This design comes from an exercise in tuning for a short achievable clock period and few clock cycles on the open sky130 flow, not from production work.
Where RTL was checked, it was by simulation tests only, not by an equivalence proof against the original.
Some runs may be left out. An edit can pass the tests and still lose a function that they never use.
Only the layout flow was run in runs 1 to 5, 9 to 14 and 17; the RTL was not checked for function there.
Power figures rest on the tool's default switching activity, not on a simulated workload.

Run 1, placed cells, one color a class:
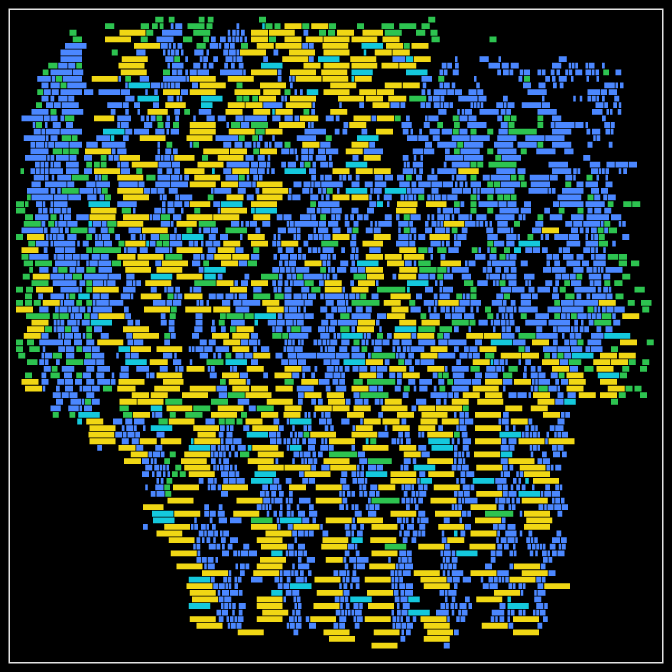
Run 1, logic cells by family:
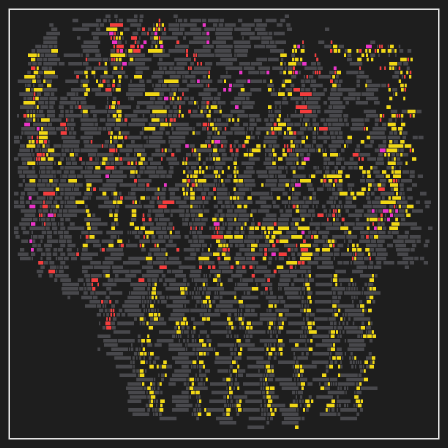
Run 1, CTS result over the die:
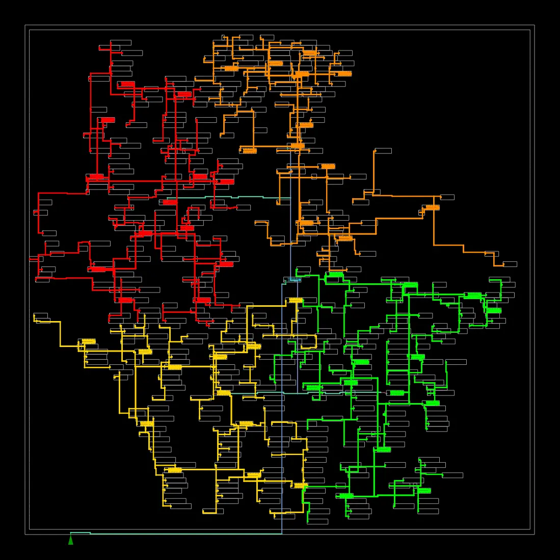
--- flow/run.sh ---
#!/bin/bash
# synth_recipe.tcl (not shown) runs the flow's synth.tcl, then flattens the netlist and writes it again
# the make line also repeats each setting of config.mk as NAME=value (left out here)
make -C /OpenROAD-flow-scripts/flow DESIGN_CONFIG=/design/flow/config.mk WORK_HOME=/design/flow/orfs CLKGATE_MAP_FILE= SYNTH_SCRIPT=/design/flow/synth_recipe.tcl finish
--- flow/config.mk ---
export PLATFORM = sky130hd
export DESIGN_NAME = proc
export DESIGN_NICKNAME = proc
export VERILOG_FILES = /design/flow/design.v
export SDC_FILE = /design/flow/constraint.sdc
export NUM_CORES = 4
export LEC_CHECK = 0
export ABC_CLOCK_PERIOD_IN_PS = 2500
export CAP_MARGIN = 20
export CORE_MARGIN = 2
export CORE_UTILIZATION = 40
export SETUP_SLACK_MARGIN = 5.0
export SLEW_MARGIN = 20
export SYNTH_HIERARCHICAL = 1
export TNS_END_PERCENT = 100
--- flow/constraint.sdc ---
create_clock -name core_clock -period 8.0 [get_ports {clk}]
set_input_delay 1.6000 -clock core_clock [delete_from_list [all_inputs] [get_ports {clk}]]
set_output_delay 1.6000 -clock core_clock [all_outputs]
set_load 0.01 [all_outputs]
--- flow/design.v ---
module dff (q, d, clk, rst);
    output         q;
    input          d;
    input          clk;
    input          rst;
    reg            state;
    assign q = state;
    always @(posedge clk) begin
      state <= rst? 1'b0 : d;
    end
endmodule
module not1 (in1,out);
input in1;
output out;
assign out = ~in1;
endmodule
module nand2 (in1,in2,out);
input in1,in2;
output out;
assign out = ~(in1 & in2);
endmodule
module mux2_1(InA,InB,S,Out);
   input InA,InB,S;
   output Out;
   wire   a1,a2,n1;
   not1 n5(S,n1);
   nand2 n4(InA,n1,a1);
   nand2 n2(InB,S,a2);
   nand2 n3(a1,a2,Out);
endmodule
module register (q, d, clk, rst, we);
   parameter WIDTHreg = 16;
   input [WIDTHreg-1:0] d;
   input               clk, rst, we;
   output [WIDTHreg-1:0] q;
   wire [WIDTHreg-1:0]   enabledIn;
   mux2_1 mux[WIDTHreg-1:0] (.InA (q), .InB(d), .S({WIDTHreg{we}}), .Out(enabledIn));
   dff file[WIDTHreg-1:0] (.q(q), .d(enabledIn), .clk({WIDTHreg{clk}}), .rst({WIDTHreg{rst}}));
endmodule
module rf (
           read1data, read2data, err,
           clk, rst, read1regsel, read2regsel, writeregsel, writedata, write
           );
   parameter WIDTH = 16;
   input clk, rst;
   input [2:0] read1regsel;
   input [2:0] read2regsel;
   input [2:0] writeregsel;
   input [(WIDTH-1):0] writedata;
   input        write;
   output [(WIDTH-1):0] read1data;
   output [(WIDTH-1):0] read2data;
   output        err;
   wire [(WIDTH-1):0] readData0, readData1, readData2, readData3, readData4, readData5, readData6, readData7;
   wire [(WIDTH-1):0] writeData0, writeData1, writeData2, writeData3, writeData4, writeData5, writeData6, writeData7;
   reg [(WIDTH-1):0] outData1, outData2;
   assign read1data = outData1;
   assign read2data = outData2; 
   register my_regs0 (.d(writeData0), .q(readData0), .clk(clk), .rst(rst), .we(1'b1));
   register my_regs1 (.d(writeData1), .q(readData1), .clk(clk), .rst(rst), .we(1'b1));
   register my_regs2 (.d(writeData2), .q(readData2), .clk(clk), .rst(rst), .we(1'b1));
   register my_regs3 (.d(writeData3), .q(readData3), .clk(clk), .rst(rst), .we(1'b1));
   register my_regs4 (.d(writeData4), .q(readData4), .clk(clk), .rst(rst), .we(1'b1));
   register my_regs5 (.d(writeData5), .q(readData5), .clk(clk), .rst(rst), .we(1'b1));
   register my_regs6 (.d(writeData6), .q(readData6), .clk(clk), .rst(rst), .we(1'b1));
   register my_regs7 (.d(writeData7), .q(readData7), .clk(clk), .rst(rst), .we(1'b1));
   assign writeData0 = (write & (writeregsel == 3'b000)) ? writedata : readData0;
   assign writeData1 = (write & (writeregsel == 3'b001)) ? writedata : readData1;
   assign writeData2 = (write & (writeregsel == 3'b010)) ? writedata : readData2;
   assign writeData3 = (write & (writeregsel == 3'b011)) ? writedata : readData3;
   assign writeData4 = (write & (writeregsel == 3'b100)) ? writedata : readData4;
   assign writeData5 = (write & (writeregsel == 3'b101)) ? writedata : readData5;
   assign writeData6 = (write & (writeregsel == 3'b110)) ? writedata : readData6;
   assign writeData7 = (write & (writeregsel == 3'b111)) ? writedata : readData7; 
   always @ (read1regsel, readData0, readData1, readData2, readData3, readData4, readData5,
             readData6, readData7) begin
     case (read1regsel)
       3'b000: outData1 = readData0;
       3'b001: outData1 = readData1; 
       3'b010: outData1 = readData2;  	   
       3'b011: outData1 = readData3; 
       3'b100: outData1 = readData4;  
       3'b101: outData1 = readData5;
       3'b110: outData1 = readData6;
       3'b111: outData1 = readData7;
     endcase  
   end
   always @ (read2regsel, readData0, readData1, readData2, readData3, readData4, readData5,
             readData6, readData7) begin
     case (read2regsel)
       3'b000: outData2 = readData0;
       3'b001: outData2 = readData1; 
       3'b010: outData2 = readData2;  	   
       3'b011: outData2 = readData3; 
       3'b100: outData2 = readData4;  
       3'b101: outData2 = readData5;
       3'b110: outData2 = readData6;
       3'b111: outData2 = readData7;
     endcase  
   end
endmodule
module add1(
            A,
            B,
            CI,
            Sum,
            P,
            G
            );
   input A, B, CI;
   output Sum, G, P;
   assign Sum = A ^ B ^ CI;
   assign G   = A & B;
   assign P   = A | B;
endmodule  
module cla_logic(
                 CI,
                 P,
                 G,
                 C,
                 Ggroup,
                 Pgroup);
   input CI;
   input [3:0] P, G;
   output [4:1] C;
   output       Ggroup, Pgroup;
   assign C[1] = G[0] | P[0] & CI;
   assign C[2] = G[1] | P[1] & C[1];
   assign C[3] = G[2] | P[2] & C[2];
   assign C[4] = G[3] | P[3] & C[3];
   assign Ggroup = G[3] | P[3]&G[2] | P[3]&P[2]&G[1] | P[3]&P[2]&P[1]&G[0];
   assign Pgroup = P[3]&P[2]&P[1]&P[0];
endmodule  
module add4(
            A,                   
            B,                   
            CI,                  
            Sum,                 
            CO,                  
            Pgroup,              
            Ggroup               
            );
   input [3:0] A, B;
   input       CI;
   output [3:0] Sum;
   output       CO, Ggroup, Pgroup;
   wire [3:0]   G, P;
   wire [4:1]   C;
   add1 a0(A[0], B[0],   CI, Sum[0], P[0], G[0]);
   add1 a1(A[1], B[1], C[1], Sum[1], P[1], G[1]);
   add1 a2(A[2], B[2], C[2], Sum[2], P[2], G[2]);
   add1 a3(A[3], B[3], C[3], Sum[3], P[3], G[3]);   
   cla_logic clo (CI, P, G, C, Ggroup, Pgroup);
   assign CO = C[4];
endmodule  
module add16(
            A,                   
            B,                   
            CI,                  
            Sum,                 
            CO,                  
            Ggroup,              
            Pgroup               
            );
   input [15:0] A, B;
   input       CI;
   output [15:0] Sum;
   output       CO, Ggroup, Pgroup;
   wire [3:0]   G, P;
   wire [4:1]   C;
   wire [3:0]   COX;              
   add4 a0 (A[3:0],   B[3:0],     CI, Sum[3:0],   COX[0], P[0], G[0]);
   add4 a1 (A[7:4],   B[7:4],   C[1], Sum[7:4],   COX[1], P[1], G[1]);
   add4 a2 (A[11:8],  B[11:8],  C[2], Sum[11:8],  COX[2], P[2], G[2]);
   add4 a3 (A[15:12], B[15:12], C[3], Sum[15:12], COX[3], P[3], G[3]);   
   cla_logic clo (CI, P, G, C, Ggroup, Pgroup);
   assign CO = C[4];
endmodule  
module mux16_2_1(
                 in1,            
                 in2,            
                 s,              
                 out             
                 );
   input [15:0] in1, in2;
   input        s;
   output [15:0] out;
   assign out = s ? in2 : in1;
endmodule  
module shift1(
              in,                
              op,                
              out
              );
   input [15:0] in;
   input [1:0]  op;
   output reg [15:0] out;
   parameter OP_ROL = 0;             
   parameter OP_SLL = 1;             
   parameter OP_ROR = 2;             
   parameter OP_ASR = 3;             
   always @(*) begin
      case (op)
        OP_ROL: begin
           out[15:1] = in[14:0];
           out[0]    = in[15];
        end
        OP_SLL: begin
           out[15:1] = in[14:0];
           out[0]    = 0;
        end
        OP_ROR: begin
           out[14:0] = in[15:1];
           out[15]   = in[0];
        end
        OP_ASR: begin
           out[14:0] = in[15:1];
           out[15]   = in[15];
        end        
      endcase  
   end
endmodule  
module shift2(
              in,                
              op,                
              out
              );
   input [15:0] in;
   input [1:0]  op;
   output reg [15:0] out;
   parameter OP_ROL = 0;             
   parameter OP_SLL = 1;             
   parameter OP_ROR = 2;             
   parameter OP_ASR = 3;             
   always @(*) begin
      case (op)
        OP_ROL: begin
           out[15:2] = in[13:0];
           out[1:0]  = in[15:14];
        end
        OP_SLL: begin
           out[15:2] = in[13:0];
           out[1:0]  = 0;
        end
        OP_ROR: begin
           out[13:0]  = in[15:2];
           out[15:14] = in[1:0];
        end
        OP_ASR: begin
           out[13:0] = in[15:2];
           out[15]   = in[15];
           out[14]   = in[15];
        end        
      endcase  
   end
endmodule  
module shift4(
              in,                
              op,                
              out
              );
   input [15:0] in;
   input [1:0]  op;
   output reg [15:0] out;
   parameter OP_ROL = 0;             
   parameter OP_SLL = 1;             
   parameter OP_ROR = 2;             
   parameter OP_ASR = 3;             
   always @(*) begin
      case (op)
        OP_ROL: begin
           out[15:4] = in[11:0];
           out[3:0]  = in[15:12];
        end
        OP_SLL: begin
           out[15:4] = in[11:0];
           out[3:0]  = 0;
        end
        OP_ROR: begin
           out[11:0]  = in[15:4];
           out[15:12] = in[3:0];
        end
        OP_ASR: begin
           out[11:0] = in[15:4];
           out[15]   = in[15];
           out[14]   = in[15];
           out[13]   = in[15];
           out[12]   = in[15];
        end        
      endcase  
   end
endmodule  
module shift8(
              in,                
              op,                
              out
              );
   input [15:0] in;
   input [1:0]  op;
   output reg [15:0] out;
   parameter OP_ROL = 0;             
   parameter OP_SLL = 1;             
   parameter OP_ROR = 2;             
   parameter OP_ASR = 3;             
   always @(*) begin
      case (op)
        OP_ROL: begin
           out[15:8] = in[7:0];
           out[7:0]  = in[15:8];
        end
        OP_SLL: begin
           out[15:8] = in[7:0];
           out[7:0]  = 0;
        end
        OP_ROR: begin
           out[7:0]  = in[15:8];
           out[15:8] = in[7:0];
        end
        OP_ASR: begin
           out[7:0] = in[15:8];
           out[15]   = in[15];
           out[14]   = in[15];
           out[13]   = in[15];
           out[12]   = in[15];
           out[11]   = in[15];
           out[10]   = in[15];
           out[9]    = in[15];
           out[8]    = in[15];                                 
        end        
      endcase  
   end
endmodule  
module shift16(
               In,               
               Cnt,              
               Op,               
               Out               
               );
   input [15:0] In;
   input [3:0]  Cnt;
   input [1:0]  Op;
   output [15:0] Out;
   wire [15:0] l3, sl3,          
               l2, sl2,          
               l1, sl1,          
               l0, sl0;          
   shift8 s8 (l3, Op, sl3);
   shift4 s4 (l2, Op, sl2);
   shift2 s2 (l1, Op, sl1);
   shift1 s1 (l0, Op, sl0);
   assign l3 = In;
   mux16_2_1 m3 (l3, sl3, Cnt[3], l2);
   mux16_2_1 m2 (l2, sl2, Cnt[2], l1);
   mux16_2_1 m1 (l1, sl1, Cnt[1], l0);
   mux16_2_1 m0 (l0, sl0, Cnt[0], Out);   
endmodule  
module btr_calc(Rs, Rd);
input[15:0] Rs;
output[15:0] Rd;
assign Rd[15] = Rs[0];
assign Rd[14] = Rs[1];
assign Rd[13] = Rs[2];
assign Rd[12] = Rs[3];
assign Rd[11] = Rs[4];
assign Rd[10] = Rs[5];
assign Rd[9] = Rs[6];
assign Rd[8] = Rs[7];
assign Rd[7] = Rs[8];
assign Rd[6] = Rs[9];
assign Rd[5] = Rs[10];
assign Rd[4] = Rs[11];
assign Rd[3] = Rs[12];
assign Rd[2] = Rs[13];
assign Rd[1] = Rs[14];
assign Rd[0] = Rs[15];
endmodule
module ALU (
            A,                   
            B,                   
            Op,                  
            sign,                
            Out,                 
            OFL,                 
            Zero                 
            );
   input [15:0] A, B;
   input [4:0]  Op;
   input        sign;
   output reg [15:0] Out;
   output            OFL, Zero;
   parameter ADD   = 0;
   parameter SUB   = 1;
   parameter OR    = 2;
   parameter AND   = 3;
   parameter ROL   = 4;
   parameter SLL   = 5;
   parameter ROR   = 6;
   parameter SRA   = 7;
   parameter ST    = 8;
   parameter LD    = 9;
   parameter STU   = 10;
   parameter BTR   = 11;
   parameter SEQ   = 12;
   parameter SLT   = 13;
   parameter SLE   = 14;
   parameter SCO   = 15;
   parameter BEQZ  = 16;
   parameter BNEZ  = 17;
   parameter BLTZ  = 18;
   parameter LBI   = 19;
   parameter SLBI  = 20;
   parameter JINST = 21;
   parameter JAL   = 22;
   parameter JR    = 23;
   parameter JALR  = 24;
   parameter RET   = 25;
   parameter SIIC  = 26;
   parameter RTI   = 27;
   parameter NOP   = 28;
   parameter HALT  = 29;
   wire signed [15:0] opA;
   wire signed [15:0] opB;
   wire [15:0]        shifter_Out;
   reg [1:0]          shifter_op;
   wire [15:0]        add_Sum;
   wire               add_CO, add_P, add_G;
   wire [15:0]        btr_rd;              
   wire               OFL_signed, OFL_unsigned;
   shift16 shifter (opA, opB[3:0], shifter_op, shifter_Out); 
   add16   adder   (.A(opA),
                    .B(opB),
                    .CI(Cin),
                    .Sum(add_Sum), 
                    .CO(add_CO), 
                    .Ggroup(add_G),
                    .Pgroup(add_P));
   btr_calc btr(.Rs(opA), .Rd(btr_rd));
   wire               sub = (Op == SUB);
   assign opA = sub ? B     : A;
   assign opB = sub ? ~A    : B;
   assign Cin = sub ? 1'b1  : 1'b0;
   assign OFL_signed = ( opA[15] &  opB[15] & ~add_Sum[15]) |   
                       (~opA[15] & ~opB[15] &  add_Sum[15]);    
   assign OFL_unsigned = add_CO;
   assign OFL = sign ? OFL_signed : OFL_unsigned;
   assign Zero = (opA == 16'h0000) ? 1'b1 : 1'b0;		 
   always @ (Op, add_Sum, add_CO, shifter_Out, opA, opB, btr_rd) begin
      shifter_op = 2'b00;
      case (Op)
        ADD   : Out = add_Sum;
        SUB   : Out = add_Sum;
        ROR   : begin
	   shifter_op = 2'b10;
	   Out = shifter_Out;
	end	
        SRA   : begin
	   shifter_op = 2'b11;
	   Out = shifter_Out;
	end
	ROL   : begin
	   shifter_op = 2'b00;
	   Out = shifter_Out;
	end
	SLL   : begin
	   shifter_op = 2'b01;
	   Out = shifter_Out;
	end
	OR    : Out = opA | opB;
        AND   : Out = opA & opB;
	LD    : Out = add_Sum;
	ST    : Out = add_Sum; 
	STU   : Out = add_Sum;
	BTR   : Out = btr_rd;
	SEQ   : Out = (opA == opB) ? 16'h0001 : 16'h0000;
	SLT   : Out = opA < opB;
	SLE   : Out = opA <= opB;
	BLTZ  : Out = (opA[15]) ? 16'hFFFF : 16'h0000;	 
	SCO   : Out = add_CO;
	LBI   : Out = opB;
	SLBI  : Out = {opA[7:0], 8'b0} | opB;
	JR    : Out = add_Sum;
	JALR  : Out = add_Sum;
	RET   : Out = opB;		 
	SIIC  : Out = 16'b0; 	 
        RTI   : Out = 16'b0;		 
	NOP   : Out = 16'b0;		 
	HALT  : Out = 16'b0;		 
        default:
          Out = 16'hbada;
      endcase
   end
endmodule  
module alu_op_decode (instr, alu_op);
input [15:0] instr;
output [4:0] alu_op;
parameter ADD   = 0;
parameter SUB   = 1;
parameter OR    = 2;
parameter AND   = 3;
parameter ROL   = 4;
parameter SLL   = 5;
parameter ROR   = 6;
parameter SRA   = 7;
parameter ST    = 8;
parameter LD    = 9;
parameter STU   = 10;
parameter BTR   = 11;
parameter SEQ   = 12;
parameter SLT   = 13;
parameter SLE   = 14;
parameter SCO   = 15;
parameter BEQZ  = 16;
parameter BNEZ  = 17;
parameter BLTZ  = 18;
parameter LBI   = 19;
parameter SLBI  = 20;
parameter JINST = 21;
parameter JAL   = 22;
parameter JR    = 23;
parameter JALR  = 24;
parameter RET   = 25;
parameter SIIC  = 26;
parameter RTI   = 27;
parameter NOP   = 28;
parameter HALT  = 29;
reg [4:0] op;
wire [6:0] instr_op;
assign instr_op = {instr[15:11], instr[1:0]};
assign alu_op = op;
always @ (*) begin
	casex (instr_op)
	7'b1101100 : op = ADD;
	7'b1101101 : op = SUB;
	7'b1101110 : op = OR;
	7'b1101111 : op = AND;
	7'b1101000 : op = ROL;
	7'b1101001 : op = SLL;
	7'b1101010 : op = ROR;
	7'b1101011 : op = SRA;
	7'b00000xx : op = HALT;
	7'b00001xx : op = NOP;
	7'b01000xx : op = ADD;
	7'b01001xx : op = SUB;
	7'b01010xx : op = OR;
	7'b01011xx : op = AND;
	7'b10100xx : op = ROL;
	7'b10101xx : op = SLL;
	7'b10110xx : op = ROR;
	7'b10111xx : op = SRA;
	7'b10000xx : op = ST;
	7'b10001xx : op = LD;
	7'b10011xx : op = STU;
	7'b11001xx : op = BTR;
	7'b11100xx : op = SEQ;
	7'b11101xx : op = SLT;
	7'b11110xx : op = SLE;
	7'b11111xx : op = SCO;
	7'b01100xx : op = BEQZ;
	7'b01101xx : op = BNEZ;
	7'b01111xx : op = BLTZ;
	7'b11000xx : op = LBI;
	7'b10010xx : op = SLBI;
	7'b00100xx : op = JINST;
	7'b00101xx : op = JR;
	7'b00110xx : op = JAL;
	7'b00111xx : op = JALR;
	7'b01110xx : op = RET;
	7'b00010xx : op = SIIC;
	7'b00011xx : op = RTI;
	default	  : op = 5'b11111;
	endcase
end
endmodule
module alu_operand_decode (instr, rsVal, rtVal, opA, opB);
   input [15:0] instr;
   input [15:0] rsVal;
   input [15:0] rtVal;
   output [15:0] opA;
   output [15:0] opB;
   reg [15:0]    opBVal;
   wire [6:0]    op;
   assign opA = rsVal;
   assign opB = opBVal;
   assign op = {instr[15:11], instr[1:0]};
   always @ (*) begin
      casex (op)
	7'b1101100 :  
	  opBVal = rtVal;
	7'b1101101 :  
	  opBVal = rtVal;
	7'b1101110 :  
	  opBVal = rtVal;
	7'b1101111 :  
	  opBVal = rtVal;
	7'b1101000 :  
	  opBVal = rtVal;
	7'b1101001 :  
	  opBVal = rtVal;
	7'b1101010 :  
	  opBVal = rtVal;
	7'b1101011 :  
	  opBVal = rtVal;
	7'b00000xx :  
	  opBVal = 16'b0;	 
	7'b00001xx :  
	  opBVal = 16'b0;	 
	7'b01000xx :  
	  opBVal = {{11{instr[4]}}, instr[4:0]};  
	7'b01001xx :  
	  opBVal = {{11{instr[4]}}, instr[4:0]};  
	7'b01010xx :  
	  opBVal = {11'b0, instr[4:0]};		 
	7'b01011xx :  
	  opBVal = {11'b0, instr[4:0]};		 
	7'b10100xx :  
	  opBVal = {11'b0, instr[4:0]};		 
	7'b10101xx :  
	  opBVal = {11'b0, instr[4:0]};		 
	7'b10110xx :  
	  opBVal = {11'b0, instr[4:0]};		 
	7'b10111xx :  
	  opBVal = {11'b0, instr[4:0]};		 
	7'b10000xx :  
	  opBVal = {{11{instr[4]}}, instr[4:0]};  
	7'b10001xx :  
	  opBVal = {{11{instr[4]}}, instr[4:0]};  
	7'b10011xx :  
	  opBVal = {{11{instr[4]}}, instr[4:0]};  
	7'b11001xx :  
	  opBVal = 16'b1;	 
	7'b11100xx :  
	  opBVal = rtVal;
	7'b11101xx :  
	  opBVal = rtVal;
	7'b11110xx :  
	  opBVal = rtVal;
	7'b11111xx :  
	  opBVal = rtVal;
	7'b01100xx :  
	  opBVal = {{8{instr[7]}}, instr[7:0]};		 
	7'b01101xx :  
	  opBVal = {{8{instr[7]}}, instr[7:0]};		 
	7'b01111xx :  
	  opBVal = {{8{instr[7]}}, instr[7:0]};		 
	7'b11000xx :  
	  opBVal = {{8{instr[7]}}, instr[7:0]};		 
	7'b10010xx :  
	  opBVal = {8'b0, instr[7:0]};					 
	7'b00100xx :  
	  opBVal = {{5{instr[10]}}, instr[10:0]};	 
	7'b00101xx :  
	  opBVal = {{8{instr[7]}}, instr[7:0]};		 
	7'b00110xx :  
	  opBVal = {{5{instr[10]}}, instr [10:0]};  
	7'b00111xx :  
	  opBVal = {{8{instr[7]}}, instr[7:0]};		 
	7'b01110xx :  
	  opBVal = rtVal;
	7'b00010xx :  
	  opBVal = 16'b0;   
	7'b00011xx :  
	  opBVal = 16'b0;   
	default	  : opBVal = 16'b1;	
      endcase
   end
endmodule
module alu_destination_decode (instr, rd, we_reg);
   input [15:0] instr;
   output reg [2:0] rd;
   output reg       we_reg;
   wire [2:0]       rd_imm, rd_reg, rd_ld_imm;
   assign rd_imm = instr[7:5];
   assign rd_reg = instr[4:2];
   assign rd_ld_imm = instr[10:8];
   wire [6:0]       op;
   assign op = {instr[15:11], instr[1:0]};
   always @ (*) begin
      casex (op)
	7'b1101100 : begin  
	   rd = rd_reg;
	   we_reg = 1'b1;
	end
	7'b1101101 : begin  
	   rd = rd_reg;
	   we_reg = 1'b1;
	end
	7'b1101110 : begin  
	   rd = rd_reg;
	   we_reg = 1'b1;
	end
	7'b1101111 : begin 
	   rd = rd_reg;
	   we_reg = 1'b1;
	end
	7'b1101000 : begin  
	   rd = rd_reg;
	   we_reg = 1'b1;
	end
	7'b1101001 : begin  
	   rd = rd_reg;
	   we_reg = 1'b1;
        end
	7'b1101010 : begin  
	   rd = rd_reg;
	   we_reg = 1'b1;
	end
	7'b1101011 : begin 
	   rd = rd_reg;
	   we_reg = 1'b1;
        end
	7'b11100xx : begin  
	   rd = rd_reg;
	   we_reg = 1'b1;
        end
	7'b11101xx : begin 
	   rd = rd_reg;
	   we_reg = 1'b1;
        end
	7'b11110xx : begin 
	   rd = rd_reg;
           we_reg = 1'b1;
	end
	7'b11111xx : begin  
	   rd = rd_reg;
	   we_reg = 1'b1;
        end
	7'b11001xx : begin  
	   rd = rd_reg;
           we_reg = 1'b1;
	end
	7'b01000xx : begin  
	   rd = rd_imm;
	   we_reg = 1'b1;
        end
	7'b01001xx : begin 
	   rd = rd_imm;
           we_reg = 1'b1;
        end
	7'b01010xx : begin 
	   rd = rd_imm;
	   we_reg = 1'b1;
        end
	7'b01011xx : begin  
	   rd = rd_imm;
           we_reg = 1'b1;
        end
	7'b10100xx : begin  
	   rd = rd_imm;
           we_reg = 1'b1;
        end
	7'b10101xx : begin  
	   rd = rd_imm;
           we_reg = 1'b1;
        end
	7'b10110xx : begin  
	   rd = rd_imm;
           we_reg = 1'b1;
	end
	7'b10111xx : begin  
	   rd = rd_imm;
 	   we_reg = 1'b1;
        end
	7'b10001xx : begin  
	   rd = rd_imm;
	   we_reg = 1'b1;
        end
	7'b11000xx : begin  
	   rd = rd_ld_imm;
	   we_reg = 1'b1;
	end
	7'b10010xx : begin 
	   rd = rd_ld_imm;
	   we_reg = 1'b1;
	end
	7'b00110xx : begin  
	   rd = 3'd7;
	   we_reg = 1'b1;
	end
	7'b00111xx : begin  
	   rd = 3'd7;
	   we_reg = 1'b1;
	end
  	7'b10011xx : begin  
	   rd = rd_ld_imm;
	   we_reg = 1'b1;
	end
	7'b10000xx : begin  
           rd = 3'd0;
           we_reg = 1'b0;
        end
	7'b01100xx : begin  
           rd = 3'd0;
	   we_reg = 1'b0;
        end
	7'b01101xx : begin  
           rd = 3'd0;
	   we_reg = 1'b0;
        end
	7'b01111xx : begin  
           rd = 3'd0;
	   we_reg = 1'b0;
        end
	7'b00100xx : begin  
           rd = 3'd0;
	   we_reg = 1'b0;
        end
	7'b00101xx : begin  
           rd = 3'd0;
	   we_reg = 1'b0;
        end
	7'b01110xx : begin  
           rd = 3'd0;
	   we_reg = 1'b0;
        end
	7'b00010xx : begin  
           rd = 3'd0;
	   we_reg = 1'b0;
        end
	7'b00011xx : begin  
           rd = 3'd0;
	   we_reg = 1'b0;
        end
	7'b00000xx : begin  
           rd = 3'd0;
	   we_reg = 1'b0;
        end
	7'b00001xx : begin  
           rd = 3'd0;
	   we_reg = 1'b0;
        end
	default	  : begin
           rd = 3'd0;
           we_reg = 1'b0;
        end
      endcase
   end
endmodule
module branch_logic (op, zero, top_alu, bt);
   input [4:0] op;
   input       zero;
   input       top_alu;
   output reg  bt;
   parameter BEQZ = 5'b01100;
   parameter BNEZ = 5'b01101;
   parameter BLTZ = 5'b01111;
   parameter JUMP = 5'b00100;
   parameter JR   = 5'b00101;
   parameter JAL  = 5'b00110;
   parameter JALR = 5'b00111;
   parameter RET  = 5'b01110;
   always@(*) begin
      case (op)
	BEQZ : bt = (zero == 1'b1) ? 1'b1 : 1'b0;
	BNEZ : bt = (zero == 1'b1) ? 1'b0 : 1'b1;
	BLTZ : bt = (zero == 1'b0 && top_alu == 1'b1) ? 1'b1 : 1'b0;
        JUMP : bt = 1;
        JR   : bt = 1;
        JAL  : bt = 1;
        JALR : bt = 1;
        RET  : bt = 1;
        default : bt = 0;
      endcase
   end
endmodule
module brj_addr_calc (instr, next_pc, dest_addr);
   input [15:0] instr;
   input [15:0] next_pc;
   output [15:0] dest_addr;
   wire [4:0]    op;
   wire          co, G, P;
   reg [15:0]    sextVal;
   assign op = instr[15:11];
   add16 add (.A(sextVal), .B(next_pc), .CI(1'b0), .Sum(dest_addr), .CO(co), .Ggroup(G), .Pgroup (P));
   always @ (*) begin
      case (op)
	5'b01100 : begin   
	   sextVal = {{8{instr[7]}}, instr[7:0]};		
	end
	5'b01101 : begin   
	   sextVal = {{8{instr[7]}}, instr[7:0]}; 
	end
	5'b01111 : begin	 
	   sextVal = {{8{instr[7]}}, instr[7:0]};
	end
	5'b00100 : begin	 
	   sextVal = {{5{instr[10]}}, instr[10:0]};
	end
	5'b00110 : begin   
	   sextVal = {{5{instr[10]}}, instr[10:0]};
	end
	default :  begin
	   sextVal = 16'b0;
	end			
      endcase
   end
endmodule
module next_pc_addr (instr, pc_inc, alu_out, brj_dest, bt, stall, next_pc, pc);
   input [15:0] instr;
   input [15:0] pc_inc;
   input [15:0] pc;
   input [15:0] alu_out;
   input [15:0] brj_dest;
   input        bt;
   input        stall;
   output [15:0] next_pc;
   wire [4:0]        op;
   reg [15:0] br_pc;
   assign op = instr[15:11];
   assign next_pc = (stall & ~bt) ? pc : br_pc; 
   always @ (*) begin
         case (op)
	   5'b01100 : begin	 
	      br_pc = (bt == 1'b1) ? brj_dest : pc_inc;
	   end
	   5'b01101 : begin   
	      br_pc = (bt == 1'b1) ? brj_dest : pc_inc;
	   end
	   5'b01111 : begin   
	      br_pc = (bt == 1'b1) ? brj_dest : pc_inc;
	   end
	   5'b00100 : begin   
	      br_pc = brj_dest;	
	   end
	   5'b00101 : begin   
	      br_pc = alu_out;
	   end
	   5'b00110 : begin   
	      br_pc = brj_dest;
	   end
	   5'b00111 : begin   
	      br_pc = alu_out;
	   end
	   5'b01110 : begin   
	      br_pc = alu_out;
	   end
	   5'b00011 : begin   
	      br_pc = alu_out;
	   end
	   default : begin
	      br_pc = pc_inc;
	   end
         endcase  
   end
endmodule
module mem_decode_logic (instr, e_mem, wr_mem, halt);
   input [15:0] instr;
   output reg   halt;		 
   output reg   e_mem;
   output reg   wr_mem;
   wire [6:0]   op;
   assign op = {instr[15:11], instr[1:0]};
   always @ (*) begin
      casex (op)
	7'b10001xx : begin  
	   wr_mem = 1'b0;
	   e_mem = 1'b1;
	   halt = 1'b0;
        end
	7'b10011xx : begin 
	   wr_mem = 1'b1;
	   e_mem = 1'b1;
	   halt = 1'b0;
	end
	7'b10000xx : begin  
	   wr_mem = 1'b1;
           e_mem = 1'b1;
	   halt = 1'b0;
	end 
	7'b00000xx : begin  
	   wr_mem = 1'b0;
	   e_mem = 1'b0;
	   halt = 1'b1;
        end      
	default	  : begin
	   e_mem = 1'b0;
	   wr_mem = 1'b0;
	   halt = 1'b0;
        end
      endcase
   end
endmodule
module dest_data_decode (instr, next_pc, alu_out, mem_out, rdata);
   input [15:0] instr;
   input [15:0] next_pc;
   input [15:0] alu_out;
   input [15:0] mem_out;
   output reg [15:0] rdata;
   wire [6:0]        op; 
   assign op = {instr[15:11], instr[1:0]};
   always @ (*) begin
      casex (op)
	7'b1101100 :  
	  rdata = alu_out;
	7'b1101101 :  
	  rdata = alu_out;
	7'b1101110 :  
	  rdata = alu_out;
	7'b1101111 :  
	  rdata = alu_out;
	7'b1101000 :  
	  rdata = alu_out;
	7'b1101001 :  
	  rdata = alu_out;
	7'b1101010 :  
	  rdata = alu_out;
	7'b1101011 :  
	  rdata = alu_out;
	7'b11100xx :  
	  rdata = alu_out;
	7'b11101xx :  
	  rdata = alu_out;
	7'b11110xx :  
	  rdata = alu_out;
	7'b11111xx :  
	  rdata = alu_out;
	7'b11001xx :  
	  rdata = alu_out;
	7'b01000xx :  
	  rdata = alu_out;
	7'b01001xx :  
	  rdata = alu_out;
	7'b01010xx :  
	  rdata = alu_out;
	7'b01011xx :  
	  rdata = alu_out;
	7'b10100xx :  
	  rdata = alu_out;
	7'b10101xx :  
	  rdata = alu_out;
	7'b10110xx :  
	  rdata = alu_out;
	7'b10111xx :  
	  rdata = alu_out;
	7'b10001xx :  
	  rdata = mem_out;
	7'b11000xx :  
	  rdata = alu_out;
	7'b10010xx :  
	  rdata = alu_out;
	7'b00110xx :  
	  rdata = next_pc;
	7'b00111xx :  
	  rdata = next_pc;
	7'b10011xx :  
	  rdata = alu_out;   
	default	  : rdata = 16'b0;
      endcase
   end
endmodule
module proc(
	    clk,
	    rst,
	    imem_rdata,
	    dmem_rdata,
	    imem_addr,
	    dmem_addr,
	    dmem_wdata,
	    dmem_en,
	    dmem_wr,
	    halt
	    );
   input clk;
   input rst;
   input [15:0] imem_rdata;
   input [15:0] dmem_rdata;
   output [15:0] imem_addr;
   output [15:0] dmem_addr;
   output [15:0] dmem_wdata;
   output        dmem_en;
   output        dmem_wr;
   output        halt;
   localparam OP_HALT = 5'b00000, OP_J = 5'b00100, OP_JR = 5'b00101, OP_JAL = 5'b00110,
              OP_JALR = 5'b00111, OP_ADDI = 5'b01000, OP_SUBI = 5'b01001, OP_ORI = 5'b01010,
              OP_ANDI = 5'b01011, OP_BEQZ = 5'b01100, OP_BNEZ = 5'b01101, OP_RET = 5'b01110,
              OP_BLTZ = 5'b01111, OP_ST = 5'b10000, OP_LD = 5'b10001, OP_SLBI = 5'b10010,
              OP_STU = 5'b10011, OP_LBI = 5'b11000, OP_BTR = 5'b11001, OP_SHR = 5'b11010,
              OP_ALR = 5'b11011, OP_SEQ = 5'b11100, OP_SLT = 5'b11101, OP_SLE = 5'b11110,
              OP_SCO = 5'b11111;
   reg [15:0] pc;
   reg [15:0] ras;            
   reg        ras_v;
   reg        d_v;
   reg [2:0]  d_rs, d_rt, d_dst;
   reg [7:0]  d_i8;
   reg [15:0] d_imm, d_pc2, d_tgt;
   reg        d_pt;           
   reg        d_wr, d_rrr, d_agu, d_ret, d_jr, d_ld, d_st, d_stu, d_lbi, d_slbi, d_call, d_halt;
   reg        d_beqz, d_bnez, d_bltz;
   reg        d_sum, d_sub, d_or, d_and, d_shl, d_shr, d_rot, d_btr, d_seq, d_slt, d_sle, d_sco;
   reg        x_wr, x_ld, x_en, x_we, x_halt, x_beqz, x_bnez, x_bltz, x_pt, x_ev;
   reg [2:0]  x_dst;
   reg [15:0] x_A, x_B, x_S, x_addr, x_early, x_ebyp, x_pc2, x_tgt;
   reg        x_sub;
   reg        x_s_sum, x_s_or, x_s_and, x_s_shl, x_s_shr, x_s_btr, x_s_seq, x_s_slt, x_s_sle,
              x_s_sco, x_s_slbi, x_s_early, x_rot;
   reg [15:0] rf [0:7];
   reg [15:0] d_rfa, d_rft;   
   reg        d_rfa_z;        
   reg        x_zok, x_ebyp_z, x_ebyp_n;  
   reg        fa_x, ft_x, fa_w, ft_w, f7_x;  
   reg        w_wr;           
   reg [2:0]  w_dst;
   reg [15:0] w_res;
   wire        stall, x_redir, d_redir;
   wire        d_go = d_v & ~stall & ~x_redir;
   wire        d_bres, d_bmis, d_jrr;
   wire [15:0] d_btgt;
   wire [15:0] x_rtgt, agu, x_res;
   wire [15:0] fi = imem_rdata;
   wire [4:0]  fop = fi[15:11];
   wire [15:0] pc2 = pc + 16'd2;
   wire [15:0] f_tt;          
   wire [8:0]  lo8;
   wire [11:0] lo11;
   wire [7:0]  h8p, h8m;
   wire [4:0]  h5p, h5m;
   wisc_addlo8  a8  (.a(pc2[7:0]),  .b(fi[7:0]),  .s(lo8));
   wisc_addlo11 a11 (.a(pc2[10:0]), .b(fi[10:0]), .s(lo11));
   wisc_incdec8 i8  (.a(pc2[15:8]),  .p(h8p), .m(h8m));
   wisc_incdec5 i5  (.a(pc2[15:11]), .p(h5p), .m(h5m));
   wisc_tsel tsel (.fi(fi), .lo8(lo8), .lo11(lo11), .h8(pc2[15:8]), .h8p(h8p), .h8m(h8m),
                   .h5(pc2[15:11]), .h5p(h5p), .h5m(h5m), .tgt(f_tt));
   wire        f_isj    = (fop == OP_J) | (fop == OP_JAL);
   wire        f_isbr   = (fop == OP_BEQZ) | (fop == OP_BNEZ) | (fop == OP_BLTZ);
   wire        f_isret  = (fop == OP_RET);
   wire        f_iscall = (fop == OP_JAL) | (fop == OP_JALR);
   wire        f_brt    = f_isbr & (fi[7] | (fop == OP_BNEZ));
   wire        f_take   = f_isj | f_brt;
   wire [15:0] f_seq    = (f_isret & ras_v) ? ras : pc2;
   wire        s_x = x_redir;
   wire        s_d = d_v & ~stall & ~x_redir & d_jrr;
   wire        s_b = d_v & ~stall & ~x_redir & d_bmis;
   wire        s_h = stall & ~x_redir;
   wire        s_n = ~x_redir & ~d_redir & ~stall;
   wire [15:0] pc_rest = ({16{s_x}} & x_rtgt) | ({16{s_b}} & d_btgt) | ({16{s_h}} & pc) |
                         ({16{s_n & ~f_take}} & f_seq);
   wire [15:0] pc_next;
   wisc_ao3 pcmux (.s1(s_n & f_take), .a(f_tt), .s2(s_d), .b(agu), .s3(~(s_n & f_take) & ~s_d), .c(pc_rest),
                   .y(pc_next));
   always @(posedge clk) begin
      if (rst)
        pc <= 16'd0;
      else
        pc <= pc_next;
   end
   always @(posedge clk) begin
      if (rst)
        ras_v <= 1'b0;
      else if (f_iscall) begin
         ras_v <= 1'b1;
         ras <= pc2;
      end
   end
   assign imem_addr = pc;
   wire f_alr  = (fop == OP_ALR);
   wire f_rfmt = (fop == OP_BTR) | (fop == OP_SHR) | f_alr | (fop[4:2] == 3'b111);
   wire f_ifmt = (fop[4:2] == 3'b010) | (fop[4:2] == 3'b101) | (fop == OP_LD);
   wire f_sfmt = (fop == OP_LBI) | (fop == OP_SLBI) | (fop == OP_STU);
   wire [2:0] f_dst = f_iscall ? 3'd7 : f_sfmt ? fi[10:8] : f_ifmt ? fi[7:5] : fi[4:2];
   wire f_shi  = (fop[4:2] == 3'b101);
   wire f_shr_r = (fop == OP_SHR);
   wire [1:0] f_shop = f_shr_r ? fi[1:0] : fop[1:0];
   reg  [15:0] f_imm;
   always @(*) begin
      case (fop)
        OP_ADDI, OP_SUBI, OP_ST, OP_LD, OP_STU: f_imm = {{11{fi[4]}}, fi[4:0]};
        OP_LBI, OP_JR, OP_JALR:                 f_imm = {{8{fi[7]}}, fi[7:0]};
        OP_SLBI:                                f_imm = {8'd0, fi[7:0]};
        default:                                f_imm = {11'd0, fi[4:0]};
      endcase
   end
   wire [2:0] n_rs = stall ? d_rs : fi[10:8];
   wire [2:0] n_rt = stall ? d_rt : fi[7:5];
   wire       n_xw = d_go & d_wr;
   always @(posedge clk) begin
      d_rfa <= rf[n_rs];
      d_rfa_z <= (rf[n_rs] == 16'd0);
      d_rft <= rf[n_rt];
      fa_x <= n_xw & (d_dst == n_rs);
      ft_x <= n_xw & (d_dst == n_rt);
      f7_x <= n_xw & (d_dst == 3'd7);
      fa_w <= x_wr & (x_dst == n_rs);
      ft_w <= x_wr & (x_dst == n_rt);
   end
   always @(posedge clk) begin
      if (rst | x_redir | d_redir)
        d_v <= 1'b0;
      else if (!stall)
        d_v <= 1'b1;
      if (!stall) begin
         d_rs   <= fi[10:8];
         d_rt   <= fi[7:5];
         d_i8   <= fi[7:0];
         d_dst  <= f_dst;
         d_imm  <= f_imm;
         d_pc2  <= pc2;
         d_tgt  <= f_isret ? ras : f_tt;
         d_pt   <= f_isret ? ras_v : f_brt;
         d_wr   <= f_rfmt | f_ifmt | f_sfmt | f_iscall;
         d_rrr  <= f_shr_r | f_alr | (fop[4:2] == 3'b111);
         d_agu  <= (fop == OP_LD) | (fop == OP_ST) | (fop == OP_STU) | (fop == OP_JR) | (fop == OP_JALR);
         d_ret  <= f_isret;
         d_jr   <= (fop == OP_JR) | (fop == OP_JALR);
         d_ld   <= (fop == OP_LD);
         d_st   <= (fop == OP_ST) | (fop == OP_STU);
         d_stu  <= (fop == OP_STU);
         d_lbi  <= (fop == OP_LBI);
         d_slbi <= (fop == OP_SLBI);
         d_call <= f_iscall;
         d_halt <= (fop == OP_HALT);
         d_beqz <= (fop == OP_BEQZ);
         d_bnez <= (fop == OP_BNEZ);
         d_bltz <= (fop == OP_BLTZ);
         d_sub  <= (fop == OP_SUBI) | (f_alr & (fi[1:0] == 2'b01));
         d_sum  <= (fop == OP_ADDI) | (fop == OP_SUBI) | (f_alr & ~fi[1]);
         d_or   <= (fop == OP_ORI) | (f_alr & (fi[1:0] == 2'b10));
         d_and  <= (fop == OP_ANDI) | (f_alr & (fi[1:0] == 2'b11));
         d_shl  <= (f_shi | f_shr_r) & ~f_shop[1];
         d_shr  <= (f_shi | f_shr_r) & f_shop[1];
         d_rot  <= ~f_shop[0];
         d_btr  <= (fop == OP_BTR);
         d_seq  <= (fop == OP_SEQ);
         d_slt  <= (fop == OP_SLT);
         d_sle  <= (fop == OP_SLE);
         d_sco  <= (fop == OP_SCO);
      end
   end
   wire        a_fx = fa_x;
   wire        t_fx = ft_x;
   wire [15:0] a_rf = fa_w ? w_res : d_rfa;
   wire [15:0] t_rf = ft_w ? w_res : d_rft;
   wire [15:0] a_val = a_fx ? x_res : a_rf;
   wire [15:0] t_val = t_fx ? x_res : t_rf;
   wire        b_fx = d_rrr & t_fx;
   wire [15:0] b_oth = d_rrr ? t_rf : d_imm;
   wire [15:0] base = a_fx ? x_ebyp : a_rf;
   wire        base_ok = ~a_fx | x_ev;
   wire [15:0] sum_b;
   wire [8:0]  ab_lo;
   wire [7:0]  ab_hp, ab_hm;
   wisc_addlo8  ab8 (.a(base[7:0]), .b(d_imm[7:0]), .s(ab_lo));
   wisc_incdec8 abi (.a(base[15:8]), .p(ab_hp), .m(ab_hm));
   wisc_hsel8   abs (.c(ab_lo[8]), .sg(d_imm[15]), .h(base[15:8]), .hp(ab_hp), .hm(ab_hm), .y(sum_b[15:8]));
   assign sum_b[7:0] = ab_lo[7:0];
   wire        r7_fx = f7_x;
   wire [15:0] r7 = r7_fx ? x_ebyp : rf[7];
   wire        r7_ok = ~r7_fx | x_ev;
   assign agu = d_ret ? r7 : sum_b;
   assign stall = d_v & ((d_agu & ~base_ok) | (d_ret & ~r7_ok));
   wire ret_hit = d_pt & (r7 == d_tgt);
   always @(posedge clk) begin
      if (rst | ~d_go) begin
         x_wr <= 1'b0; x_ld <= 1'b0; x_en <= 1'b0; x_we <= 1'b0; x_halt <= 1'b0;
         x_beqz <= 1'b0; x_bnez <= 1'b0; x_bltz <= 1'b0;
      end else begin
         x_wr <= d_wr; x_ld <= d_ld; x_en <= d_ld | d_st; x_we <= d_st; x_halt <= d_halt;
         x_beqz <= d_beqz & ~d_bres; x_bnez <= d_bnez & ~d_bres; x_bltz <= d_bltz & ~d_bres;
      end
      x_dst <= d_dst;
      x_A <= a_val;
      x_B <= b_fx ? x_res : b_oth;
      x_S <= t_val;
      x_addr <= sum_b;
      x_early <= d_stu ? sum_b : d_call ? d_pc2 : d_imm;
      x_ebyp <= d_stu ? sum_b : d_call ? d_pc2 : d_lbi ? d_imm : {base[7:0], d_i8};
      x_ev <= d_stu | d_call | d_lbi | (d_slbi & base_ok);
      x_zok <= d_call | d_lbi | (d_slbi & base_ok);
      x_ebyp_z <= d_call ? (d_pc2 == 16'd0) : d_lbi ? (d_imm == 16'd0) : ({base[7:0], d_i8} == 16'd0);
      x_ebyp_n <= d_call ? d_pc2[15] : d_lbi ? d_imm[15] : base[7];
      x_pc2 <= d_pc2;
      x_tgt <= d_tgt;
      x_pt <= d_pt;
      x_sub <= d_sub;
      x_s_sum <= d_sum | d_sco; x_s_or <= d_or; x_s_and <= d_and;
      x_s_shl <= d_shl; x_s_shr <= d_shr; x_rot <= d_rot;
      x_s_btr <= d_btr; x_s_seq <= d_seq; x_s_slt <= d_slt; x_s_sle <= d_sle;
      x_s_sco <= d_sco; x_s_slbi <= d_slbi; x_s_early <= d_stu | d_call | d_lbi;
   end
   wire [15:0] ax = x_A ^ {16{x_sub}};
   wire [16:0] s17 = {1'b0, x_B} + {1'b0, ax} + {16'd0, x_sub};
   wire [15:0] sum = s17[15:0];
   wire        c16 = s17[16];
   wire        ult = (x_A[14:0] < x_B[14:0]);
   wire        eq  = (x_A == x_B);
   wire        slt = (x_A[15] & ~x_B[15]) | (~(x_A[15] ^ x_B[15]) & ult);
   wire [3:0]  n = x_B[3:0];
   wire [15:0] l0 = n[0] ? {x_A[14:0], x_rot ? x_A[15]    : 1'b0}  : x_A;
   wire [15:0] l1 = n[1] ? {l0[13:0],  x_rot ? l0[15:14]  : 2'b0}  : l0;
   wire [15:0] l2 = n[2] ? {l1[11:0],  x_rot ? l1[15:12]  : 4'b0}  : l1;
   wire [15:0] l3 = n[3] ? {l2[7:0],   x_rot ? l2[15:8]   : 8'b0}  : l2;
   wire        sg = x_A[15];
   wire [15:0] r0 = n[0] ? {x_rot ? x_A[0]   : sg,       x_A[15:1]} : x_A;
   wire [15:0] r1 = n[1] ? {x_rot ? r0[1:0]  : {2{sg}},  r0[15:2]}  : r0;
   wire [15:0] r2 = n[2] ? {x_rot ? r1[3:0]  : {4{sg}},  r1[15:4]}  : r1;
   wire [15:0] r3 = n[3] ? {x_rot ? r2[7:0]  : {8{sg}},  r2[15:8]}  : r2;
   wire [15:0] btr;
   genvar gi;
   generate for (gi = 0; gi < 16; gi = gi + 1) begin : g_btr
      assign btr[gi] = x_A[15-gi];
   end endgenerate
   wire [15:0] sum_m = x_s_sco ? {15'd0, c16} : sum;
   assign x_res = ({16{x_s_sum}} & sum_m) | ({16{x_s_or}} & (x_A | x_B)) | ({16{x_s_and}} & (x_A & x_B)) |
                  ({16{x_s_shl}} & l3) | ({16{x_s_shr}} & r3) | ({16{x_s_btr}} & btr) |
                  ({16{x_s_slbi}} & {x_A[7:0], x_B[7:0]}) |
                  ({16{x_s_early}} & x_early) | ({16{x_ld}} & dmem_rdata) |
                  {15'd0, (x_s_seq & eq) | (x_s_slt & slt) | (x_s_sle & (slt | eq))};
   wire a_zero = (x_A == 16'd0);
   wire taken  = (x_beqz & a_zero) | (x_bnez & ~a_zero) | (x_bltz & x_A[15]);
   assign x_redir = (x_beqz | x_bnez | x_bltz) & (taken ^ x_pt);
   assign x_rtgt = taken ? x_tgt : x_pc2;
   always @(posedge clk) begin
      if (x_wr)
        rf[x_dst] <= x_res;
   end
   always @(posedge clk) begin
      if (rst)
        w_wr <= 1'b0;
      else
        w_wr <= x_wr;
      w_dst <= x_dst;
      w_res <= x_res;
   end
   wire        d_zero = a_fx ? x_ebyp_z : fa_w ? (w_res == 16'd0) : d_rfa_z;
   wire        d_neg  = a_fx ? x_ebyp_n : fa_w ? w_res[15] : d_rfa[15];
   wire        d_rok  = ~a_fx | x_zok;
   wire        d_isbr = d_beqz | d_bnez | d_bltz;
   wire        d_tk   = (d_beqz & d_zero) | (d_bnez & ~d_zero) | (d_bltz & d_neg);
   assign d_bres = d_isbr & d_rok;
   assign d_bmis = d_bres & (d_tk ^ d_pt);
   assign d_btgt = d_tk ? d_tgt : d_pc2;
   assign d_jrr  = d_jr | (d_ret & ~ret_hit);
   assign d_redir = d_v & ~stall & ~x_redir & (d_jrr | d_bmis);
   assign dmem_addr = x_addr;
   assign dmem_wdata = x_S;
   assign dmem_en = x_en;
   assign dmem_wr = x_we;
   assign halt = x_halt;
endmodule
module wisc_mux16 (s, a, b, y);
   input        s;
   input [15:0] a, b;
   output [15:0] y;
   assign y = s ? a : b;
endmodule
module wisc_addlo8 (a, b, s);
   input [7:0] a, b;
   output [8:0] s;
   assign s = {1'b0, a} + {1'b0, b};
endmodule
module wisc_addlo11 (a, b, s);
   input [10:0] a, b;
   output [11:0] s;
   assign s = {1'b0, a} + {1'b0, b};
endmodule
module wisc_incdec8 (a, p, m);
   input [7:0] a;
   output [7:0] p, m;
   assign p = a + 1'b1;
   assign m = a - 1'b1;
endmodule
module wisc_incdec5 (a, p, m);
   input [4:0] a;
   output [4:0] p, m;
   assign p = a + 1'b1;
   assign m = a - 1'b1;
endmodule
module wisc_tsel (fi, lo8, lo11, h8, h8p, h8m, h5, h5p, h5m, tgt);
   input [15:0] fi;
   input [8:0]  lo8;
   input [11:0] lo11;
   input [7:0]  h8, h8p, h8m;
   input [4:0]  h5, h5p, h5m;
   output [15:0] tgt;
   wire        isj = (fi[15:13] == 3'b001) & ~fi[11];
   wire [15:0] t8  = {(lo8[8] & ~fi[7]) ? h8p : (~lo8[8] & fi[7]) ? h8m : h8, lo8[7:0]};
   wire [15:0] t11 = {(lo11[11] & ~fi[10]) ? h5p : (~lo11[11] & fi[10]) ? h5m : h5, lo11[10:0]};
   assign tgt = isj ? t11 : t8;
endmodule
module wisc_ao3 (s1, a, s2, b, s3, c, y);
   input        s1, s2, s3;
   input [15:0] a, b, c;
   output [15:0] y;
   assign y = ({16{s1}} & a) | ({16{s2}} & b) | ({16{s3}} & c);
endmodule
module wisc_hsel8 (c, sg, h, hp, hm, y);
   input       c, sg;
   input [7:0] h, hp, hm;
   output [7:0] y;
   assign y = (c & ~sg) ? hp : (~c & sg) ? hm : h;
endmodule
==> flow_summary.ini, run 1 <==
[place]
dp_worst_setup_slack_ns = 2.756
placed_cell_area_mm2 = 0.02981
place.gp.congestion = 0.9404
dp_hpwl_mm = 70.86
dpl.cell_count = 3836

[critical_path]
path_delay_family = simple AND/OR/NAND/NOR gates
r2r-start = pc[6]$_SDFF_PP0_
r2r_setup_slack_ns = 4.60
cp_max_fo = 4
startpoint = pc[6]$_SDFF_PP0_
cp_common_cell = mux2i_1
required_ns = 8.48
end_kind = register
cpPeakStageDelay_ns = 0.54
crit_chain = nand4_1 > buf_4 > nor2_4 > and3_4 > xor2_2 > buf_6 > or4_4 > nor4_4 > xor2_1 > mux2i_1 > mux2i_1 > mux2_4 > a222oi_1 > inv_1 > nor2b_1
crit_end = pc[15]$_SDFF_PP0_
cp_slowest_cell = or4_4
startpoint_type = register
reg2regPathDepth = 15
crit_type = register to register
timing.critical_path.buf_inv = 3
cp_num_cells = 15

[yosys]
synth_seq_cells = 450
yosys-top-cells-area = edfxtp_1, dfxtp_1, mux2i_1
synth_ff_type = dfxtp_1
syn_area_per_cell_um2 = 9.415
ys_seq_area_frac = 0.3983
netlist_area_mm2 = 0.02812
synth_cells = 2987
synth_edf_count = 219
synth_top_area_frac = 0.2338
yosysTopAreaCell = edfxtp_1
ys_types = 98
yosys_warnings = 7
synth_most_common_cell = nand2_1

[timing]
layout_setup_ws_ns = 4.597
timing.final.crit_share = 0.4253
drv_slew = 0
final.setup.tns_ns = 0
finalSetupViolCount = 0
tightest_slew_ns = 1.091

[routing]
drc_errors = 0
drt-pass1-iter-count = 13
first_iter_violations = 3245
drt-wirelength-per-cell_um = 26.63
wl_met3_mm = 9.942
routed_wl_mm = 111.4
wl_met1_mm = 46.18
ant_nets = 0
routed-wl-met2_mm = 50.47
vias = 25910

[final_layout]
fillers = 6125
drive_gt1_frac = 0.2650
largest_reg_flops = 128
area_growth_pct = 29.57
final_util = 0.5222
mostFrequentLayoutCells = nand2_1, edfxtp_1, buf_4
instances_no_fill = 4185
nNetsFinal = 3339

[global_routing]
met3_usage = 0.04764
grt_max_degree = 78
antenna_found_initial = 5
globalRoute.totalOverflow = 0
grt_usage = 0.2857
use_met1 = 0.3956
grt_pass1_vias = 24010
grt_pass1_wl_mm = 158.2
grt.busiest_layer = met2

[power_and_ir_drop]
power_uw = 7980
p_clk_uw = 2430
combinationalPower_uw = 2600
p_seq_frac = 0.370
power.density_mw_per_mm2 = 219.0
p_seq_uw = 2950
p_clk_frac = 0.305
p_switching_uw = 2672
peakVddDrop_v = 0.0001397
comb_power_share = 0.325
leakagePower_uw = 0.01435
intPower_uw = 5308
switching_share = 0.3348

[clocking]
cts_setup_buffers = 105
insertion_delay_ns = 0.61
cts_tree = built
cts.sinks = 450
path_clk_slew_ns = 0.06
clock_path_buffers = 3

[die]
die_h_um = 269.2
row_count = 97
ioPinCount = 85
coreArea_mm2 = 0.06979
die_x_um = 269.2

[run_status]
outcome = finished clean

[worst_hold_path]
worstHoldPathType = register to register
Back to the opening pictures, 'placed cells, one color a class':
legend:
  other buffers and delay cells:
    color: green
    cells: 387
  combinational and other logic:
    color: blue
    cells: 2314
  flops:
    color: yellow
    cells: 450
  clock drivers and dummy loads:
    color: cyan
    cells: 94

Back to the opening pictures, 'logic cells by family':
legend:
  inverting AOI/OAI gates:
    color: yellow
    cells: 665
    where: widely spread
  AND and OR gates:
    color: magenta
    cells: 49
  NOR gates:
    color: red
    cells: 251

Back to the opening pictures, 'CTS result over the die':
level count of the clock H-tree: 2
total CTS buffers: 51
Seq Cell Count: 450

-- run 1: final cells by class --
class	instances	area, µm²	area share
inverters	138	564.3	0.01549
repair buffers	387	4026	0.1105
multi-input cells	2170	17550	0.4817
repair inverters	6	45.04	0.001236
clock inverters	13	101.3	0.002781
flip-flops and latches	450	11320	0.3106
clock buffers	81	1657	0.04546
well taps	940	1176	0.03228
-- run 1: worst min path at each step --
stage                                from  cells after the start              end
after floorplan           d_rot$_DFFE_PN_                      0    x_rot$_DFF_P_
after global placement    d_btr$_DFFE_PN_                      0  x_s_btr$_DFF_P_
after detailed placement  d_sle$_DFFE_PN_                      0  x_s_sle$_DFF_P_
after CTS                 d_sle$_DFFE_PN_                      0  x_s_sle$_DFF_P_
after global routing      d_sle$_DFFE_PN_                      0  x_s_sle$_DFF_P_
final                     d_shr$_DFFE_PN_                      0  x_s_shr$_DFF_P_
-- run 1: cell families after synthesis --
logic type	Yosys count	synth area share
compound gates	721	0.1752
xor+xnor	112	0.03488
flops	450	0.3983
mux	299	0.1252
simple gates	934	0.1648
buf+inv	370	0.05561
fa+ha+maj	101	0.04600
==> run 2: changes to the inputs <==
--- a/flow/design.v
+++ b/flow/design.v
@@ -1231,6 +1231,8 @@
    wire [15:0] t_rf = ft_w ? w_res : d_rft;
-   wire [15:0] a_val = a_fx ? x_res : a_rf;
-   wire [15:0] t_val = t_fx ? x_res : t_rf;
+   wire [15:0] a_val, t_val, b_val;
+   wisc_mux16 amux (.s(a_fx), .a(x_res), .b(a_rf), .y(a_val));
+   wisc_mux16 tmux (.s(t_fx), .a(x_res), .b(t_rf), .y(t_val));
    wire        b_fx = d_rrr & t_fx;
    wire [15:0] b_oth = d_rrr ? t_rf : d_imm;
+   wisc_mux16 bmux (.s(b_fx), .a(x_res), .b(b_oth), .y(b_val));
    wire [15:0] base = a_fx ? x_ebyp : a_rf;
@@ -1260,3 +1262,3 @@
       x_A <= a_val;
-      x_B <= b_fx ? x_res : b_oth;
+      x_B <= b_val;
       x_S <= t_val;
@@ -1273,3 +1275,3 @@
       x_sub <= d_sub;
-      x_s_sum <= d_sum | d_sco; x_s_or <= d_or; x_s_and <= d_and;
+      x_s_sum <= d_sum; x_s_or <= d_or; x_s_and <= d_and;
       x_s_shl <= d_shl; x_s_shr <= d_shr; x_rot <= d_rot;
@@ -1279,5 +1281,10 @@
    wire [15:0] ax = x_A ^ {16{x_sub}};
-   wire [16:0] s17 = {1'b0, x_B} + {1'b0, ax} + {16'd0, x_sub};
-   wire [15:0] sum = s17[15:0];
-   wire        c16 = s17[16];
+   wire [8:0]  xs_lo, xs_h0, xs_h1;
+   wisc_addc8 xal (.a(x_B[7:0]),  .b(ax[7:0]),  .ci(x_sub), .s(xs_lo));
+   wisc_addc8 xh0 (.a(x_B[15:8]), .b(ax[15:8]), .ci(1'b0),  .s(xs_h0));
+   wisc_addc8 xh1 (.a(x_B[15:8]), .b(ax[15:8]), .ci(1'b1),  .s(xs_h1));
+   wire [8:0]  xs_hi;
+   wisc_mux9  xhs (.s(xs_lo[8]), .a(xs_h1), .b(xs_h0), .y(xs_hi));
+   wire [15:0] sum = {xs_hi[7:0], xs_lo[7:0]};
+   wire        c16 = xs_hi[8];
    wire        ult = (x_A[14:0] < x_B[14:0]);
@@ -1300,4 +1307,3 @@
    end endgenerate
-   wire [15:0] sum_m = x_s_sco ? {15'd0, c16} : sum;
-   assign x_res = ({16{x_s_sum}} & sum_m) | ({16{x_s_or}} & (x_A | x_B)) | ({16{x_s_and}} & (x_A & x_B)) |
+   wire [15:0] x_oth = ({16{x_s_or}} & (x_A | x_B)) | ({16{x_s_and}} & (x_A & x_B)) |
                   ({16{x_s_shl}} & l3) | ({16{x_s_shr}} & r3) | ({16{x_s_btr}} & btr) |
@@ -1306,2 +1312,3 @@
                   {15'd0, (x_s_seq & eq) | (x_s_slt & slt) | (x_s_sle & (slt | eq))};
+   wisc_fin xfin (.s(x_s_sum), .a(sum), .sc(x_s_sco), .c(c16), .o(x_oth), .y(x_res));
    wire a_zero = (x_A == 16'd0);
@@ -1390 +1397,19 @@
 endmodule
+module wisc_addc8 (a, b, ci, s);
+   input [7:0] a, b;
+   input       ci;
+   output [8:0] s;
+   assign s = {1'b0, a} + {1'b0, b} + {8'd0, ci};
+endmodule
+module wisc_mux9 (s, a, b, y);
+   input       s;
+   input [8:0] a, b;
+   output [8:0] y;
+   assign y = s ? a : b;
+endmodule
+module wisc_fin (s, a, sc, c, o, y);
+   input        s, sc, c;
+   input [15:0] a, o;
+   output [15:0] y;
+   assign y = ({16{s}} & a) | {15'd0, sc & c} | o;
+endmodule
==> run 2 against run 1 <==
- still clean on timing, DRC and antenna
- sequential share of layout area increased by 1.8 points
- non-clock buffer count decreased by 69
- first-iteration DRC count decreased by 4.1%
- critical path depth increased by 3
- synthesized cell count decreased by 8.0%
- count of clock-buffer cells in the layout decreased by 15
- via count decreased by 9.0%
- wire length decreased by 8.9%
- synthesized area decreased by 3.0%
- highest routed layer unchanged
==> flow_summary.ini, run 2 <==
[routing]
drt-pass1-iter-count = 9
routed_wl_mm = 101.5
drc_errors = 0
routed_via_density = 6.117
drt-wirelength-per-cell_um = 26.35
routed-wl-met2_mm = 46.17
wl_met1_mm = 42.43
routed.top_layer = met5
wl_met3_mm = 8.718
first_iter_violations = 3112
ant_nets = 0
vias = 23560

[clocking]
cts.sinks = 450
cts_setup_buffers = 89
cts_hold_buffers = 0
cts_resized = 426
cts_root_buffer = clkbuf_16
cts_tree = built
clock_path_buffers = 3
cts_made_buffers = 50
path_clk_slew_ns = 0.06
cts.htree.levels = 2

[yosys]
syn_area_per_cell_um2 = 9.922
netlist_area_mm2 = 0.02727
ys_seq_area_frac = 0.4107
muxShareOfSynthArea = 0.1578
synth_most_common_cell = nand2_1
synth_cells = 2749
synth_ff_type = dfxtp_1
synthSimpleGateAreaFrac = 0.1514
synth_edf_count = 219
synth_top_family_by_area = multiplexers
yosys-top-cells-area = edfxtp_1, dfxtp_1, mux2i_1
synth_top_area_frac = 0.2411
yosysTopAreaCell = edfxtp_1
synth-xor-area-share = 0.03821
synth_compound_area_frac = 0.1375
yosys_warnings = 7
ys_types = 90
synth_fa_ha_area_frac = 0.05386
synth_common_cells = nand2_1, dfxtp_1, edfxtp_1, mux2i_1, nor2_1
ys_async_sr_fraction = 0
synth_seq_cells = 450

[global_routing]
grt_use_met2 = 0.4439
grt_usage = 0.2749
grt_max_degree = 73
met3_usage = 0.03823
use_met1 = 0.3800
grt_pass1_vias = 22540
antenna_found_initial = 4
grt_pass1_wl_mm = 146.8
grt.busiest_layer = met2
globalRoute.totalOverflow = 0

[timing]
rsz0062_at_grt = yes
report.final.hold_viol_count = 0
finalSetupViolCount = 0
final.setup.tns_ns = 0
tightest_slew_ns = 1.104
timing.final.crit_share = 0.4296
period_needed_ns = 3.437
drv_slew = 0
relSlewSlack = 0.2637
timing.fmax_mhz = 291.0

[worst_hold_path]
hold-path-endpoint = x_s_or$_DFF_P_
hold_depth = 0
hold_start = d_or$_DFFE_PN_
worstHoldPathType = register to register

[final_layout]
largest_reg_flops = 128
final_util = 0.5098
area_growth_pct = 25.96
drive_gt1_frac = 0.2703
mostFrequentLayoutCells = nand2_1, edfxtp_1, dfxtp_1
nNetsFinal = 3082
max_flop_register = rf
fillers = 5874

[critical_path]
cpPeakStageDelay_ns = 0.42
end_kind = register
path_delay_family = compound AO/OA/AOI/OAI gates
cp_num_cells = 18
r2r-start = fa_w$_DFF_P_
rr_endpoint = pc[15]$_SDFF_PP0_
startpoint_type = register
timing.critical_path.buf_inv = 6
cp_max_fo = 8
cp_slowest_cell = fa_2
crit_arrival_ns = 3.92
r2r_setup_slack_ns = 4.56
startpoint = fa_w$_DFF_P_
crit_chain = buf_12 > buf_6 > mux2_4 > mux2i_4 > inv_2 > fa_2 > a21oi_4 > nor2b_4 > a31oi_4 > o21ai_4 > buf_12 > mux2i_2 > buf_4 > nor2_2 > a21oi_1 > a222oi_1 > inv_1 > nor2b_4
crit_end = pc[15]$_SDFF_PP0_
required_ns = 8.48
reg2regPathDepth = 18
crit_type = register to register

[power_and_ir_drop]
power_uw = 7856
power.density_mw_per_mm2 = 228.7
peakVddDrop_v = 0.0001758
leakagePower_uw = 0.01390

[place]
place.gp.congestion = 0.9618
portBuffers = 84
dp_hpwl_mm = 65.16

[die]
die_area_mm2 = 0.07029
ioPinCount = 85
die_x_um = 265.1
floorplan.initialDensity = 0.4047
coreArea_mm2 = 0.06740
row_count = 95
die_h_um = 265.1

[run_status]
outcome = finished clean

[flow_run]
cap_violations = 0
## run 2: cell count changes after synthesis, moves of 42 or more
cell	previous run	this run
a21oi_1	206	92
clkbuf_1	165	123
o21ai_0	84	126
mux2_2	44	111
nand2b_1	164	46
a211oi_1	97	32
a311oi_1	65	0
nor2_1	129	172
## run 2: where the power goes
part / switching [µW] / internal [µW] / leakage, µW
registers: 249 / 2690 / 0.00412
clock network: 1020 / 1450 / 0.000846
logic: 1310 / 1130 / 0.00893
## run 2: metrics by stage
stage                     setup slack, ns  cell area (µm²)  std cells  hold WS (ns)
after floorplan                     4.313            27580       2749        0.3233
after global placement              2.838            28890       3571        0.3300
after detailed placement            2.805            28910       3572        0.3294
after CTS                           4.660            32910       3766        0.3457
after global routing                4.482            34360       3852        0.3590
final                               4.563            34360       3852        0.3434
## run 2: final cells by class
type	count	area [µm²]	area share
antenna	1	2.502	0.00007284
clock buffer	66	1383	0.04024
clock inverter	28	367.9	0.01071
inverter	97	406.6	0.01184
multi-input combinational	2016	16510	0.4805
sequential	450	11270	0.3282
tap	873	1092	0.03179
timing repair buffer	318	3301	0.09607
timing repair inverter	3	22.52	0.0006555
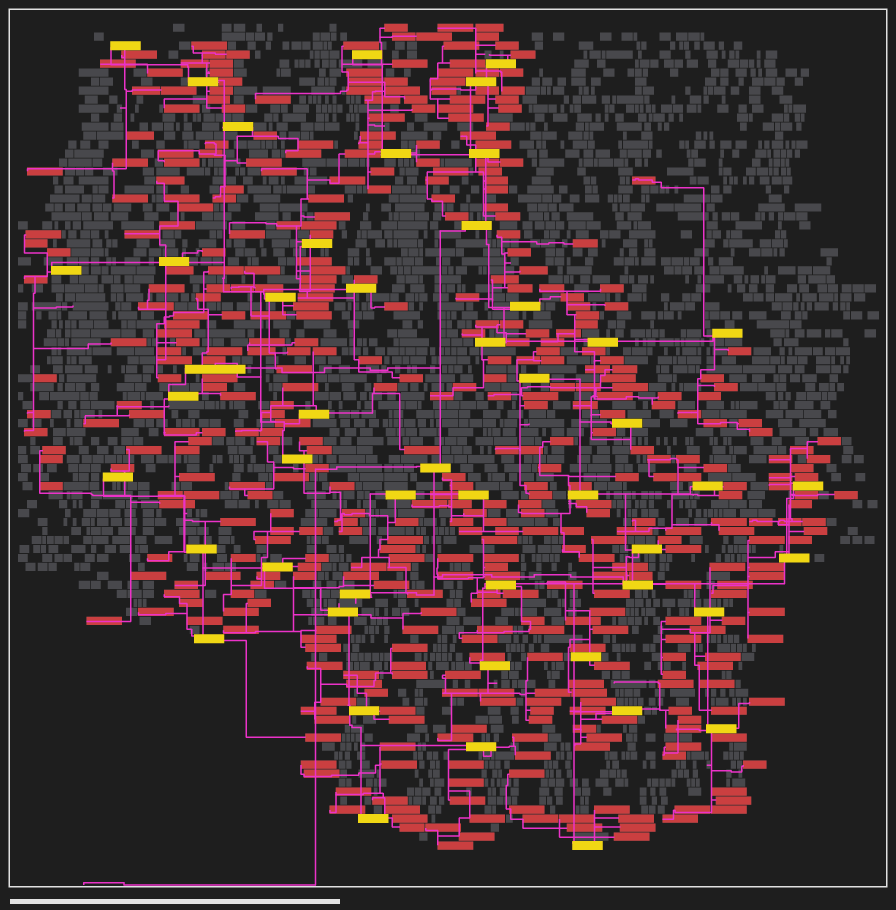
Run 2: clock wires, drivers and flops
Scale bar: 100 µm.
legend:
  flip-flops:
    color: red
    count: 450
  clock wires:
    color: magenta
    length: 6050 µm
  clock drivers:
    color: yellow
    count: 50
routed clock nets: 51
Clock Skews: 0.04338 ns
worst skew pair latency: 0.62 ns

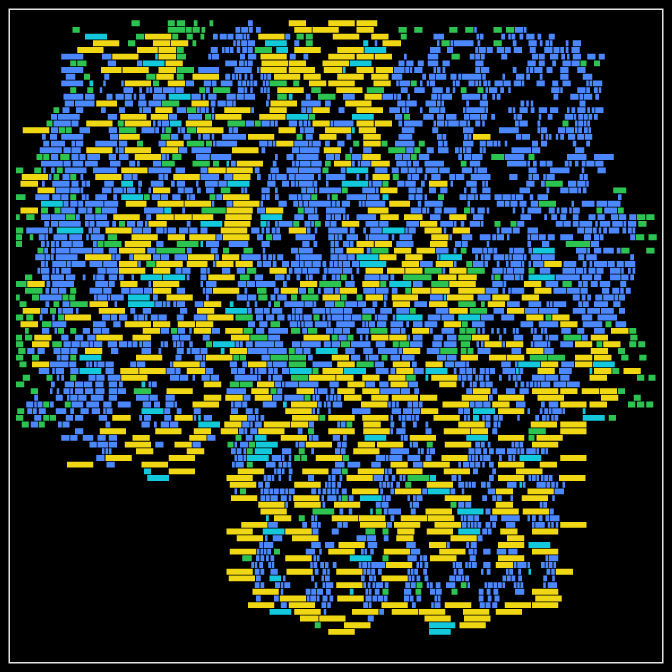
Run 2: placed cells, one color a class
legend:
  flops:
    color: yellow
    cells: 450
  combinational and other logic:
    color: blue
    cells: 2116
  other buffers and delay cells:
    color: green
    cells: 318
  clock drivers and dummy loads:
    color: cyan
    cells: 94

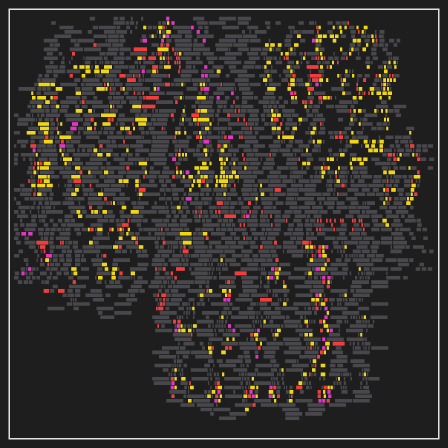
Run 2: logic cells by family
legend:
  AND and OR gates:
    color: magenta
    cells: 67
  NOR gates:
    color: red
    cells: 299
    where: widely spread
  inverting AOI/OAI gates:
    color: yellow
    cells: 455
    where: widely spread
commonest non-fill, non-tap cell in the layout: nand2_1
Finished Layout Cells: 3852
multi-input combinational area share: 0.4805

==> run 3: changes to the inputs <==
--- a/flow/design.v
+++ b/flow/design.v
@@ -1098,3 +1098,3 @@
    reg        d_rfa_z;        
-   reg        x_zok, x_ebyp_z, x_ebyp_n;  
+   reg        x_zk, x_zv, x_nk, x_nv;  
    reg        fa_x, ft_x, fa_w, ft_w, f7_x;  
@@ -1252,2 +1252,14 @@
    wire ret_hit = d_pt & (r7 == d_tgt);
+   wire [15:0] t_e  = t_fx ? x_ebyp : t_rf;
+   wire        t_ok = ~t_fx | x_ev;
+   wire [15:0] ez_b = d_rrr ? t_e : d_imm;
+   wire [15:0] ez_a = base ^ {16{d_sub}};
+   wire [15:0] ez_p = ez_b ^ ez_a;
+   wire [15:0] ez_o = ez_b | ez_a;
+   wire        ez_add = (ez_p == {ez_o[14:0], d_sub});
+   wire        ez_eq  = (base == t_e);
+   wire        ez_ult = (base[14:0] < t_e[14:0]);
+   wire        ez_lt  = (base[15] & ~t_e[15]) | (~(base[15] ^ t_e[15]) & ez_ult);
+   wire        ez_cmp = (d_seq & ez_eq) | (d_slt & ez_lt) | (d_sle & (ez_lt | ez_eq));
+   wire        d_cmp  = d_seq | d_slt | d_sle;
    always @(posedge clk) begin
@@ -1268,5 +1280,7 @@
       x_ev <= d_stu | d_call | d_lbi | (d_slbi & base_ok);
-      x_zok <= d_call | d_lbi | (d_slbi & base_ok);
-      x_ebyp_z <= d_call ? (d_pc2 == 16'd0) : d_lbi ? (d_imm == 16'd0) : ({base[7:0], d_i8} == 16'd0);
-      x_ebyp_n <= d_call ? d_pc2[15] : d_lbi ? d_imm[15] : base[7];
+      x_zk <= d_call | d_lbi | ((d_slbi | (d_cmp & t_ok) | (d_sum & (~d_rrr | t_ok))) & base_ok);
+      x_zv <= d_call ? (d_pc2 == 16'd0) : d_lbi ? (d_imm == 16'd0) : d_slbi ? ({base[7:0], d_i8} == 16'd0) :
+              d_sum ? ez_add : ~ez_cmp;
+      x_nk <= d_call | d_lbi | (d_slbi & base_ok) | d_cmp;
+      x_nv <= d_call ? d_pc2[15] : d_lbi ? d_imm[15] : d_slbi & base[7];
       x_pc2 <= d_pc2;
@@ -1329,5 +1343,5 @@
    end
-   wire        d_zero = a_fx ? x_ebyp_z : fa_w ? (w_res == 16'd0) : d_rfa_z;
-   wire        d_neg  = a_fx ? x_ebyp_n : fa_w ? w_res[15] : d_rfa[15];
-   wire        d_rok  = ~a_fx | x_zok;
+   wire        d_zero = a_fx ? x_zv : fa_w ? (w_res == 16'd0) : d_rfa_z;
+   wire        d_neg  = a_fx ? x_nv : fa_w ? w_res[15] : d_rfa[15];
+   wire        d_rok  = ~a_fx | (d_bltz ? x_nk : x_zk);
    wire        d_isbr = d_beqz | d_bnez | d_bltz;
==> run 3 against run 2 <==
- cell count is 6.1% higher
- largest power group unchanged
- via count is 6.2% higher
- non-clock buffer count is 11 higher
- largest cell class unchanged
- combinational power is 13% higher
- sequential share of layout area is 1.9 points lower
- critical endpoint is now pc[12]$_SDFF_PP0_
- wire length is 7.9% higher
- synthesized area is 5.6% higher
- clock skew is 0.0019 ns higher
- fmax is 0.54% higher
- sequential cell count is 1 higher
- die area is 5.5% higher
- count of clock-buffer cells in the layout is 3 higher
==> flow_summary.ini, run 3 <==
[run_status]
outcome = finished clean

[place]
placed_cell_area_mm2 = 0.03059
place.gp.congestion = 0.9559
dpl.cell_count = 3801
portBuffers = 84
dp_hpwl_mm = 70.68

[routing]
wl_met1_mm = 45.10
wl_met3_mm = 8.932
routed_via_density = 6.125
drt-pass1-iter-count = 8
routed-wl-met2_mm = 50.49
routed.top_layer = met5
first_iter_violations = 2673
vias = 25030
routed_wl_mm = 109.5
drt-wirelength-per-cell_um = 26.81
drc_errors = 0
ant_nets = 0

[critical_path]
cp_common_cell = mux2i_4
crit_arrival_ns = 3.90
startpoint_type = register
cp_max_fo = 8
end_kind = register
crit_chain = mux2_4 > mux2i_4 > inv_2 > ha_4 > fa_2 > a21oi_4 > nor2b_4 > a31oi_4 > o21ai_2 > buf_12 > buf_4 > mux2i_4 > nor2_1 > a21oi_1 > a222oi_1 > inv_1 > nor2b_1
r2r_setup_slack_ns = 4.58
crit_type = register to register
required_ns = 8.48
path_delay_family = compound AO/OA/AOI/OAI gates
cpPeakStageDelay_ns = 0.40
timing.critical_path.buf_inv = 4
cp_slowest_cell = dfxtp_4

[final_layout]
inv_count = 101
multi_input_area_mm2 = 0.01831
final_area_mm2 = 0.03666
mostFrequentLayoutCells = nand2_1, edfxtp_1, dfxtp_1
seq_cell_count = 451
nNetsFinal = 3270
num-clock-buffers = 69
largest_reg_flops = 128
max_flop_register = rf
comb.multi_input.count = 2160
instances_no_fill = 4086
mostFrequentLayoutCell = nand2_1
area_growth_pct = 27.23
buf_share = 0.09878
ff_latch_area_mm2 = 0.01132
fillers = 6242
seq_share = 0.3089
antennaDiodeCount = 2
largest_cell_class = multi-input combinational cells
clkCellAreaFrac = 0.04912
drive_gt1_frac = 0.2840
multi_input_area_share = 0.4996
n_all_buffers = 329

[yosys]
muxShareOfSynthArea = 0.1585
synth_common_cells = nand2_1, dfxtp_1, edfxtp_1, mux2i_1, nor2_1
synth_ff_type = dfxtp_1
ys_types = 95
synth_most_common_cell = nand2_1
netlist_area_mm2 = 0.02881
synth-xor-area-share = 0.04716
synth_cells = 2910
synth_top_area_frac = 0.2283
synth_fa_ha_area_frac = 0.06445
synth_compound_area_frac = 0.1448
synth_top_family_by_area = multiplexers
syn_area_per_cell_um2 = 9.901
yosysTopAreaCell = edfxtp_1
synth_edf_count = 219
synth_seq_cells = 451
ys_seq_area_frac = 0.3895
synthSimpleGateAreaFrac = 0.1468
yosys_warnings = 7
ys_async_sr_fraction = 0
yosys-top-cells-area = edfxtp_1, dfxtp_1, mux2i_1

[timing]
drv_slew = 0
fin_hold_ws_ns = 0.3348
tightest_slew_ns = 1.132
timing.fmax_mhz = 292.6
skew_ns = 0.04529
report.final.hold_viol_count = 0
relSlewSlack = 0.2452
final.setup.tns_ns = 0
finalSetupViolCount = 0
period_needed_ns = 3.418
timing.final.crit_share = 0.4273
rsz0062_at_grt = yes

[clocking]
cts_resized = 452
cts_made_buffers = 50
insertion_delay_ns = 0.60
path_clk_slew_ns = 0.06
cts.sinks = 451
cts_root_buffer = clkbuf_16
cts.htree.levels = 2
cts_tree = built
cts_setup_buffers = 127
clock_path_buffers = 3
cts_hold_buffers = 0

[die]
die_x_um = 272.4
coreArea_mm2 = 0.07136
row_count = 98
die_area_mm2 = 0.07419
ioPinCount = 85
die_h_um = 272.4
n_tap_cell = 950
floorplan.initialDensity = 0.4037

[power_and_ir_drop]
p_switching_uw = 2713
intPower_uw = 5485
p_seq_frac = 0.360
peakVddDrop_v = 0.0001510
leakagePower_uw = 0.01473
power.density_mw_per_mm2 = 223.7
switching_share = 0.3309
comb_power_share = 0.335

[global_routing]
grt_pass1_vias = 24190
antenna_found_initial = 2
globalRoute.totalOverflow = 0
met3_usage = 0.03888
grt_use_met2 = 0.4600
grt_max_degree = 68
grt.busiest_layer = met2
grt_pass1_wl_mm = 159.4
grt_usage = 0.2843
use_met1 = 0.3826

[flow_run]
cap_violations = 0

[worst_hold_path]
worstHoldPathType = register to register
## run 3: power by group through the flow
stage,clock [µW],combinational (µW),sequential [µW]
2_1_floorplan,0,1460,2870
3_3_place_gp,0,2070,2960
3_5_place_dp,0,2100,2970
4_1_cts,2510,2500,2930
5_1_grt,2600,2910,2960
6_report,2500,2750,2950
## run 3: worst register-to-register path, delay by kind of cell (launching register included)
family	cells	cell delay (ns)
DFF	1	0.40
buffers and inverters	4	0.48
and+or+nand+nor	3	0.30
AOI/OAI and AO/OA	5	0.81
adders and majority gates	2	0.54
muxes	3	0.76
## run 3: metrics by stage
step / total power (µW) / setup WS, ns / util
after global placement: 5032 / 2.916 / 0.4287
final: 8199 / 4.582 / 0.5137
after detailed placement: 5073 / 2.814 / 0.4287
after global routing: 8469 / 4.460 / 0.5136
after floorplan: 4332 / 4.313 / -
after CTS: 7940 / 4.623 / 0.4962
## run 3: path summary, 6_finish.rpt
check,startpoint,endpoint,cells after the start
max,fa_w$_DFF_P_,pc[12]$_SDFF_PP0_,17
min,d_and$_DFFE_PN_,x_s_and$_DFF_P_,0
max reg2reg,fa_w$_DFF_P_,pc[12]$_SDFF_PP0_,17
min reg2reg,d_and$_DFFE_PN_,x_s_and$_DFF_P_,0
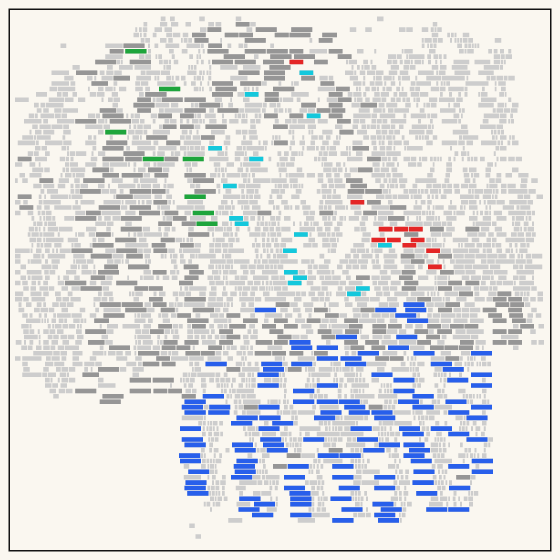
Run 3: where the registers sit
Other sequential cells in the stronger gray, the rest of the logic in the fainter gray.
legend:
  d_i8:
    color: green
    placed_flops: 8
  x_ebyp:
    color: cyan
    placed_flops: 16
  rf:
    color: blue
    placed_flops: 128
  x_early:
    color: red
    placed_flops: 11
    where: east
not colored: 288

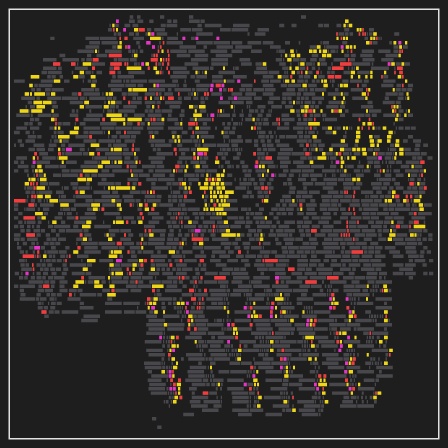
Run 3: logic cells by family
legend:
  inverting AOI/OAI gates:
    color: yellow
    cells: 496
    where: widely spread
  NOR gates:
    color: red
    cells: 311
    where: widely spread
  AND and OR gates:
    color: magenta
    cells: 67

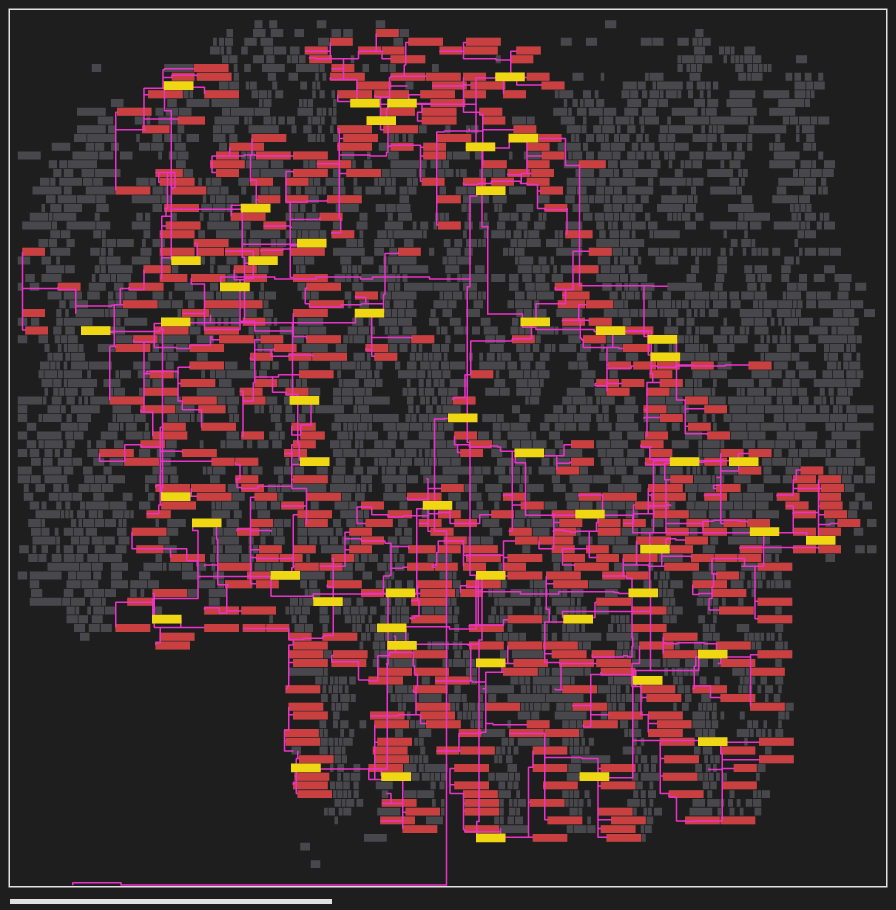
Run 3: clock wires, drivers and flops
Scale bar: 100 µm.
legend:
  flip-flops:
    color: red
    count: 451
  clock wires:
    color: magenta
    length: 5890 µm
  clock drivers:
    color: yellow
    count: 50
routed clock nets: 51
clock share of power: 0.305
Clk power: 2500 µW

==> run 4: changes to the inputs <==
--- a/flow/config.mk
+++ b/flow/config.mk
@@ -10,3 +10,4 @@
 export CORE_MARGIN = 2
-export CORE_UTILIZATION = 40
+export CORE_UTILIZATION = 55
+export PLACE_DENSITY = 0.8
 export SETUP_SLACK_MARGIN = 5.0
==> run 4 against run 3 <==
- still clean
- clock skew is 0.0038 ns lower
- wire length is 3.1% lower
- synthesized area stayed put
- global-route usage is 8.7 points higher
- critical path type unchanged
==> flow_summary.ini, run 4 <==
[place]
portBuffers = 84
dp_worst_setup_slack_ns = 2.562
placed_cell_area_mm2 = 0.03025
place.gp.congestion = 0.9843
dp_hpwl_mm = 66.01

[power_and_ir_drop]
leakagePower_uw = 0.01452
switching_share = 0.3362
p_clk_frac = 0.292
comb_power_share = 0.336
peakVddDrop_v = 0.0002019
p_switching_uw = 2668

[critical_path]
path_delay_family = compound AO/OA/AOI/OAI gates
reg2regPathDepth = 16
crit_arrival_ns = 4.05
cpPeakStageDelay_ns = 0.47
cp_max_fo = 8
rr_endpoint = pc[10]$_SDFF_PP0_
required_ns = 8.47
crit_type = register to register
r2r_setup_slack_ns = 4.43
cp_slowest_cell = xnor2_2
r2r-start = pc[2]$_SDFF_PP0_

[routing]
vias = 26000
drt-wirelength-per-cell_um = 27.90
routed_via_density = 6.835
first_iter_violations = 4201
wl_met1_mm = 39.09
routed-wl-met2_mm = 47.10
drt-pass1-iter-count = 8
ant_nets = 0
routed.top_layer = met5

[clocking]
insertion_delay_ns = 0.62
cts_tree = built
cts_resized = 396
cts_setup_buffers = 101
clock_path_buffers = 3
cts.sinks = 451
cts.htree.levels = 2
cts_hold_buffers = 0

[global_routing]
grt_usage = 0.3718
grt_max_degree = 68
grt_use_met2 = 0.5888
antenna_found_initial = 4
grt_pass1_wl_mm = 152.4
grt.busiest_layer = met2
globalRoute.totalOverflow = 0
use_met1 = 0.4857

[final_layout]
nNetsFinal = 3262
num-clock-buffers = 68
buf_share = 0.09291
multi_input_area_share = 0.5086
n_all_buffers = 322
largest_cell_class = multi-input combinational cells
max_flop_register = rf
final_util = 0.6915
comb.multi_input.count = 2164
area_growth_pct = 23.63
mostFrequentLayoutCells = nand2_1, edfxtp_1, dfxtp_1
antennaDiodeCount = 1
mostFrequentLayoutCell = nand2_1
ff_latch_area_mm2 = 0.01131
drive_gt1_frac = 0.2741
largest_reg_flops = 128
seq_share = 0.3176

[yosys]
synth-xor-area-share = 0.04716
synth_cells = 2910
synth_compound_area_frac = 0.1448
synth_fa_ha_area_frac = 0.06445
synth_top_family_by_area = multiplexers
synth_top_area_frac = 0.2283
yosys-top-cells-area = edfxtp_1, dfxtp_1, mux2i_1
ys_async_sr_fraction = 0
synth_seq_cells = 451
muxShareOfSynthArea = 0.1585
synth_ff_type = dfxtp_1

[worst_hold_path]
worstHoldPathType = register to register
hold-path-endpoint = x_s_shr$_DFF_P_
hold_start = d_shr$_DFFE_PN_
hold_depth = 0

[timing]
drv_slew = 0
skew_ns = 0.04152
layout_setup_ws_ns = 4.425
final.setup.tns_ns = 0
relSlewSlack = 0.2312
period_needed_ns = 3.575
tightest_slew_ns = 1.149
timing.fmax_mhz = 279.7

[die]
ioPinCount = 85
die_area_mm2 = 0.05423
n_tap_cell = 680
floorplan.initialDensity = 0.5593

[flow_run]
cap_violations = 0

[run_status]
outcome = finished clean
-- run 4: worst max-delay path by stage --
stage                           from           endpoint  slack, ns  depth (start not counted)
CTS                    imem_rdata[0]  pc[13]$_SDFF_PP0_       4.60                         13
finish              pc[2]$_SDFF_PP0_  pc[10]$_SDFF_PP0_       4.43                         16
global route            fa_w$_DFF_P_  pc[10]$_SDFF_PP0_       4.38                         16
detailed placement     imem_rdata[7]  pc[11]$_SDFF_PP0_       2.56                         10
global placement       imem_rdata[7]  pc[12]$_SDFF_PP0_       2.65                         10
floorplan              imem_rdata[0]  pc[11]$_SDFF_PP0_       4.31                         12
-- run 4: power by group through the flow --
stage                     clock network [µW]  logic, µW  registers, µW
after floorplan                            0       1460           2870
after global placement                     0       2020           2950
after detailed placement                   0       2070           2960
after CTS                               2300       2360           2920
after global routing                    2400       2790           2960
final                                   2310       2670           2950
-- run 4: metrics by stage --
| step | total power (µW) | cells | hold slack [ns] |
|---|---|---|---|
| finish | 7936 | 3804 | 0.3423 |
| global route | 8158 | 3803 | 0.3553 |
| CTS | 7577 | 3725 | 0.3440 |
| detailed placement | 5032 | 3527 | 0.3346 |
| global placement | 4968 | 3527 | 0.3292 |
| floorplan | 4332 | 2910 | 0.3233 |
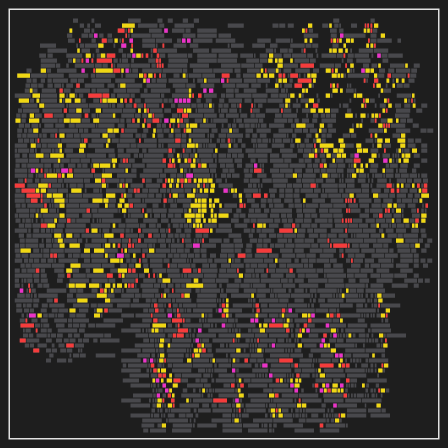
Run 4: logic cells by family
legend:
  NOR gates:
    color: red
    cells: 311
    where: widely spread
  inverting AOI/OAI gates:
    color: yellow
    cells: 496
    where: widely spread
  AND and OR gates:
    color: magenta
    cells: 67

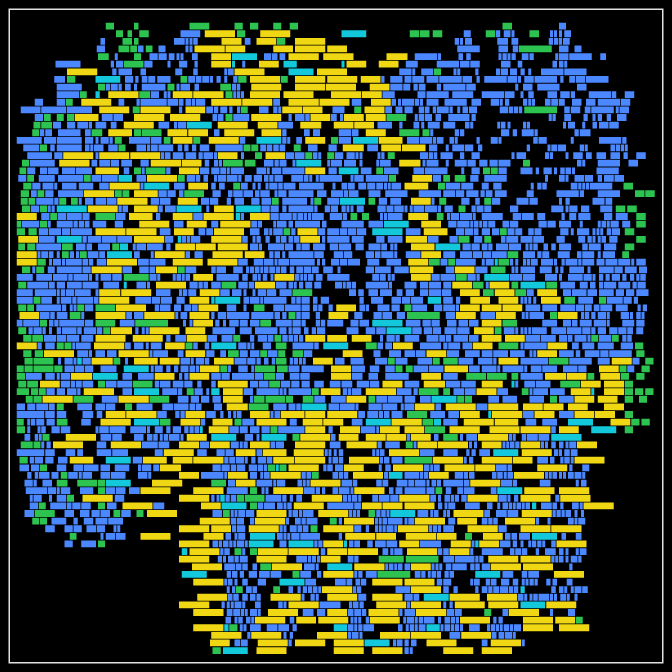
Run 4: placed cells, one color a class
legend:
  other buffers and delay cells:
    color: green
    cells: 322
  clock drivers and dummy loads:
    color: cyan
    cells: 86
  flops:
    color: yellow
    cells: 451
  combinational and other logic:
    color: blue
    cells: 2264
core area: 0.05151 mm²
cell area after layout: 0.03562 mm²

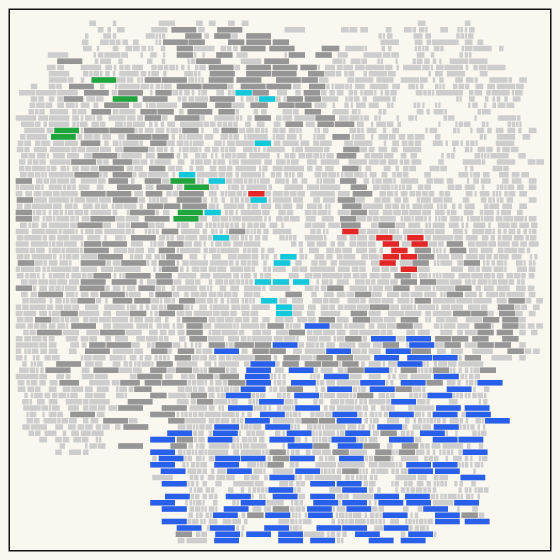
Run 4: where the registers sit
Other sequential cells in the stronger gray, the rest of the logic in the fainter gray.
legend:
  x_ebyp:
    color: cyan
    placed_flops: 16
    where: center
  rf:
    color: blue
    placed_flops: 128
  d_i8:
    color: green
    placed_flops: 8
    where: north-west
  x_early:
    color: red
    placed_flops: 11
not colored: 288

==> run 5: changes to the inputs <==
--- a/flow/design.v
+++ b/flow/design.v
@@ -1114,10 +1114,11 @@
    wire [11:0] lo11;
-   wire [7:0]  h8p, h8m;
-   wire [4:0]  h5p, h5m;
+   wire [7:0]  h8m1, h8p1, h8p2;
+   wire [4:0]  h5m1, h5p1, h5p2;
    wisc_addlo8  a8  (.a(pc2[7:0]),  .b(fi[7:0]),  .s(lo8));
    wisc_addlo11 a11 (.a(pc2[10:0]), .b(fi[10:0]), .s(lo11));
-   wisc_incdec8 i8  (.a(pc2[15:8]),  .p(h8p), .m(h8m));
-   wisc_incdec5 i5  (.a(pc2[15:11]), .p(h5p), .m(h5m));
-   wisc_tsel tsel (.fi(fi), .lo8(lo8), .lo11(lo11), .h8(pc2[15:8]), .h8p(h8p), .h8m(h8m),
-                   .h5(pc2[15:11]), .h5p(h5p), .h5m(h5m), .tgt(f_tt));
+   wisc_hv8 hv8 (.a(pc[15:8]),  .m1(h8m1), .p1(h8p1), .p2(h8p2));
+   wisc_hv5 hv5 (.a(pc[15:11]), .m1(h5m1), .p1(h5p1), .p2(h5p2));
+   wisc_tsel tsel (.fi(fi), .lo8(lo8), .lo11(lo11), .c8(&pc[7:1]), .c11(&pc[10:1]),
+                   .h8(pc[15:8]), .h8m1(h8m1), .h8p1(h8p1), .h8p2(h8p2),
+                   .h5(pc[15:11]), .h5m1(h5m1), .h5p1(h5p1), .h5p2(h5p2), .tgt(f_tt));
    wire        f_isj    = (fop == OP_J) | (fop == OP_JAL);
@@ -1381,9 +1382,17 @@
 endmodule
-module wisc_incdec5 (a, p, m);
+module wisc_hv8 (a, m1, p1, p2);
+   input [7:0] a;
+   output [7:0] m1, p1, p2;
+   assign m1 = a - 8'd1;
+   assign p1 = a + 8'd1;
+   assign p2 = a + 8'd2;
+endmodule
+module wisc_hv5 (a, m1, p1, p2);
    input [4:0] a;
-   output [4:0] p, m;
-   assign p = a + 1'b1;
-   assign m = a - 1'b1;
+   output [4:0] m1, p1, p2;
+   assign m1 = a - 5'd1;
+   assign p1 = a + 5'd1;
+   assign p2 = a + 5'd2;
 endmodule
-module wisc_tsel (fi, lo8, lo11, h8, h8p, h8m, h5, h5p, h5m, tgt);
+module wisc_tsel (fi, lo8, lo11, c8, c11, h8, h8m1, h8p1, h8p2, h5, h5m1, h5p1, h5p2, tgt);
    input [15:0] fi;
@@ -1391,9 +1400,24 @@
    input [11:0] lo11;
-   input [7:0]  h8, h8p, h8m;
-   input [4:0]  h5, h5p, h5m;
+   input        c8, c11;
+   input [7:0]  h8, h8m1, h8p1, h8p2;
+   input [4:0]  h5, h5m1, h5p1, h5p2;
    output [15:0] tgt;
    wire        isj = (fi[15:13] == 3'b001) & ~fi[11];
-   wire [15:0] t8  = {(lo8[8] & ~fi[7]) ? h8p : (~lo8[8] & fi[7]) ? h8m : h8, lo8[7:0]};
-   wire [15:0] t11 = {(lo11[11] & ~fi[10]) ? h5p : (~lo11[11] & fi[10]) ? h5m : h5, lo11[10:0]};
-   assign tgt = isj ? t11 : t8;
+   reg [7:0]   t8h;
+   reg [4:0]   t11h;
+   always @(*) begin
+      case ({c8, lo8[8], fi[7]})
+        3'b001:                 t8h = h8m1;
+        3'b000, 3'b011, 3'b101: t8h = h8;
+        3'b010, 3'b100, 3'b111: t8h = h8p1;
+        default:                t8h = h8p2;
+      endcase
+      case ({c11, lo11[11], fi[10]})
+        3'b001:                 t11h = h5m1;
+        3'b000, 3'b011, 3'b101: t11h = h5;
+        3'b010, 3'b100, 3'b111: t11h = h5p1;
+        default:                t11h = h5p2;
+      endcase
+   end
+   assign tgt = isj ? {t11h, lo11[10:0]} : {t8h, lo8[7:0]};
 endmodule
--- a/flow/config.mk
+++ b/flow/config.mk
@@ -10,4 +10,3 @@
 export CORE_MARGIN = 2
-export CORE_UTILIZATION = 55
-export PLACE_DENSITY = 0.8
+export CORE_UTILIZATION = 40
 export SETUP_SLACK_MARGIN = 5.0
==> run 5 against run 4 <==
- die area up 36%
- largest cell class unchanged
- critical endpoint is now pc[12]$_SDFF_PP0_
- fmax rose by 4.2%
- register-to-register slack gained 0.15 ns
- first-iteration DRC count fell by 38%
- largest power group unchanged
- sequential cell count unchanged
==> flow_summary.ini, run 5 <==
[run_status]
outcome = finished clean

[yosys]
synth_seq_cells = 451
synth_edf_count = 219
yosysTopAreaCell = edfxtp_1
synth_top_family_by_area = multiplexers
ys_seq_area_frac = 0.3913
ys_types = 106
synth-xor-area-share = 0.04949
synth_fa_ha_area_frac = 0.06738
synthSimpleGateAreaFrac = 0.1381
muxShareOfSynthArea = 0.1621
yosys-top-cells-area = edfxtp_1, dfxtp_1, ha_1
netlist_area_mm2 = 0.02867
synth_cells = 2841
synth_top_area_frac = 0.2294
syn_area_per_cell_um2 = 10.09

[timing]
fin_hold_ws_ns = 0.3396
rsz0062_at_grt = yes
period_needed_ns = 3.431
skew_ns = 0.01882
relSlewSlack = 0.2690
tightest_slew_ns = 1.096
drv_slew = 0
timing.fmax_mhz = 291.5

[flow_run]
cap_violations = 0

[final_layout]
max_flop_register = rf
multi_input_area_mm2 = 0.01812
n_all_buffers = 346
area_growth_pct = 26.47
comb.multi_input.count = 2092
seq_share = 0.3118
largest_cell_class = multi-input combinational cells
instances_no_fill = 4043
antennaDiodeCount = 0
multi_input_area_share = 0.4998
nNetsFinal = 3237

[routing]
vias = 24240
wl_met3_mm = 7.531
ant_nets = 0
first_iter_violations = 2593
drt-pass1-iter-count = 6

[clocking]
cts.htree.levels = 2
cts_hold_buffers = 0
cts_resized = 501
cts_setup_buffers = 145
cts_tree = built
clock_path_buffers = 3
cts_root_buffer = clkbuf_16
path_clk_slew_ns = 0.06

[power_and_ir_drop]
p_seq_uw = 2910
p_clk_frac = 0.287
power.density_mw_per_mm2 = 218.1
p_clk_uw = 2270
combinationalPower_uw = 2730
intPower_uw = 5254
power_uw = 7911
comb_power_share = 0.345
peakVddDrop_v = 0.0001424
p_switching_uw = 2656
p_seq_frac = 0.368

[global_routing]
grt_pass1_vias = 23660
met3_usage = 0.03238
grt.busiest_layer = met2
grt_pass1_wl_mm = 155.4

[place]
dpl.cell_count = 3734
portBuffers = 84

[die]
die_x_um = 271.7
floorplan.initialDensity = 0.4025
ioPinCount = 85

[critical_path]
startpoint_type = input pin
crit_arrival_ns = 3.90
end_kind = register
cpPeakStageDelay_ns = 0.35
cp_max_fo = 8
required_ns = 8.47
crit_type = input pin to register

[worst_hold_path]
worstHoldPathType = register to register
run 5: changes by cell type after synthesis, moves of 19 or more:
cell / previous run / this run
clkbuf_1: 137 / 99
o22ai_1: 12 / 31
mux2_2: 127 / 150
and2_1: 41 / 16
nor2b_1: 64 / 31
run 5: through the flow:
step	cell area [µm²]	util	worst slack, ns
after floorplan	28970	-	4.287
after global placement	30300	0.4253	2.621
after detailed placement	30300	0.4253	2.475
after CTS	34910	0.4900	4.549
after global routing	36260	0.5090	4.440
final	36260	0.5090	4.569
run 5: final timing paths:
path,depth (start not counted),start,endpoint
worst max register to register,14,pc[4]$_SDFF_PP0_,pc[14]$_SDFF_PP0_
worst min-delay path,0,d_shl$_DFFE_PN_,x_s_shl$_DFF_P_
worst min register to register,0,d_shl$_DFFE_PN_,x_s_shl$_DFF_P_
worst max-delay path,13,imem_rdata[0],pc[12]$_SDFF_PP0_
run 5: modules after synthesis, one instance, submodules excluded, excerpt:
module,flops+latches,times used
wisc_incdec8,0,1
wisc_addc8,0,3
wisc_hsel8,0,1
wisc_addlo8,0,2
wisc_addlo11,0,1
wisc_tsel,0,1
wisc_hv8,0,1
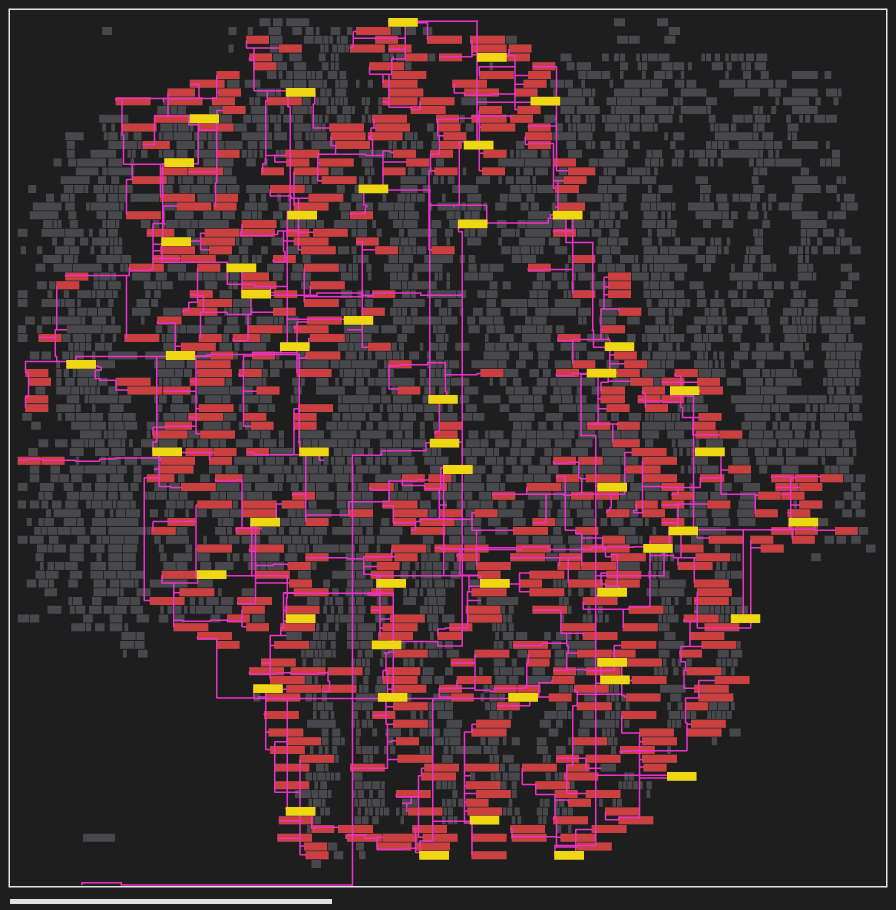
Run 5: clock wires, drivers and flops
Scale bar: 100 µm.
legend:
  clock wires:
    color: magenta
    length: 5940 µm
  flip-flops:
    color: red
    count: 451
  clock drivers:
    color: yellow
    count: 49
routed clock nets: 50

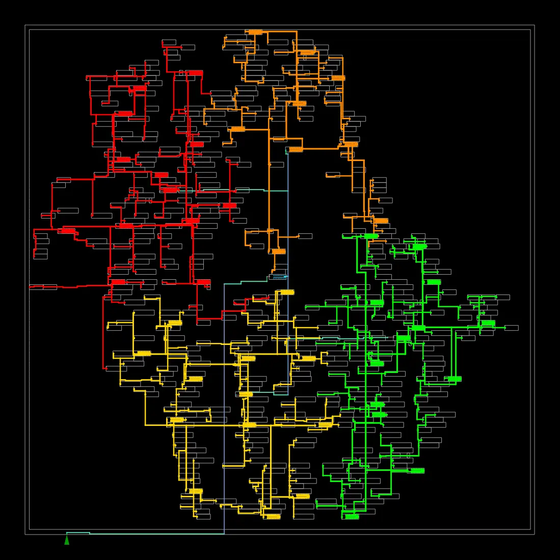
Run 5: CTS result over the die
total CTS buffers: 49
Seq Cell Count: 451
Clock Sink Count: 451

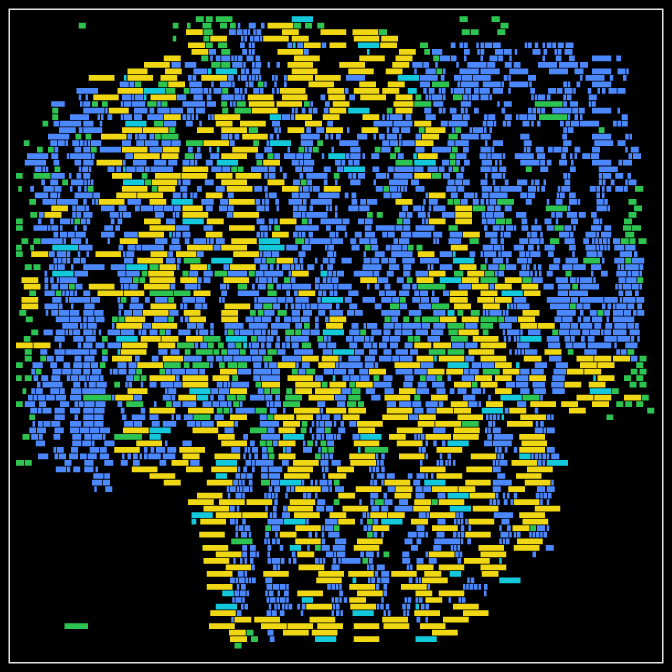
Run 5: placed cells, one color a class
legend:
  clock drivers and dummy loads:
    color: cyan
    cells: 90
  combinational and other logic:
    color: blue
    cells: 2206
  flops:
    color: yellow
    cells: 451
  other buffers and delay cells:
    color: green
    cells: 346

==> run 6: changes to the inputs <==
--- a/flow/design.v
+++ b/flow/design.v
@@ -1138,9 +1138,7 @@
    wire [15:0] pc_next;
-   wisc_ao3 pcmux (.s1(s_n & f_take), .a(f_tt), .s2(s_d), .b(agu), .s3(~(s_n & f_take) & ~s_d), .c(pc_rest),
+   wisc_ao3 pcmux (.s1(s_n & f_take & ~rst), .a(f_tt), .s2(s_d & ~rst), .b(agu),
+                   .s3(~(s_n & f_take) & ~s_d & ~rst), .c(pc_rest),
                    .y(pc_next));
    always @(posedge clk) begin
-      if (rst)
-        pc <= 16'd0;
-      else
-        pc <= pc_next;
+      pc <= pc_next;
    end
--- a/flow/config.mk
+++ b/flow/config.mk
@@ -11,2 +11,3 @@
 export CORE_UTILIZATION = 40
+export GPL_ROUTABILITY_DRIVEN = 0
 export SETUP_SLACK_MARGIN = 5.0
==> run 6 against run 5 <==
- sequential power barely moved
- first-iteration DRC count rose by 19%
- register-to-register slack improved by 0.15 ns
- via count rose by 8.2%
- fmax rose by 3.1%
- final area rose by 3.5%
- largest power group unchanged
==> flow_summary.ini, run 6 <==
[run_status]
outcome = finished clean

[clocking]
cts_hold_buffers = 0
cts_resized = 447
cts_tree = built
cts_made_buffers = 50
path_clk_slew_ns = 0.06
cts_root_buffer = clkbuf_16
clock_path_buffers = 3
cts.sinks = 451
cts.htree.levels = 2
insertion_delay_ns = 0.62
cts_setup_buffers = 95

[critical_path]
startpoint = imem_rdata[5]
rr_endpoint = pc[12]$_DFF_P_
cp_slowest_cell = a211oi_4
crit_arrival_ns = 3.83
required_ns = 8.50
cp_common_cell = o22ai_1
cp_max_fo = 6
r2r_setup_slack_ns = 4.73
end_kind = register
timing.critical_path.buf_inv = 2
crit_end = pc[12]$_DFF_P_
cp_num_cells = 10
cpPeakStageDelay_ns = 0.36
crit_chain = buf_4 > ha_1 > and2_1 > a211oi_4 > o21bai_4 > xor2_4 > o22ai_1 > o22ai_1 > a222oi_1 > inv_1
crit_type = input pin to register
r2r-start = pc[2]$_DFF_P_
path_delay_family = compound AO/OA/AOI/OAI gates
startpoint_type = input pin
reg2regPathDepth = 12

[global_routing]
grt_max_degree = 73
globalRoute.totalOverflow = 0
grt_pass1_vias = 24520
grt_pass1_wl_mm = 159.3
antenna_found_initial = 5
grt_usage = 0.2679

[final_layout]
nNetsFinal = 3455
fillers = 6532
mostFrequentLayoutCells = nand2_1, edfxtp_1, dfxtp_1
max_flop_register = rf
antennaDiodeCount = 0
largest_reg_flops = 128
area_growth_pct = 24.61
drive_gt1_frac = 0.2695
mostFrequentLayoutCell = nand2_1

[power_and_ir_drop]
intPower_uw = 5489
peakVddDrop_v = 0.0001757
comb_power_share = 0.328
p_clk_frac = 0.317
maxPowerGroup = registers
p_seq_frac = 0.355
switching_share = 0.3303
power.density_mw_per_mm2 = 218.4
leakagePower_uw = 0.01489
power_uw = 8197
p_switching_uw = 2707
p_clk_uw = 2600
combinationalPower_uw = 2690

[yosys]
synth_cells = 3125
yosysTopAreaCell = edfxtp_1
netlist_area_mm2 = 0.03012
muxShareOfSynthArea = 0.1481
synth_fa_ha_area_frac = 0.06414
synth_most_common_cell = nand2_1
yosys_warnings = 8
ys_async_sr_fraction = 0
synth_top_family_by_area = compound AO/OA/AOI/OAI gates
ys_types = 101
syn_area_per_cell_um2 = 9.638
synth_compound_area_frac = 0.1629
synth-xor-area-share = 0.04711
ys_seq_area_frac = 0.3726
synth_common_cells = nand2_1, dfxtp_1, edfxtp_1, mux2i_1, a21oi_1
synth_top_area_frac = 0.2184
yosys-top-cells-area = edfxtp_1, dfxtp_1, mux2i_1
synthSimpleGateAreaFrac = 0.1513
synth_edf_count = 219
synth_ff_type = dfxtp_1
synth_seq_cells = 451

[timing]
rsz0062_at_grt = yes
timing.fmax_mhz = 300.6
relSlewSlack = 0.2649
drv_slew = 0
period_needed_ns = 3.327
report.final.hold_viol_count = 0
layout_setup_ws_ns = 4.673
final.setup.tns_ns = 0
finalSetupViolCount = 0
fin_hold_ws_ns = 0.3461
tightest_slew_ns = 1.103
timing.final.crit_share = 0.4158
skew_ns = 0.02318

[routing]
ant_nets = 0
routed_via_density = 6.124
wl_met1_mm = 46.79
vias = 26230
drt-wirelength-per-cell_um = 25.72
routed-wl-met2_mm = 49.39
drt-pass1-iter-count = 6
first_iter_violations = 3081
routed.top_layer = met5
routed_wl_mm = 110.2
drc_errors = 0
wl_met3_mm = 9.585

[worst_hold_path]
hold-path-endpoint = x_s_and$_DFF_P_
hold_start = d_and$_DFFE_PN_
hold_depth = 0
worstHoldPathType = register to register

[place]
dpl.cell_count = 4003
dp_worst_setup_slack_ns = 3.128
dp_hpwl_mm = 68.15
portBuffers = 84
placed_cell_area_mm2 = 0.03167

[die]
floorplan.initialDensity = 0.4046
die_area_mm2 = 0.07750
die_x_um = 278.4
ioPinCount = 85
die_h_um = 278.4

[flow_run]
cap_violations = 0
Testbench counts for the RTL of run 6, summed over its fixed seeds: cycles 85,394.
run 6: worst reg2reg max path, cell delays in order (launching register included):
cell	delay [ns]
dfxtp_2	0.42
ha_4	0.20
nand3_1	0.18
xnor2_4	0.32
ha_1	0.31
and2_1	0.27
a211oi_4	0.36
o21bai_4	0.16
xor2_4	0.20
o22ai_1	0.20
o22ai_1	0.13
a222oi_1	0.34
inv_1	0.07
run 6: area by class of cell:
| cell class | count | area (µm²) | area share |
|---|---|---|---|
| Multi-Input combinational cell | 2338 | 19180 | 0.5110 |
| Tap cell | 969 | 1212 | 0.03230 |
| Sequential cell | 451 | 11300 | 0.3012 |
| Clock buffer | 65 | 1434 | 0.03821 |
| Inverter | 99 | 397.9 | 0.01060 |
| Timing Repair Buffer | 331 | 3575 | 0.09525 |
| Clock inverter | 28 | 421.7 | 0.01123 |
| Timing Repair inverter | 1 | 7.507 | 0.0002000 |
run 6: routing by layer:
layer	global-route usage	up-vias
met4	0.1017	6
met3	0.03652	247
li1	-	11770
met1	0.3757	12800
met2	0.4189	1404
met5	0	-
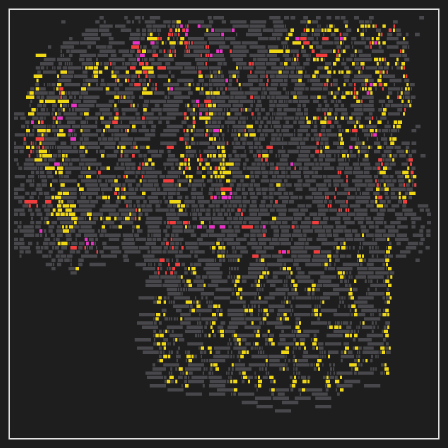
Run 6: logic cells by family
legend:
  NOR gates:
    color: red
    cells: 222
  AND and OR gates:
    color: magenta
    cells: 46
  inverting AOI/OAI gates:
    color: yellow
    cells: 618
    where: widely spread
Finished Layout Cells: 4282
multi-input combinational area share: 0.5110

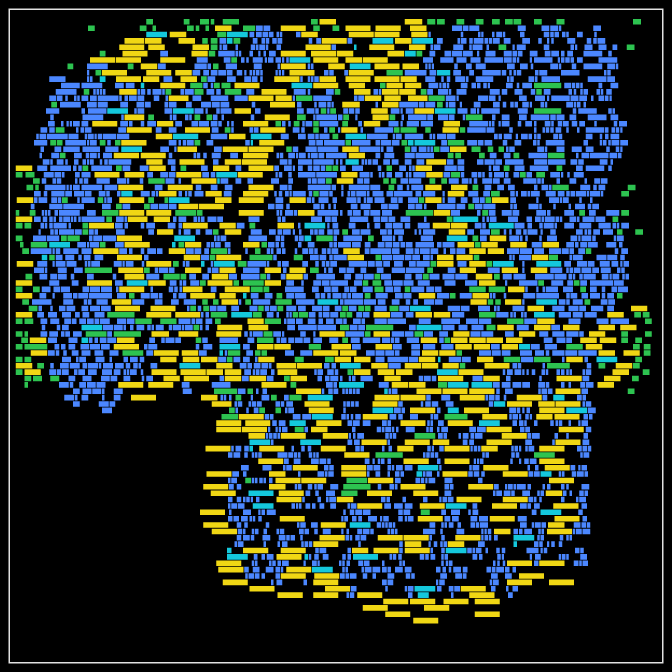
Run 6: placed cells, one color a class
legend:
  combinational and other logic:
    color: blue
    cells: 2438
  clock drivers and dummy loads:
    color: cyan
    cells: 93
  other buffers and delay cells:
    color: green
    cells: 331
  flops:
    color: yellow
    cells: 451
fin util: 0.5041
core area: 0.07445 mm²
cell area after layout: 0.03753 mm²
FP Rows: 100

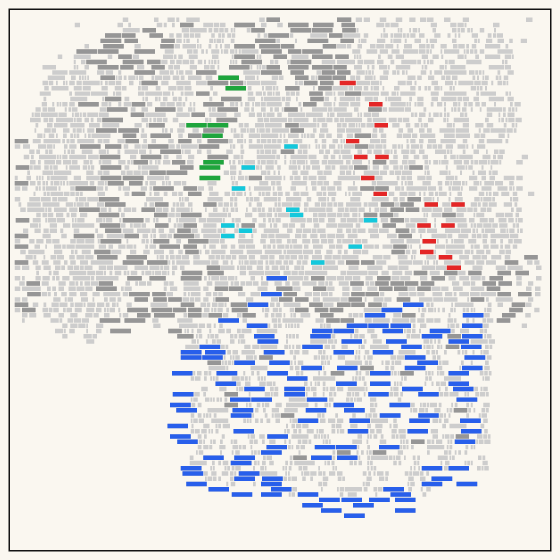
Run 6: where the registers sit
Other sequential cells in the stronger gray, the rest of the logic in the fainter gray.
legend:
  d_i8:
    color: green
    placed_flops: 8
  x_B:
    color: red
    placed_flops: 16
  rf:
    color: blue
    placed_flops: 128
  x_ebyp:
    color: cyan
    placed_flops: 11
    where: center
not colored: 288
fraction of area in registers: 0.3012
P_seq: 2910 µW
register area: 0.01130 mm²

==> run 7: changes to the inputs <==
--- a/flow/config.mk
+++ b/flow/config.mk
@@ -11,3 +11,2 @@
 export CORE_UTILIZATION = 40
-export GPL_ROUTABILITY_DRIVEN = 0
 export SETUP_SLACK_MARGIN = 5.0
==> run 7 against run 6 <==
- setup slack lost 0.010 ns
- synthesized area is the same
- utilization shrank 0.63 points
- final area shrank 1.2%
- register-to-register slack lost 0.07 ns
- combinational power shrank 2%
- total power shrank 2.4%
- critical path type is now register to register
==> flow_summary.ini, run 7 <==
[critical_path]
crit_arrival_ns = 3.85
crit_chain = buf_12 > clkbuf_16 > mux2_2 > mux2i_4 > inv_2 > fa_2 > a21oi_4 > nor2b_4 > a31oi_4 > o21ai_2 > buf_12 > buf_12 > mux2i_4 > nor2_1 > a21oi_1 > a222oi_1 > inv_1
cp_common_cell = buf_12
startpoint = fa_w$_DFF_P_
cp_slowest_cell = mux2_2
required_ns = 8.51
cpPeakStageDelay_ns = 0.39
r2r-start = fa_w$_DFF_P_
path_delay_family = multiplexers
timing.critical_path.buf_inv = 6
startpoint_type = register
crit_type = register to register
end_kind = register
cp_max_fo = 7

[yosys]
synth_common_cells = nand2_1, dfxtp_1, edfxtp_1, mux2i_1, a21oi_1
synth_top_area_frac = 0.2184
ys_types = 101
ys_seq_area_frac = 0.3726
synth_compound_area_frac = 0.1629
netlist_area_mm2 = 0.03012
muxShareOfSynthArea = 0.1481
synthSimpleGateAreaFrac = 0.1513
syn_area_per_cell_um2 = 9.638
synth_most_common_cell = nand2_1
ys_async_sr_fraction = 0
yosys_warnings = 8
synth_ff_type = dfxtp_1
synth_fa_ha_area_frac = 0.06414
yosys-top-cells-area = edfxtp_1, dfxtp_1, mux2i_1
yosysTopAreaCell = edfxtp_1
synth_seq_cells = 451
synth_edf_count = 219
synth_top_family_by_area = compound AO/OA/AOI/OAI gates
synth_cells = 3125
synth-xor-area-share = 0.04711

[clocking]
cts_setup_buffers = 85
path_clk_slew_ns = 0.06
cts_resized = 426
cts_root_buffer = clkbuf_16
cts_hold_buffers = 0
cts_made_buffers = 50
cts.sinks = 451
insertion_delay_ns = 0.63
cts.htree.levels = 2
clock_path_buffers = 3
cts_tree = built

[power_and_ir_drop]
leakagePower_uw = 0.01471
power.density_mw_per_mm2 = 215.9
peakVddDrop_v = 0.0001526
power_uw = 8001

[final_layout]
multi_input_area_share = 0.5157
instances_no_fill = 4263
antennaDiodeCount = 1
area_growth_pct = 23.07
buf_share = 0.08898
seq_cell_count = 451
final_area_mm2 = 0.03707
drive_gt1_frac = 0.2590
max_flop_register = rf
num-clock-buffers = 75
largest_cell_class = multi-input combinational cells
comb.multi_input.count = 2338
clkCellAreaFrac = 0.04658
nNetsFinal = 3434
ff_latch_area_mm2 = 0.01131
multi_input_area_mm2 = 0.01911
mostFrequentLayoutCells = nand2_1, edfxtp_1, dfxtp_1
seq_share = 0.3051
inv_count = 100
n_all_buffers = 310
largest_reg_flops = 128
fillers = 6678
mostFrequentLayoutCell = nand2_1

[place]
portBuffers = 84
dp_worst_setup_slack_ns = 3.126
dpl.cell_count = 4001
place.gp.congestion = 0.9180
dp_hpwl_mm = 68.57
placed_cell_area_mm2 = 0.03165

[global_routing]
grt_pass1_vias = 24380
globalRoute.totalOverflow = 0
grt_max_degree = 79
grt.busiest_layer = met2
antenna_found_initial = 4
grt_pass1_wl_mm = 158.3
grt_use_met2 = 0.4184
use_met1 = 0.3699
met3_usage = 0.04130
grt_usage = 0.2677

[timing]
finalSetupViolCount = 0
rsz0062_at_grt = yes
drv_slew = 0
fin_hold_ws_ns = 0.3421
timing.final.crit_share = 0.4171
skew_ns = 0.03715
final.setup.tns_ns = 0
report.final.hold_viol_count = 0
tightest_slew_ns = 1.091
period_needed_ns = 3.337
layout_setup_ws_ns = 4.663
relSlewSlack = 0.2701
timing.fmax_mhz = 299.7

[routing]
routed_via_density = 6.114
ant_nets = 0
drc_errors = 0
vias = 26060
routed.top_layer = met4
routed_wl_mm = 109.5
first_iter_violations = 3184
wl_met1_mm = 46.08
drt-pass1-iter-count = 10
routed-wl-met2_mm = 49.43
wl_met3_mm = 9.338
drt-wirelength-per-cell_um = 25.68

[die]
n_tap_cell = 969
row_count = 100
coreArea_mm2 = 0.07445
floorplan.initialDensity = 0.4046

[worst_hold_path]
hold_start = d_or$_DFFE_PN_
worstHoldPathType = register to register

[run_status]
outcome = finished clean

[flow_run]
cap_violations = 0
[run 7: modules after synthesis, one instance, submodules excluded]
module / flip-flops and latches / times used / cell area (µm²) / cells inside
proc: 451 / 1 / 24720 / 2496
wisc_tsel: 0 / 1 / 868.3 / 117
wisc_addlo11: 0 / 1 / 529.3 / 68
wisc_hv8: 0 / 1 / 381.6 / 48
wisc_addlo8: 0 / 2 / 315.3 / 39
wisc_addc8: 0 / 3 / 312.8 / 38
wisc_hsel8: 0 / 1 / 276.5 / 27
wisc_incdec8: 0 / 1 / 261.5 / 34
wisc_mux16: 0 / 3 / 249.0 / 18
wisc_ao3: 0 / 1 / 247.7 / 35
wisc_hv5: 0 / 1 / 215.2 / 26
wisc_fin: 0 / 1 / 151.4 / 18
wisc_mux9: 0 / 1 / 146.4 / 10
[run 7: path summary, 6_finish.rpt]
check        slack (ns)              to  cells after the start
min                0.34  x_s_or$_DFF_P_                      0
max reg2reg        4.66  pc[15]$_DFF_P_                     17
max                4.66  pc[15]$_DFF_P_                     17
min reg2reg        0.34  x_s_or$_DFF_P_                      0
[run 7: report_power, final]
group / switching, µW / internal (µW)
clock: 1030 / 1400
sequential: 233 / 2700
combinational: 1440 / 1200
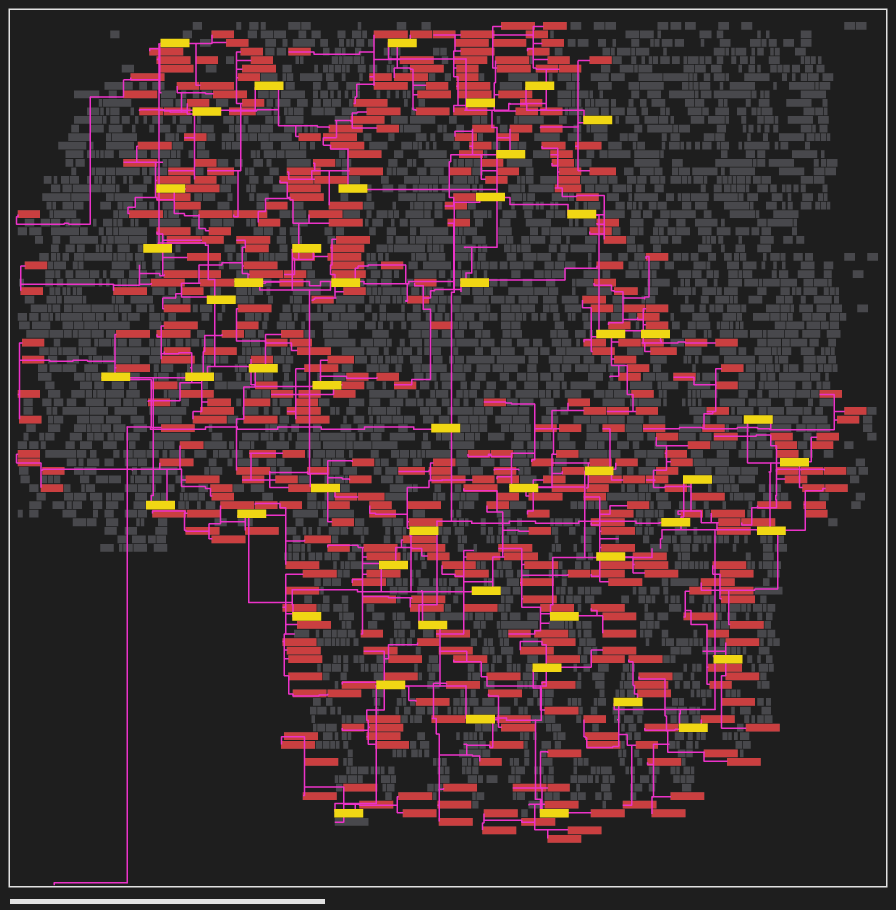
Run 7: clock wires, drivers and flops
Scale bar: 100 µm.
legend:
  flip-flops:
    color: red
    count: 451
  clock wires:
    color: magenta
    length: 6250 µm
  clock drivers:
    color: yellow
    count: 50
routed clock nets: 51

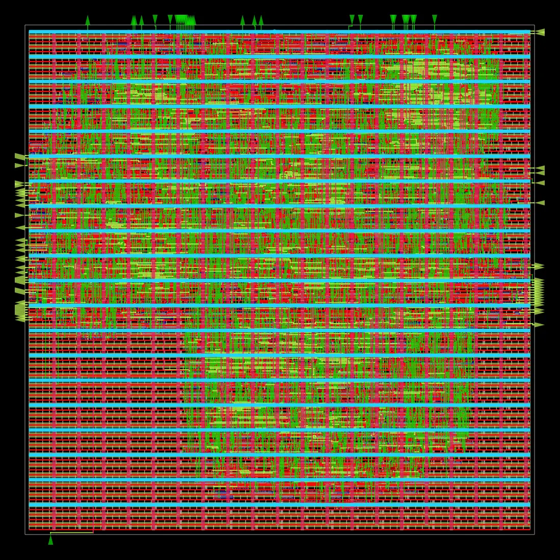
Run 7: the whole layout, all layers
fin util: 0.4979
die width: 278.4 µm
I/O pin count: 85
Die Area: 0.07750 mm²
Die Ht: 278.4 µm

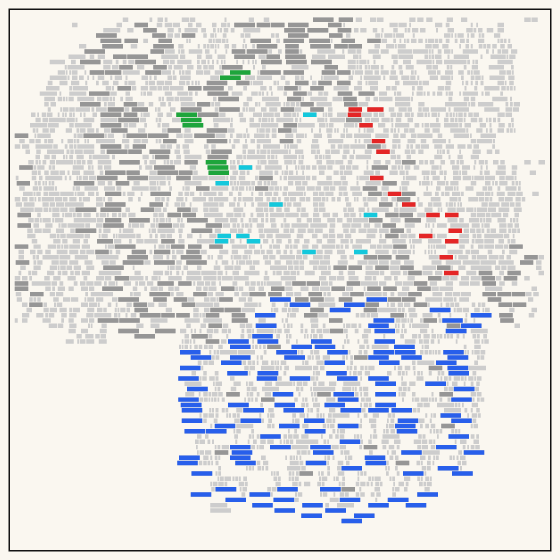
Run 7: where the registers sit
Other sequential cells in the stronger gray, the rest of the logic in the fainter gray.
legend:
  d_i8:
    color: green
    placed_flops: 8
  x_B:
    color: red
    placed_flops: 16
  x_ebyp:
    color: cyan
    placed_flops: 11
    where: center
  rf:
    color: blue
    placed_flops: 128

==> run 8: changes to the inputs <==
--- a/flow/config.mk
+++ b/flow/config.mk
@@ -10,3 +10,3 @@
 export CORE_MARGIN = 2
-export CORE_UTILIZATION = 40
+export CORE_UTILIZATION = 30
 export SETUP_SLACK_MARGIN = 5.0
==> run 8 against run 7 <==
- setup slack better by 0.011 ns
- first-iteration DRC count grew 3.0%
- wire length rose by 3.2%
- register-to-register slack about the same
- count of clock-buffer cells in the layout up 2
- utilization fell by 12 points
- highest routed layer is now met5
==> flow_summary.ini, run 8 <==
[timing]
report.final.hold_viol_count = 0
fin_hold_ws_ns = 0.3445
timing.fmax_mhz = 300.6
relSlewSlack = 0.2422
tightest_slew_ns = 1.137
timing.final.crit_share = 0.4158
rsz0062_at_grt = yes
final.setup.tns_ns = 0
drv_slew = 0
finalSetupViolCount = 0
period_needed_ns = 3.326
layout_setup_ws_ns = 4.674
skew_ns = 0.02954

[global_routing]
antenna_found_initial = 5
grt_pass1_vias = 24730
grt_max_degree = 109
grt_usage = 0.2086
grt.busiest_layer = met2
grt_pass1_wl_mm = 163.7
use_met1 = 0.2941
grt_use_met2 = 0.3258
met3_usage = 0.02739

[critical_path]
cp_max_fo = 5
end_kind = register
cp_slowest_cell = dfxtp_4
startpoint_type = register
crit_type = register to register
timing.critical_path.buf_inv = 4
crit_arrival_ns = 3.83
cpPeakStageDelay_ns = 0.38
path_delay_family = compound AO/OA/AOI/OAI gates
crit_chain = and3_4 > and2_4 > and3_4 > buf_12 > nand2_2 > xnor2_2 > ha_1 > inv_2 > buf_4 > nor3_2 > o21ai_2 > o21bai_4 > xor2_4 > o22ai_2 > o22ai_2 > a222oi_1 > inv_1
required_ns = 8.50

[routing]
drt-wirelength-per-cell_um = 24.49
wl_met1_mm = 47.80
routed_wl_mm = 113.0
first_iter_violations = 3279
wl_met3_mm = 10.14
ant_nets = 0
routed.top_layer = met5
routed-wl-met2_mm = 50.48
drc_errors = 0
vias = 26410
routed_via_density = 5.727
drt-pass1-iter-count = 6

[final_layout]
mostFrequentLayoutCell = nand2_1
max_flop_register = rf
mostFrequentLayoutCells = nand2_1, edfxtp_1, dfxtp_1
instances_no_fill = 4612
nNetsFinal = 3456
area_growth_pct = 24.74
fillers = 9754
final_area_mm2 = 0.03757
largest_reg_flops = 128
antennaDiodeCount = 0

[power_and_ir_drop]
intPower_uw = 5233
p_clk_uw = 2310
combinationalPower_uw = 2700
peakVddDrop_v = 0.0001585
leakagePower_uw = 0.01473
maxPowerGroup = registers
comb_power_share = 0.340
power.density_mw_per_mm2 = 211.2
p_clk_frac = 0.291
power_uw = 7935
p_seq_frac = 0.369
p_switching_uw = 2701
switching_share = 0.3405

[clocking]
cts_tree = built
insertion_delay_ns = 0.62
path_clk_slew_ns = 0.06
cts.sinks = 451
clock_path_buffers = 3
cts_made_buffers = 50
cts_hold_buffers = 0
cts.htree.levels = 2

[yosys]
yosys_warnings = 8
muxShareOfSynthArea = 0.1481
netlist_area_mm2 = 0.03012
yosys-top-cells-area = edfxtp_1, dfxtp_1, mux2i_1
synth_common_cells = nand2_1, dfxtp_1, edfxtp_1, mux2i_1, a21oi_1
ys_seq_area_frac = 0.3726
synth_fa_ha_area_frac = 0.06414
synth_most_common_cell = nand2_1
synth_seq_cells = 451
synth_top_family_by_area = compound AO/OA/AOI/OAI gates
synth-xor-area-share = 0.04711
ys_types = 101
synth_compound_area_frac = 0.1629
ys_async_sr_fraction = 0
syn_area_per_cell_um2 = 9.638
synth_ff_type = dfxtp_1
synth_cells = 3125
synthSimpleGateAreaFrac = 0.1513

[worst_hold_path]
worstHoldPathType = register to register

[place]
portBuffers = 84
dp_hpwl_mm = 71.05
placed_cell_area_mm2 = 0.03204
place.gp.congestion = 0.9537
dpl.cell_count = 4327
dp_worst_setup_slack_ns = 3.064

[die]
die_area_mm2 = 0.1029
row_count = 116
ioPinCount = 85
die_x_um = 320.8
floorplan.initialDensity = 0.3016
die_h_um = 320.8

[run_status]
outcome = finished clean
## run 8: cell counts after synthesis
Identical to the previous run, type by type.
## run 8: timing repair
| action | in CTS | in global routing |
|---|---|---|
| endpoints found under the hold margin | 0 | 0 |
| buffers inserted | 120 | 53 |
| resized for setup | 463 | 150 |
| pin swaps | 62 | 69 |
| gates cloned | 17 | 2 |
| endpoints found under the setup margin | 414 | 208 |
## run 8: path summary, 6_finish.rpt
check / start / endpoint / slack (ns) / cells after the start
max: pc[5]$_DFF_P_ / pc[15]$_DFF_P_ / 4.67 / 17
min: d_and$_DFFE_PN_ / x_s_and$_DFF_P_ / 0.34 / 0
max reg2reg: pc[5]$_DFF_P_ / pc[15]$_DFF_P_ / 4.67 / 17
min reg2reg: d_and$_DFFE_PN_ / x_s_and$_DFF_P_ / 0.34 / 0
## run 8: layout make-up
class	instances	area, µm²	area share
well taps	1298	1624	0.04323
inverters	99	385.4	0.01026
flip-flops and latches	451	11300	0.3008
repair buffers	331	3512	0.09349
multi-input cells	2339	19130	0.5091
clock buffers	77	1478	0.03933
clock inverters	16	132.6	0.003530
repair inverters	1	7.507	0.0001998
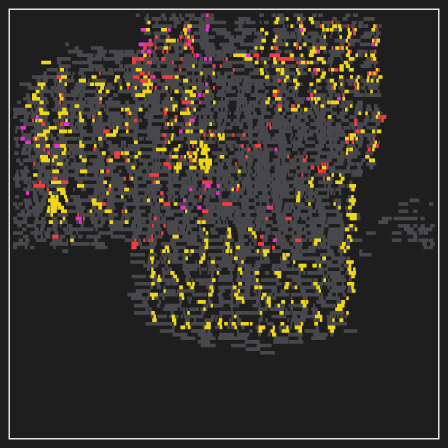
Run 8: logic cells by family
legend:
  NOR gates:
    color: red
    cells: 222
  inverting AOI/OAI gates:
    color: yellow
    cells: 619
  AND and OR gates:
    color: magenta
    cells: 46

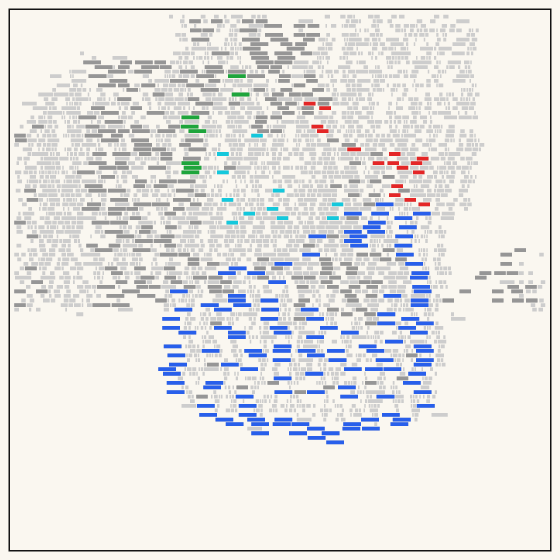
Run 8: where the registers sit
Other sequential cells in the stronger gray, the rest of the logic in the fainter gray.
legend:
  d_i8:
    color: green
    placed_flops: 8
  x_ebyp:
    color: cyan
    placed_flops: 11
  rf:
    color: blue
    placed_flops: 128
  x_B:
    color: red
    placed_flops: 16
not colored: 288
P_seq: 2930 µW
fraction of area in registers: 0.3008
register area: 0.01130 mm²
fin util: 0.3762

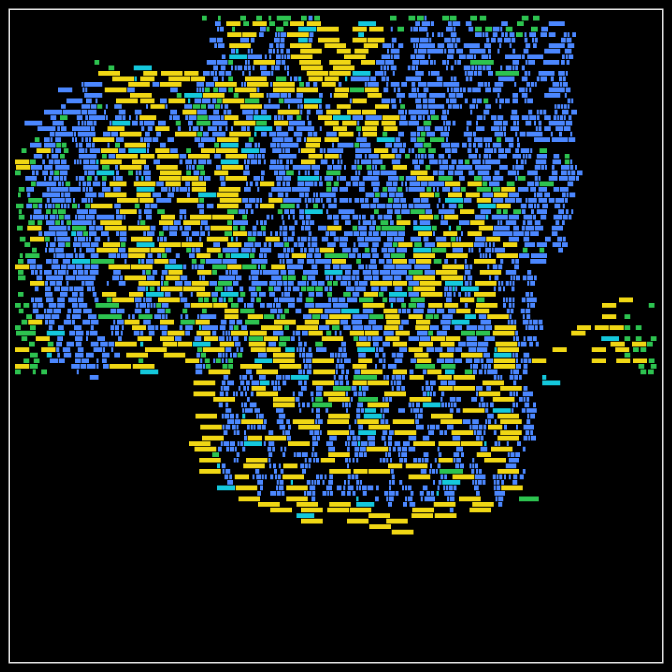
Run 8: placed cells, one color a class
legend:
  combinational and other logic:
    color: blue
    cells: 2439
  flops:
    color: yellow
    cells: 451
  other buffers and delay cells:
    color: green
    cells: 331
  clock drivers and dummy loads:
    color: cyan
    cells: 93

==> run 9: changes to the inputs <==
--- a/flow/design.v
+++ b/flow/design.v
@@ -1099,3 +1099,3 @@
    reg        x_zk, x_zv, x_nk, x_nv;  
-   reg        fa_x, ft_x, fa_w, ft_w, f7_x;  
+   reg        fa_x, ft_x, fa_w, ft_w, f7_x, f7_w;  
    reg        w_wr;           
@@ -1173,6 +1173,9 @@
    wire       n_xw = d_go & d_wr;
-   always @(posedge clk) begin
-      d_rfa <= rf[n_rs];
-      d_rfa_z <= (rf[n_rs] == 16'd0);
-      d_rft <= rf[n_rt];
+   wire [15:0] n_rfa, n_rft;
+   wisc_mux16 wamux (.s(w_wr & (w_dst == n_rs)), .a(w_res), .b(rf[n_rs]), .y(n_rfa));
+   wisc_mux16 wtmux (.s(w_wr & (w_dst == n_rt)), .a(w_res), .b(rf[n_rt]), .y(n_rft));
+   always @(posedge clk) begin
+      d_rfa <= n_rfa;
+      d_rfa_z <= (n_rfa == 16'd0);
+      d_rft <= n_rft;
       fa_x <= n_xw & (d_dst == n_rs);
@@ -1180,2 +1183,3 @@
       f7_x <= n_xw & (d_dst == 3'd7);
+      f7_w <= x_wr & (x_dst == 3'd7);
       fa_w <= x_wr & (x_dst == n_rs);
@@ -1246,3 +1250,3 @@
    wire        r7_fx = f7_x;
-   wire [15:0] r7 = r7_fx ? x_ebyp : rf[7];
+   wire [15:0] r7 = r7_fx ? x_ebyp : f7_w ? w_res : rf[7];
    wire        r7_ok = ~r7_fx | x_ev;
@@ -1331,4 +1335,4 @@
    always @(posedge clk) begin
-      if (x_wr)
-        rf[x_dst] <= x_res;
+      if (w_wr)
+        rf[w_dst] <= w_res;
    end
--- a/flow/config.mk
+++ b/flow/config.mk
@@ -10,3 +10,3 @@
 export CORE_MARGIN = 2
-export CORE_UTILIZATION = 30
+export CORE_UTILIZATION = 40
 export SETUP_SLACK_MARGIN = 5.0
==> run 9 against run 8 <==
- register-to-register slack worse by 0.03 ns
- sequential share of layout area is 1.4 points higher
- first-iteration DRC count is 1.7% lower
- fmax is 3.4% lower
- clock power grew 8%
- combinational power down 5%
- utilization grew 13 points
- critical endpoint is now pc[14]$_DFF_P_
- largest power group unchanged
==> flow_summary.ini, run 9 <==
[run_status]
outcome = finished clean

[final_layout]
area_growth_pct = 25.01
antennaDiodeCount = 0
max_flop_register = rf
mostFrequentLayoutCells = nand2_1, edfxtp_1, nand3_1
ff_latch_area_mm2 = 0.01143
drive_gt1_frac = 0.2808
largest_reg_flops = 128
instances_no_fill = 4152
multi_input_area_mm2 = 0.01805
mostFrequentLayoutCell = nand2_1
fillers = 6381
nNetsFinal = 3343

[die]
ioPinCount = 85
die_x_um = 273.4
coreArea_mm2 = 0.07173
die_area_mm2 = 0.07476
floorplan.initialDensity = 0.4048
die_h_um = 273.4
row_count = 98

[critical_path]
startpoint_type = input pin
crit_type = input pin to register
end_kind = register
rr_endpoint = pc[13]$_DFF_P_
startpoint = imem_rdata[3]
crit_arrival_ns = 3.92
reg2regPathDepth = 13
cp_max_fo = 5
r2r-start = pc[2]$_DFF_P_
crit_end = pc[14]$_DFF_P_
r2r_setup_slack_ns = 4.64
required_ns = 8.47

[worst_hold_path]
hold_depth = 0
hold-path-endpoint = x_s_and$_DFF_P_
worstHoldPathType = register to register
hold_start = d_and$_DFFE_PN_

[yosys]
yosys-top-cells-area = edfxtp_1, dfxtp_1, mux2_2
yosysTopAreaCell = edfxtp_1
synth_edf_count = 219
ys_seq_area_frac = 0.3899
synth-xor-area-share = 0.04736
syn_area_per_cell_um2 = 9.736
synth_fa_ha_area_frac = 0.06654
synth_cells = 2982
netlist_area_mm2 = 0.02903
yosys_warnings = 8
synthSimpleGateAreaFrac = 0.1552
synth_top_area_frac = 0.2265
synth_ff_type = dfxtp_1
synth_top_family_by_area = multiplexers
synth_seq_cells = 456
ys_async_sr_fraction = 0
synth_compound_area_frac = 0.1273
synth_common_cells = nand2_1, dfxtp_1, edfxtp_1, nand3_1, mux2_2
ys_types = 96
muxShareOfSynthArea = 0.1627
synth_most_common_cell = nand2_1

[routing]
routed_via_density = 6.082
routed-wl-met2_mm = 48.73
drc_errors = 0
drt-pass1-iter-count = 7
wl_met3_mm = 9.825
routed.top_layer = met5
vias = 25250
wl_met1_mm = 44.33
first_iter_violations = 3223
drt-wirelength-per-cell_um = 25.94
ant_nets = 0

[timing]
tightest_slew_ns = 1.025
rsz0062_at_grt = yes
drv_slew = 0
report.final.hold_viol_count = 0
layout_setup_ws_ns = 4.555
timing.fmax_mhz = 290.3
timing.final.crit_share = 0.4306
fin_hold_ws_ns = 0.3455
period_needed_ns = 3.445
finalSetupViolCount = 0
skew_ns = 0.02122
final.setup.tns_ns = 0
relSlewSlack = 0.3165

[clocking]
path_clk_slew_ns = 0.06
clock_path_buffers = 3
cts_hold_buffers = 0
cts.htree.levels = 2
insertion_delay_ns = 0.61
cts_tree = built

[power_and_ir_drop]
intPower_uw = 5409
p_switching_uw = 2686
power_uw = 8095
peakVddDrop_v = 0.0001525
maxPowerGroup = registers
leakagePower_uw = 0.01475
comb_power_share = 0.317
p_seq_frac = 0.374
p_clk_uw = 2500
power.density_mw_per_mm2 = 223.0
p_clk_frac = 0.309
combinationalPower_uw = 2570
switching_share = 0.3318
p_seq_uw = 3020

[place]
dp_hpwl_mm = 69.95
dp_worst_setup_slack_ns = 2.762
place.gp.congestion = 0.9565
dpl.cell_count = 3872
placed_cell_area_mm2 = 0.03074
portBuffers = 84

[global_routing]
grt_pass1_wl_mm = 154.9
antenna_found_initial = 3
grt_pass1_vias = 24090
grt_usage = 0.2727
grt_max_degree = 69
globalRoute.totalOverflow = 0

[flow_run]
cap_violations = 0
run 9: routing by layer:
metal,up-vias,track usage
li1,11150,-
met1,12380,0.3703
met2,1446,0.4351
met3,275,0.04237
met4,2,0.1073
met5,-,0
run 9: final cells by class:
| type | count | area share |
|---|---|---|
| well taps | 950 | 0.03275 |
| flip-flops and latches | 456 | 0.3149 |
| multi-input cells | 2223 | 0.4972 |
| repair buffers | 317 | 0.09225 |
| clock inverters | 25 | 0.007308 |
| repair inverters | 3 | 0.0004826 |
| inverters | 108 | 0.01282 |
| clock buffers | 70 | 0.04230 |
run 9: worst max-delay path: stages:
cell and delay, ns:
buf_2 0.17, ha_4 0.33, o211ai_1 0.13, o21ai_2 0.27, a211oi_2 0.14, o21bai_4 0.31
xor2_4 0.17, o22ai_1 0.22, o22ai_2 0.14, a222oi_1 0.35, inv_1 0.08
run 9: timing repair:
action,in CTS,in global routing
resized for setup,492,146
buffers inserted,96,66
pin swaps,60,58
gates cloned,12,10
setup endpoints to repair,286,166
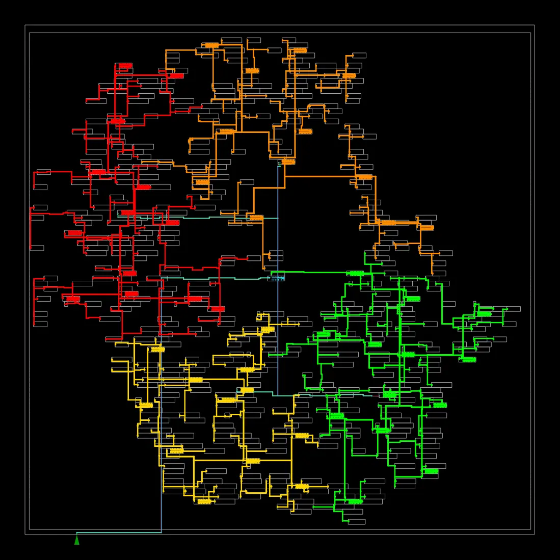
Run 9: CTS result over the die
Clock Sink Count: 456
Seq Cell Count: 456
clock root buffer: clkbuf_16
total CTS buffers: 51

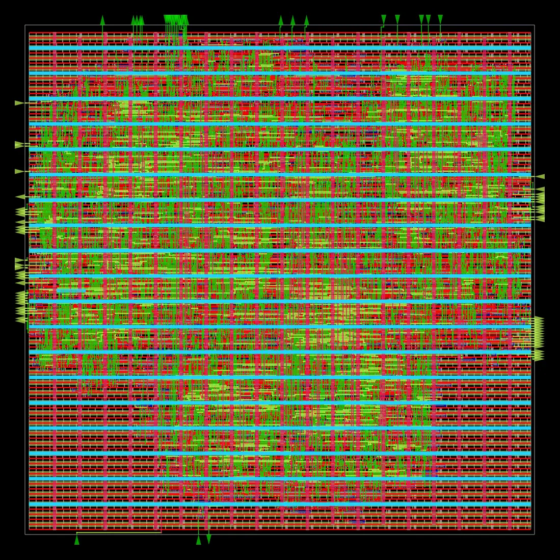
Run 9: the whole layout, all layers
Total Routed Length: 107.7 mm
cell area after layout: 0.03630 mm²
fin util: 0.5060

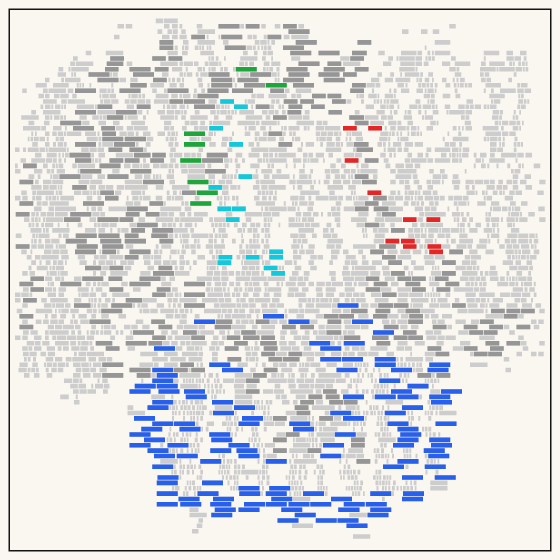
Run 9: where the registers sit
Other sequential cells in the stronger gray, the rest of the logic in the fainter gray.
legend:
  x_early:
    color: red
    placed_flops: 11
    where: east
  x_ebyp:
    color: cyan
    placed_flops: 16
  rf:
    color: blue
    placed_flops: 128
  d_i8:
    color: green
    placed_flops: 8

==> run 10: changes to the inputs <==
--- a/flow/design.v
+++ b/flow/design.v
@@ -1099,3 +1099,3 @@
    reg        x_zk, x_zv, x_nk, x_nv;  
-   reg        fa_x, ft_x, fa_w, ft_w, f7_x, f7_w;  
+   reg        fa_x, ft_x, fa_w, f7_x;  
    reg        w_wr;           
@@ -1135,7 +1135,7 @@
    wire        s_n = ~x_redir & ~d_redir & ~stall;
-   wire [15:0] pc_rest = ({16{s_x}} & x_rtgt) | ({16{s_b}} & d_btgt) | ({16{s_h}} & pc) |
+   wire [15:0] pc_rest = ({16{s_x}} & x_rtgt) | ({16{s_b}} & d_btgt) | ({16{s_h}} & pc) | ({16{s_d & d_ret}} & r7) |
                          ({16{s_n & ~f_take}} & f_seq);
    wire [15:0] pc_next;
-   wisc_ao3 pcmux (.s1(s_n & f_take & ~rst), .a(f_tt), .s2(s_d & ~rst), .b(agu),
-                   .s3(~(s_n & f_take) & ~s_d & ~rst), .c(pc_rest),
+   wisc_ao3 pcmux (.s1(s_n & f_take & ~rst), .a(f_tt), .s2(s_d & ~d_ret & ~rst), .b(sum_b),
+                   .s3(~(s_n & f_take) & ~(s_d & ~d_ret) & ~rst), .c(pc_rest),
                    .y(pc_next));
@@ -1174,7 +1174,7 @@
    wire [15:0] n_rfa, n_rft;
-   wisc_mux16 wamux (.s(w_wr & (w_dst == n_rs)), .a(w_res), .b(rf[n_rs]), .y(n_rfa));
-   wisc_mux16 wtmux (.s(w_wr & (w_dst == n_rt)), .a(w_res), .b(rf[n_rt]), .y(n_rft));
+   wisc_mux16 wamux (.s(x_wr & (x_dst == n_rs)), .a(x_res), .b(rf[n_rs]), .y(n_rfa));
+   wisc_mux16 wtmux (.s(x_wr & (x_dst == n_rt)), .a(x_res), .b(rf[n_rt]), .y(n_rft));
    always @(posedge clk) begin
       d_rfa <= n_rfa;
-      d_rfa_z <= (n_rfa == 16'd0);
+      d_rfa_z <= (rf[n_rs] == 16'd0);
       d_rft <= n_rft;
@@ -1183,5 +1183,3 @@
       f7_x <= n_xw & (d_dst == 3'd7);
-      f7_w <= x_wr & (x_dst == 3'd7);
       fa_w <= x_wr & (x_dst == n_rs);
-      ft_w <= x_wr & (x_dst == n_rt);
    end
@@ -1232,4 +1230,4 @@
    wire        t_fx = ft_x;
-   wire [15:0] a_rf = fa_w ? w_res : d_rfa;
-   wire [15:0] t_rf = ft_w ? w_res : d_rft;
+   wire [15:0] a_rf = d_rfa;
+   wire [15:0] t_rf = d_rft;
    wire [15:0] a_val, t_val, b_val;
@@ -1250,3 +1248,3 @@
    wire        r7_fx = f7_x;
-   wire [15:0] r7 = r7_fx ? x_ebyp : f7_w ? w_res : rf[7];
+   wire [15:0] r7 = r7_fx ? x_ebyp : rf[7];
    wire        r7_ok = ~r7_fx | x_ev;
@@ -1335,4 +1333,4 @@
    always @(posedge clk) begin
-      if (w_wr)
-        rf[w_dst] <= w_res;
+      if (x_wr)
+        rf[x_dst] <= x_res;
    end
@@ -1347,3 +1345,3 @@
    wire        d_zero = a_fx ? x_zv : fa_w ? (w_res == 16'd0) : d_rfa_z;
-   wire        d_neg  = a_fx ? x_nv : fa_w ? w_res[15] : d_rfa[15];
+   wire        d_neg  = a_fx ? x_nv : d_rfa[15];
    wire        d_rok  = ~a_fx | (d_bltz ? x_nk : x_zk);
==> run 10 against run 9 <==
- sequential power decreased by 2%
- die area decreased by 1.5%
- cell count decreased by 2.2%
- clock power decreased by 4%
- clock skew increased by 0.0078 ns
- non-clock buffer count increased by 17
- sequential share of layout area decreased by 0.17 points
- total power decreased by 0.67%
- final area decreased by 0.70%
- via count decreased by 0.75%
- worst hold slack got worse by 0.0093 ns
- largest power group unchanged
==> flow_summary.ini, run 10 <==
[clocking]
cts_root_buffer = clkbuf_16
cts_tree = built
insertion_delay_ns = 0.61

[global_routing]
use_met1 = 0.3824
grt_max_degree = 76
grt_usage = 0.2879
globalRoute.totalOverflow = 0
grt_pass1_vias = 24310
met3_usage = 0.04732

[timing]
timing.fmax_mhz = 291.7
layout_setup_ws_ns = 4.571
report.final.hold_viol_count = 0
skew_ns = 0.02901
relSlewSlack = 0.2851
finalSetupViolCount = 0
period_needed_ns = 3.429

[die]
coreArea_mm2 = 0.07112
ioPinCount = 85

[yosys]
synthSimpleGateAreaFrac = 0.1356
yosysTopAreaCell = edfxtp_1
synth_most_common_cell = nand2_1
ys_types = 102
synth_top_family_by_area = multiplexers
synth_fa_ha_area_frac = 0.06755
ys_async_sr_fraction = 0
ys_seq_area_frac = 0.3917
yosys_warnings = 8
muxShareOfSynthArea = 0.1546

[critical_path]
rr_endpoint = pc[15]$_DFF_P_
required_ns = 8.50
r2r_setup_slack_ns = 4.71
r2r-start = pc[4]$_DFF_P_
crit_type = input pin to register
cp_slowest_cell = or4_1
cp_num_cells = 9
timing.critical_path.buf_inv = 3

[place]
dp_hpwl_mm = 70.08
dp_worst_setup_slack_ns = 2.591

[power_and_ir_drop]
p_switching_uw = 2728
p_seq_uw = 2960
leakagePower_uw = 0.01451
switching_share = 0.3393
p_clk_frac = 0.298
combinationalPower_uw = 2680
comb_power_share = 0.333
intPower_uw = 5312

[worst_hold_path]
worstHoldPathType = register to register
hold_start = d_btr$_DFFE_PN_
hold-path-endpoint = x_s_btr$_DFF_P_
hold_depth = 0

[final_layout]
mostFrequentLayoutCell = nand2_1
max_flop_register = rf
nNetsFinal = 3249
largest_reg_flops = 128

[run_status]
outcome = finished clean

[routing]
first_iter_violations = 2838
drt-wirelength-per-cell_um = 27.71
routed-wl-met2_mm = 51.04
routed.top_layer = met5
routed_via_density = 6.174
drc_errors = 0
vias = 25060
wl_met1_mm = 45.40

[flow_run]
cap_violations = 0
-- run 10: per-stage QoR --
step | power (µW) | area (µm²) | hold WS [ns] | instances | utilization
after floorplan | 4294 | 28930 | 0.3233 | 2859 | -
after global routing | 8300 | 36040 | 0.3504 | 4059 | 0.5068
after global placement | 4975 | 30260 | 0.3304 | 3755 | 0.4255
after CTS | 7752 | 34660 | 0.3382 | 3989 | 0.4874
after detailed placement | 5020 | 30260 | 0.3328 | 3755 | 0.4255
final | 8041 | 36040 | 0.3362 | 4059 | 0.5068
-- run 10: area by class of cell --
| type | count | area, µm² | share of cell area |
|---|---|---|---|
| multi-input cells | 2128 | 17910 | 0.4969 |
| flip-flops and latches | 450 | 11290 | 0.3132 |
| repair buffers | 334 | 3496 | 0.09700 |
| clock buffers | 72 | 1486 | 0.04124 |
| well taps | 950 | 1189 | 0.03298 |
| inverters | 98 | 419.2 | 0.01163 |
| clock inverters | 22 | 220.2 | 0.006110 |
| repair inverters | 4 | 31.28 | 0.0008679 |
| diodes | 1 | 2.502 | 0.00006943 |
-- run 10: repair_timing --
action	in CTS	in global routing
gates resized for setup	432	161
cloned	22	7
endpoints found under the setup margin	433	184
pin swaps	62	57
buffers inserted	118	62
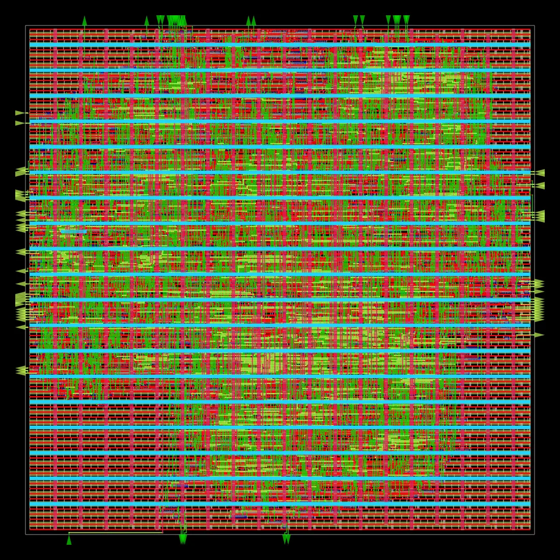
Run 10: the whole layout, all layers
fin util: 0.5068
Die Ht: 271.4 µm
Total Routed Length: 112.5 mm
Die Area: 0.07365 mm²
die width: 271.4 µm

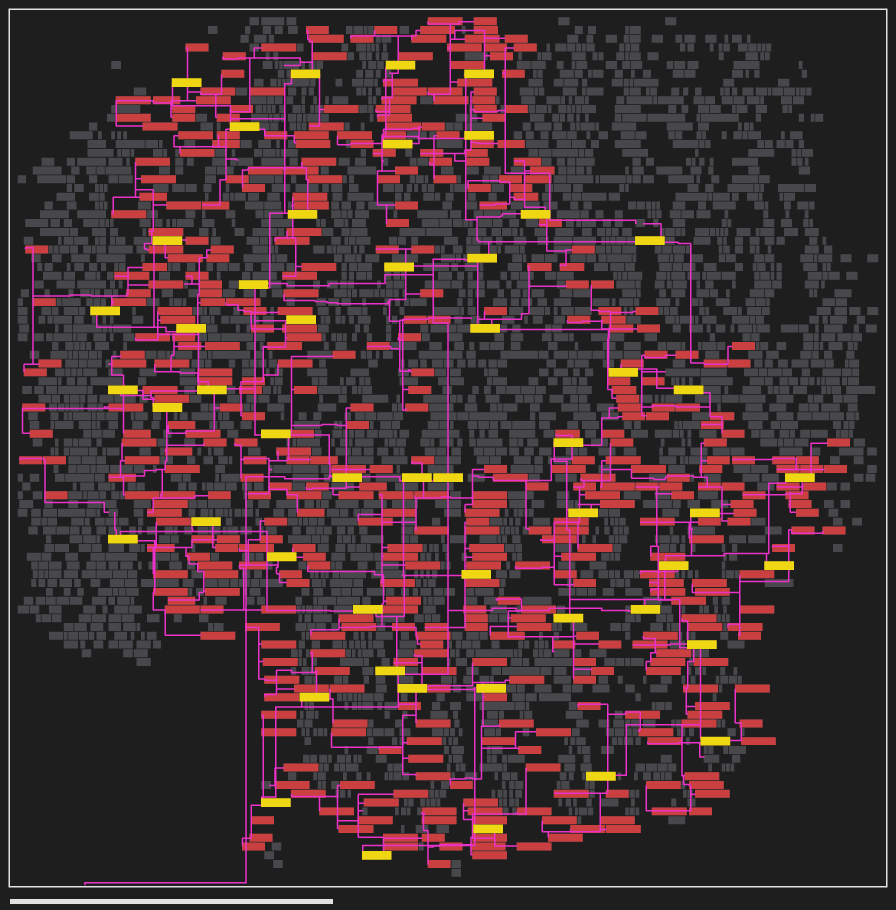
Run 10: clock wires, drivers and flops
Scale bar: 100 µm.
legend:
  clock wires:
    color: magenta
    length: 6160 µm
  clock drivers:
    color: yellow
    count: 50
  flip-flops:
    color: red
    count: 450
flops lie: widely spread
routed clock nets: 51

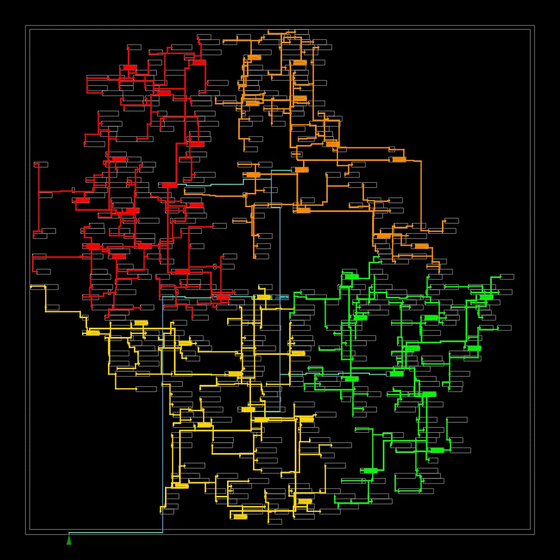
Run 10: CTS result over the die
total CTS buffers: 50
Clock Sink Count: 450

==> run 11: changes to the inputs <==
--- a/flow/design.v
+++ b/flow/design.v
@@ -1100,2 +1100,3 @@
    reg        fa_x, ft_x, fa_w, f7_x;  
+   reg        fb_x;           
    reg        w_wr;           
@@ -1153,2 +1154,4 @@
    assign imem_addr = pc;
+   wire f_base = (fop == OP_LD) | (fop == OP_ST) | (fop == OP_STU) | (fop == OP_JR) | (fop == OP_JALR) |
+                 (fop == OP_SLBI) | (fop == OP_ADDI) | (fop == OP_SUBI) | (fop == OP_ALR) | (fop[4:2] == 3'b111);
    wire f_alr  = (fop == OP_ALR);
@@ -1181,2 +1184,3 @@
       fa_x <= n_xw & (d_dst == n_rs);
+      fb_x <= n_xw & (d_dst == n_rs) & f_base;
       ft_x <= n_xw & (d_dst == n_rt);
@@ -1238,3 +1242,3 @@
    wisc_mux16 bmux (.s(b_fx), .a(x_res), .b(b_oth), .y(b_val));
-   wire [15:0] base = a_fx ? x_ebyp : a_rf;
+   wire [15:0] base = fb_x ? x_ebyp : a_rf;
    wire        base_ok = ~a_fx | x_ev;
==> run 11 against run 10 <==
- clock power fell by 6%
- critical endpoint is now d_tgt[13]$_DFFE_PN_
- still clean on timing, DRC and antenna
- global-route usage fell by 1.3 points
- sequential cell count rose by 1
- final area fell by 2.5%
- die area rose by 0.17%
- cell count fell by 1.5%
- worst hold slack improved by 0.0051 ns
- synthesized area rose by 0.17%
- highest routed layer is now met4
- fmax rose by 3.0%
==> flow_summary.ini, run 11 <==
[place]
dp_hpwl_mm = 70.41
portBuffers = 84
place.gp.congestion = 0.9439

[power_and_ir_drop]
maxPowerGroup = registers
peakVddDrop_v = 0.0001691
combinationalPower_uw = 2510
p_clk_frac = 0.291
switching_share = 0.3415
power_uw = 7744
p_seq_frac = 0.385
p_switching_uw = 2644
p_clk_uw = 2250
intPower_uw = 5100
power.density_mw_per_mm2 = 220.5

[routing]
drt-wirelength-per-cell_um = 26.51
first_iter_violations = 2880
vias = 24140
routed-wl-met2_mm = 49.13
routed_via_density = 6.038
routed_wl_mm = 106.0
drc_errors = 0
ant_nets = 0

[final_layout]
n_all_buffers = 275
nNetsFinal = 3191
clkCellAreaFrac = 0.04510
multi_input_area_mm2 = 0.01778
largest_cell_class = multi-input combinational cells
fillers = 6331
mostFrequentLayoutCell = nand2_1
area_growth_pct = 22.62
inv_count = 106
comb.multi_input.count = 2125
mostFrequentLayoutCells = nand2_1, edfxtp_1, dfxtp_1
buf_share = 0.08015

[die]
floorplan.initialDensity = 0.4021
n_tap_cell = 950
coreArea_mm2 = 0.07124
die_h_um = 271.6
row_count = 98
die_x_um = 271.6

[critical_path]
crit_arrival_ns = 3.68
crit_type = input pin to register
cp_max_fo = 11
cp_slowest_cell = a211oi_4
crit_chain = buf_6 > ha_4 > a211oi_4 > o21ai_2 > a211oi_2 > o21bai_2 > xor2_2 > o22ai_1 > o22ai_2 > mux2_4
reg2regPathDepth = 12
r2r-start = pc[3]$_DFF_P_
required_ns = 8.35
rr_endpoint = d_tgt[13]$_DFFE_PN_
r2r_setup_slack_ns = 4.73
cpPeakStageDelay_ns = 0.29
crit_end = d_tgt[13]$_DFFE_PN_

[yosys]
syn_area_per_cell_um2 = 10.01
yosysTopAreaCell = edfxtp_1
synth_ff_type = dfxtp_1
synth_edf_count = 219
ys_types = 99
ys_seq_area_frac = 0.3917
synth_cells = 2861
yosys_warnings = 8
yosys-top-cells-area = edfxtp_1, dfxtp_1, ha_1
synth_common_cells = nand2_1, dfxtp_1, edfxtp_1, mux2i_1, mux2_2
netlist_area_mm2 = 0.02865

[timing]
relSlewSlack = 0.2906
timing.final.crit_share = 0.4162
report.final.hold_viol_count = 0
tightest_slew_ns = 1.064
drv_slew = 0
final.setup.tns_ns = 0
rsz0062_at_grt = yes
timing.fmax_mhz = 300.3
period_needed_ns = 3.330

[clocking]
insertion_delay_ns = 0.60
cts.htree.levels = 2
cts_root_buffer = clkbuf_16
cts_tree = built
path_clk_slew_ns = 0.06

[worst_hold_path]
hold-path-endpoint = x_s_btr$_DFF_P_
worstHoldPathType = register to register
hold_start = d_btr$_DFFE_PN_
hold_depth = 0

[global_routing]
met3_usage = 0.03830
grt_usage = 0.2752
antenna_found_initial = 2
globalRoute.totalOverflow = 0
grt_pass1_wl_mm = 154.5
grt_max_degree = 67
grt_pass1_vias = 23700
grt.busiest_layer = met2

[run_status]
outcome = finished clean

[flow_run]
cap_violations = 0
## run 11: what timing repair did
| item | CTS | global route |
|---|---|---|
| hold buffers | 0 | 0 |
| pin swaps | 66 | 41 |
| buffers inserted | 97 | 40 |
| gates resized for setup | 435 | 118 |
| gates cloned | 15 | 3 |
| setup endpoints to repair | 419 | 208 |
## run 11: worst max-delay path: cells and delay by family
family                     cells  cell delay, ns
adders and majority gates      1            0.23
xor gates and xnor gates       1            0.25
muxes                          1            0.28
AOI/OAI and AO/OA              6            1.15
buffers and inverters          1            0.15
## run 11: cell families after synthesis
kind of cell,after synthesis,synth area share
mux,386,0.1609
flops,451,0.3917
buf+inv,293,0.04883
fa+ha+maj,149,0.06744
xor+xnor,162,0.04953
compound gates,570,0.1389
simple gates,848,0.1424
other cells,2,0.0002622
## run 11: metrics by stage
stage               setup slack, ns  instances  utilization  hold WS, ns  cell area (µm²)
CTS                           4.673       3956       0.4818       0.3426            34320
finish                        4.670       3999       0.4931       0.3413            35130
detailed placement            2.991       3752       0.4258       0.3296            30330
floorplan                     4.369       2861            -       0.3233            29050
global route                  4.566       3999       0.4931       0.3606            35130
global placement              3.153       3752       0.4256       0.3352            30320
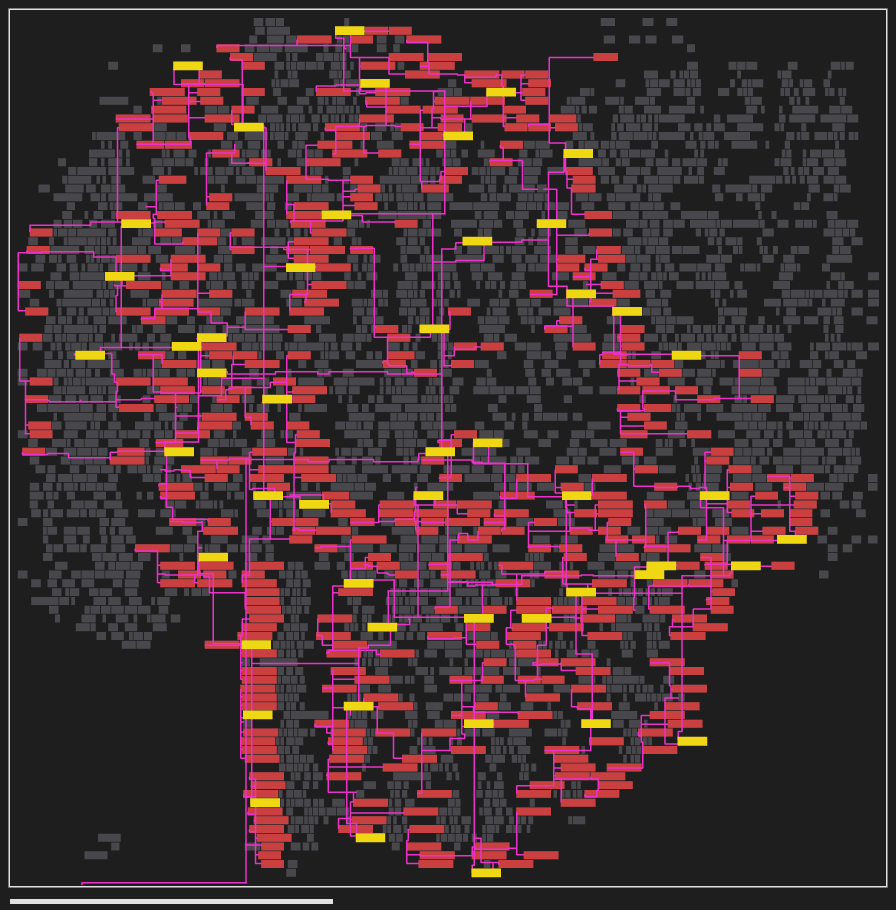
Run 11: clock wires, drivers and flops
Scale bar: 100 µm.
legend:
  clock drivers:
    color: yellow
    count: 49
  clock wires:
    color: magenta
    length: 5800 µm
  flip-flops:
    color: red
    count: 451
routed clock nets: 50

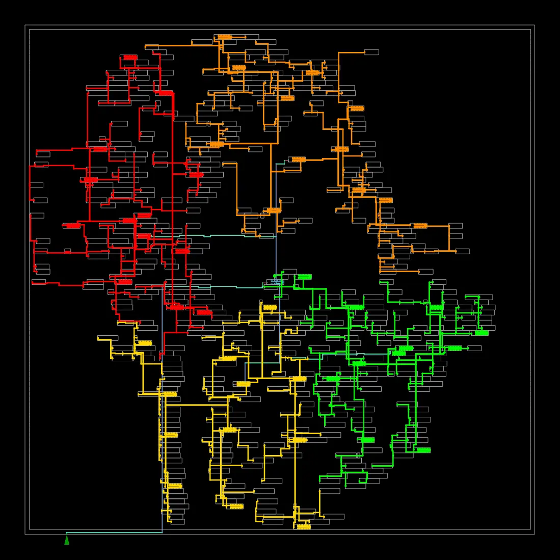
Run 11: CTS result over the die
total CTS buffers: 49
Clock Sink Count: 451
Seq Cell Count: 451

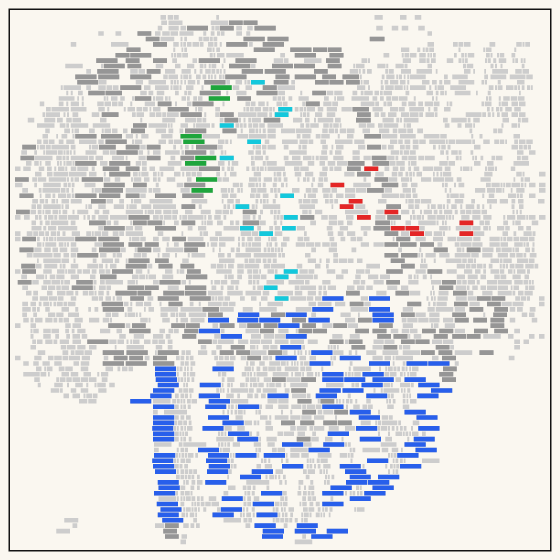
Run 11: where the registers sit
Other sequential cells in the stronger gray, the rest of the logic in the fainter gray.
legend:
  rf:
    color: blue
    placed_flops: 128
  x_ebyp:
    color: cyan
    placed_flops: 16
  d_i8:
    color: green
    placed_flops: 8
  x_early:
    color: red
    placed_flops: 11
not colored: 288
P_seq: 2980 µW
register area: 0.01133 mm²
fraction of area in registers: 0.3226

==> run 12: changes to the inputs <==
--- a/flow/design.v
+++ b/flow/design.v
@@ -1084,3 +1084,3 @@
    reg [7:0]  d_i8;
-   reg [15:0] d_imm, d_pc2, d_tgt;
+   reg [15:0] d_imm, d_pc2, d_tgt, d_ras;
    reg        d_pt;           
@@ -1099,4 +1099,3 @@
    reg        x_zk, x_zv, x_nk, x_nv;  
-   reg        fa_x, ft_x, fa_w, f7_x;  
-   reg        fb_x;           
+   reg        fa_x, ft_x, fa_w, ft_w, f7_x;  
    reg        w_wr;           
@@ -1121,5 +1120,10 @@
    wisc_hv5 hv5 (.a(pc[15:11]), .m1(h5m1), .p1(h5p1), .p2(h5p2));
-   wisc_tsel tsel (.fi(fi), .lo8(lo8), .lo11(lo11), .c8(&pc[7:1]), .c11(&pc[10:1]),
-                   .h8(pc[15:8]), .h8m1(h8m1), .h8p1(h8p1), .h8p2(h8p2),
-                   .h5(pc[15:11]), .h5m1(h5m1), .h5p1(h5p1), .h5p2(h5p2), .tgt(f_tt));
+   wire [7:0]  t8c1, t8c0;
+   wire [4:0]  t11c1, t11c0;
+   wisc_hpre8 hp8 (.c2(&pc[7:1]), .sg(fi[7]), .h(pc[15:8]), .m1(h8m1), .p1(h8p1), .p2(h8p2),
+                   .c1v(t8c1), .c0v(t8c0));
+   wisc_hpre5 hp5 (.c2(&pc[10:1]), .sg(fi[10]), .h(pc[15:11]), .m1(h5m1), .p1(h5p1), .p2(h5p2),
+                   .c1v(t11c1), .c0v(t11c0));
+   wisc_tsel tsel (.fi(fi), .lo8(lo8), .lo11(lo11), .t8c1(t8c1), .t8c0(t8c0), .t11c1(t11c1), .t11c0(t11c0),
+                   .tgt(f_tt));
    wire        f_isj    = (fop == OP_J) | (fop == OP_JAL);
@@ -1136,7 +1140,7 @@
    wire        s_n = ~x_redir & ~d_redir & ~stall;
-   wire [15:0] pc_rest = ({16{s_x}} & x_rtgt) | ({16{s_b}} & d_btgt) | ({16{s_h}} & pc) | ({16{s_d & d_ret}} & r7) |
+   wire [15:0] pc_rest = ({16{s_x}} & x_rtgt) | ({16{s_b}} & d_btgt) | ({16{s_h}} & pc) |
                          ({16{s_n & ~f_take}} & f_seq);
    wire [15:0] pc_next;
-   wisc_ao3 pcmux (.s1(s_n & f_take & ~rst), .a(f_tt), .s2(s_d & ~d_ret & ~rst), .b(sum_b),
-                   .s3(~(s_n & f_take) & ~(s_d & ~d_ret) & ~rst), .c(pc_rest),
+   wisc_ao3 pcmux (.s1(s_n & f_take & ~rst), .a(f_tt), .s2(s_d & ~rst), .b(agu),
+                   .s3(~(s_n & f_take) & ~s_d & ~rst), .c(pc_rest),
                    .y(pc_next));
@@ -1154,4 +1158,2 @@
    assign imem_addr = pc;
-   wire f_base = (fop == OP_LD) | (fop == OP_ST) | (fop == OP_STU) | (fop == OP_JR) | (fop == OP_JALR) |
-                 (fop == OP_SLBI) | (fop == OP_ADDI) | (fop == OP_SUBI) | (fop == OP_ALR) | (fop[4:2] == 3'b111);
    wire f_alr  = (fop == OP_ALR);
@@ -1176,11 +1178,7 @@
    wire       n_xw = d_go & d_wr;
-   wire [15:0] n_rfa, n_rft;
-   wisc_mux16 wamux (.s(x_wr & (x_dst == n_rs)), .a(x_res), .b(rf[n_rs]), .y(n_rfa));
-   wisc_mux16 wtmux (.s(x_wr & (x_dst == n_rt)), .a(x_res), .b(rf[n_rt]), .y(n_rft));
    always @(posedge clk) begin
-      d_rfa <= n_rfa;
+      d_rfa <= rf[n_rs];
       d_rfa_z <= (rf[n_rs] == 16'd0);
-      d_rft <= n_rft;
+      d_rft <= rf[n_rt];
       fa_x <= n_xw & (d_dst == n_rs);
-      fb_x <= n_xw & (d_dst == n_rs) & f_base;
       ft_x <= n_xw & (d_dst == n_rt);
@@ -1188,2 +1186,3 @@
       fa_w <= x_wr & (x_dst == n_rs);
+      ft_w <= x_wr & (x_dst == n_rt);
    end
@@ -1201,3 +1200,4 @@
          d_pc2  <= pc2;
-         d_tgt  <= f_isret ? ras : f_tt;
+         d_tgt  <= f_tt;
+         d_ras  <= ras;
          d_pt   <= f_isret ? ras_v : f_brt;
@@ -1234,4 +1234,4 @@
    wire        t_fx = ft_x;
-   wire [15:0] a_rf = d_rfa;
-   wire [15:0] t_rf = d_rft;
+   wire [15:0] a_rf = fa_w ? w_res : d_rfa;
+   wire [15:0] t_rf = ft_w ? w_res : d_rft;
    wire [15:0] a_val, t_val, b_val;
@@ -1242,3 +1242,3 @@
    wisc_mux16 bmux (.s(b_fx), .a(x_res), .b(b_oth), .y(b_val));
-   wire [15:0] base = fb_x ? x_ebyp : a_rf;
+   wire [15:0] base = a_fx ? x_ebyp : a_rf;
    wire        base_ok = ~a_fx | x_ev;
@@ -1256,3 +1256,3 @@
    assign stall = d_v & ((d_agu & ~base_ok) | (d_ret & ~r7_ok));
-   wire ret_hit = d_pt & (r7 == d_tgt);
+   wire ret_hit = d_pt & (r7 == d_ras);
    wire [15:0] t_e  = t_fx ? x_ebyp : t_rf;
@@ -1349,3 +1349,3 @@
    wire        d_zero = a_fx ? x_zv : fa_w ? (w_res == 16'd0) : d_rfa_z;
-   wire        d_neg  = a_fx ? x_nv : d_rfa[15];
+   wire        d_neg  = a_fx ? x_nv : fa_w ? w_res[15] : d_rfa[15];
    wire        d_rok  = ~a_fx | (d_bltz ? x_nk : x_zk);
@@ -1400,3 +1400,3 @@
 endmodule
-module wisc_tsel (fi, lo8, lo11, c8, c11, h8, h8m1, h8p1, h8p2, h5, h5m1, h5p1, h5p2, tgt);
+module wisc_tsel (fi, lo8, lo11, t8c1, t8c0, t11c1, t11c0, tgt);
    input [15:0] fi;
@@ -1404,25 +1404,24 @@
    input [11:0] lo11;
-   input        c8, c11;
-   input [7:0]  h8, h8m1, h8p1, h8p2;
-   input [4:0]  h5, h5m1, h5p1, h5p2;
+   input [7:0]  t8c1, t8c0;
+   input [4:0]  t11c1, t11c0;
    output [15:0] tgt;
    wire        isj = (fi[15:13] == 3'b001) & ~fi[11];
-   reg [7:0]   t8h;
-   reg [4:0]   t11h;
-   always @(*) begin
-      case ({c8, lo8[8], fi[7]})
-        3'b001:                 t8h = h8m1;
-        3'b000, 3'b011, 3'b101: t8h = h8;
-        3'b010, 3'b100, 3'b111: t8h = h8p1;
-        default:                t8h = h8p2;
-      endcase
-      case ({c11, lo11[11], fi[10]})
-        3'b001:                 t11h = h5m1;
-        3'b000, 3'b011, 3'b101: t11h = h5;
-        3'b010, 3'b100, 3'b111: t11h = h5p1;
-        default:                t11h = h5p2;
-      endcase
-   end
+   wire [7:0]  t8h  = lo8[8] ? t8c1 : t8c0;
+   wire [4:0]  t11h = lo11[11] ? t11c1 : t11c0;
    assign tgt = isj ? {t11h, lo11[10:0]} : {t8h, lo8[7:0]};
 endmodule
+module wisc_hpre8 (c2, sg, h, m1, p1, p2, c1v, c0v);
+   input       c2, sg;
+   input [7:0] h, m1, p1, p2;
+   output [7:0] c1v, c0v;
+   assign c1v = c2 ? (sg ? p1 : p2) : (sg ? h : p1);
+   assign c0v = c2 ? (sg ? h : p1) : (sg ? m1 : h);
+endmodule
+module wisc_hpre5 (c2, sg, h, m1, p1, p2, c1v, c0v);
+   input       c2, sg;
+   input [4:0] h, m1, p1, p2;
+   output [4:0] c1v, c0v;
+   assign c1v = c2 ? (sg ? p1 : p2) : (sg ? h : p1);
+   assign c0v = c2 ? (sg ? h : p1) : (sg ? m1 : h);
+endmodule
 module wisc_ao3 (s1, a, s2, b, s3, c, y);
==> run 12 against run 11 <==
- sequential cell count is 16 higher
- count of clock-buffer cells in the layout is 10 higher
- highest routed layer is now met5
- global-route usage is 1.0 points higher
- clock skew is 0.0065 ns higher
==> flow_summary.ini, run 12 <==
[final_layout]
final_area_mm2 = 0.03805
drive_gt1_frac = 0.2547
mostFrequentLayoutCells = nand2_1, edfxtp_1, dfxtp_1
nNetsFinal = 3450
largest_reg_flops = 128
area_growth_pct = 26.37
max_flop_register = rf
mostFrequentLayoutCell = nand2_1
multi_input_area_mm2 = 0.01869
fillers = 6408

[routing]
drt-wirelength-per-cell_um = 27.33
wl_met3_mm = 10.39
drc_errors = 0
vias = 26700
drt-pass1-iter-count = 8
ant_nets = 0
routed.top_layer = met5
first_iter_violations = 3781
routed_via_density = 6.237
routed-wl-met2_mm = 53.54
wl_met1_mm = 46.72

[yosys]
ys_seq_area_frac = 0.3887
netlist_area_mm2 = 0.03011
yosys-top-cells-area = edfxtp_1, dfxtp_1, mux2i_1
synth_fa_ha_area_frac = 0.06417
synth_most_common_cell = nand2_1
synth_compound_area_frac = 0.1480
yosys_warnings = 7
yosysTopAreaCell = edfxtp_1
ys_types = 98
synth_ff_type = edfxtp_1
synth_top_family_by_area = multiplexers
synth_cells = 3054
ys_async_sr_fraction = 0
synth_top_area_frac = 0.2344
synth_common_cells = nand2_1, edfxtp_1, mux2i_1, dfxtp_1, nor2_1
synth_edf_count = 235
synth_seq_cells = 467
syn_area_per_cell_um2 = 9.858
synthSimpleGateAreaFrac = 0.1483
muxShareOfSynthArea = 0.1515
synth-xor-area-share = 0.04671

[worst_hold_path]
hold_start = d_btr$_DFFE_PN_
hold-path-endpoint = x_s_btr$_DFF_P_
hold_depth = 0
worstHoldPathType = register to register

[timing]
finalSetupViolCount = 0
relSlewSlack = 0.2771
timing.fmax_mhz = 297.6
period_needed_ns = 3.360
drv_slew = 0
rsz0062_at_grt = yes
report.final.hold_viol_count = 0
layout_setup_ws_ns = 4.640
skew_ns = 0.02731
tightest_slew_ns = 1.084
timing.final.crit_share = 0.4200
fin_hold_ws_ns = 0.3444
final.setup.tns_ns = 0

[power_and_ir_drop]
peakVddDrop_v = 0.0001880
power.density_mw_per_mm2 = 221.5
leakagePower_uw = 0.01527
power_uw = 8428

[critical_path]
cpPeakStageDelay_ns = 0.36
r2r_setup_slack_ns = 4.67
end_kind = register
crit_chain = buf_12 > ha_4 > fa_2 > a21oi_2 > nor2b_4 > a31oi_4 > o21ai_4 > mux2_4 > mux2_4 > a222oi_1 > inv_1
path_delay_family = compound AO/OA/AOI/OAI gates
required_ns = 8.50
crit_type = input pin to register
crit_end = pc[8]$_DFF_P_
cp_common_cell = mux2_4
cp_slowest_cell = a222oi_1
cp_num_cells = 11
crit_arrival_ns = 3.86
timing.critical_path.buf_inv = 2
startpoint_type = input pin
reg2regPathDepth = 16
startpoint = imem_rdata[0]
rr_endpoint = pc[15]$_DFF_P_
r2r-start = fa_w$_DFF_P_
cp_max_fo = 4

[global_routing]
grt_usage = 0.2856
globalRoute.totalOverflow = 0
grt_use_met2 = 0.4615
grt_pass1_vias = 25430
antenna_found_initial = 3
grt.busiest_layer = met2
grt_max_degree = 82
grt_pass1_wl_mm = 167.4
use_met1 = 0.3778
met3_usage = 0.04097

[die]
die_h_um = 278.3
row_count = 100
floorplan.initialDensity = 0.4044
die_x_um = 278.3
ioPinCount = 85
coreArea_mm2 = 0.07445
die_area_mm2 = 0.07748

[place]
dp_worst_setup_slack_ns = 2.774
placed_cell_area_mm2 = 0.03170
dpl.cell_count = 3946
place.gp.congestion = 0.9663
portBuffers = 84
dp_hpwl_mm = 72.96

[flow_run]
cap_violations = 0

[clocking]
cts_root_buffer = clkbuf_16
cts_tree = built
cts.htree.levels = 2
clock_path_buffers = 3
insertion_delay_ns = 0.62
cts_hold_buffers = 0
path_clk_slew_ns = 0.06

[run_status]
outcome = finished clean
[run 12: report_power, final]
part | switching [µW] | internal (µW)
clock | 1060 | 1570
combinational | 1530 | 1250
sequential | 219 | 2800
total | 2810 | 5620
[run 12: final cells by class]
cell class,instances,area share
clock inverters,24,0.008518
inverters,115,0.01276
repair inverters,1,0.0001973
repair buffers,375,0.1046
diodes,1,0.00006577
well taps,969,0.03187
flip-flops and latches,467,0.3097
multi-input cells,2256,0.4912
clock buffers,72,0.04108
[run 12: modules after synthesis, one instance, submodules excluded, a selection]
module / area [µm²] / flip-flops and latches / cells
wisc_ao3: 247.7 / 0 / 35
wisc_hsel8: 276.5 / 0 / 27
wisc_fin: 151.4 / 0 / 18
wisc_addlo11: 529.3 / 0 / 68
wisc_hpre5: 295.3 / 0 / 30
wisc_hpre8: 484.2 / 0 / 47
wisc_addc8: 312.8 / 0 / 38
wisc_hv8: 381.6 / 0 / 48
wisc_mux9: 146.4 / 0 / 10
wisc_hv5: 215.2 / 0 / 26
wisc_mux16: 249.0 / 0 / 18
[run 12: what timing repair did]
action | CTS | global route
setup endpoints to repair | 436 | 206
pin swaps | 62 | 41
setup buffers | 138 | 75
resized for setup | 455 | 142
gates cloned | 18 | 6
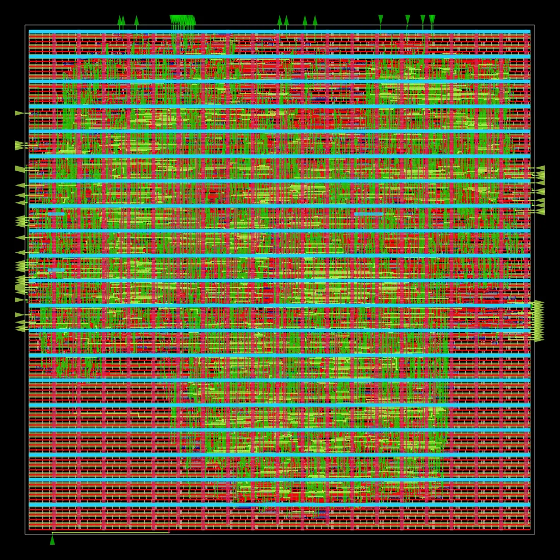
Run 12: the whole layout, all layers
Total Routed Length: 117.0 mm
Finished Layout Cells: 4280

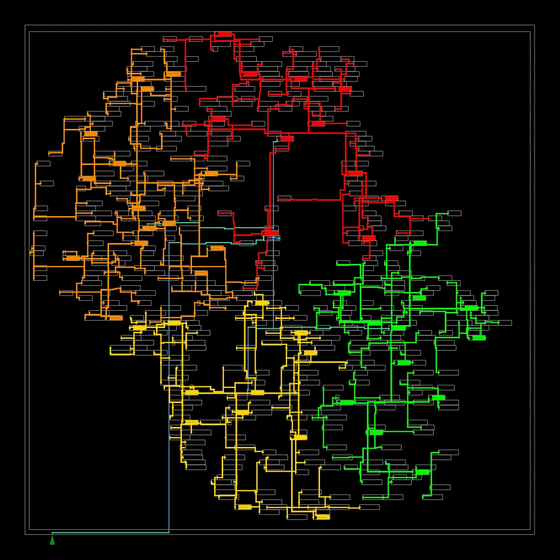
Run 12: CTS result over the die
Clock Sink Count: 467
total CTS buffers: 51
Seq Cell Count: 467

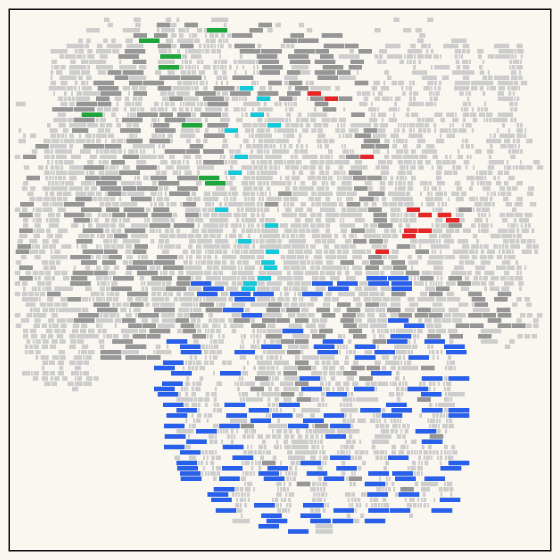
Run 12: where the registers sit
Other sequential cells in the stronger gray, the rest of the logic in the fainter gray.
legend:
  x_ebyp:
    color: cyan
    placed_flops: 16
  x_early:
    color: red
    placed_flops: 11
  d_i8:
    color: green
    placed_flops: 8
  rf:
    color: blue
    placed_flops: 128
not colored: 304
P_seq: 3010 µW
fraction of area in registers: 0.3097
fin util: 0.5110
register area: 0.01178 mm²

==> run 13: changes to the inputs <==
--- a/flow/design.v
+++ b/flow/design.v
@@ -1099,3 +1099,3 @@
    reg        x_zk, x_zv, x_nk, x_nv;  
-   reg        fa_x, ft_x, fa_w, ft_w, f7_x;  
+   reg        fa_x, ft_x, fa_w, ft_w, f7_x, f7_w;  
    reg        w_wr;           
@@ -1178,6 +1178,10 @@
    wire       n_xw = d_go & d_wr;
-   always @(posedge clk) begin
-      d_rfa <= rf[n_rs];
-      d_rfa_z <= (rf[n_rs] == 16'd0);
-      d_rft <= rf[n_rt];
+   wire        w_hit_a = w_wr & (w_dst == n_rs);
+   wire [15:0] n_rfa, n_rft;
+   wisc_mux16 wamux (.s(w_hit_a), .a(w_res), .b(rf[n_rs]), .y(n_rfa));
+   wisc_mux16 wtmux (.s(w_wr & (w_dst == n_rt)), .a(w_res), .b(rf[n_rt]), .y(n_rft));
+   always @(posedge clk) begin
+      d_rfa <= n_rfa;
+      d_rfa_z <= (w_hit_a ? (w_res == 16'd0) : (rf[n_rs] == 16'd0));
+      d_rft <= n_rft;
       fa_x <= n_xw & (d_dst == n_rs);
@@ -1185,2 +1189,3 @@
       f7_x <= n_xw & (d_dst == 3'd7);
+      f7_w <= x_wr & (x_dst == 3'd7);
       fa_w <= x_wr & (x_dst == n_rs);
@@ -1252,3 +1257,3 @@
    wire        r7_fx = f7_x;
-   wire [15:0] r7 = r7_fx ? x_ebyp : rf[7];
+   wire [15:0] r7 = r7_fx ? x_ebyp : f7_w ? w_res : rf[7];
    wire        r7_ok = ~r7_fx | x_ev;
@@ -1337,4 +1342,4 @@
    always @(posedge clk) begin
-      if (x_wr)
-        rf[x_dst] <= x_res;
+      if (w_wr)
+        rf[w_dst] <= w_res;
    end
==> run 13 against run 12 <==
- global-route usage decreased by 1.4 points
- utilization decreased by 0.31 points
- clock power about the same
- cell count decreased by 2.8%
- combinational power decreased by 6%
- fmax decreased by 2.3%
- sequential share of layout area increased by 1.3 points
- register-to-register slack got worse by 0.11 ns
==> flow_summary.ini, run 13 <==
[final_layout]
seq_share = 0.3224
ff_latch_area_mm2 = 0.01197
antennaDiodeCount = 1
final_area_mm2 = 0.03712
area_growth_pct = 25.62
mostFrequentLayoutCell = nand2_1
max_flop_register = rf
final_util = 0.5079
clkCellAreaFrac = 0.05205
largest_reg_flops = 128
buf_share = 0.09543
n_all_buffers = 354
fillers = 6416
seq_cell_count = 472
num-clock-buffers = 74
multi_input_area_mm2 = 0.01798
mostFrequentLayoutCells = nand2_1, edfxtp_1, mux2i_1
nNetsFinal = 3339
drive_gt1_frac = 0.2743
largest_cell_class = multi-input combinational cells
inv_count = 109

[place]
portBuffers = 84
dp_hpwl_mm = 71.53
placed_cell_area_mm2 = 0.03109
place.gp.congestion = 0.9523
dpl.cell_count = 3826

[yosys]
synth_cells = 2940
synth_common_cells = nand2_1, mux2i_1, dfxtp_1, edfxtp_1, nand3_1
ys_async_sr_fraction = 0
synth_most_common_cell = nand2_1
synth_edf_count = 235
synthSimpleGateAreaFrac = 0.1393
ys_seq_area_frac = 0.3994
synth_ff_type = dfxtp_1
synth_fa_ha_area_frac = 0.06538
synth_compound_area_frac = 0.1292
ys_types = 95
muxShareOfSynthArea = 0.1643
netlist_area_mm2 = 0.02955
synth_top_family_by_area = multiplexers
yosys_warnings = 7
syn_area_per_cell_um2 = 10.05
yosysTopAreaCell = edfxtp_1

[routing]
routed_wl_mm = 108.9
first_iter_violations = 2787
drt-wirelength-per-cell_um = 26.17
routed_via_density = 6.050
ant_nets = 0
drc_errors = 0
vias = 25170
drt-pass1-iter-count = 18

[flow_run]
cap_violations = 0

[critical_path]
cp_slowest_cell = dfxtp_4
startpoint_type = register
path_delay_family = multiplexers
cp_max_fo = 8
r2r-start = fa_w$_DFF_P_
reg2regPathDepth = 14
r2r_setup_slack_ns = 4.56
crit_chain = mux2_4 > mux2i_4 > inv_2 > ha_4 > fa_2 > a21oi_2 > nor2b_2 > a31oi_1 > o21ai_1 > buf_6 > mux2i_4 > mux2_4 > a222oi_1 > inv_1
cpPeakStageDelay_ns = 0.41
timing.critical_path.buf_inv = 3
end_kind = register
required_ns = 8.48
crit_type = register to register
crit_arrival_ns = 3.92
rr_endpoint = pc[15]$_DFF_P_

[die]
row_count = 99
ioPinCount = 85
die_h_um = 275.8
die_area_mm2 = 0.07606
coreArea_mm2 = 0.07308
die_x_um = 275.8

[power_and_ir_drop]
intPower_uw = 5642
p_clk_uw = 2640
switching_share = 0.3276
leakagePower_uw = 0.01501
p_switching_uw = 2749
p_clk_frac = 0.315
power.density_mw_per_mm2 = 226.1
peakVddDrop_v = 0.0001709
combinationalPower_uw = 2610
p_seq_uw = 3130
maxPowerGroup = registers
p_seq_frac = 0.374
power_uw = 8391
comb_power_share = 0.311

[timing]
tightest_slew_ns = 1.053
relSlewSlack = 0.2978
final.setup.tns_ns = 0
layout_setup_ws_ns = 4.561
period_needed_ns = 3.439
drv_slew = 0
finalSetupViolCount = 0
fin_hold_ws_ns = 0.3516
report.final.hold_viol_count = 0
timing.final.crit_share = 0.4299
rsz0062_at_grt = yes
timing.fmax_mhz = 290.8

[clocking]
cts.htree.levels = 2
path_clk_slew_ns = 0.06
clock_path_buffers = 3
cts_hold_buffers = 0
cts_root_buffer = clkbuf_16
cts_made_buffers = 53
cts_tree = built
insertion_delay_ns = 0.62
cts.sinks = 472

[global_routing]
grt_pass1_vias = 24030
grt_usage = 0.2713
globalRoute.totalOverflow = 0
antenna_found_initial = 2
grt_pass1_wl_mm = 155.5
grt_max_degree = 69

[run_status]
outcome = finished clean

[worst_hold_path]
worstHoldPathType = register to register
hold-path-endpoint = x_s_or$_DFF_P_
hold_start = d_or$_DFFE_PN_
hold_depth = 0
run 13: routing by layer:
layer / GRT usage / vias to the layer above / routed length [µm]
met5: 0 / - / 0
met4: 0.1040 / 0 / 4918
met3: 0.03958 / 275 / 8940
met2: 0.4379 / 1363 / 49470
met1: 0.3676 / 12360 / 45550
li1: - / 11180 / -
run 13: timing repair:
action	in CTS	in global routing
buffers inserted	120	93
pin swaps	56	63
endpoints found under the hold margin	0	0
gates resized for setup	444	172
endpoints found under the setup margin	308	121
cloned	10	10
run 13: worst max-delay path by stage:
stage / from / end / cells after the start
6_report: fa_w$_DFF_P_ / pc[15]$_DFF_P_ / 14
5_1_grt: fa_w$_DFF_P_ / pc[15]$_DFF_P_ / 14
4_1_cts: fa_w$_DFF_P_ / pc[15]$_DFF_P_ / 14
3_5_place_dp: imem_rdata[10] / d_rfa_z$_DFF_P_ / 10
3_3_place_gp: imem_rdata[10] / d_rfa_z$_DFF_P_ / 10
2_1_floorplan: d_ret$_DFFE_PN_ / d_rfa_z$_DFF_P_ / 10
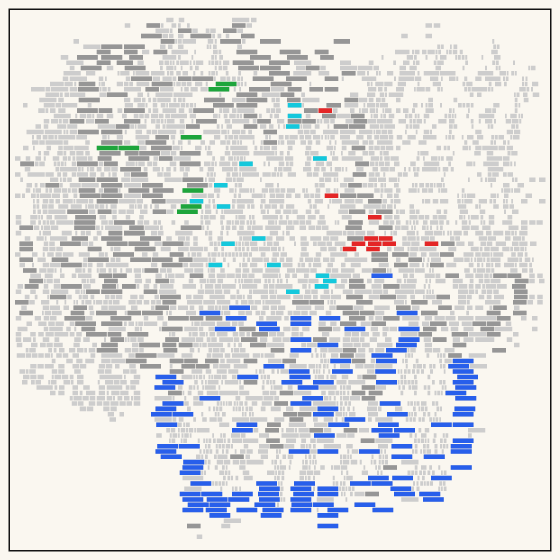
Run 13: where the registers sit
Other sequential cells in the stronger gray, the rest of the logic in the fainter gray.
legend:
  d_i8:
    color: green
    placed_flops: 8
  x_ebyp:
    color: cyan
    placed_flops: 16
  x_early:
    color: red
    placed_flops: 11
  rf:
    color: blue
    placed_flops: 128

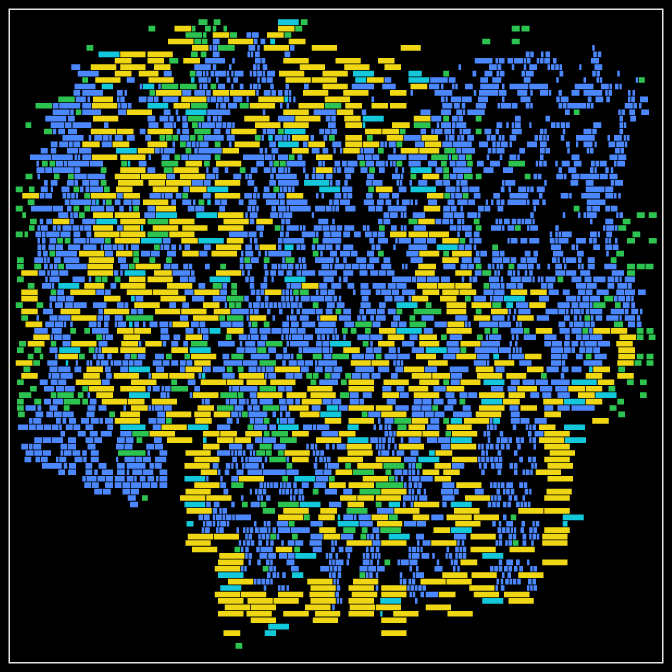
Run 13: placed cells, one color a class
legend:
  other buffers and delay cells:
    color: green
    cells: 354
  flops:
    color: yellow
    cells: 472
  clock drivers and dummy loads:
    color: cyan
    cells: 100
  combinational and other logic:
    color: blue
    cells: 2275

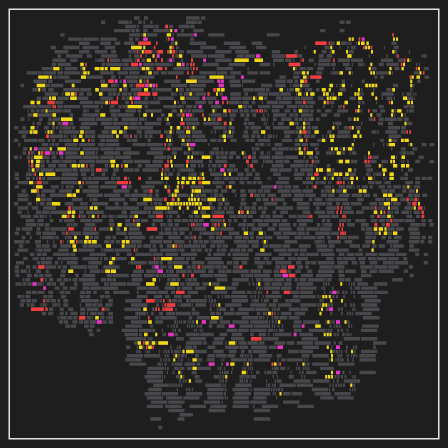
Run 13: logic cells by family
legend:
  AND and OR gates:
    color: magenta
    cells: 53
  inverting AOI/OAI gates:
    color: yellow
    cells: 467
  NOR gates:
    color: red
    cells: 228
Finished Layout Cells: 4161
multi-input combinational area share: 0.4844

==> run 14: changes to the inputs <==
--- a/flow/design.v
+++ b/flow/design.v
@@ -1089,2 +1089,3 @@
    reg        d_sum, d_sub, d_or, d_and, d_shl, d_shr, d_rot, d_btr, d_seq, d_slt, d_sle, d_sco;
+   reg        x_jr;
    reg        x_wr, x_ld, x_en, x_we, x_halt, x_beqz, x_bnez, x_bltz, x_pt, x_ev;
@@ -1140,8 +1141,6 @@
    wire        s_n = ~x_redir & ~d_redir & ~stall;
-   wire [15:0] pc_rest = ({16{s_x}} & x_rtgt) | ({16{s_b}} & d_btgt) | ({16{s_h}} & pc) |
-                         ({16{s_n & ~f_take}} & f_seq);
+   wire [15:0] pc_rest = ({16{s_x & ~rst}} & x_rtgt) | ({16{s_b & ~rst}} & d_btgt) | ({16{s_h & ~rst}} & pc) |
+                         ({16{s_d & ~rst}} & r7) | ({16{s_n & ~f_take & ~rst}} & f_seq);
    wire [15:0] pc_next;
-   wisc_ao3 pcmux (.s1(s_n & f_take & ~rst), .a(f_tt), .s2(s_d & ~rst), .b(agu),
-                   .s3(~(s_n & f_take) & ~s_d & ~rst), .c(pc_rest),
-                   .y(pc_next));
+   wisc_mux16 pcmux (.s(s_n & f_take & ~rst), .a(f_tt), .b(pc_rest), .y(pc_next));
    always @(posedge clk) begin
@@ -1277,3 +1276,3 @@
          x_wr <= 1'b0; x_ld <= 1'b0; x_en <= 1'b0; x_we <= 1'b0; x_halt <= 1'b0;
-         x_beqz <= 1'b0; x_bnez <= 1'b0; x_bltz <= 1'b0;
+         x_beqz <= 1'b0; x_bnez <= 1'b0; x_bltz <= 1'b0; x_jr <= 1'b0;
       end else begin
@@ -1281,2 +1280,3 @@
          x_beqz <= d_beqz & ~d_bres; x_bnez <= d_bnez & ~d_bres; x_bltz <= d_bltz & ~d_bres;
+         x_jr <= d_jr;
       end
@@ -1339,4 +1339,4 @@
    wire taken  = (x_beqz & a_zero) | (x_bnez & ~a_zero) | (x_bltz & x_A[15]);
-   assign x_redir = (x_beqz | x_bnez | x_bltz) & (taken ^ x_pt);
-   assign x_rtgt = taken ? x_tgt : x_pc2;
+   assign x_redir = ((x_beqz | x_bnez | x_bltz) & (taken ^ x_pt)) | x_jr;
+   assign x_rtgt = x_jr ? x_addr : taken ? x_tgt : x_pc2;
    always @(posedge clk) begin
@@ -1361,3 +1361,3 @@
    assign d_btgt = d_tk ? d_tgt : d_pc2;
-   assign d_jrr  = d_jr | (d_ret & ~ret_hit);
+   assign d_jrr  = d_ret & ~ret_hit;
    assign d_redir = d_v & ~stall & ~x_redir & (d_jrr | d_bmis);
==> run 14 against run 13 <==
- die area shrank 0.57%
- total power down 7.7%
- fmax rose by 5.4%
- worst hold slack worse by 0.0083 ns
- register-to-register slack better by 0.18 ns
- non-clock buffer count shrank 51
- count of clock-buffer cells in the layout is 7 lower
- highest routed layer is now met5
- clock power fell by 14%
- first-iteration DRC count down 6.7%
- largest cell class unchanged
- via count fell by 2.9%
- critical path depth is 2 lower
==> flow_summary.ini, run 14 <==
[timing]
timing.fmax_mhz = 306.5
final.setup.tns_ns = 0
tightest_slew_ns = 0.9818
skew_ns = 0.01464
period_needed_ns = 3.262
timing.final.crit_share = 0.4078
drv_slew = 0

[die]
floorplan.initialDensity = 0.4033
die_x_um = 275
coreArea_mm2 = 0.07283
ioPinCount = 85

[critical_path]
cp_slowest_cell = a221o_2
startpoint = x_sub$_DFF_P_
r2r_setup_slack_ns = 4.74
path_delay_family = compound AO/OA/AOI/OAI gates
timing.critical_path.buf_inv = 3
cpPeakStageDelay_ns = 0.45
crit_chain = buf_12 > buf_6 > fa_2 > fa_2 > a21oi_2 > nor2b_2 > a31oi_2 > o21ai_1 > buf_6 > mux2_4 > a221o_2 > mux2_4
rr_endpoint = x_S[0]$_DFF_P_
startpoint_type = register
required_ns = 8.48
crit_type = register to register
crit_arrival_ns = 3.74
end_kind = register
cp_max_fo = 5
r2r-start = x_sub$_DFF_P_

[yosys]
ys_types = 93
synth_top_family_by_area = multiplexers
synth-xor-area-share = 0.04889
ys_seq_area_frac = 0.4024
synth_seq_cells = 473
syn_area_per_cell_um2 = 10.17
synth_compound_area_frac = 0.1241
synth_edf_count = 235
muxShareOfSynthArea = 0.1789
yosys-top-cells-area = edfxtp_1, dfxtp_1, mux2i_1
yosysTopAreaCell = edfxtp_1
ys_async_sr_fraction = 0
synth_ff_type = dfxtp_1
synthSimpleGateAreaFrac = 0.1312

[global_routing]
grt_usage = 0.2674
grt_max_degree = 69
antenna_found_initial = 5
met3_usage = 0.03771
globalRoute.totalOverflow = 0
use_met1 = 0.3624
grt.busiest_layer = met2

[worst_hold_path]
worstHoldPathType = register to register
hold_start = d_or$_DFFE_PN_

[flow_run]
cap_violations = 0

[run_status]
outcome = finished clean

[power_and_ir_drop]
power_uw = 7749
leakagePower_uw = 0.01435
peakVddDrop_v = 0.0001674

[clocking]
clock_path_buffers = 3
cts_setup_buffers = 82
path_clk_slew_ns = 0.07
insertion_delay_ns = 0.60
cts_root_buffer = clkbuf_16
cts.htree.levels = 2

[final_layout]
fillers = 6513
largest_reg_flops = 128
max_flop_register = rf
area_growth_pct = 22.20
instances_no_fill = 4056
mostFrequentLayoutCells = nand2_1, mux2i_1, edfxtp_1
nNetsFinal = 3238

[routing]
drt-wirelength-per-cell_um = 26.28
routed.top_layer = met5
vias = 24450
routed-wl-met2_mm = 48.86
first_iter_violations = 2599
drc_errors = 0
wl_met1_mm = 44.59

[place]
dp_hpwl_mm = 71.99
dp_worst_setup_slack_ns = 2.853
dpl.cell_count = 3794
run 14: cell count changes in the layout (fill, tap and decap cells not counted), sizes merged, moves of 12 or more:
cell | before | now
nand3 | 172 | 126
a222oi | 16 | 2
mux2i | 247 | 279
a22o | 1 | 13
clkbuf | 90 | 76
a31oi | 24 | 10
o21ai | 169 | 155
mux2 | 162 | 176
buf | 266 | 223
inv | 113 | 84
nand2 | 362 | 377
run 14: final cells by class:
cell class              count  area [µm²]  share of cell area
repair buffers            303        3067             0.08542
clock inverters            25       212.7            0.005925
diodes                      1       2.502          0.00006971
multi-input cells        2136       17720              0.4935
well taps                 959        1200             0.03342
repair inverters            4       26.28           0.0007319
flip-flops and latches    473       11940              0.3325
clock buffers              67        1346             0.03750
inverters                  88       390.4             0.01087
run 14: cell families after synthesis:
| family | Yosys count |
|---|---|
| simple gates | 824 |
| compound gates | 531 |
| flops | 473 |
| mux | 463 |
| buf+inv | 282 |
| xor+xnor | 164 |
| fa+ha+maj | 149 |
| other cells | 2 |
run 14: power by group:
group	total (µW)	switching (µW)	internal (µW)
logic	2320	1260	1060
registers	3170	341	2820
clock network	2260	986	1280
total	7750	2590	5160
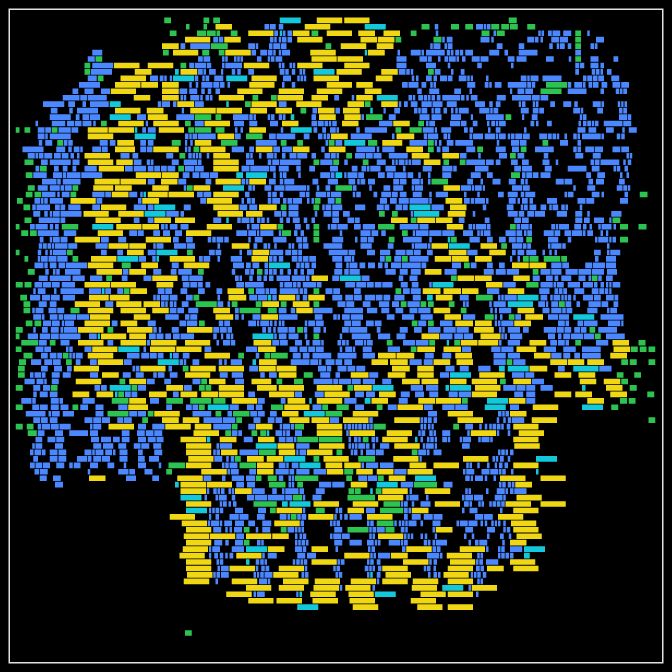
Run 14: placed cells, one color a class
legend:
  other buffers and delay cells:
    color: green
    cells: 303
  flops:
    color: yellow
    cells: 473
  clock drivers and dummy loads:
    color: cyan
    cells: 92
  combinational and other logic:
    color: blue
    cells: 2228

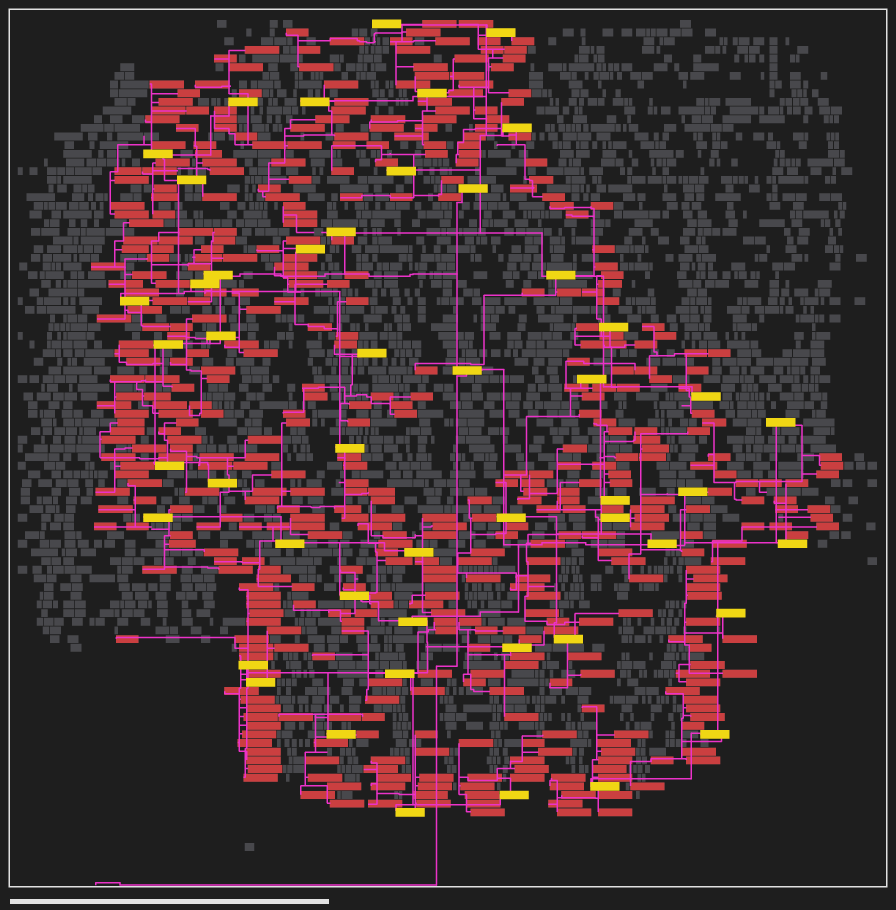
Run 14: clock wires, drivers and flops
Scale bar: 100 µm.
legend:
  clock wires:
    color: magenta
    length: 6070 µm
  flip-flops:
    color: red
    count: 473
  clock drivers:
    color: yellow
    count: 49
routed clock nets: 50

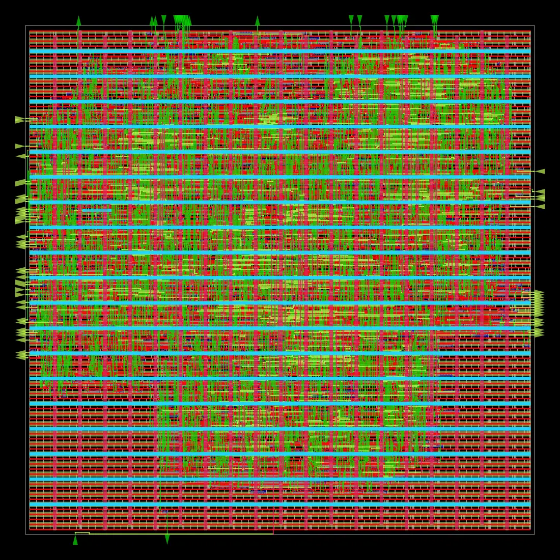
Run 14: the whole layout, all layers
Total Routed Length: 106.6 mm
fin util: 0.4929
FP Rows: 99
Die Ht: 275 µm

==> run 15: changes to the inputs <==
--- a/flow/design.v
+++ b/flow/design.v
@@ -1100,3 +1100,3 @@
    reg        x_zk, x_zv, x_nk, x_nv;  
-   reg        fa_x, ft_x, fa_w, ft_w, f7_x, f7_w;  
+   reg        fa_x, ft_x, fa_w, ft_w, f7_x;  
    reg        w_wr;           
@@ -1177,10 +1177,6 @@
    wire       n_xw = d_go & d_wr;
-   wire        w_hit_a = w_wr & (w_dst == n_rs);
-   wire [15:0] n_rfa, n_rft;
-   wisc_mux16 wamux (.s(w_hit_a), .a(w_res), .b(rf[n_rs]), .y(n_rfa));
-   wisc_mux16 wtmux (.s(w_wr & (w_dst == n_rt)), .a(w_res), .b(rf[n_rt]), .y(n_rft));
-   always @(posedge clk) begin
-      d_rfa <= n_rfa;
-      d_rfa_z <= (w_hit_a ? (w_res == 16'd0) : (rf[n_rs] == 16'd0));
-      d_rft <= n_rft;
+   always @(posedge clk) begin
+      d_rfa <= rf[n_rs];
+      d_rfa_z <= (rf[n_rs] == 16'd0);
+      d_rft <= rf[n_rt];
       fa_x <= n_xw & (d_dst == n_rs);
@@ -1188,3 +1184,2 @@
       f7_x <= n_xw & (d_dst == 3'd7);
-      f7_w <= x_wr & (x_dst == 3'd7);
       fa_w <= x_wr & (x_dst == n_rs);
@@ -1256,3 +1251,3 @@
    wire        r7_fx = f7_x;
-   wire [15:0] r7 = r7_fx ? x_ebyp : f7_w ? w_res : rf[7];
+   wire [15:0] r7 = r7_fx ? x_ebyp : rf[7];
    wire        r7_ok = ~r7_fx | x_ev;
@@ -1342,4 +1337,4 @@
    always @(posedge clk) begin
-      if (w_wr)
-        rf[w_dst] <= w_res;
+      if (x_wr)
+        rf[x_dst] <= x_res;
    end
==> run 15 against run 14 <==
- highest routed layer unchanged
- critical path depth down 1
- wire length down 0.17%
- largest power group unchanged
- non-clock buffer count down 28
==> flow_summary.ini, run 15 <==
[final_layout]
area_growth_pct = 21.34
largest_reg_flops = 128
max_flop_register = rf
nNetsFinal = 3250
drive_gt1_frac = 0.2556
instances_no_fill = 4070
mostFrequentLayoutCells = nand2_1, edfxtp_1, mux2i_1
mostFrequentLayoutCell = nand2_1
final_area_mm2 = 0.03595
final_util = 0.4911

[yosys]
synth_common_cells = nand2_1, edfxtp_1, dfxtp_1, mux2i_1, o21ai_0
synthSimpleGateAreaFrac = 0.1433
yosysTopAreaCell = edfxtp_1
yosys-top-cells-area = edfxtp_1, dfxtp_1, mux2i_1
synth-xor-area-share = 0.04730
syn_area_per_cell_um2 = 10.10
ys_types = 96
synth_compound_area_frac = 0.1346
synth_most_common_cell = nand2_1
synth_top_family_by_area = multiplexers
muxShareOfSynthArea = 0.1673
synth_seq_cells = 468
synth_top_area_frac = 0.2382
netlist_area_mm2 = 0.02963
ys_async_sr_fraction = 0
synth_cells = 2935
ys_seq_area_frac = 0.3956
synth_fa_ha_area_frac = 0.06520
yosys_warnings = 7
synth_edf_count = 235
synth_ff_type = edfxtp_1

[routing]
wl_met3_mm = 8.096
drt-pass1-iter-count = 6
first_iter_violations = 2581
routed_wl_mm = 106.4
ant_nets = 0
routed.top_layer = met5
wl_met1_mm = 44.69
vias = 24370
routed-wl-met2_mm = 48.67
drc_errors = 0
drt-wirelength-per-cell_um = 26.15
routed_via_density = 5.987

[critical_path]
crit_type = register to register
end_kind = register
rr_endpoint = x_S[0]$_DFF_P_
reg2regPathDepth = 11
cp_max_fo = 5
startpoint_type = register
r2r_setup_slack_ns = 4.83
crit_arrival_ns = 3.67
crit_end = x_S[0]$_DFF_P_
required_ns = 8.49
r2r-start = x_sub$_DFF_P_
crit_chain = buf_6 > fa_2 > fa_2 > a21oi_2 > nor2b_2 > a31oi_2 > o21ai_2 > buf_6 > mux2_4 > a221o_4 > mux2_4
cpPeakStageDelay_ns = 0.45
cp_slowest_cell = a221o_4
startpoint = x_sub$_DFF_P_

[worst_hold_path]
worstHoldPathType = register to register
hold-path-endpoint = x_s_sco$_DFF_P_
hold_depth = 0
hold_start = d_sco$_DFFE_PN_

[global_routing]
grt_max_degree = 68
grt.busiest_layer = met2
use_met1 = 0.3526
met3_usage = 0.03836
grt_pass1_vias = 23720
grt_pass1_wl_mm = 154.0
globalRoute.totalOverflow = 0
grt_usage = 0.2640
antenna_found_initial = 4
grt_use_met2 = 0.4296

[die]
die_area_mm2 = 0.07627
die_h_um = 276.2
die_x_um = 276.2
floorplan.initialDensity = 0.4047
ioPinCount = 85
coreArea_mm2 = 0.07321
row_count = 99

[timing]
tightest_slew_ns = 1.123
layout_setup_ws_ns = 4.826
fin_hold_ws_ns = 0.3403
period_needed_ns = 3.174
report.final.hold_viol_count = 0
rsz0062_at_grt = yes
relSlewSlack = 0.2511
final.setup.tns_ns = 0
finalSetupViolCount = 0
drv_slew = 0
timing.fmax_mhz = 315.1
skew_ns = 0.02356
timing.final.crit_share = 0.3967

[clocking]
cts_resized = 390
path_clk_slew_ns = 0.07
cts_setup_buffers = 85
clock_path_buffers = 3
cts.htree.levels = 2
insertion_delay_ns = 0.62
cts_tree = built
cts_made_buffers = 51
cts_root_buffer = clkbuf_16
cts_hold_buffers = 0

[power_and_ir_drop]
leakagePower_uw = 0.01420
p_clk_frac = 0.310
power_uw = 7936
power.density_mw_per_mm2 = 220.7
p_switching_uw = 2610
peakVddDrop_v = 0.0001817
comb_power_share = 0.300
switching_share = 0.3289
intPower_uw = 5325
p_seq_frac = 0.390

[place]
portBuffers = 84
dpl.cell_count = 3824
dp_hpwl_mm = 71.48
placed_cell_area_mm2 = 0.03127
dp_worst_setup_slack_ns = 2.945
place.gp.congestion = 0.9776

[flow_run]
cap_violations = 0

[run_status]
outcome = finished clean
Testbench counts for the RTL of run 15, summed over its fixed seeds: cycles 86,302.
run 15: cell types whose count changed after synthesis, sizes merged, moves of 13 or more:
cell and delta:
a211oi +24, a22oi +13, a32o -17, a32oi +29
and2 +34, mux2 +23, mux2i -62, nand2 -45
nand2b +30, nor2b +26, o221a +16
run 15: layout make-up:
| type | count | area, µm² |
|---|---|---|
| fill | 6575 | 37250 |
| multi-input combinational | 2188 | 18000 |
| sequential | 468 | 11830 |
| timing repair buffer | 275 | 2811 |
| clock buffer | 67 | 1469 |
| tap | 959 | 1200 |
| inverter | 81 | 342.8 |
| clock inverter | 29 | 291.5 |
| timing repair inverter | 2 | 12.51 |
| antenna | 1 | 2.502 |
run 15: critical path: cells and delay by family, from the launching register on:
family / cells / cell delay (ns)
muxes: 2 / 0.62
DFF: 1 / 0.38
buffers and inverters: 2 / 0.28
and+or+nand+nor: 1 / 0.06
adders and majority gates: 2 / 0.78
AOI/OAI and AO/OA: 4 / 0.90
run 15: power by group through the flow:
stage	logic, µW	registers [µW]	clock network (µW)
3_5_place_dp	1960	3140	0
5_1_grt	2540	3110	2580
6_report	2380	3100	2460
4_1_cts	2200	3080	2470
2_1_floorplan	1420	2970	0
3_3_place_gp	1930	3140	0
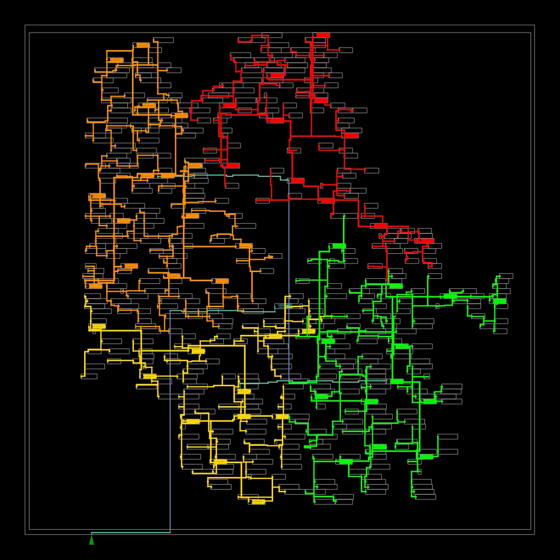
Run 15: CTS result over the die
Seq Cell Count: 468
Clock Sink Count: 468

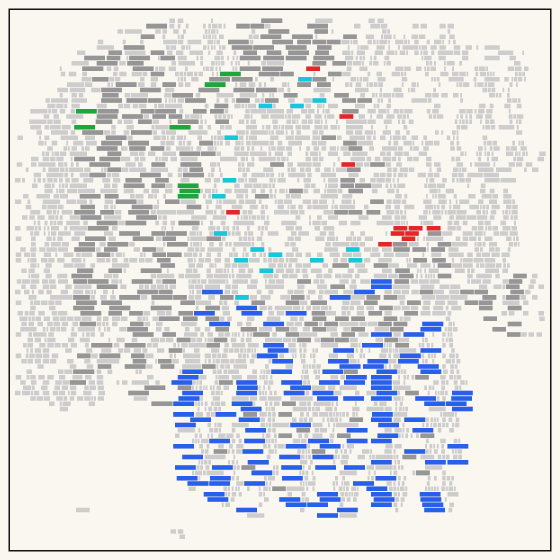
Run 15: where the registers sit
Other sequential cells in the stronger gray, the rest of the logic in the fainter gray.
legend:
  x_early:
    color: red
    placed_flops: 11
    where: east
  d_i8:
    color: green
    placed_flops: 8
  x_ebyp:
    color: cyan
    placed_flops: 16
    where: center
  rf:
    color: blue
    placed_flops: 128

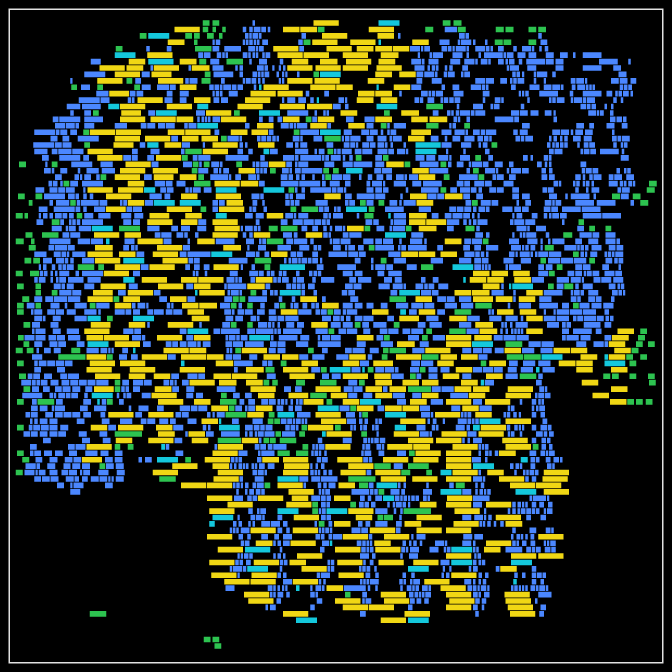
Run 15: placed cells, one color a class
legend:
  combinational and other logic:
    color: blue
    cells: 2271
  flops:
    color: yellow
    cells: 468
  clock drivers and dummy loads:
    color: cyan
    cells: 96
  other buffers and delay cells:
    color: green
    cells: 275

==> run 16: changes to the inputs <==
--- a/flow/design.v
+++ b/flow/design.v
@@ -1115,13 +1115,17 @@
    wire [11:0] lo11;
-   wire [7:0]  h8m1, h8p1, h8p2;
-   wire [4:0]  h5m1, h5p1, h5p2;
-   wisc_addlo8  a8  (.a(pc2[7:0]),  .b(fi[7:0]),  .s(lo8));
-   wisc_addlo11 a11 (.a(pc2[10:0]), .b(fi[10:0]), .s(lo11));
-   wisc_hv8 hv8 (.a(pc[15:8]),  .m1(h8m1), .p1(h8p1), .p2(h8p2));
-   wisc_hv5 hv5 (.a(pc[15:11]), .m1(h5m1), .p1(h5p1), .p2(h5p2));
+   wire [7:0]  h8m1, h8p1;
+   wire [4:0]  h5m1, h5p1;
+   wire [7:0]  r8;
+   wire [10:0] r11;
+   wisc_addi7  a8  (.a(pc[7:1]),  .b(fi[7:1]),  .s(r8));
+   wisc_addi10 a11 (.a(pc[10:1]), .b(fi[10:1]), .s(r11));
+   assign lo8  = {r8, fi[0]};
+   assign lo11 = {r11, fi[0]};
+   wisc_hv8 hv8 (.a(pc[15:8]),  .m1(h8m1), .p1(h8p1));
+   wisc_hv5 hv5 (.a(pc[15:11]), .m1(h5m1), .p1(h5p1));
    wire [7:0]  t8c1, t8c0;
    wire [4:0]  t11c1, t11c0;
-   wisc_hpre8 hp8 (.c2(&pc[7:1]), .sg(fi[7]), .h(pc[15:8]), .m1(h8m1), .p1(h8p1), .p2(h8p2),
+   wisc_hpre8 hp8 (.sg(fi[7]), .h(pc[15:8]), .m1(h8m1), .p1(h8p1),
                    .c1v(t8c1), .c0v(t8c0));
-   wisc_hpre5 hp5 (.c2(&pc[10:1]), .sg(fi[10]), .h(pc[15:11]), .m1(h5m1), .p1(h5p1), .p2(h5p2),
+   wisc_hpre5 hp5 (.sg(fi[10]), .h(pc[15:11]), .m1(h5m1), .p1(h5p1),
                    .c1v(t11c1), .c0v(t11c0));
@@ -1375,7 +1379,2 @@
 endmodule
-module wisc_addlo11 (a, b, s);
-   input [10:0] a, b;
-   output [11:0] s;
-   assign s = {1'b0, a} + {1'b0, b};
-endmodule
 module wisc_incdec8 (a, p, m);
@@ -1386,15 +1385,13 @@
 endmodule
-module wisc_hv8 (a, m1, p1, p2);
+module wisc_hv8 (a, m1, p1);
    input [7:0] a;
-   output [7:0] m1, p1, p2;
+   output [7:0] m1, p1;
    assign m1 = a - 8'd1;
    assign p1 = a + 8'd1;
-   assign p2 = a + 8'd2;
 endmodule
-module wisc_hv5 (a, m1, p1, p2);
+module wisc_hv5 (a, m1, p1);
    input [4:0] a;
-   output [4:0] m1, p1, p2;
+   output [4:0] m1, p1;
    assign m1 = a - 5'd1;
    assign p1 = a + 5'd1;
-   assign p2 = a + 5'd2;
 endmodule
@@ -1412,15 +1409,25 @@
 endmodule
-module wisc_hpre8 (c2, sg, h, m1, p1, p2, c1v, c0v);
-   input       c2, sg;
-   input [7:0] h, m1, p1, p2;
+module wisc_hpre8 (sg, h, m1, p1, c1v, c0v);
+   input       sg;
+   input [7:0] h, m1, p1;
    output [7:0] c1v, c0v;
-   assign c1v = c2 ? (sg ? p1 : p2) : (sg ? h : p1);
-   assign c0v = c2 ? (sg ? h : p1) : (sg ? m1 : h);
+   assign c1v = sg ? h : p1;
+   assign c0v = sg ? m1 : h;
 endmodule
-module wisc_hpre5 (c2, sg, h, m1, p1, p2, c1v, c0v);
-   input       c2, sg;
-   input [4:0] h, m1, p1, p2;
+module wisc_hpre5 (sg, h, m1, p1, c1v, c0v);
+   input       sg;
+   input [4:0] h, m1, p1;
    output [4:0] c1v, c0v;
-   assign c1v = c2 ? (sg ? p1 : p2) : (sg ? h : p1);
-   assign c0v = c2 ? (sg ? h : p1) : (sg ? m1 : h);
+   assign c1v = sg ? h : p1;
+   assign c0v = sg ? m1 : h;
+endmodule
+module wisc_addi7 (a, b, s);
+   input [6:0] a, b;
+   output [7:0] s;
+   assign s = {1'b0, a} + {1'b0, b} + 8'd1;
+endmodule
+module wisc_addi10 (a, b, s);
+   input [9:0] a, b;
+   output [10:0] s;
+   assign s = {1'b0, a} + {1'b0, b} + 11'd1;
 endmodule
==> run 16 against run 15 <==
- worst hold slack worse by 0.0014 ns
- wire length decreased by 7.0%
- register-to-register slack barely moved
- largest cell class unchanged
- via count down 5.5%
- critical path depth stayed put
- die area down 3.9%
- synthesized area shrank 4.0%
- critical path type unchanged
- fmax down 0.32%
- still clean
- critical endpoint unchanged
- sequential power about the same
- non-clock buffer count decreased by 18
- clock skew rose by 0.0091 ns
- utilization down 0.18 points
==> flow_summary.ini, run 16 <==
[global_routing]
grt_use_met2 = 0.4219
use_met1 = 0.3517
grt.busiest_layer = met2
met3_usage = 0.03257
antenna_found_initial = 4

[die]
row_count = 97
coreArea_mm2 = 0.07027
die_h_um = 270.7
floorplan.initialDensity = 0.4048
n_tap_cell = 940
die_area_mm2 = 0.07327
die_x_um = 270.7

[routing]
routed_via_density = 5.947
ant_nets = 0
wl_met3_mm = 6.854
routed.top_layer = met4

[final_layout]
clkCellAreaFrac = 0.04974
final_util = 0.4893
area_growth_pct = 20.87
drive_gt1_frac = 0.2526
largest_reg_flops = 128
mostFrequentLayoutCell = nand2_1
comb.multi_input.count = 2003
seq_share = 0.3447
num-clock-buffers = 63

[clocking]
cts_hold_buffers = 0
cts_tree = built
cts_root_buffer = clkbuf_16
path_clk_slew_ns = 0.08
clock_path_buffers = 3
cts.htree.levels = 2
cts_resized = 353
cts.sinks = 468

[power_and_ir_drop]
intPower_uw = 5171
p_switching_uw = 2439
leakagePower_uw = 0.01380
comb_power_share = 0.276
maxPowerGroup = registers
p_seq_uw = 3080
power.density_mw_per_mm2 = 221.3
p_clk_uw = 2430

[timing]
timing.final.crit_share = 0.3980
drv_slew = 0
timing.fmax_mhz = 314.1
report.final.hold_viol_count = 0

[run_status]
outcome = finished clean

[yosys]
netlist_area_mm2 = 0.02845
yosys-top-cells-area = edfxtp_1, dfxtp_1, mux2i_1
synth_ff_type = edfxtp_1
synth_fa_ha_area_frac = 0.06439
muxShareOfSynthArea = 0.1737
synth_compound_area_frac = 0.1239
synth-xor-area-share = 0.04557
synth_cells = 2753
synth_top_area_frac = 0.2481

[critical_path]
crit_chain = buf_12 > xor2_1 > fa_2 > fa_2 > a21oi_2 > nor2b_1 > a31oi_2 > o21ai_1 > mux2_4 > a221o_4 > mux2_4
cp_max_fo = 4
crit_type = register to register
path_delay_family = compound AO/OA/AOI/OAI gates
cp_slowest_cell = a221o_4

[place]
dp_hpwl_mm = 66.95
dpl.cell_count = 3638
place.gp.congestion = 0.9586
Testbench counts for the RTL of run 16, summed over its fixed seeds: cycles 86,302.
==> run 16: kinds of logic (layout without fill, tap and decap cells) <==
family          after synthesis  after routing
compound gates              511            512
flops                       468            468
simple gates                791            792
xor+xnor                    148            148
mux                         408            408
fa+ha+maj                   141            141
other cells                   2              2
buf+inv                     284            459
==> run 16: final timing paths <==
kind	startpoint	to	slack, ns	cells after the start
setup reg to reg	x_sub$_DFF_P_	x_S[0]$_DFF_P_	4.82	11
setup / recovery	x_sub$_DFF_P_	x_S[0]$_DFF_P_	4.82	11
hold reg to reg	d_btr$_DFFE_PN_	x_s_btr$_DFF_P_	0.34	0
hold / removal	d_btr$_DFFE_PN_	x_s_btr$_DFF_P_	0.34	0
==> run 16: stage by stage <==
stage | area [µm²] | worst slack (ns) | hold slack (ns) | total power [µW]
5_1_grt | 34390 | 4.791 | 0.3510 | 7885
3_3_place_gp | 30070 | 3.033 | 0.3333 | 4867
3_5_place_dp | 30070 | 3.029 | 0.3328 | 4905
4_1_cts | 33550 | 4.821 | 0.3415 | 7491
2_1_floorplan | 28690 | 4.593 | 0.3233 | 4247
6_report | 34390 | 4.816 | 0.3389 | 7610
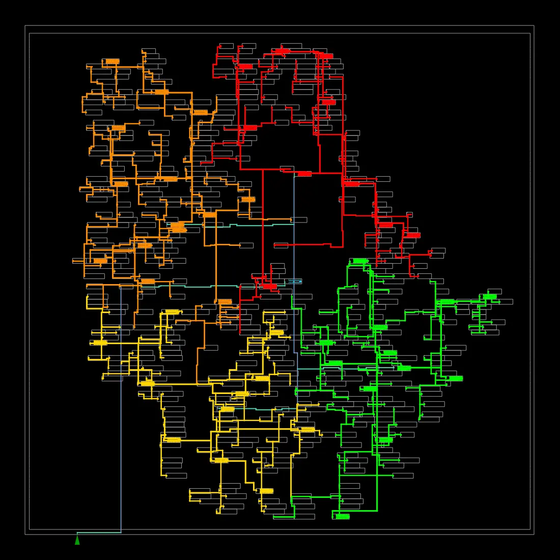
Run 16: CTS result over the die
total CTS buffers: 48

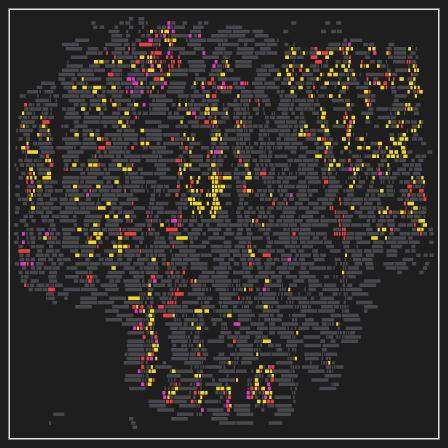
Run 16: logic cells by family
legend:
  inverting AOI/OAI gates:
    color: yellow
    cells: 424
    where: widely spread
  NOR gates:
    color: red
    cells: 250
    where: widely spread
  AND and OR gates:
    color: magenta
    cells: 68
multi-input combinational area share: 0.4804
Finished Layout Cells: 3870

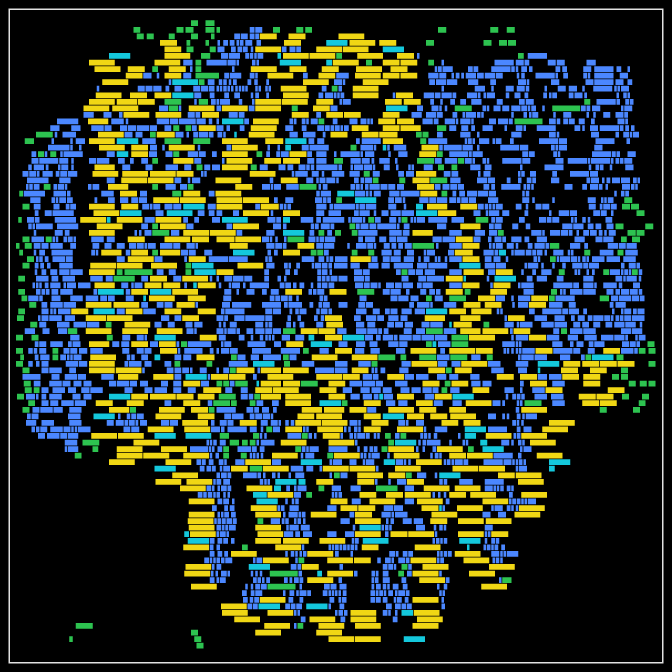
Run 16: placed cells, one color a class
legend:
  clock drivers and dummy loads:
    color: cyan
    cells: 90
  combinational and other logic:
    color: blue
    cells: 2115
  other buffers and delay cells:
    color: green
    cells: 257
  flops:
    color: yellow
    cells: 468

==> run 17: changes to the inputs <==
--- a/flow/design.v
+++ b/flow/design.v
@@ -1084,3 +1084,3 @@
    reg [7:0]  d_i8;
-   reg [15:0] d_imm, d_pc2, d_tgt, d_ras;
+   reg [15:0] d_imm, d_pc2, d_tgt;
    reg        d_pt;           
@@ -1089,3 +1089,2 @@
    reg        d_sum, d_sub, d_or, d_and, d_shl, d_shr, d_rot, d_btr, d_seq, d_slt, d_sle, d_sco;
-   reg        x_jr;
    reg        x_wr, x_ld, x_en, x_we, x_halt, x_beqz, x_bnez, x_bltz, x_pt, x_ev;
@@ -1112,23 +1111,7 @@
    wire [15:0] pc2 = pc + 16'd2;
-   wire [15:0] f_tt;          
-   wire [8:0]  lo8;
-   wire [11:0] lo11;
-   wire [7:0]  h8m1, h8p1;
-   wire [4:0]  h5m1, h5p1;
-   wire [7:0]  r8;
-   wire [10:0] r11;
-   wisc_addi7  a8  (.a(pc[7:1]),  .b(fi[7:1]),  .s(r8));
-   wisc_addi10 a11 (.a(pc[10:1]), .b(fi[10:1]), .s(r11));
-   assign lo8  = {r8, fi[0]};
-   assign lo11 = {r11, fi[0]};
-   wisc_hv8 hv8 (.a(pc[15:8]),  .m1(h8m1), .p1(h8p1));
-   wisc_hv5 hv5 (.a(pc[15:11]), .m1(h5m1), .p1(h5p1));
-   wire [7:0]  t8c1, t8c0;
-   wire [4:0]  t11c1, t11c0;
-   wisc_hpre8 hp8 (.sg(fi[7]), .h(pc[15:8]), .m1(h8m1), .p1(h8p1),
-                   .c1v(t8c1), .c0v(t8c0));
-   wisc_hpre5 hp5 (.sg(fi[10]), .h(pc[15:11]), .m1(h5m1), .p1(h5p1),
-                   .c1v(t11c1), .c0v(t11c0));
-   wisc_tsel tsel (.fi(fi), .lo8(lo8), .lo11(lo11), .t8c1(t8c1), .t8c0(t8c0), .t11c1(t11c1), .t11c0(t11c0),
-                   .tgt(f_tt));
+   wire [15:0] f_tt;
+   wire [15:0] tk8, tk11;
+   wisc_kadd a8  (.a({1'b0, pc[15:1]}), .b({1'b0, {8{fi[7]}}, fi[7:1]}),  .ci(1'b1), .s(tk8),  .co());
+   wisc_kadd a11 (.a({1'b0, pc[15:1]}), .b({1'b0, {5{fi[10]}}, fi[10:1]}), .ci(1'b1), .s(tk11), .co());
+   wisc_tsel tsel (.fi(fi), .t8(tk8), .t11(tk11), .tgt(f_tt));
    wire        f_isj    = (fop == OP_J) | (fop == OP_JAL);
@@ -1145,6 +1128,8 @@
    wire        s_n = ~x_redir & ~d_redir & ~stall;
-   wire [15:0] pc_rest = ({16{s_x & ~rst}} & x_rtgt) | ({16{s_b & ~rst}} & d_btgt) | ({16{s_h & ~rst}} & pc) |
-                         ({16{s_d & ~rst}} & r7) | ({16{s_n & ~f_take & ~rst}} & f_seq);
+   wire [15:0] pc_rest = ({16{s_x}} & x_rtgt) | ({16{s_b}} & d_btgt) | ({16{s_h}} & pc) |
+                         ({16{s_n & ~f_take}} & f_seq);
    wire [15:0] pc_next;
-   wisc_mux16 pcmux (.s(s_n & f_take & ~rst), .a(f_tt), .b(pc_rest), .y(pc_next));
+   wisc_ao3 pcmux (.s1(s_n & f_take & ~rst), .a(f_tt), .s2(s_d & ~rst), .b(agu),
+                   .s3(~(s_n & f_take) & ~s_d & ~rst), .c(pc_rest),
+                   .y(pc_next));
    always @(posedge clk) begin
@@ -1203,4 +1188,3 @@
          d_pc2  <= pc2;
-         d_tgt  <= f_tt;
-         d_ras  <= ras;
+         d_tgt  <= f_isret ? ras : f_tt;
          d_pt   <= f_isret ? ras_v : f_brt;
@@ -1248,8 +1232,3 @@
    wire [15:0] sum_b;
-   wire [8:0]  ab_lo;
-   wire [7:0]  ab_hp, ab_hm;
-   wisc_addlo8  ab8 (.a(base[7:0]), .b(d_imm[7:0]), .s(ab_lo));
-   wisc_incdec8 abi (.a(base[15:8]), .p(ab_hp), .m(ab_hm));
-   wisc_hsel8   abs (.c(ab_lo[8]), .sg(d_imm[15]), .h(base[15:8]), .hp(ab_hp), .hm(ab_hm), .y(sum_b[15:8]));
-   assign sum_b[7:0] = ab_lo[7:0];
+   wisc_kadd aadd (.a(base), .b(d_imm), .ci(1'b0), .s(sum_b), .co());
    wire        r7_fx = f7_x;
@@ -1259,3 +1238,3 @@
    assign stall = d_v & ((d_agu & ~base_ok) | (d_ret & ~r7_ok));
-   wire ret_hit = d_pt & (r7 == d_ras);
+   wire ret_hit = d_pt & (r7 == d_tgt);
    wire [15:0] t_e  = t_fx ? x_ebyp : t_rf;
@@ -1275,3 +1254,3 @@
          x_wr <= 1'b0; x_ld <= 1'b0; x_en <= 1'b0; x_we <= 1'b0; x_halt <= 1'b0;
-         x_beqz <= 1'b0; x_bnez <= 1'b0; x_bltz <= 1'b0; x_jr <= 1'b0;
+         x_beqz <= 1'b0; x_bnez <= 1'b0; x_bltz <= 1'b0;
       end else begin
@@ -1279,3 +1258,2 @@
          x_beqz <= d_beqz & ~d_bres; x_bnez <= d_bnez & ~d_bres; x_bltz <= d_bltz & ~d_bres;
-         x_jr <= d_jr;
       end
@@ -1304,10 +1282,5 @@
    wire [15:0] ax = x_A ^ {16{x_sub}};
-   wire [8:0]  xs_lo, xs_h0, xs_h1;
-   wisc_addc8 xal (.a(x_B[7:0]),  .b(ax[7:0]),  .ci(x_sub), .s(xs_lo));
-   wisc_addc8 xh0 (.a(x_B[15:8]), .b(ax[15:8]), .ci(1'b0),  .s(xs_h0));
-   wisc_addc8 xh1 (.a(x_B[15:8]), .b(ax[15:8]), .ci(1'b1),  .s(xs_h1));
-   wire [8:0]  xs_hi;
-   wisc_mux9  xhs (.s(xs_lo[8]), .a(xs_h1), .b(xs_h0), .y(xs_hi));
-   wire [15:0] sum = {xs_hi[7:0], xs_lo[7:0]};
-   wire        c16 = xs_hi[8];
+   wire [15:0] sum;
+   wire        c16;
+   wisc_kadd xadd (.a(x_B), .b(ax), .ci(x_sub), .s(sum), .co(c16));
    wire        ult = (x_A[14:0] < x_B[14:0]);
@@ -1338,4 +1311,4 @@
    wire taken  = (x_beqz & a_zero) | (x_bnez & ~a_zero) | (x_bltz & x_A[15]);
-   assign x_redir = ((x_beqz | x_bnez | x_bltz) & (taken ^ x_pt)) | x_jr;
-   assign x_rtgt = x_jr ? x_addr : taken ? x_tgt : x_pc2;
+   assign x_redir = (x_beqz | x_bnez | x_bltz) & (taken ^ x_pt);
+   assign x_rtgt = taken ? x_tgt : x_pc2;
    always @(posedge clk) begin
@@ -1360,3 +1333,3 @@
    assign d_btgt = d_tk ? d_tgt : d_pc2;
-   assign d_jrr  = d_ret & ~ret_hit;
+   assign d_jrr  = d_jr | (d_ret & ~ret_hit);
    assign d_redir = d_v & ~stall & ~x_redir & (d_jrr | d_bmis);
@@ -1374,60 +1347,7 @@
 endmodule
-module wisc_addlo8 (a, b, s);
-   input [7:0] a, b;
-   output [8:0] s;
-   assign s = {1'b0, a} + {1'b0, b};
-endmodule
-module wisc_incdec8 (a, p, m);
-   input [7:0] a;
-   output [7:0] p, m;
-   assign p = a + 1'b1;
-   assign m = a - 1'b1;
-endmodule
-module wisc_hv8 (a, m1, p1);
-   input [7:0] a;
-   output [7:0] m1, p1;
-   assign m1 = a - 8'd1;
-   assign p1 = a + 8'd1;
-endmodule
-module wisc_hv5 (a, m1, p1);
-   input [4:0] a;
-   output [4:0] m1, p1;
-   assign m1 = a - 5'd1;
-   assign p1 = a + 5'd1;
-endmodule
-module wisc_tsel (fi, lo8, lo11, t8c1, t8c0, t11c1, t11c0, tgt);
-   input [15:0] fi;
-   input [8:0]  lo8;
-   input [11:0] lo11;
-   input [7:0]  t8c1, t8c0;
-   input [4:0]  t11c1, t11c0;
+module wisc_tsel (fi, t8, t11, tgt);
+   input [15:0] fi, t8, t11;
    output [15:0] tgt;
    wire        isj = (fi[15:13] == 3'b001) & ~fi[11];
-   wire [7:0]  t8h  = lo8[8] ? t8c1 : t8c0;
-   wire [4:0]  t11h = lo11[11] ? t11c1 : t11c0;
-   assign tgt = isj ? {t11h, lo11[10:0]} : {t8h, lo8[7:0]};
-endmodule
-module wisc_hpre8 (sg, h, m1, p1, c1v, c0v);
-   input       sg;
-   input [7:0] h, m1, p1;
-   output [7:0] c1v, c0v;
-   assign c1v = sg ? h : p1;
-   assign c0v = sg ? m1 : h;
-endmodule
-module wisc_hpre5 (sg, h, m1, p1, c1v, c0v);
-   input       sg;
-   input [4:0] h, m1, p1;
-   output [4:0] c1v, c0v;
-   assign c1v = sg ? h : p1;
-   assign c0v = sg ? m1 : h;
-endmodule
-module wisc_addi7 (a, b, s);
-   input [6:0] a, b;
-   output [7:0] s;
-   assign s = {1'b0, a} + {1'b0, b} + 8'd1;
-endmodule
-module wisc_addi10 (a, b, s);
-   input [9:0] a, b;
-   output [10:0] s;
-   assign s = {1'b0, a} + {1'b0, b} + 11'd1;
+   assign tgt = isj ? {t11[14:0], fi[0]} : {t8[14:0], fi[0]};
 endmodule
@@ -1439,20 +1359,2 @@
 endmodule
-module wisc_hsel8 (c, sg, h, hp, hm, y);
-   input       c, sg;
-   input [7:0] h, hp, hm;
-   output [7:0] y;
-   assign y = (c & ~sg) ? hp : (~c & sg) ? hm : h;
-endmodule
-module wisc_addc8 (a, b, ci, s);
-   input [7:0] a, b;
-   input       ci;
-   output [8:0] s;
-   assign s = {1'b0, a} + {1'b0, b} + {8'd0, ci};
-endmodule
-module wisc_mux9 (s, a, b, y);
-   input       s;
-   input [8:0] a, b;
-   output [8:0] y;
-   assign y = s ? a : b;
-endmodule
 module wisc_fin (s, a, sc, c, o, y);
@@ -1463 +1365,52 @@
 endmodule
+module wisc_x16 (a, b, y);
+   input [15:0] a, b;
+   output [15:0] y;
+   assign y = a ^ b;
+endmodule
+module wisc_a16 (a, b, y);
+   input [15:0] a, b;
+   output [15:0] y;
+   assign y = a & b;
+endmodule
+module wisc_o16 (a, b, y);
+   input [15:0] a, b;
+   output [15:0] y;
+   assign y = a | b;
+endmodule
+module wisc_pfx (g, o, ci, c);
+   input [15:0] g, o;
+   input        ci;
+   output [16:0] c;
+   wire [16:0] g0 = {g, ci};
+   wire [16:0] p0 = {o, 1'b0};
+   wire [16:0] g1, p1, g2, p2, g3, p3, g4, p4, g5;
+   genvar i;
+   generate for (i = 0; i < 17; i = i + 1) begin : k
+      if (i >= 1)  begin assign g1[i] = g0[i] | (p0[i] & g0[i-1]);  assign p1[i] = p0[i] & p0[i-1];  end
+      else         begin assign g1[i] = g0[i];                       assign p1[i] = p0[i];            end
+      if (i >= 2)  begin assign g2[i] = g1[i] | (p1[i] & g1[i-2]);  assign p2[i] = p1[i] & p1[i-2];  end
+      else         begin assign g2[i] = g1[i];                       assign p2[i] = p1[i];            end
+      if (i >= 4)  begin assign g3[i] = g2[i] | (p2[i] & g2[i-4]);  assign p3[i] = p2[i] & p2[i-4];  end
+      else         begin assign g3[i] = g2[i];                       assign p3[i] = p2[i];            end
+      if (i >= 8)  begin assign g4[i] = g3[i] | (p3[i] & g3[i-8]);  assign p4[i] = p3[i] & p3[i-8];  end
+      else         begin assign g4[i] = g3[i];                       assign p4[i] = p3[i];            end
+      if (i >= 16) begin assign g5[i] = g4[i] | (p4[i] & g4[i-16]);                                  end
+      else         begin assign g5[i] = g4[i];                                                        end
+   end endgenerate
+   assign c = g5;
+endmodule
+module wisc_kadd (a, b, ci, s, co);
+   input [15:0] a, b;
+   input        ci;
+   output [15:0] s;
+   output        co;
+   wire [15:0] p, g, o;
+   wire [16:0] c;
+   wisc_x16 ux (.a(a), .b(b), .y(p));
+   wisc_a16 ua (.a(a), .b(b), .y(g));
+   wisc_o16 uo (.a(a), .b(b), .y(o));
+   wisc_pfx up (.g(g), .o(o), .ci(ci), .c(c));
+   wisc_x16 us (.a(p), .b(c[15:0]), .y(s));
+   assign co = c[16];
+endmodule
==> run 17 against run 16 <==
- clock power about the same
- worst hold slack gained 0.0055 ns
- largest power group unchanged
- utilization grew 1.1 points
- setup slack got worse by 0.31 ns
- clock skew increased by 0.021 ns
- fmax decreased by 8.8%
- first-iteration DRC count up 21%
- final area shrank 0.59%
- die area down 3.2%
- critical path depth increased by 5
- critical endpoint is now pc[14]$_DFF_P_
==> flow_summary.ini, run 17 <==
[run_status]
outcome = finished clean

[critical_path]
r2r_setup_slack_ns = 4.51
startpoint = fa_w$_DFF_P_
cp_slowest_cell = o311a_4
crit_type = register to register
end_kind = register
required_ns = 8.52
path_delay_family = compound AO/OA/AOI/OAI gates
crit_end = pc[14]$_DFF_P_
rr_endpoint = pc[14]$_DFF_P_
r2r-start = fa_w$_DFF_P_
cp_max_fo = 5
startpoint_type = register
timing.critical_path.buf_inv = 4
crit_arrival_ns = 4.01
reg2regPathDepth = 16
cp_num_cells = 16
cpPeakStageDelay_ns = 0.39
crit_chain = buf_12 > buf_4 > mux2_4 > mux2i_4 > inv_2 > and2_4 > a21oi_4 > a21boi_2 > o311a_4 > or2_4 > o31a_1 > xor2_2 > nor2_1 > a21oi_1 > a222oi_1 > inv_1

[clocking]
cts_tree = built
cts_root_buffer = clkbuf_16
cts_hold_buffers = 0
cts.htree.levels = 2
cts_made_buffers = 50
path_clk_slew_ns = 0.07
cts.sinks = 451
clock_path_buffers = 3
cts_resized = 460
cts_setup_buffers = 106

[timing]
timing.final.crit_share = 0.4365
drv_slew = 0
relSlewSlack = 0.2893
tightest_slew_ns = 1.066
rsz0062_at_grt = yes
layout_setup_ws_ns = 4.508
finalSetupViolCount = 0
final.setup.tns_ns = 0
timing.fmax_mhz = 286.4
period_needed_ns = 3.492
report.final.hold_viol_count = 0

[final_layout]
final_area_mm2 = 0.03418
drive_gt1_frac = 0.2461
max_flop_register = rf
largest_reg_flops = 128
nNetsFinal = 3071
mostFrequentLayoutCells = nand2_1, edfxtp_1, dfxtp_1
area_growth_pct = 24.18
instances_no_fill = 3882
mostFrequentLayoutCell = nand2_1

[routing]
routed_wl_mm = 101.8
drc_errors = 0
routed_via_density = 6.074
routed-wl-met2_mm = 46.38
routed.top_layer = met5
wl_met1_mm = 42.13
vias = 23580
wl_met3_mm = 8.691
first_iter_violations = 3146
ant_nets = 0
drt-wirelength-per-cell_um = 26.24
drt-pass1-iter-count = 8

[yosys]
synth_cells = 2777
syn_area_per_cell_um2 = 9.912
yosys_warnings = 7
netlist_area_mm2 = 0.02753

[power_and_ir_drop]
leakagePower_uw = 0.01441
peakVddDrop_v = 0.0001737
power.density_mw_per_mm2 = 226.4
power_uw = 7739

[global_routing]
use_met1 = 0.3776
grt.busiest_layer = met2
grt_max_degree = 73
met3_usage = 0.04057
grt_pass1_vias = 22740
grt_usage = 0.2784
grt_pass1_wl_mm = 148.1
antenna_found_initial = 6
globalRoute.totalOverflow = 0
grt_use_met2 = 0.4436

[place]
portBuffers = 84
place.gp.congestion = 0.9555
dpl.cell_count = 3628
placed_cell_area_mm2 = 0.02927
dp_worst_setup_slack_ns = 2.813
dp_hpwl_mm = 67.86

[worst_hold_path]
hold_start = d_rot$_DFFE_PN_
hold-path-endpoint = x_rot$_DFF_P_
worstHoldPathType = register to register
hold_depth = 0

[die]
floorplan.initialDensity = 0.4028
row_count = 96
ioPinCount = 85
die_h_um = 266.3
die_area_mm2 = 0.07093
die_x_um = 266.3

[flow_run]
cap_violations = 0
## run 17: changes by cell type in the layout (fill, tap and decap cells not counted), moves of 20 or more
cell,before,now
or2_1,0,38
buf_6,11,44
mux2i_1,163,135
nand2_1,289,269
inv_1,92,70
xor2_1,79,145
or2_4,1,25
a21o_1,17,52
and2_1,36,67
dfxtp_1,187,207
mux2_4,106,63
ha_1,117,80
## run 17: where the power goes
group / switching [µW] / leakage (µW) / total [µW] / internal (µW)
Combinational: 1320 / 0.00943 / 2370 / 1060
Sequential: 224 / 0.00412 / 2920 / 2700
Clock: 1020 / 0.000859 / 2440 / 1430
## run 17: cell type report
cell class              instances  area [µm²]
diodes                          1       2.502
clock buffers                  71        1474
clock inverters                23       272.8
fillers                      6025       34160
inverters                      88       387.9
multi-input cells            2072       16550
flip-flops and latches        451       11300
well taps                     882        1104
repair buffers                293        3084
repair inverters                1       7.507
## run 17: metrics by stage
step	utilization	hold WS, ns
floorplan	-	0.3233
finish	0.5001	0.3444
global route	0.5001	0.3509
CTS	0.4874	0.3469
detailed placement	0.4283	0.3346
global placement	0.4283	0.3329
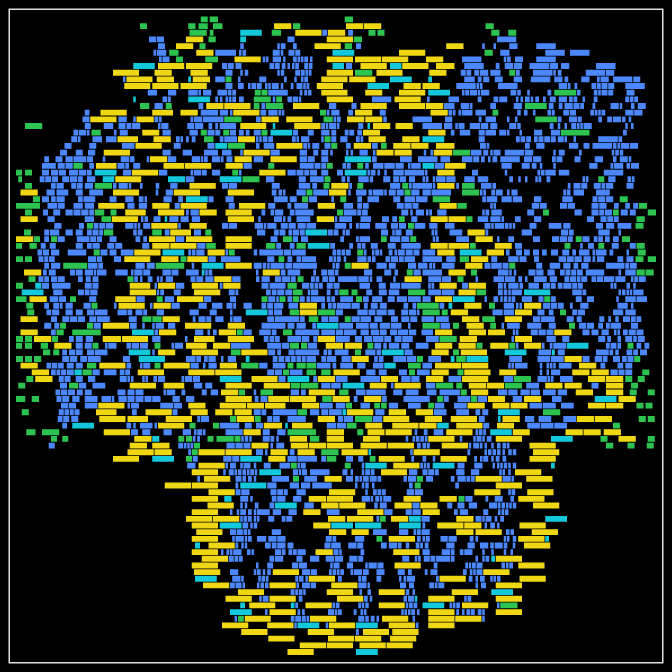
Run 17: placed cells, one color a class
legend:
  clock drivers and dummy loads:
    color: cyan
    cells: 94
  combinational and other logic:
    color: blue
    cells: 2161
  flops:
    color: yellow
    cells: 451
  other buffers and delay cells:
    color: green
    cells: 293
core area: 0.06835 mm²
fraction of area in registers: 0.3306

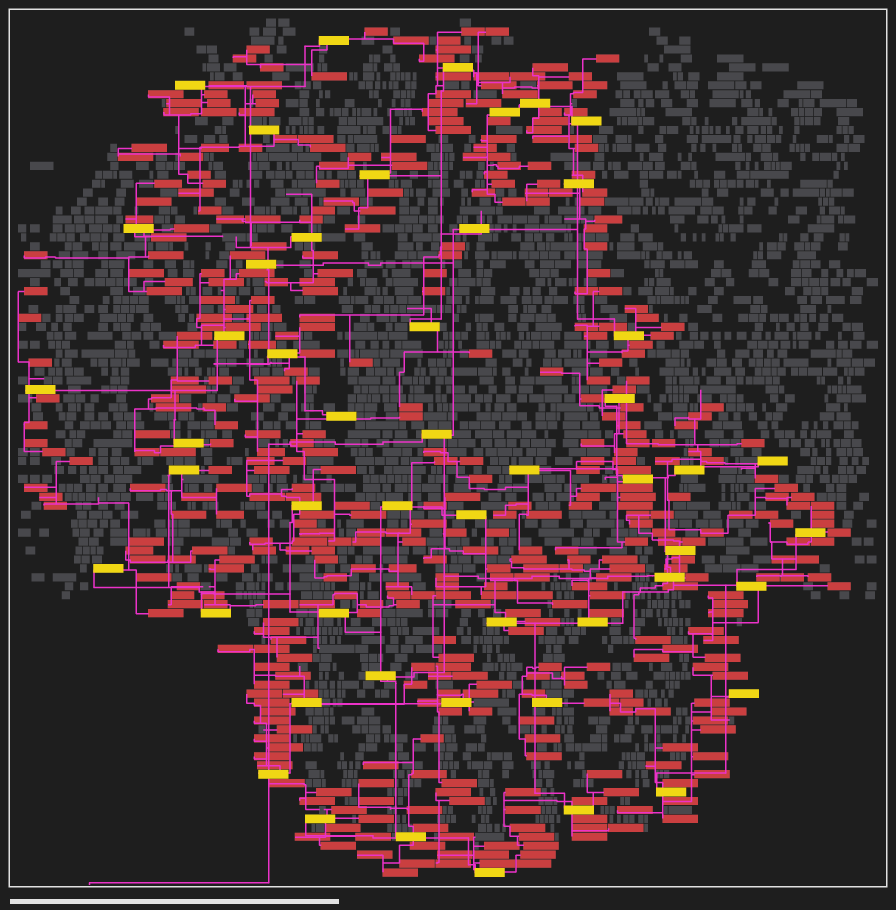
Run 17: clock wires, drivers and flops
Scale bar: 100 µm.
legend:
  flip-flops:
    color: red
    count: 451
  clock wires:
    color: magenta
    length: 6100 µm
  clock drivers:
    color: yellow
    count: 50
routed clock nets: 51
Clock Skews: 0.05355 ns
worst skew pair latency: 0.63 ns
Clk power: 2440 µW
clock share of power: 0.316

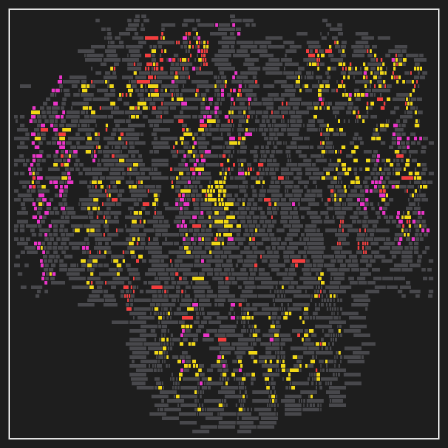
Run 17: logic cells by family
legend:
  AND and OR gates:
    color: magenta
    cells: 178
  inverting AOI/OAI gates:
    color: yellow
    cells: 430
    where: widely spread
  NOR gates:
    color: red
    cells: 226

==> static timing again, ports no longer ideal <==
In the flow no input, the clock included, has a driving cell. The finished layouts below were timed again as built, in two steps. Step 1, drivers: a clkbuf_16 drives clk and a buf_2 each remaining input, both assumed. Step 2 adds t to the input delays and takes it off the output delays; t is the mean of the earliest and latest rising clock arrival at the registers after step 1. Input paths then give back, and output paths get back, about the clock's delay inside the block. a / b / c = no drivers / after step 1 / after step 2; a / b = the first two.
| run | shift t [ns] | setup slack, ns | worst hold slack (ns) | worst data-port slew with drivers (ns) |
|---|---|---|---|---|
| run 1 | 0.653 | 4.597 / 4.597 / 4.036 | 0.341 / 0.341 / 0.341 | 0.22 |
| run 2 | 0.663 | 4.563 / 4.563 / 3.977 | 0.343 / 0.343 / 0.343 | 0.08 |
| run 3 | 0.643 | 4.582 / 4.582 / 3.977 | 0.335 / 0.335 / 0.335 | 0.07 |
| run 4 | 0.659 | 4.425 / 4.425 / 3.830 | 0.342 / 0.342 / 0.342 | 0.07 |
| run 5 | 0.654 | 4.569 / 4.576 / 3.922 | 0.340 / 0.340 / 0.340 | 0.20 |
| run 6 | 0.667 | 4.673 / 4.712 / 4.045 | 0.346 / 0.346 / 0.346 | 0.28 |
| run 7 | 0.679 | 4.663 / 4.663 / 4.012 | 0.342 / 0.342 / 0.342 | 0.29 |
| run 8 | 0.676 | 4.674 / 4.608 / 3.932 | 0.345 / 0.345 / 0.345 | 0.27 |
| run 9 | 0.657 | 4.555 / 4.589 / 3.932 | 0.345 / 0.345 / 0.345 | 0.06 |
| run 10 | 0.662 | 4.571 / 4.612 / 3.950 | 0.336 / 0.336 / 0.336 | 0.06 |
| run 11 | 0.653 | 4.670 / 4.685 / 4.031 | 0.341 / 0.341 / 0.341 | 0.06 |
| run 12 | 0.676 | 4.640 / 4.656 / 3.980 | 0.344 / 0.344 / 0.344 | 0.06 |
| run 13 | 0.669 | 4.561 / 4.561 / 4.001 | 0.352 / 0.352 / 0.352 | 0.07 |
| run 14 | 0.659 | 4.738 / 4.738 / 4.132 | 0.343 / 0.343 / 0.343 | 0.07 |
| run 15 | 0.664 | 4.826 / 4.826 / 4.224 | 0.340 / 0.340 / 0.340 | 0.07 |
| run 16 | 0.659 | 4.816 / 4.816 / 4.246 | 0.339 / 0.339 / 0.339 | 0.10 |
| run 17 | 0.667 | 4.508 / 4.486 / 3.819 | 0.344 / 0.344 / 0.344 | 0.22 |
After both steps every run listed still meets setup and hold. The setup slack of run 8, which loses most, moves by -0.066 ns with the drivers and by -0.742 ns with both steps.
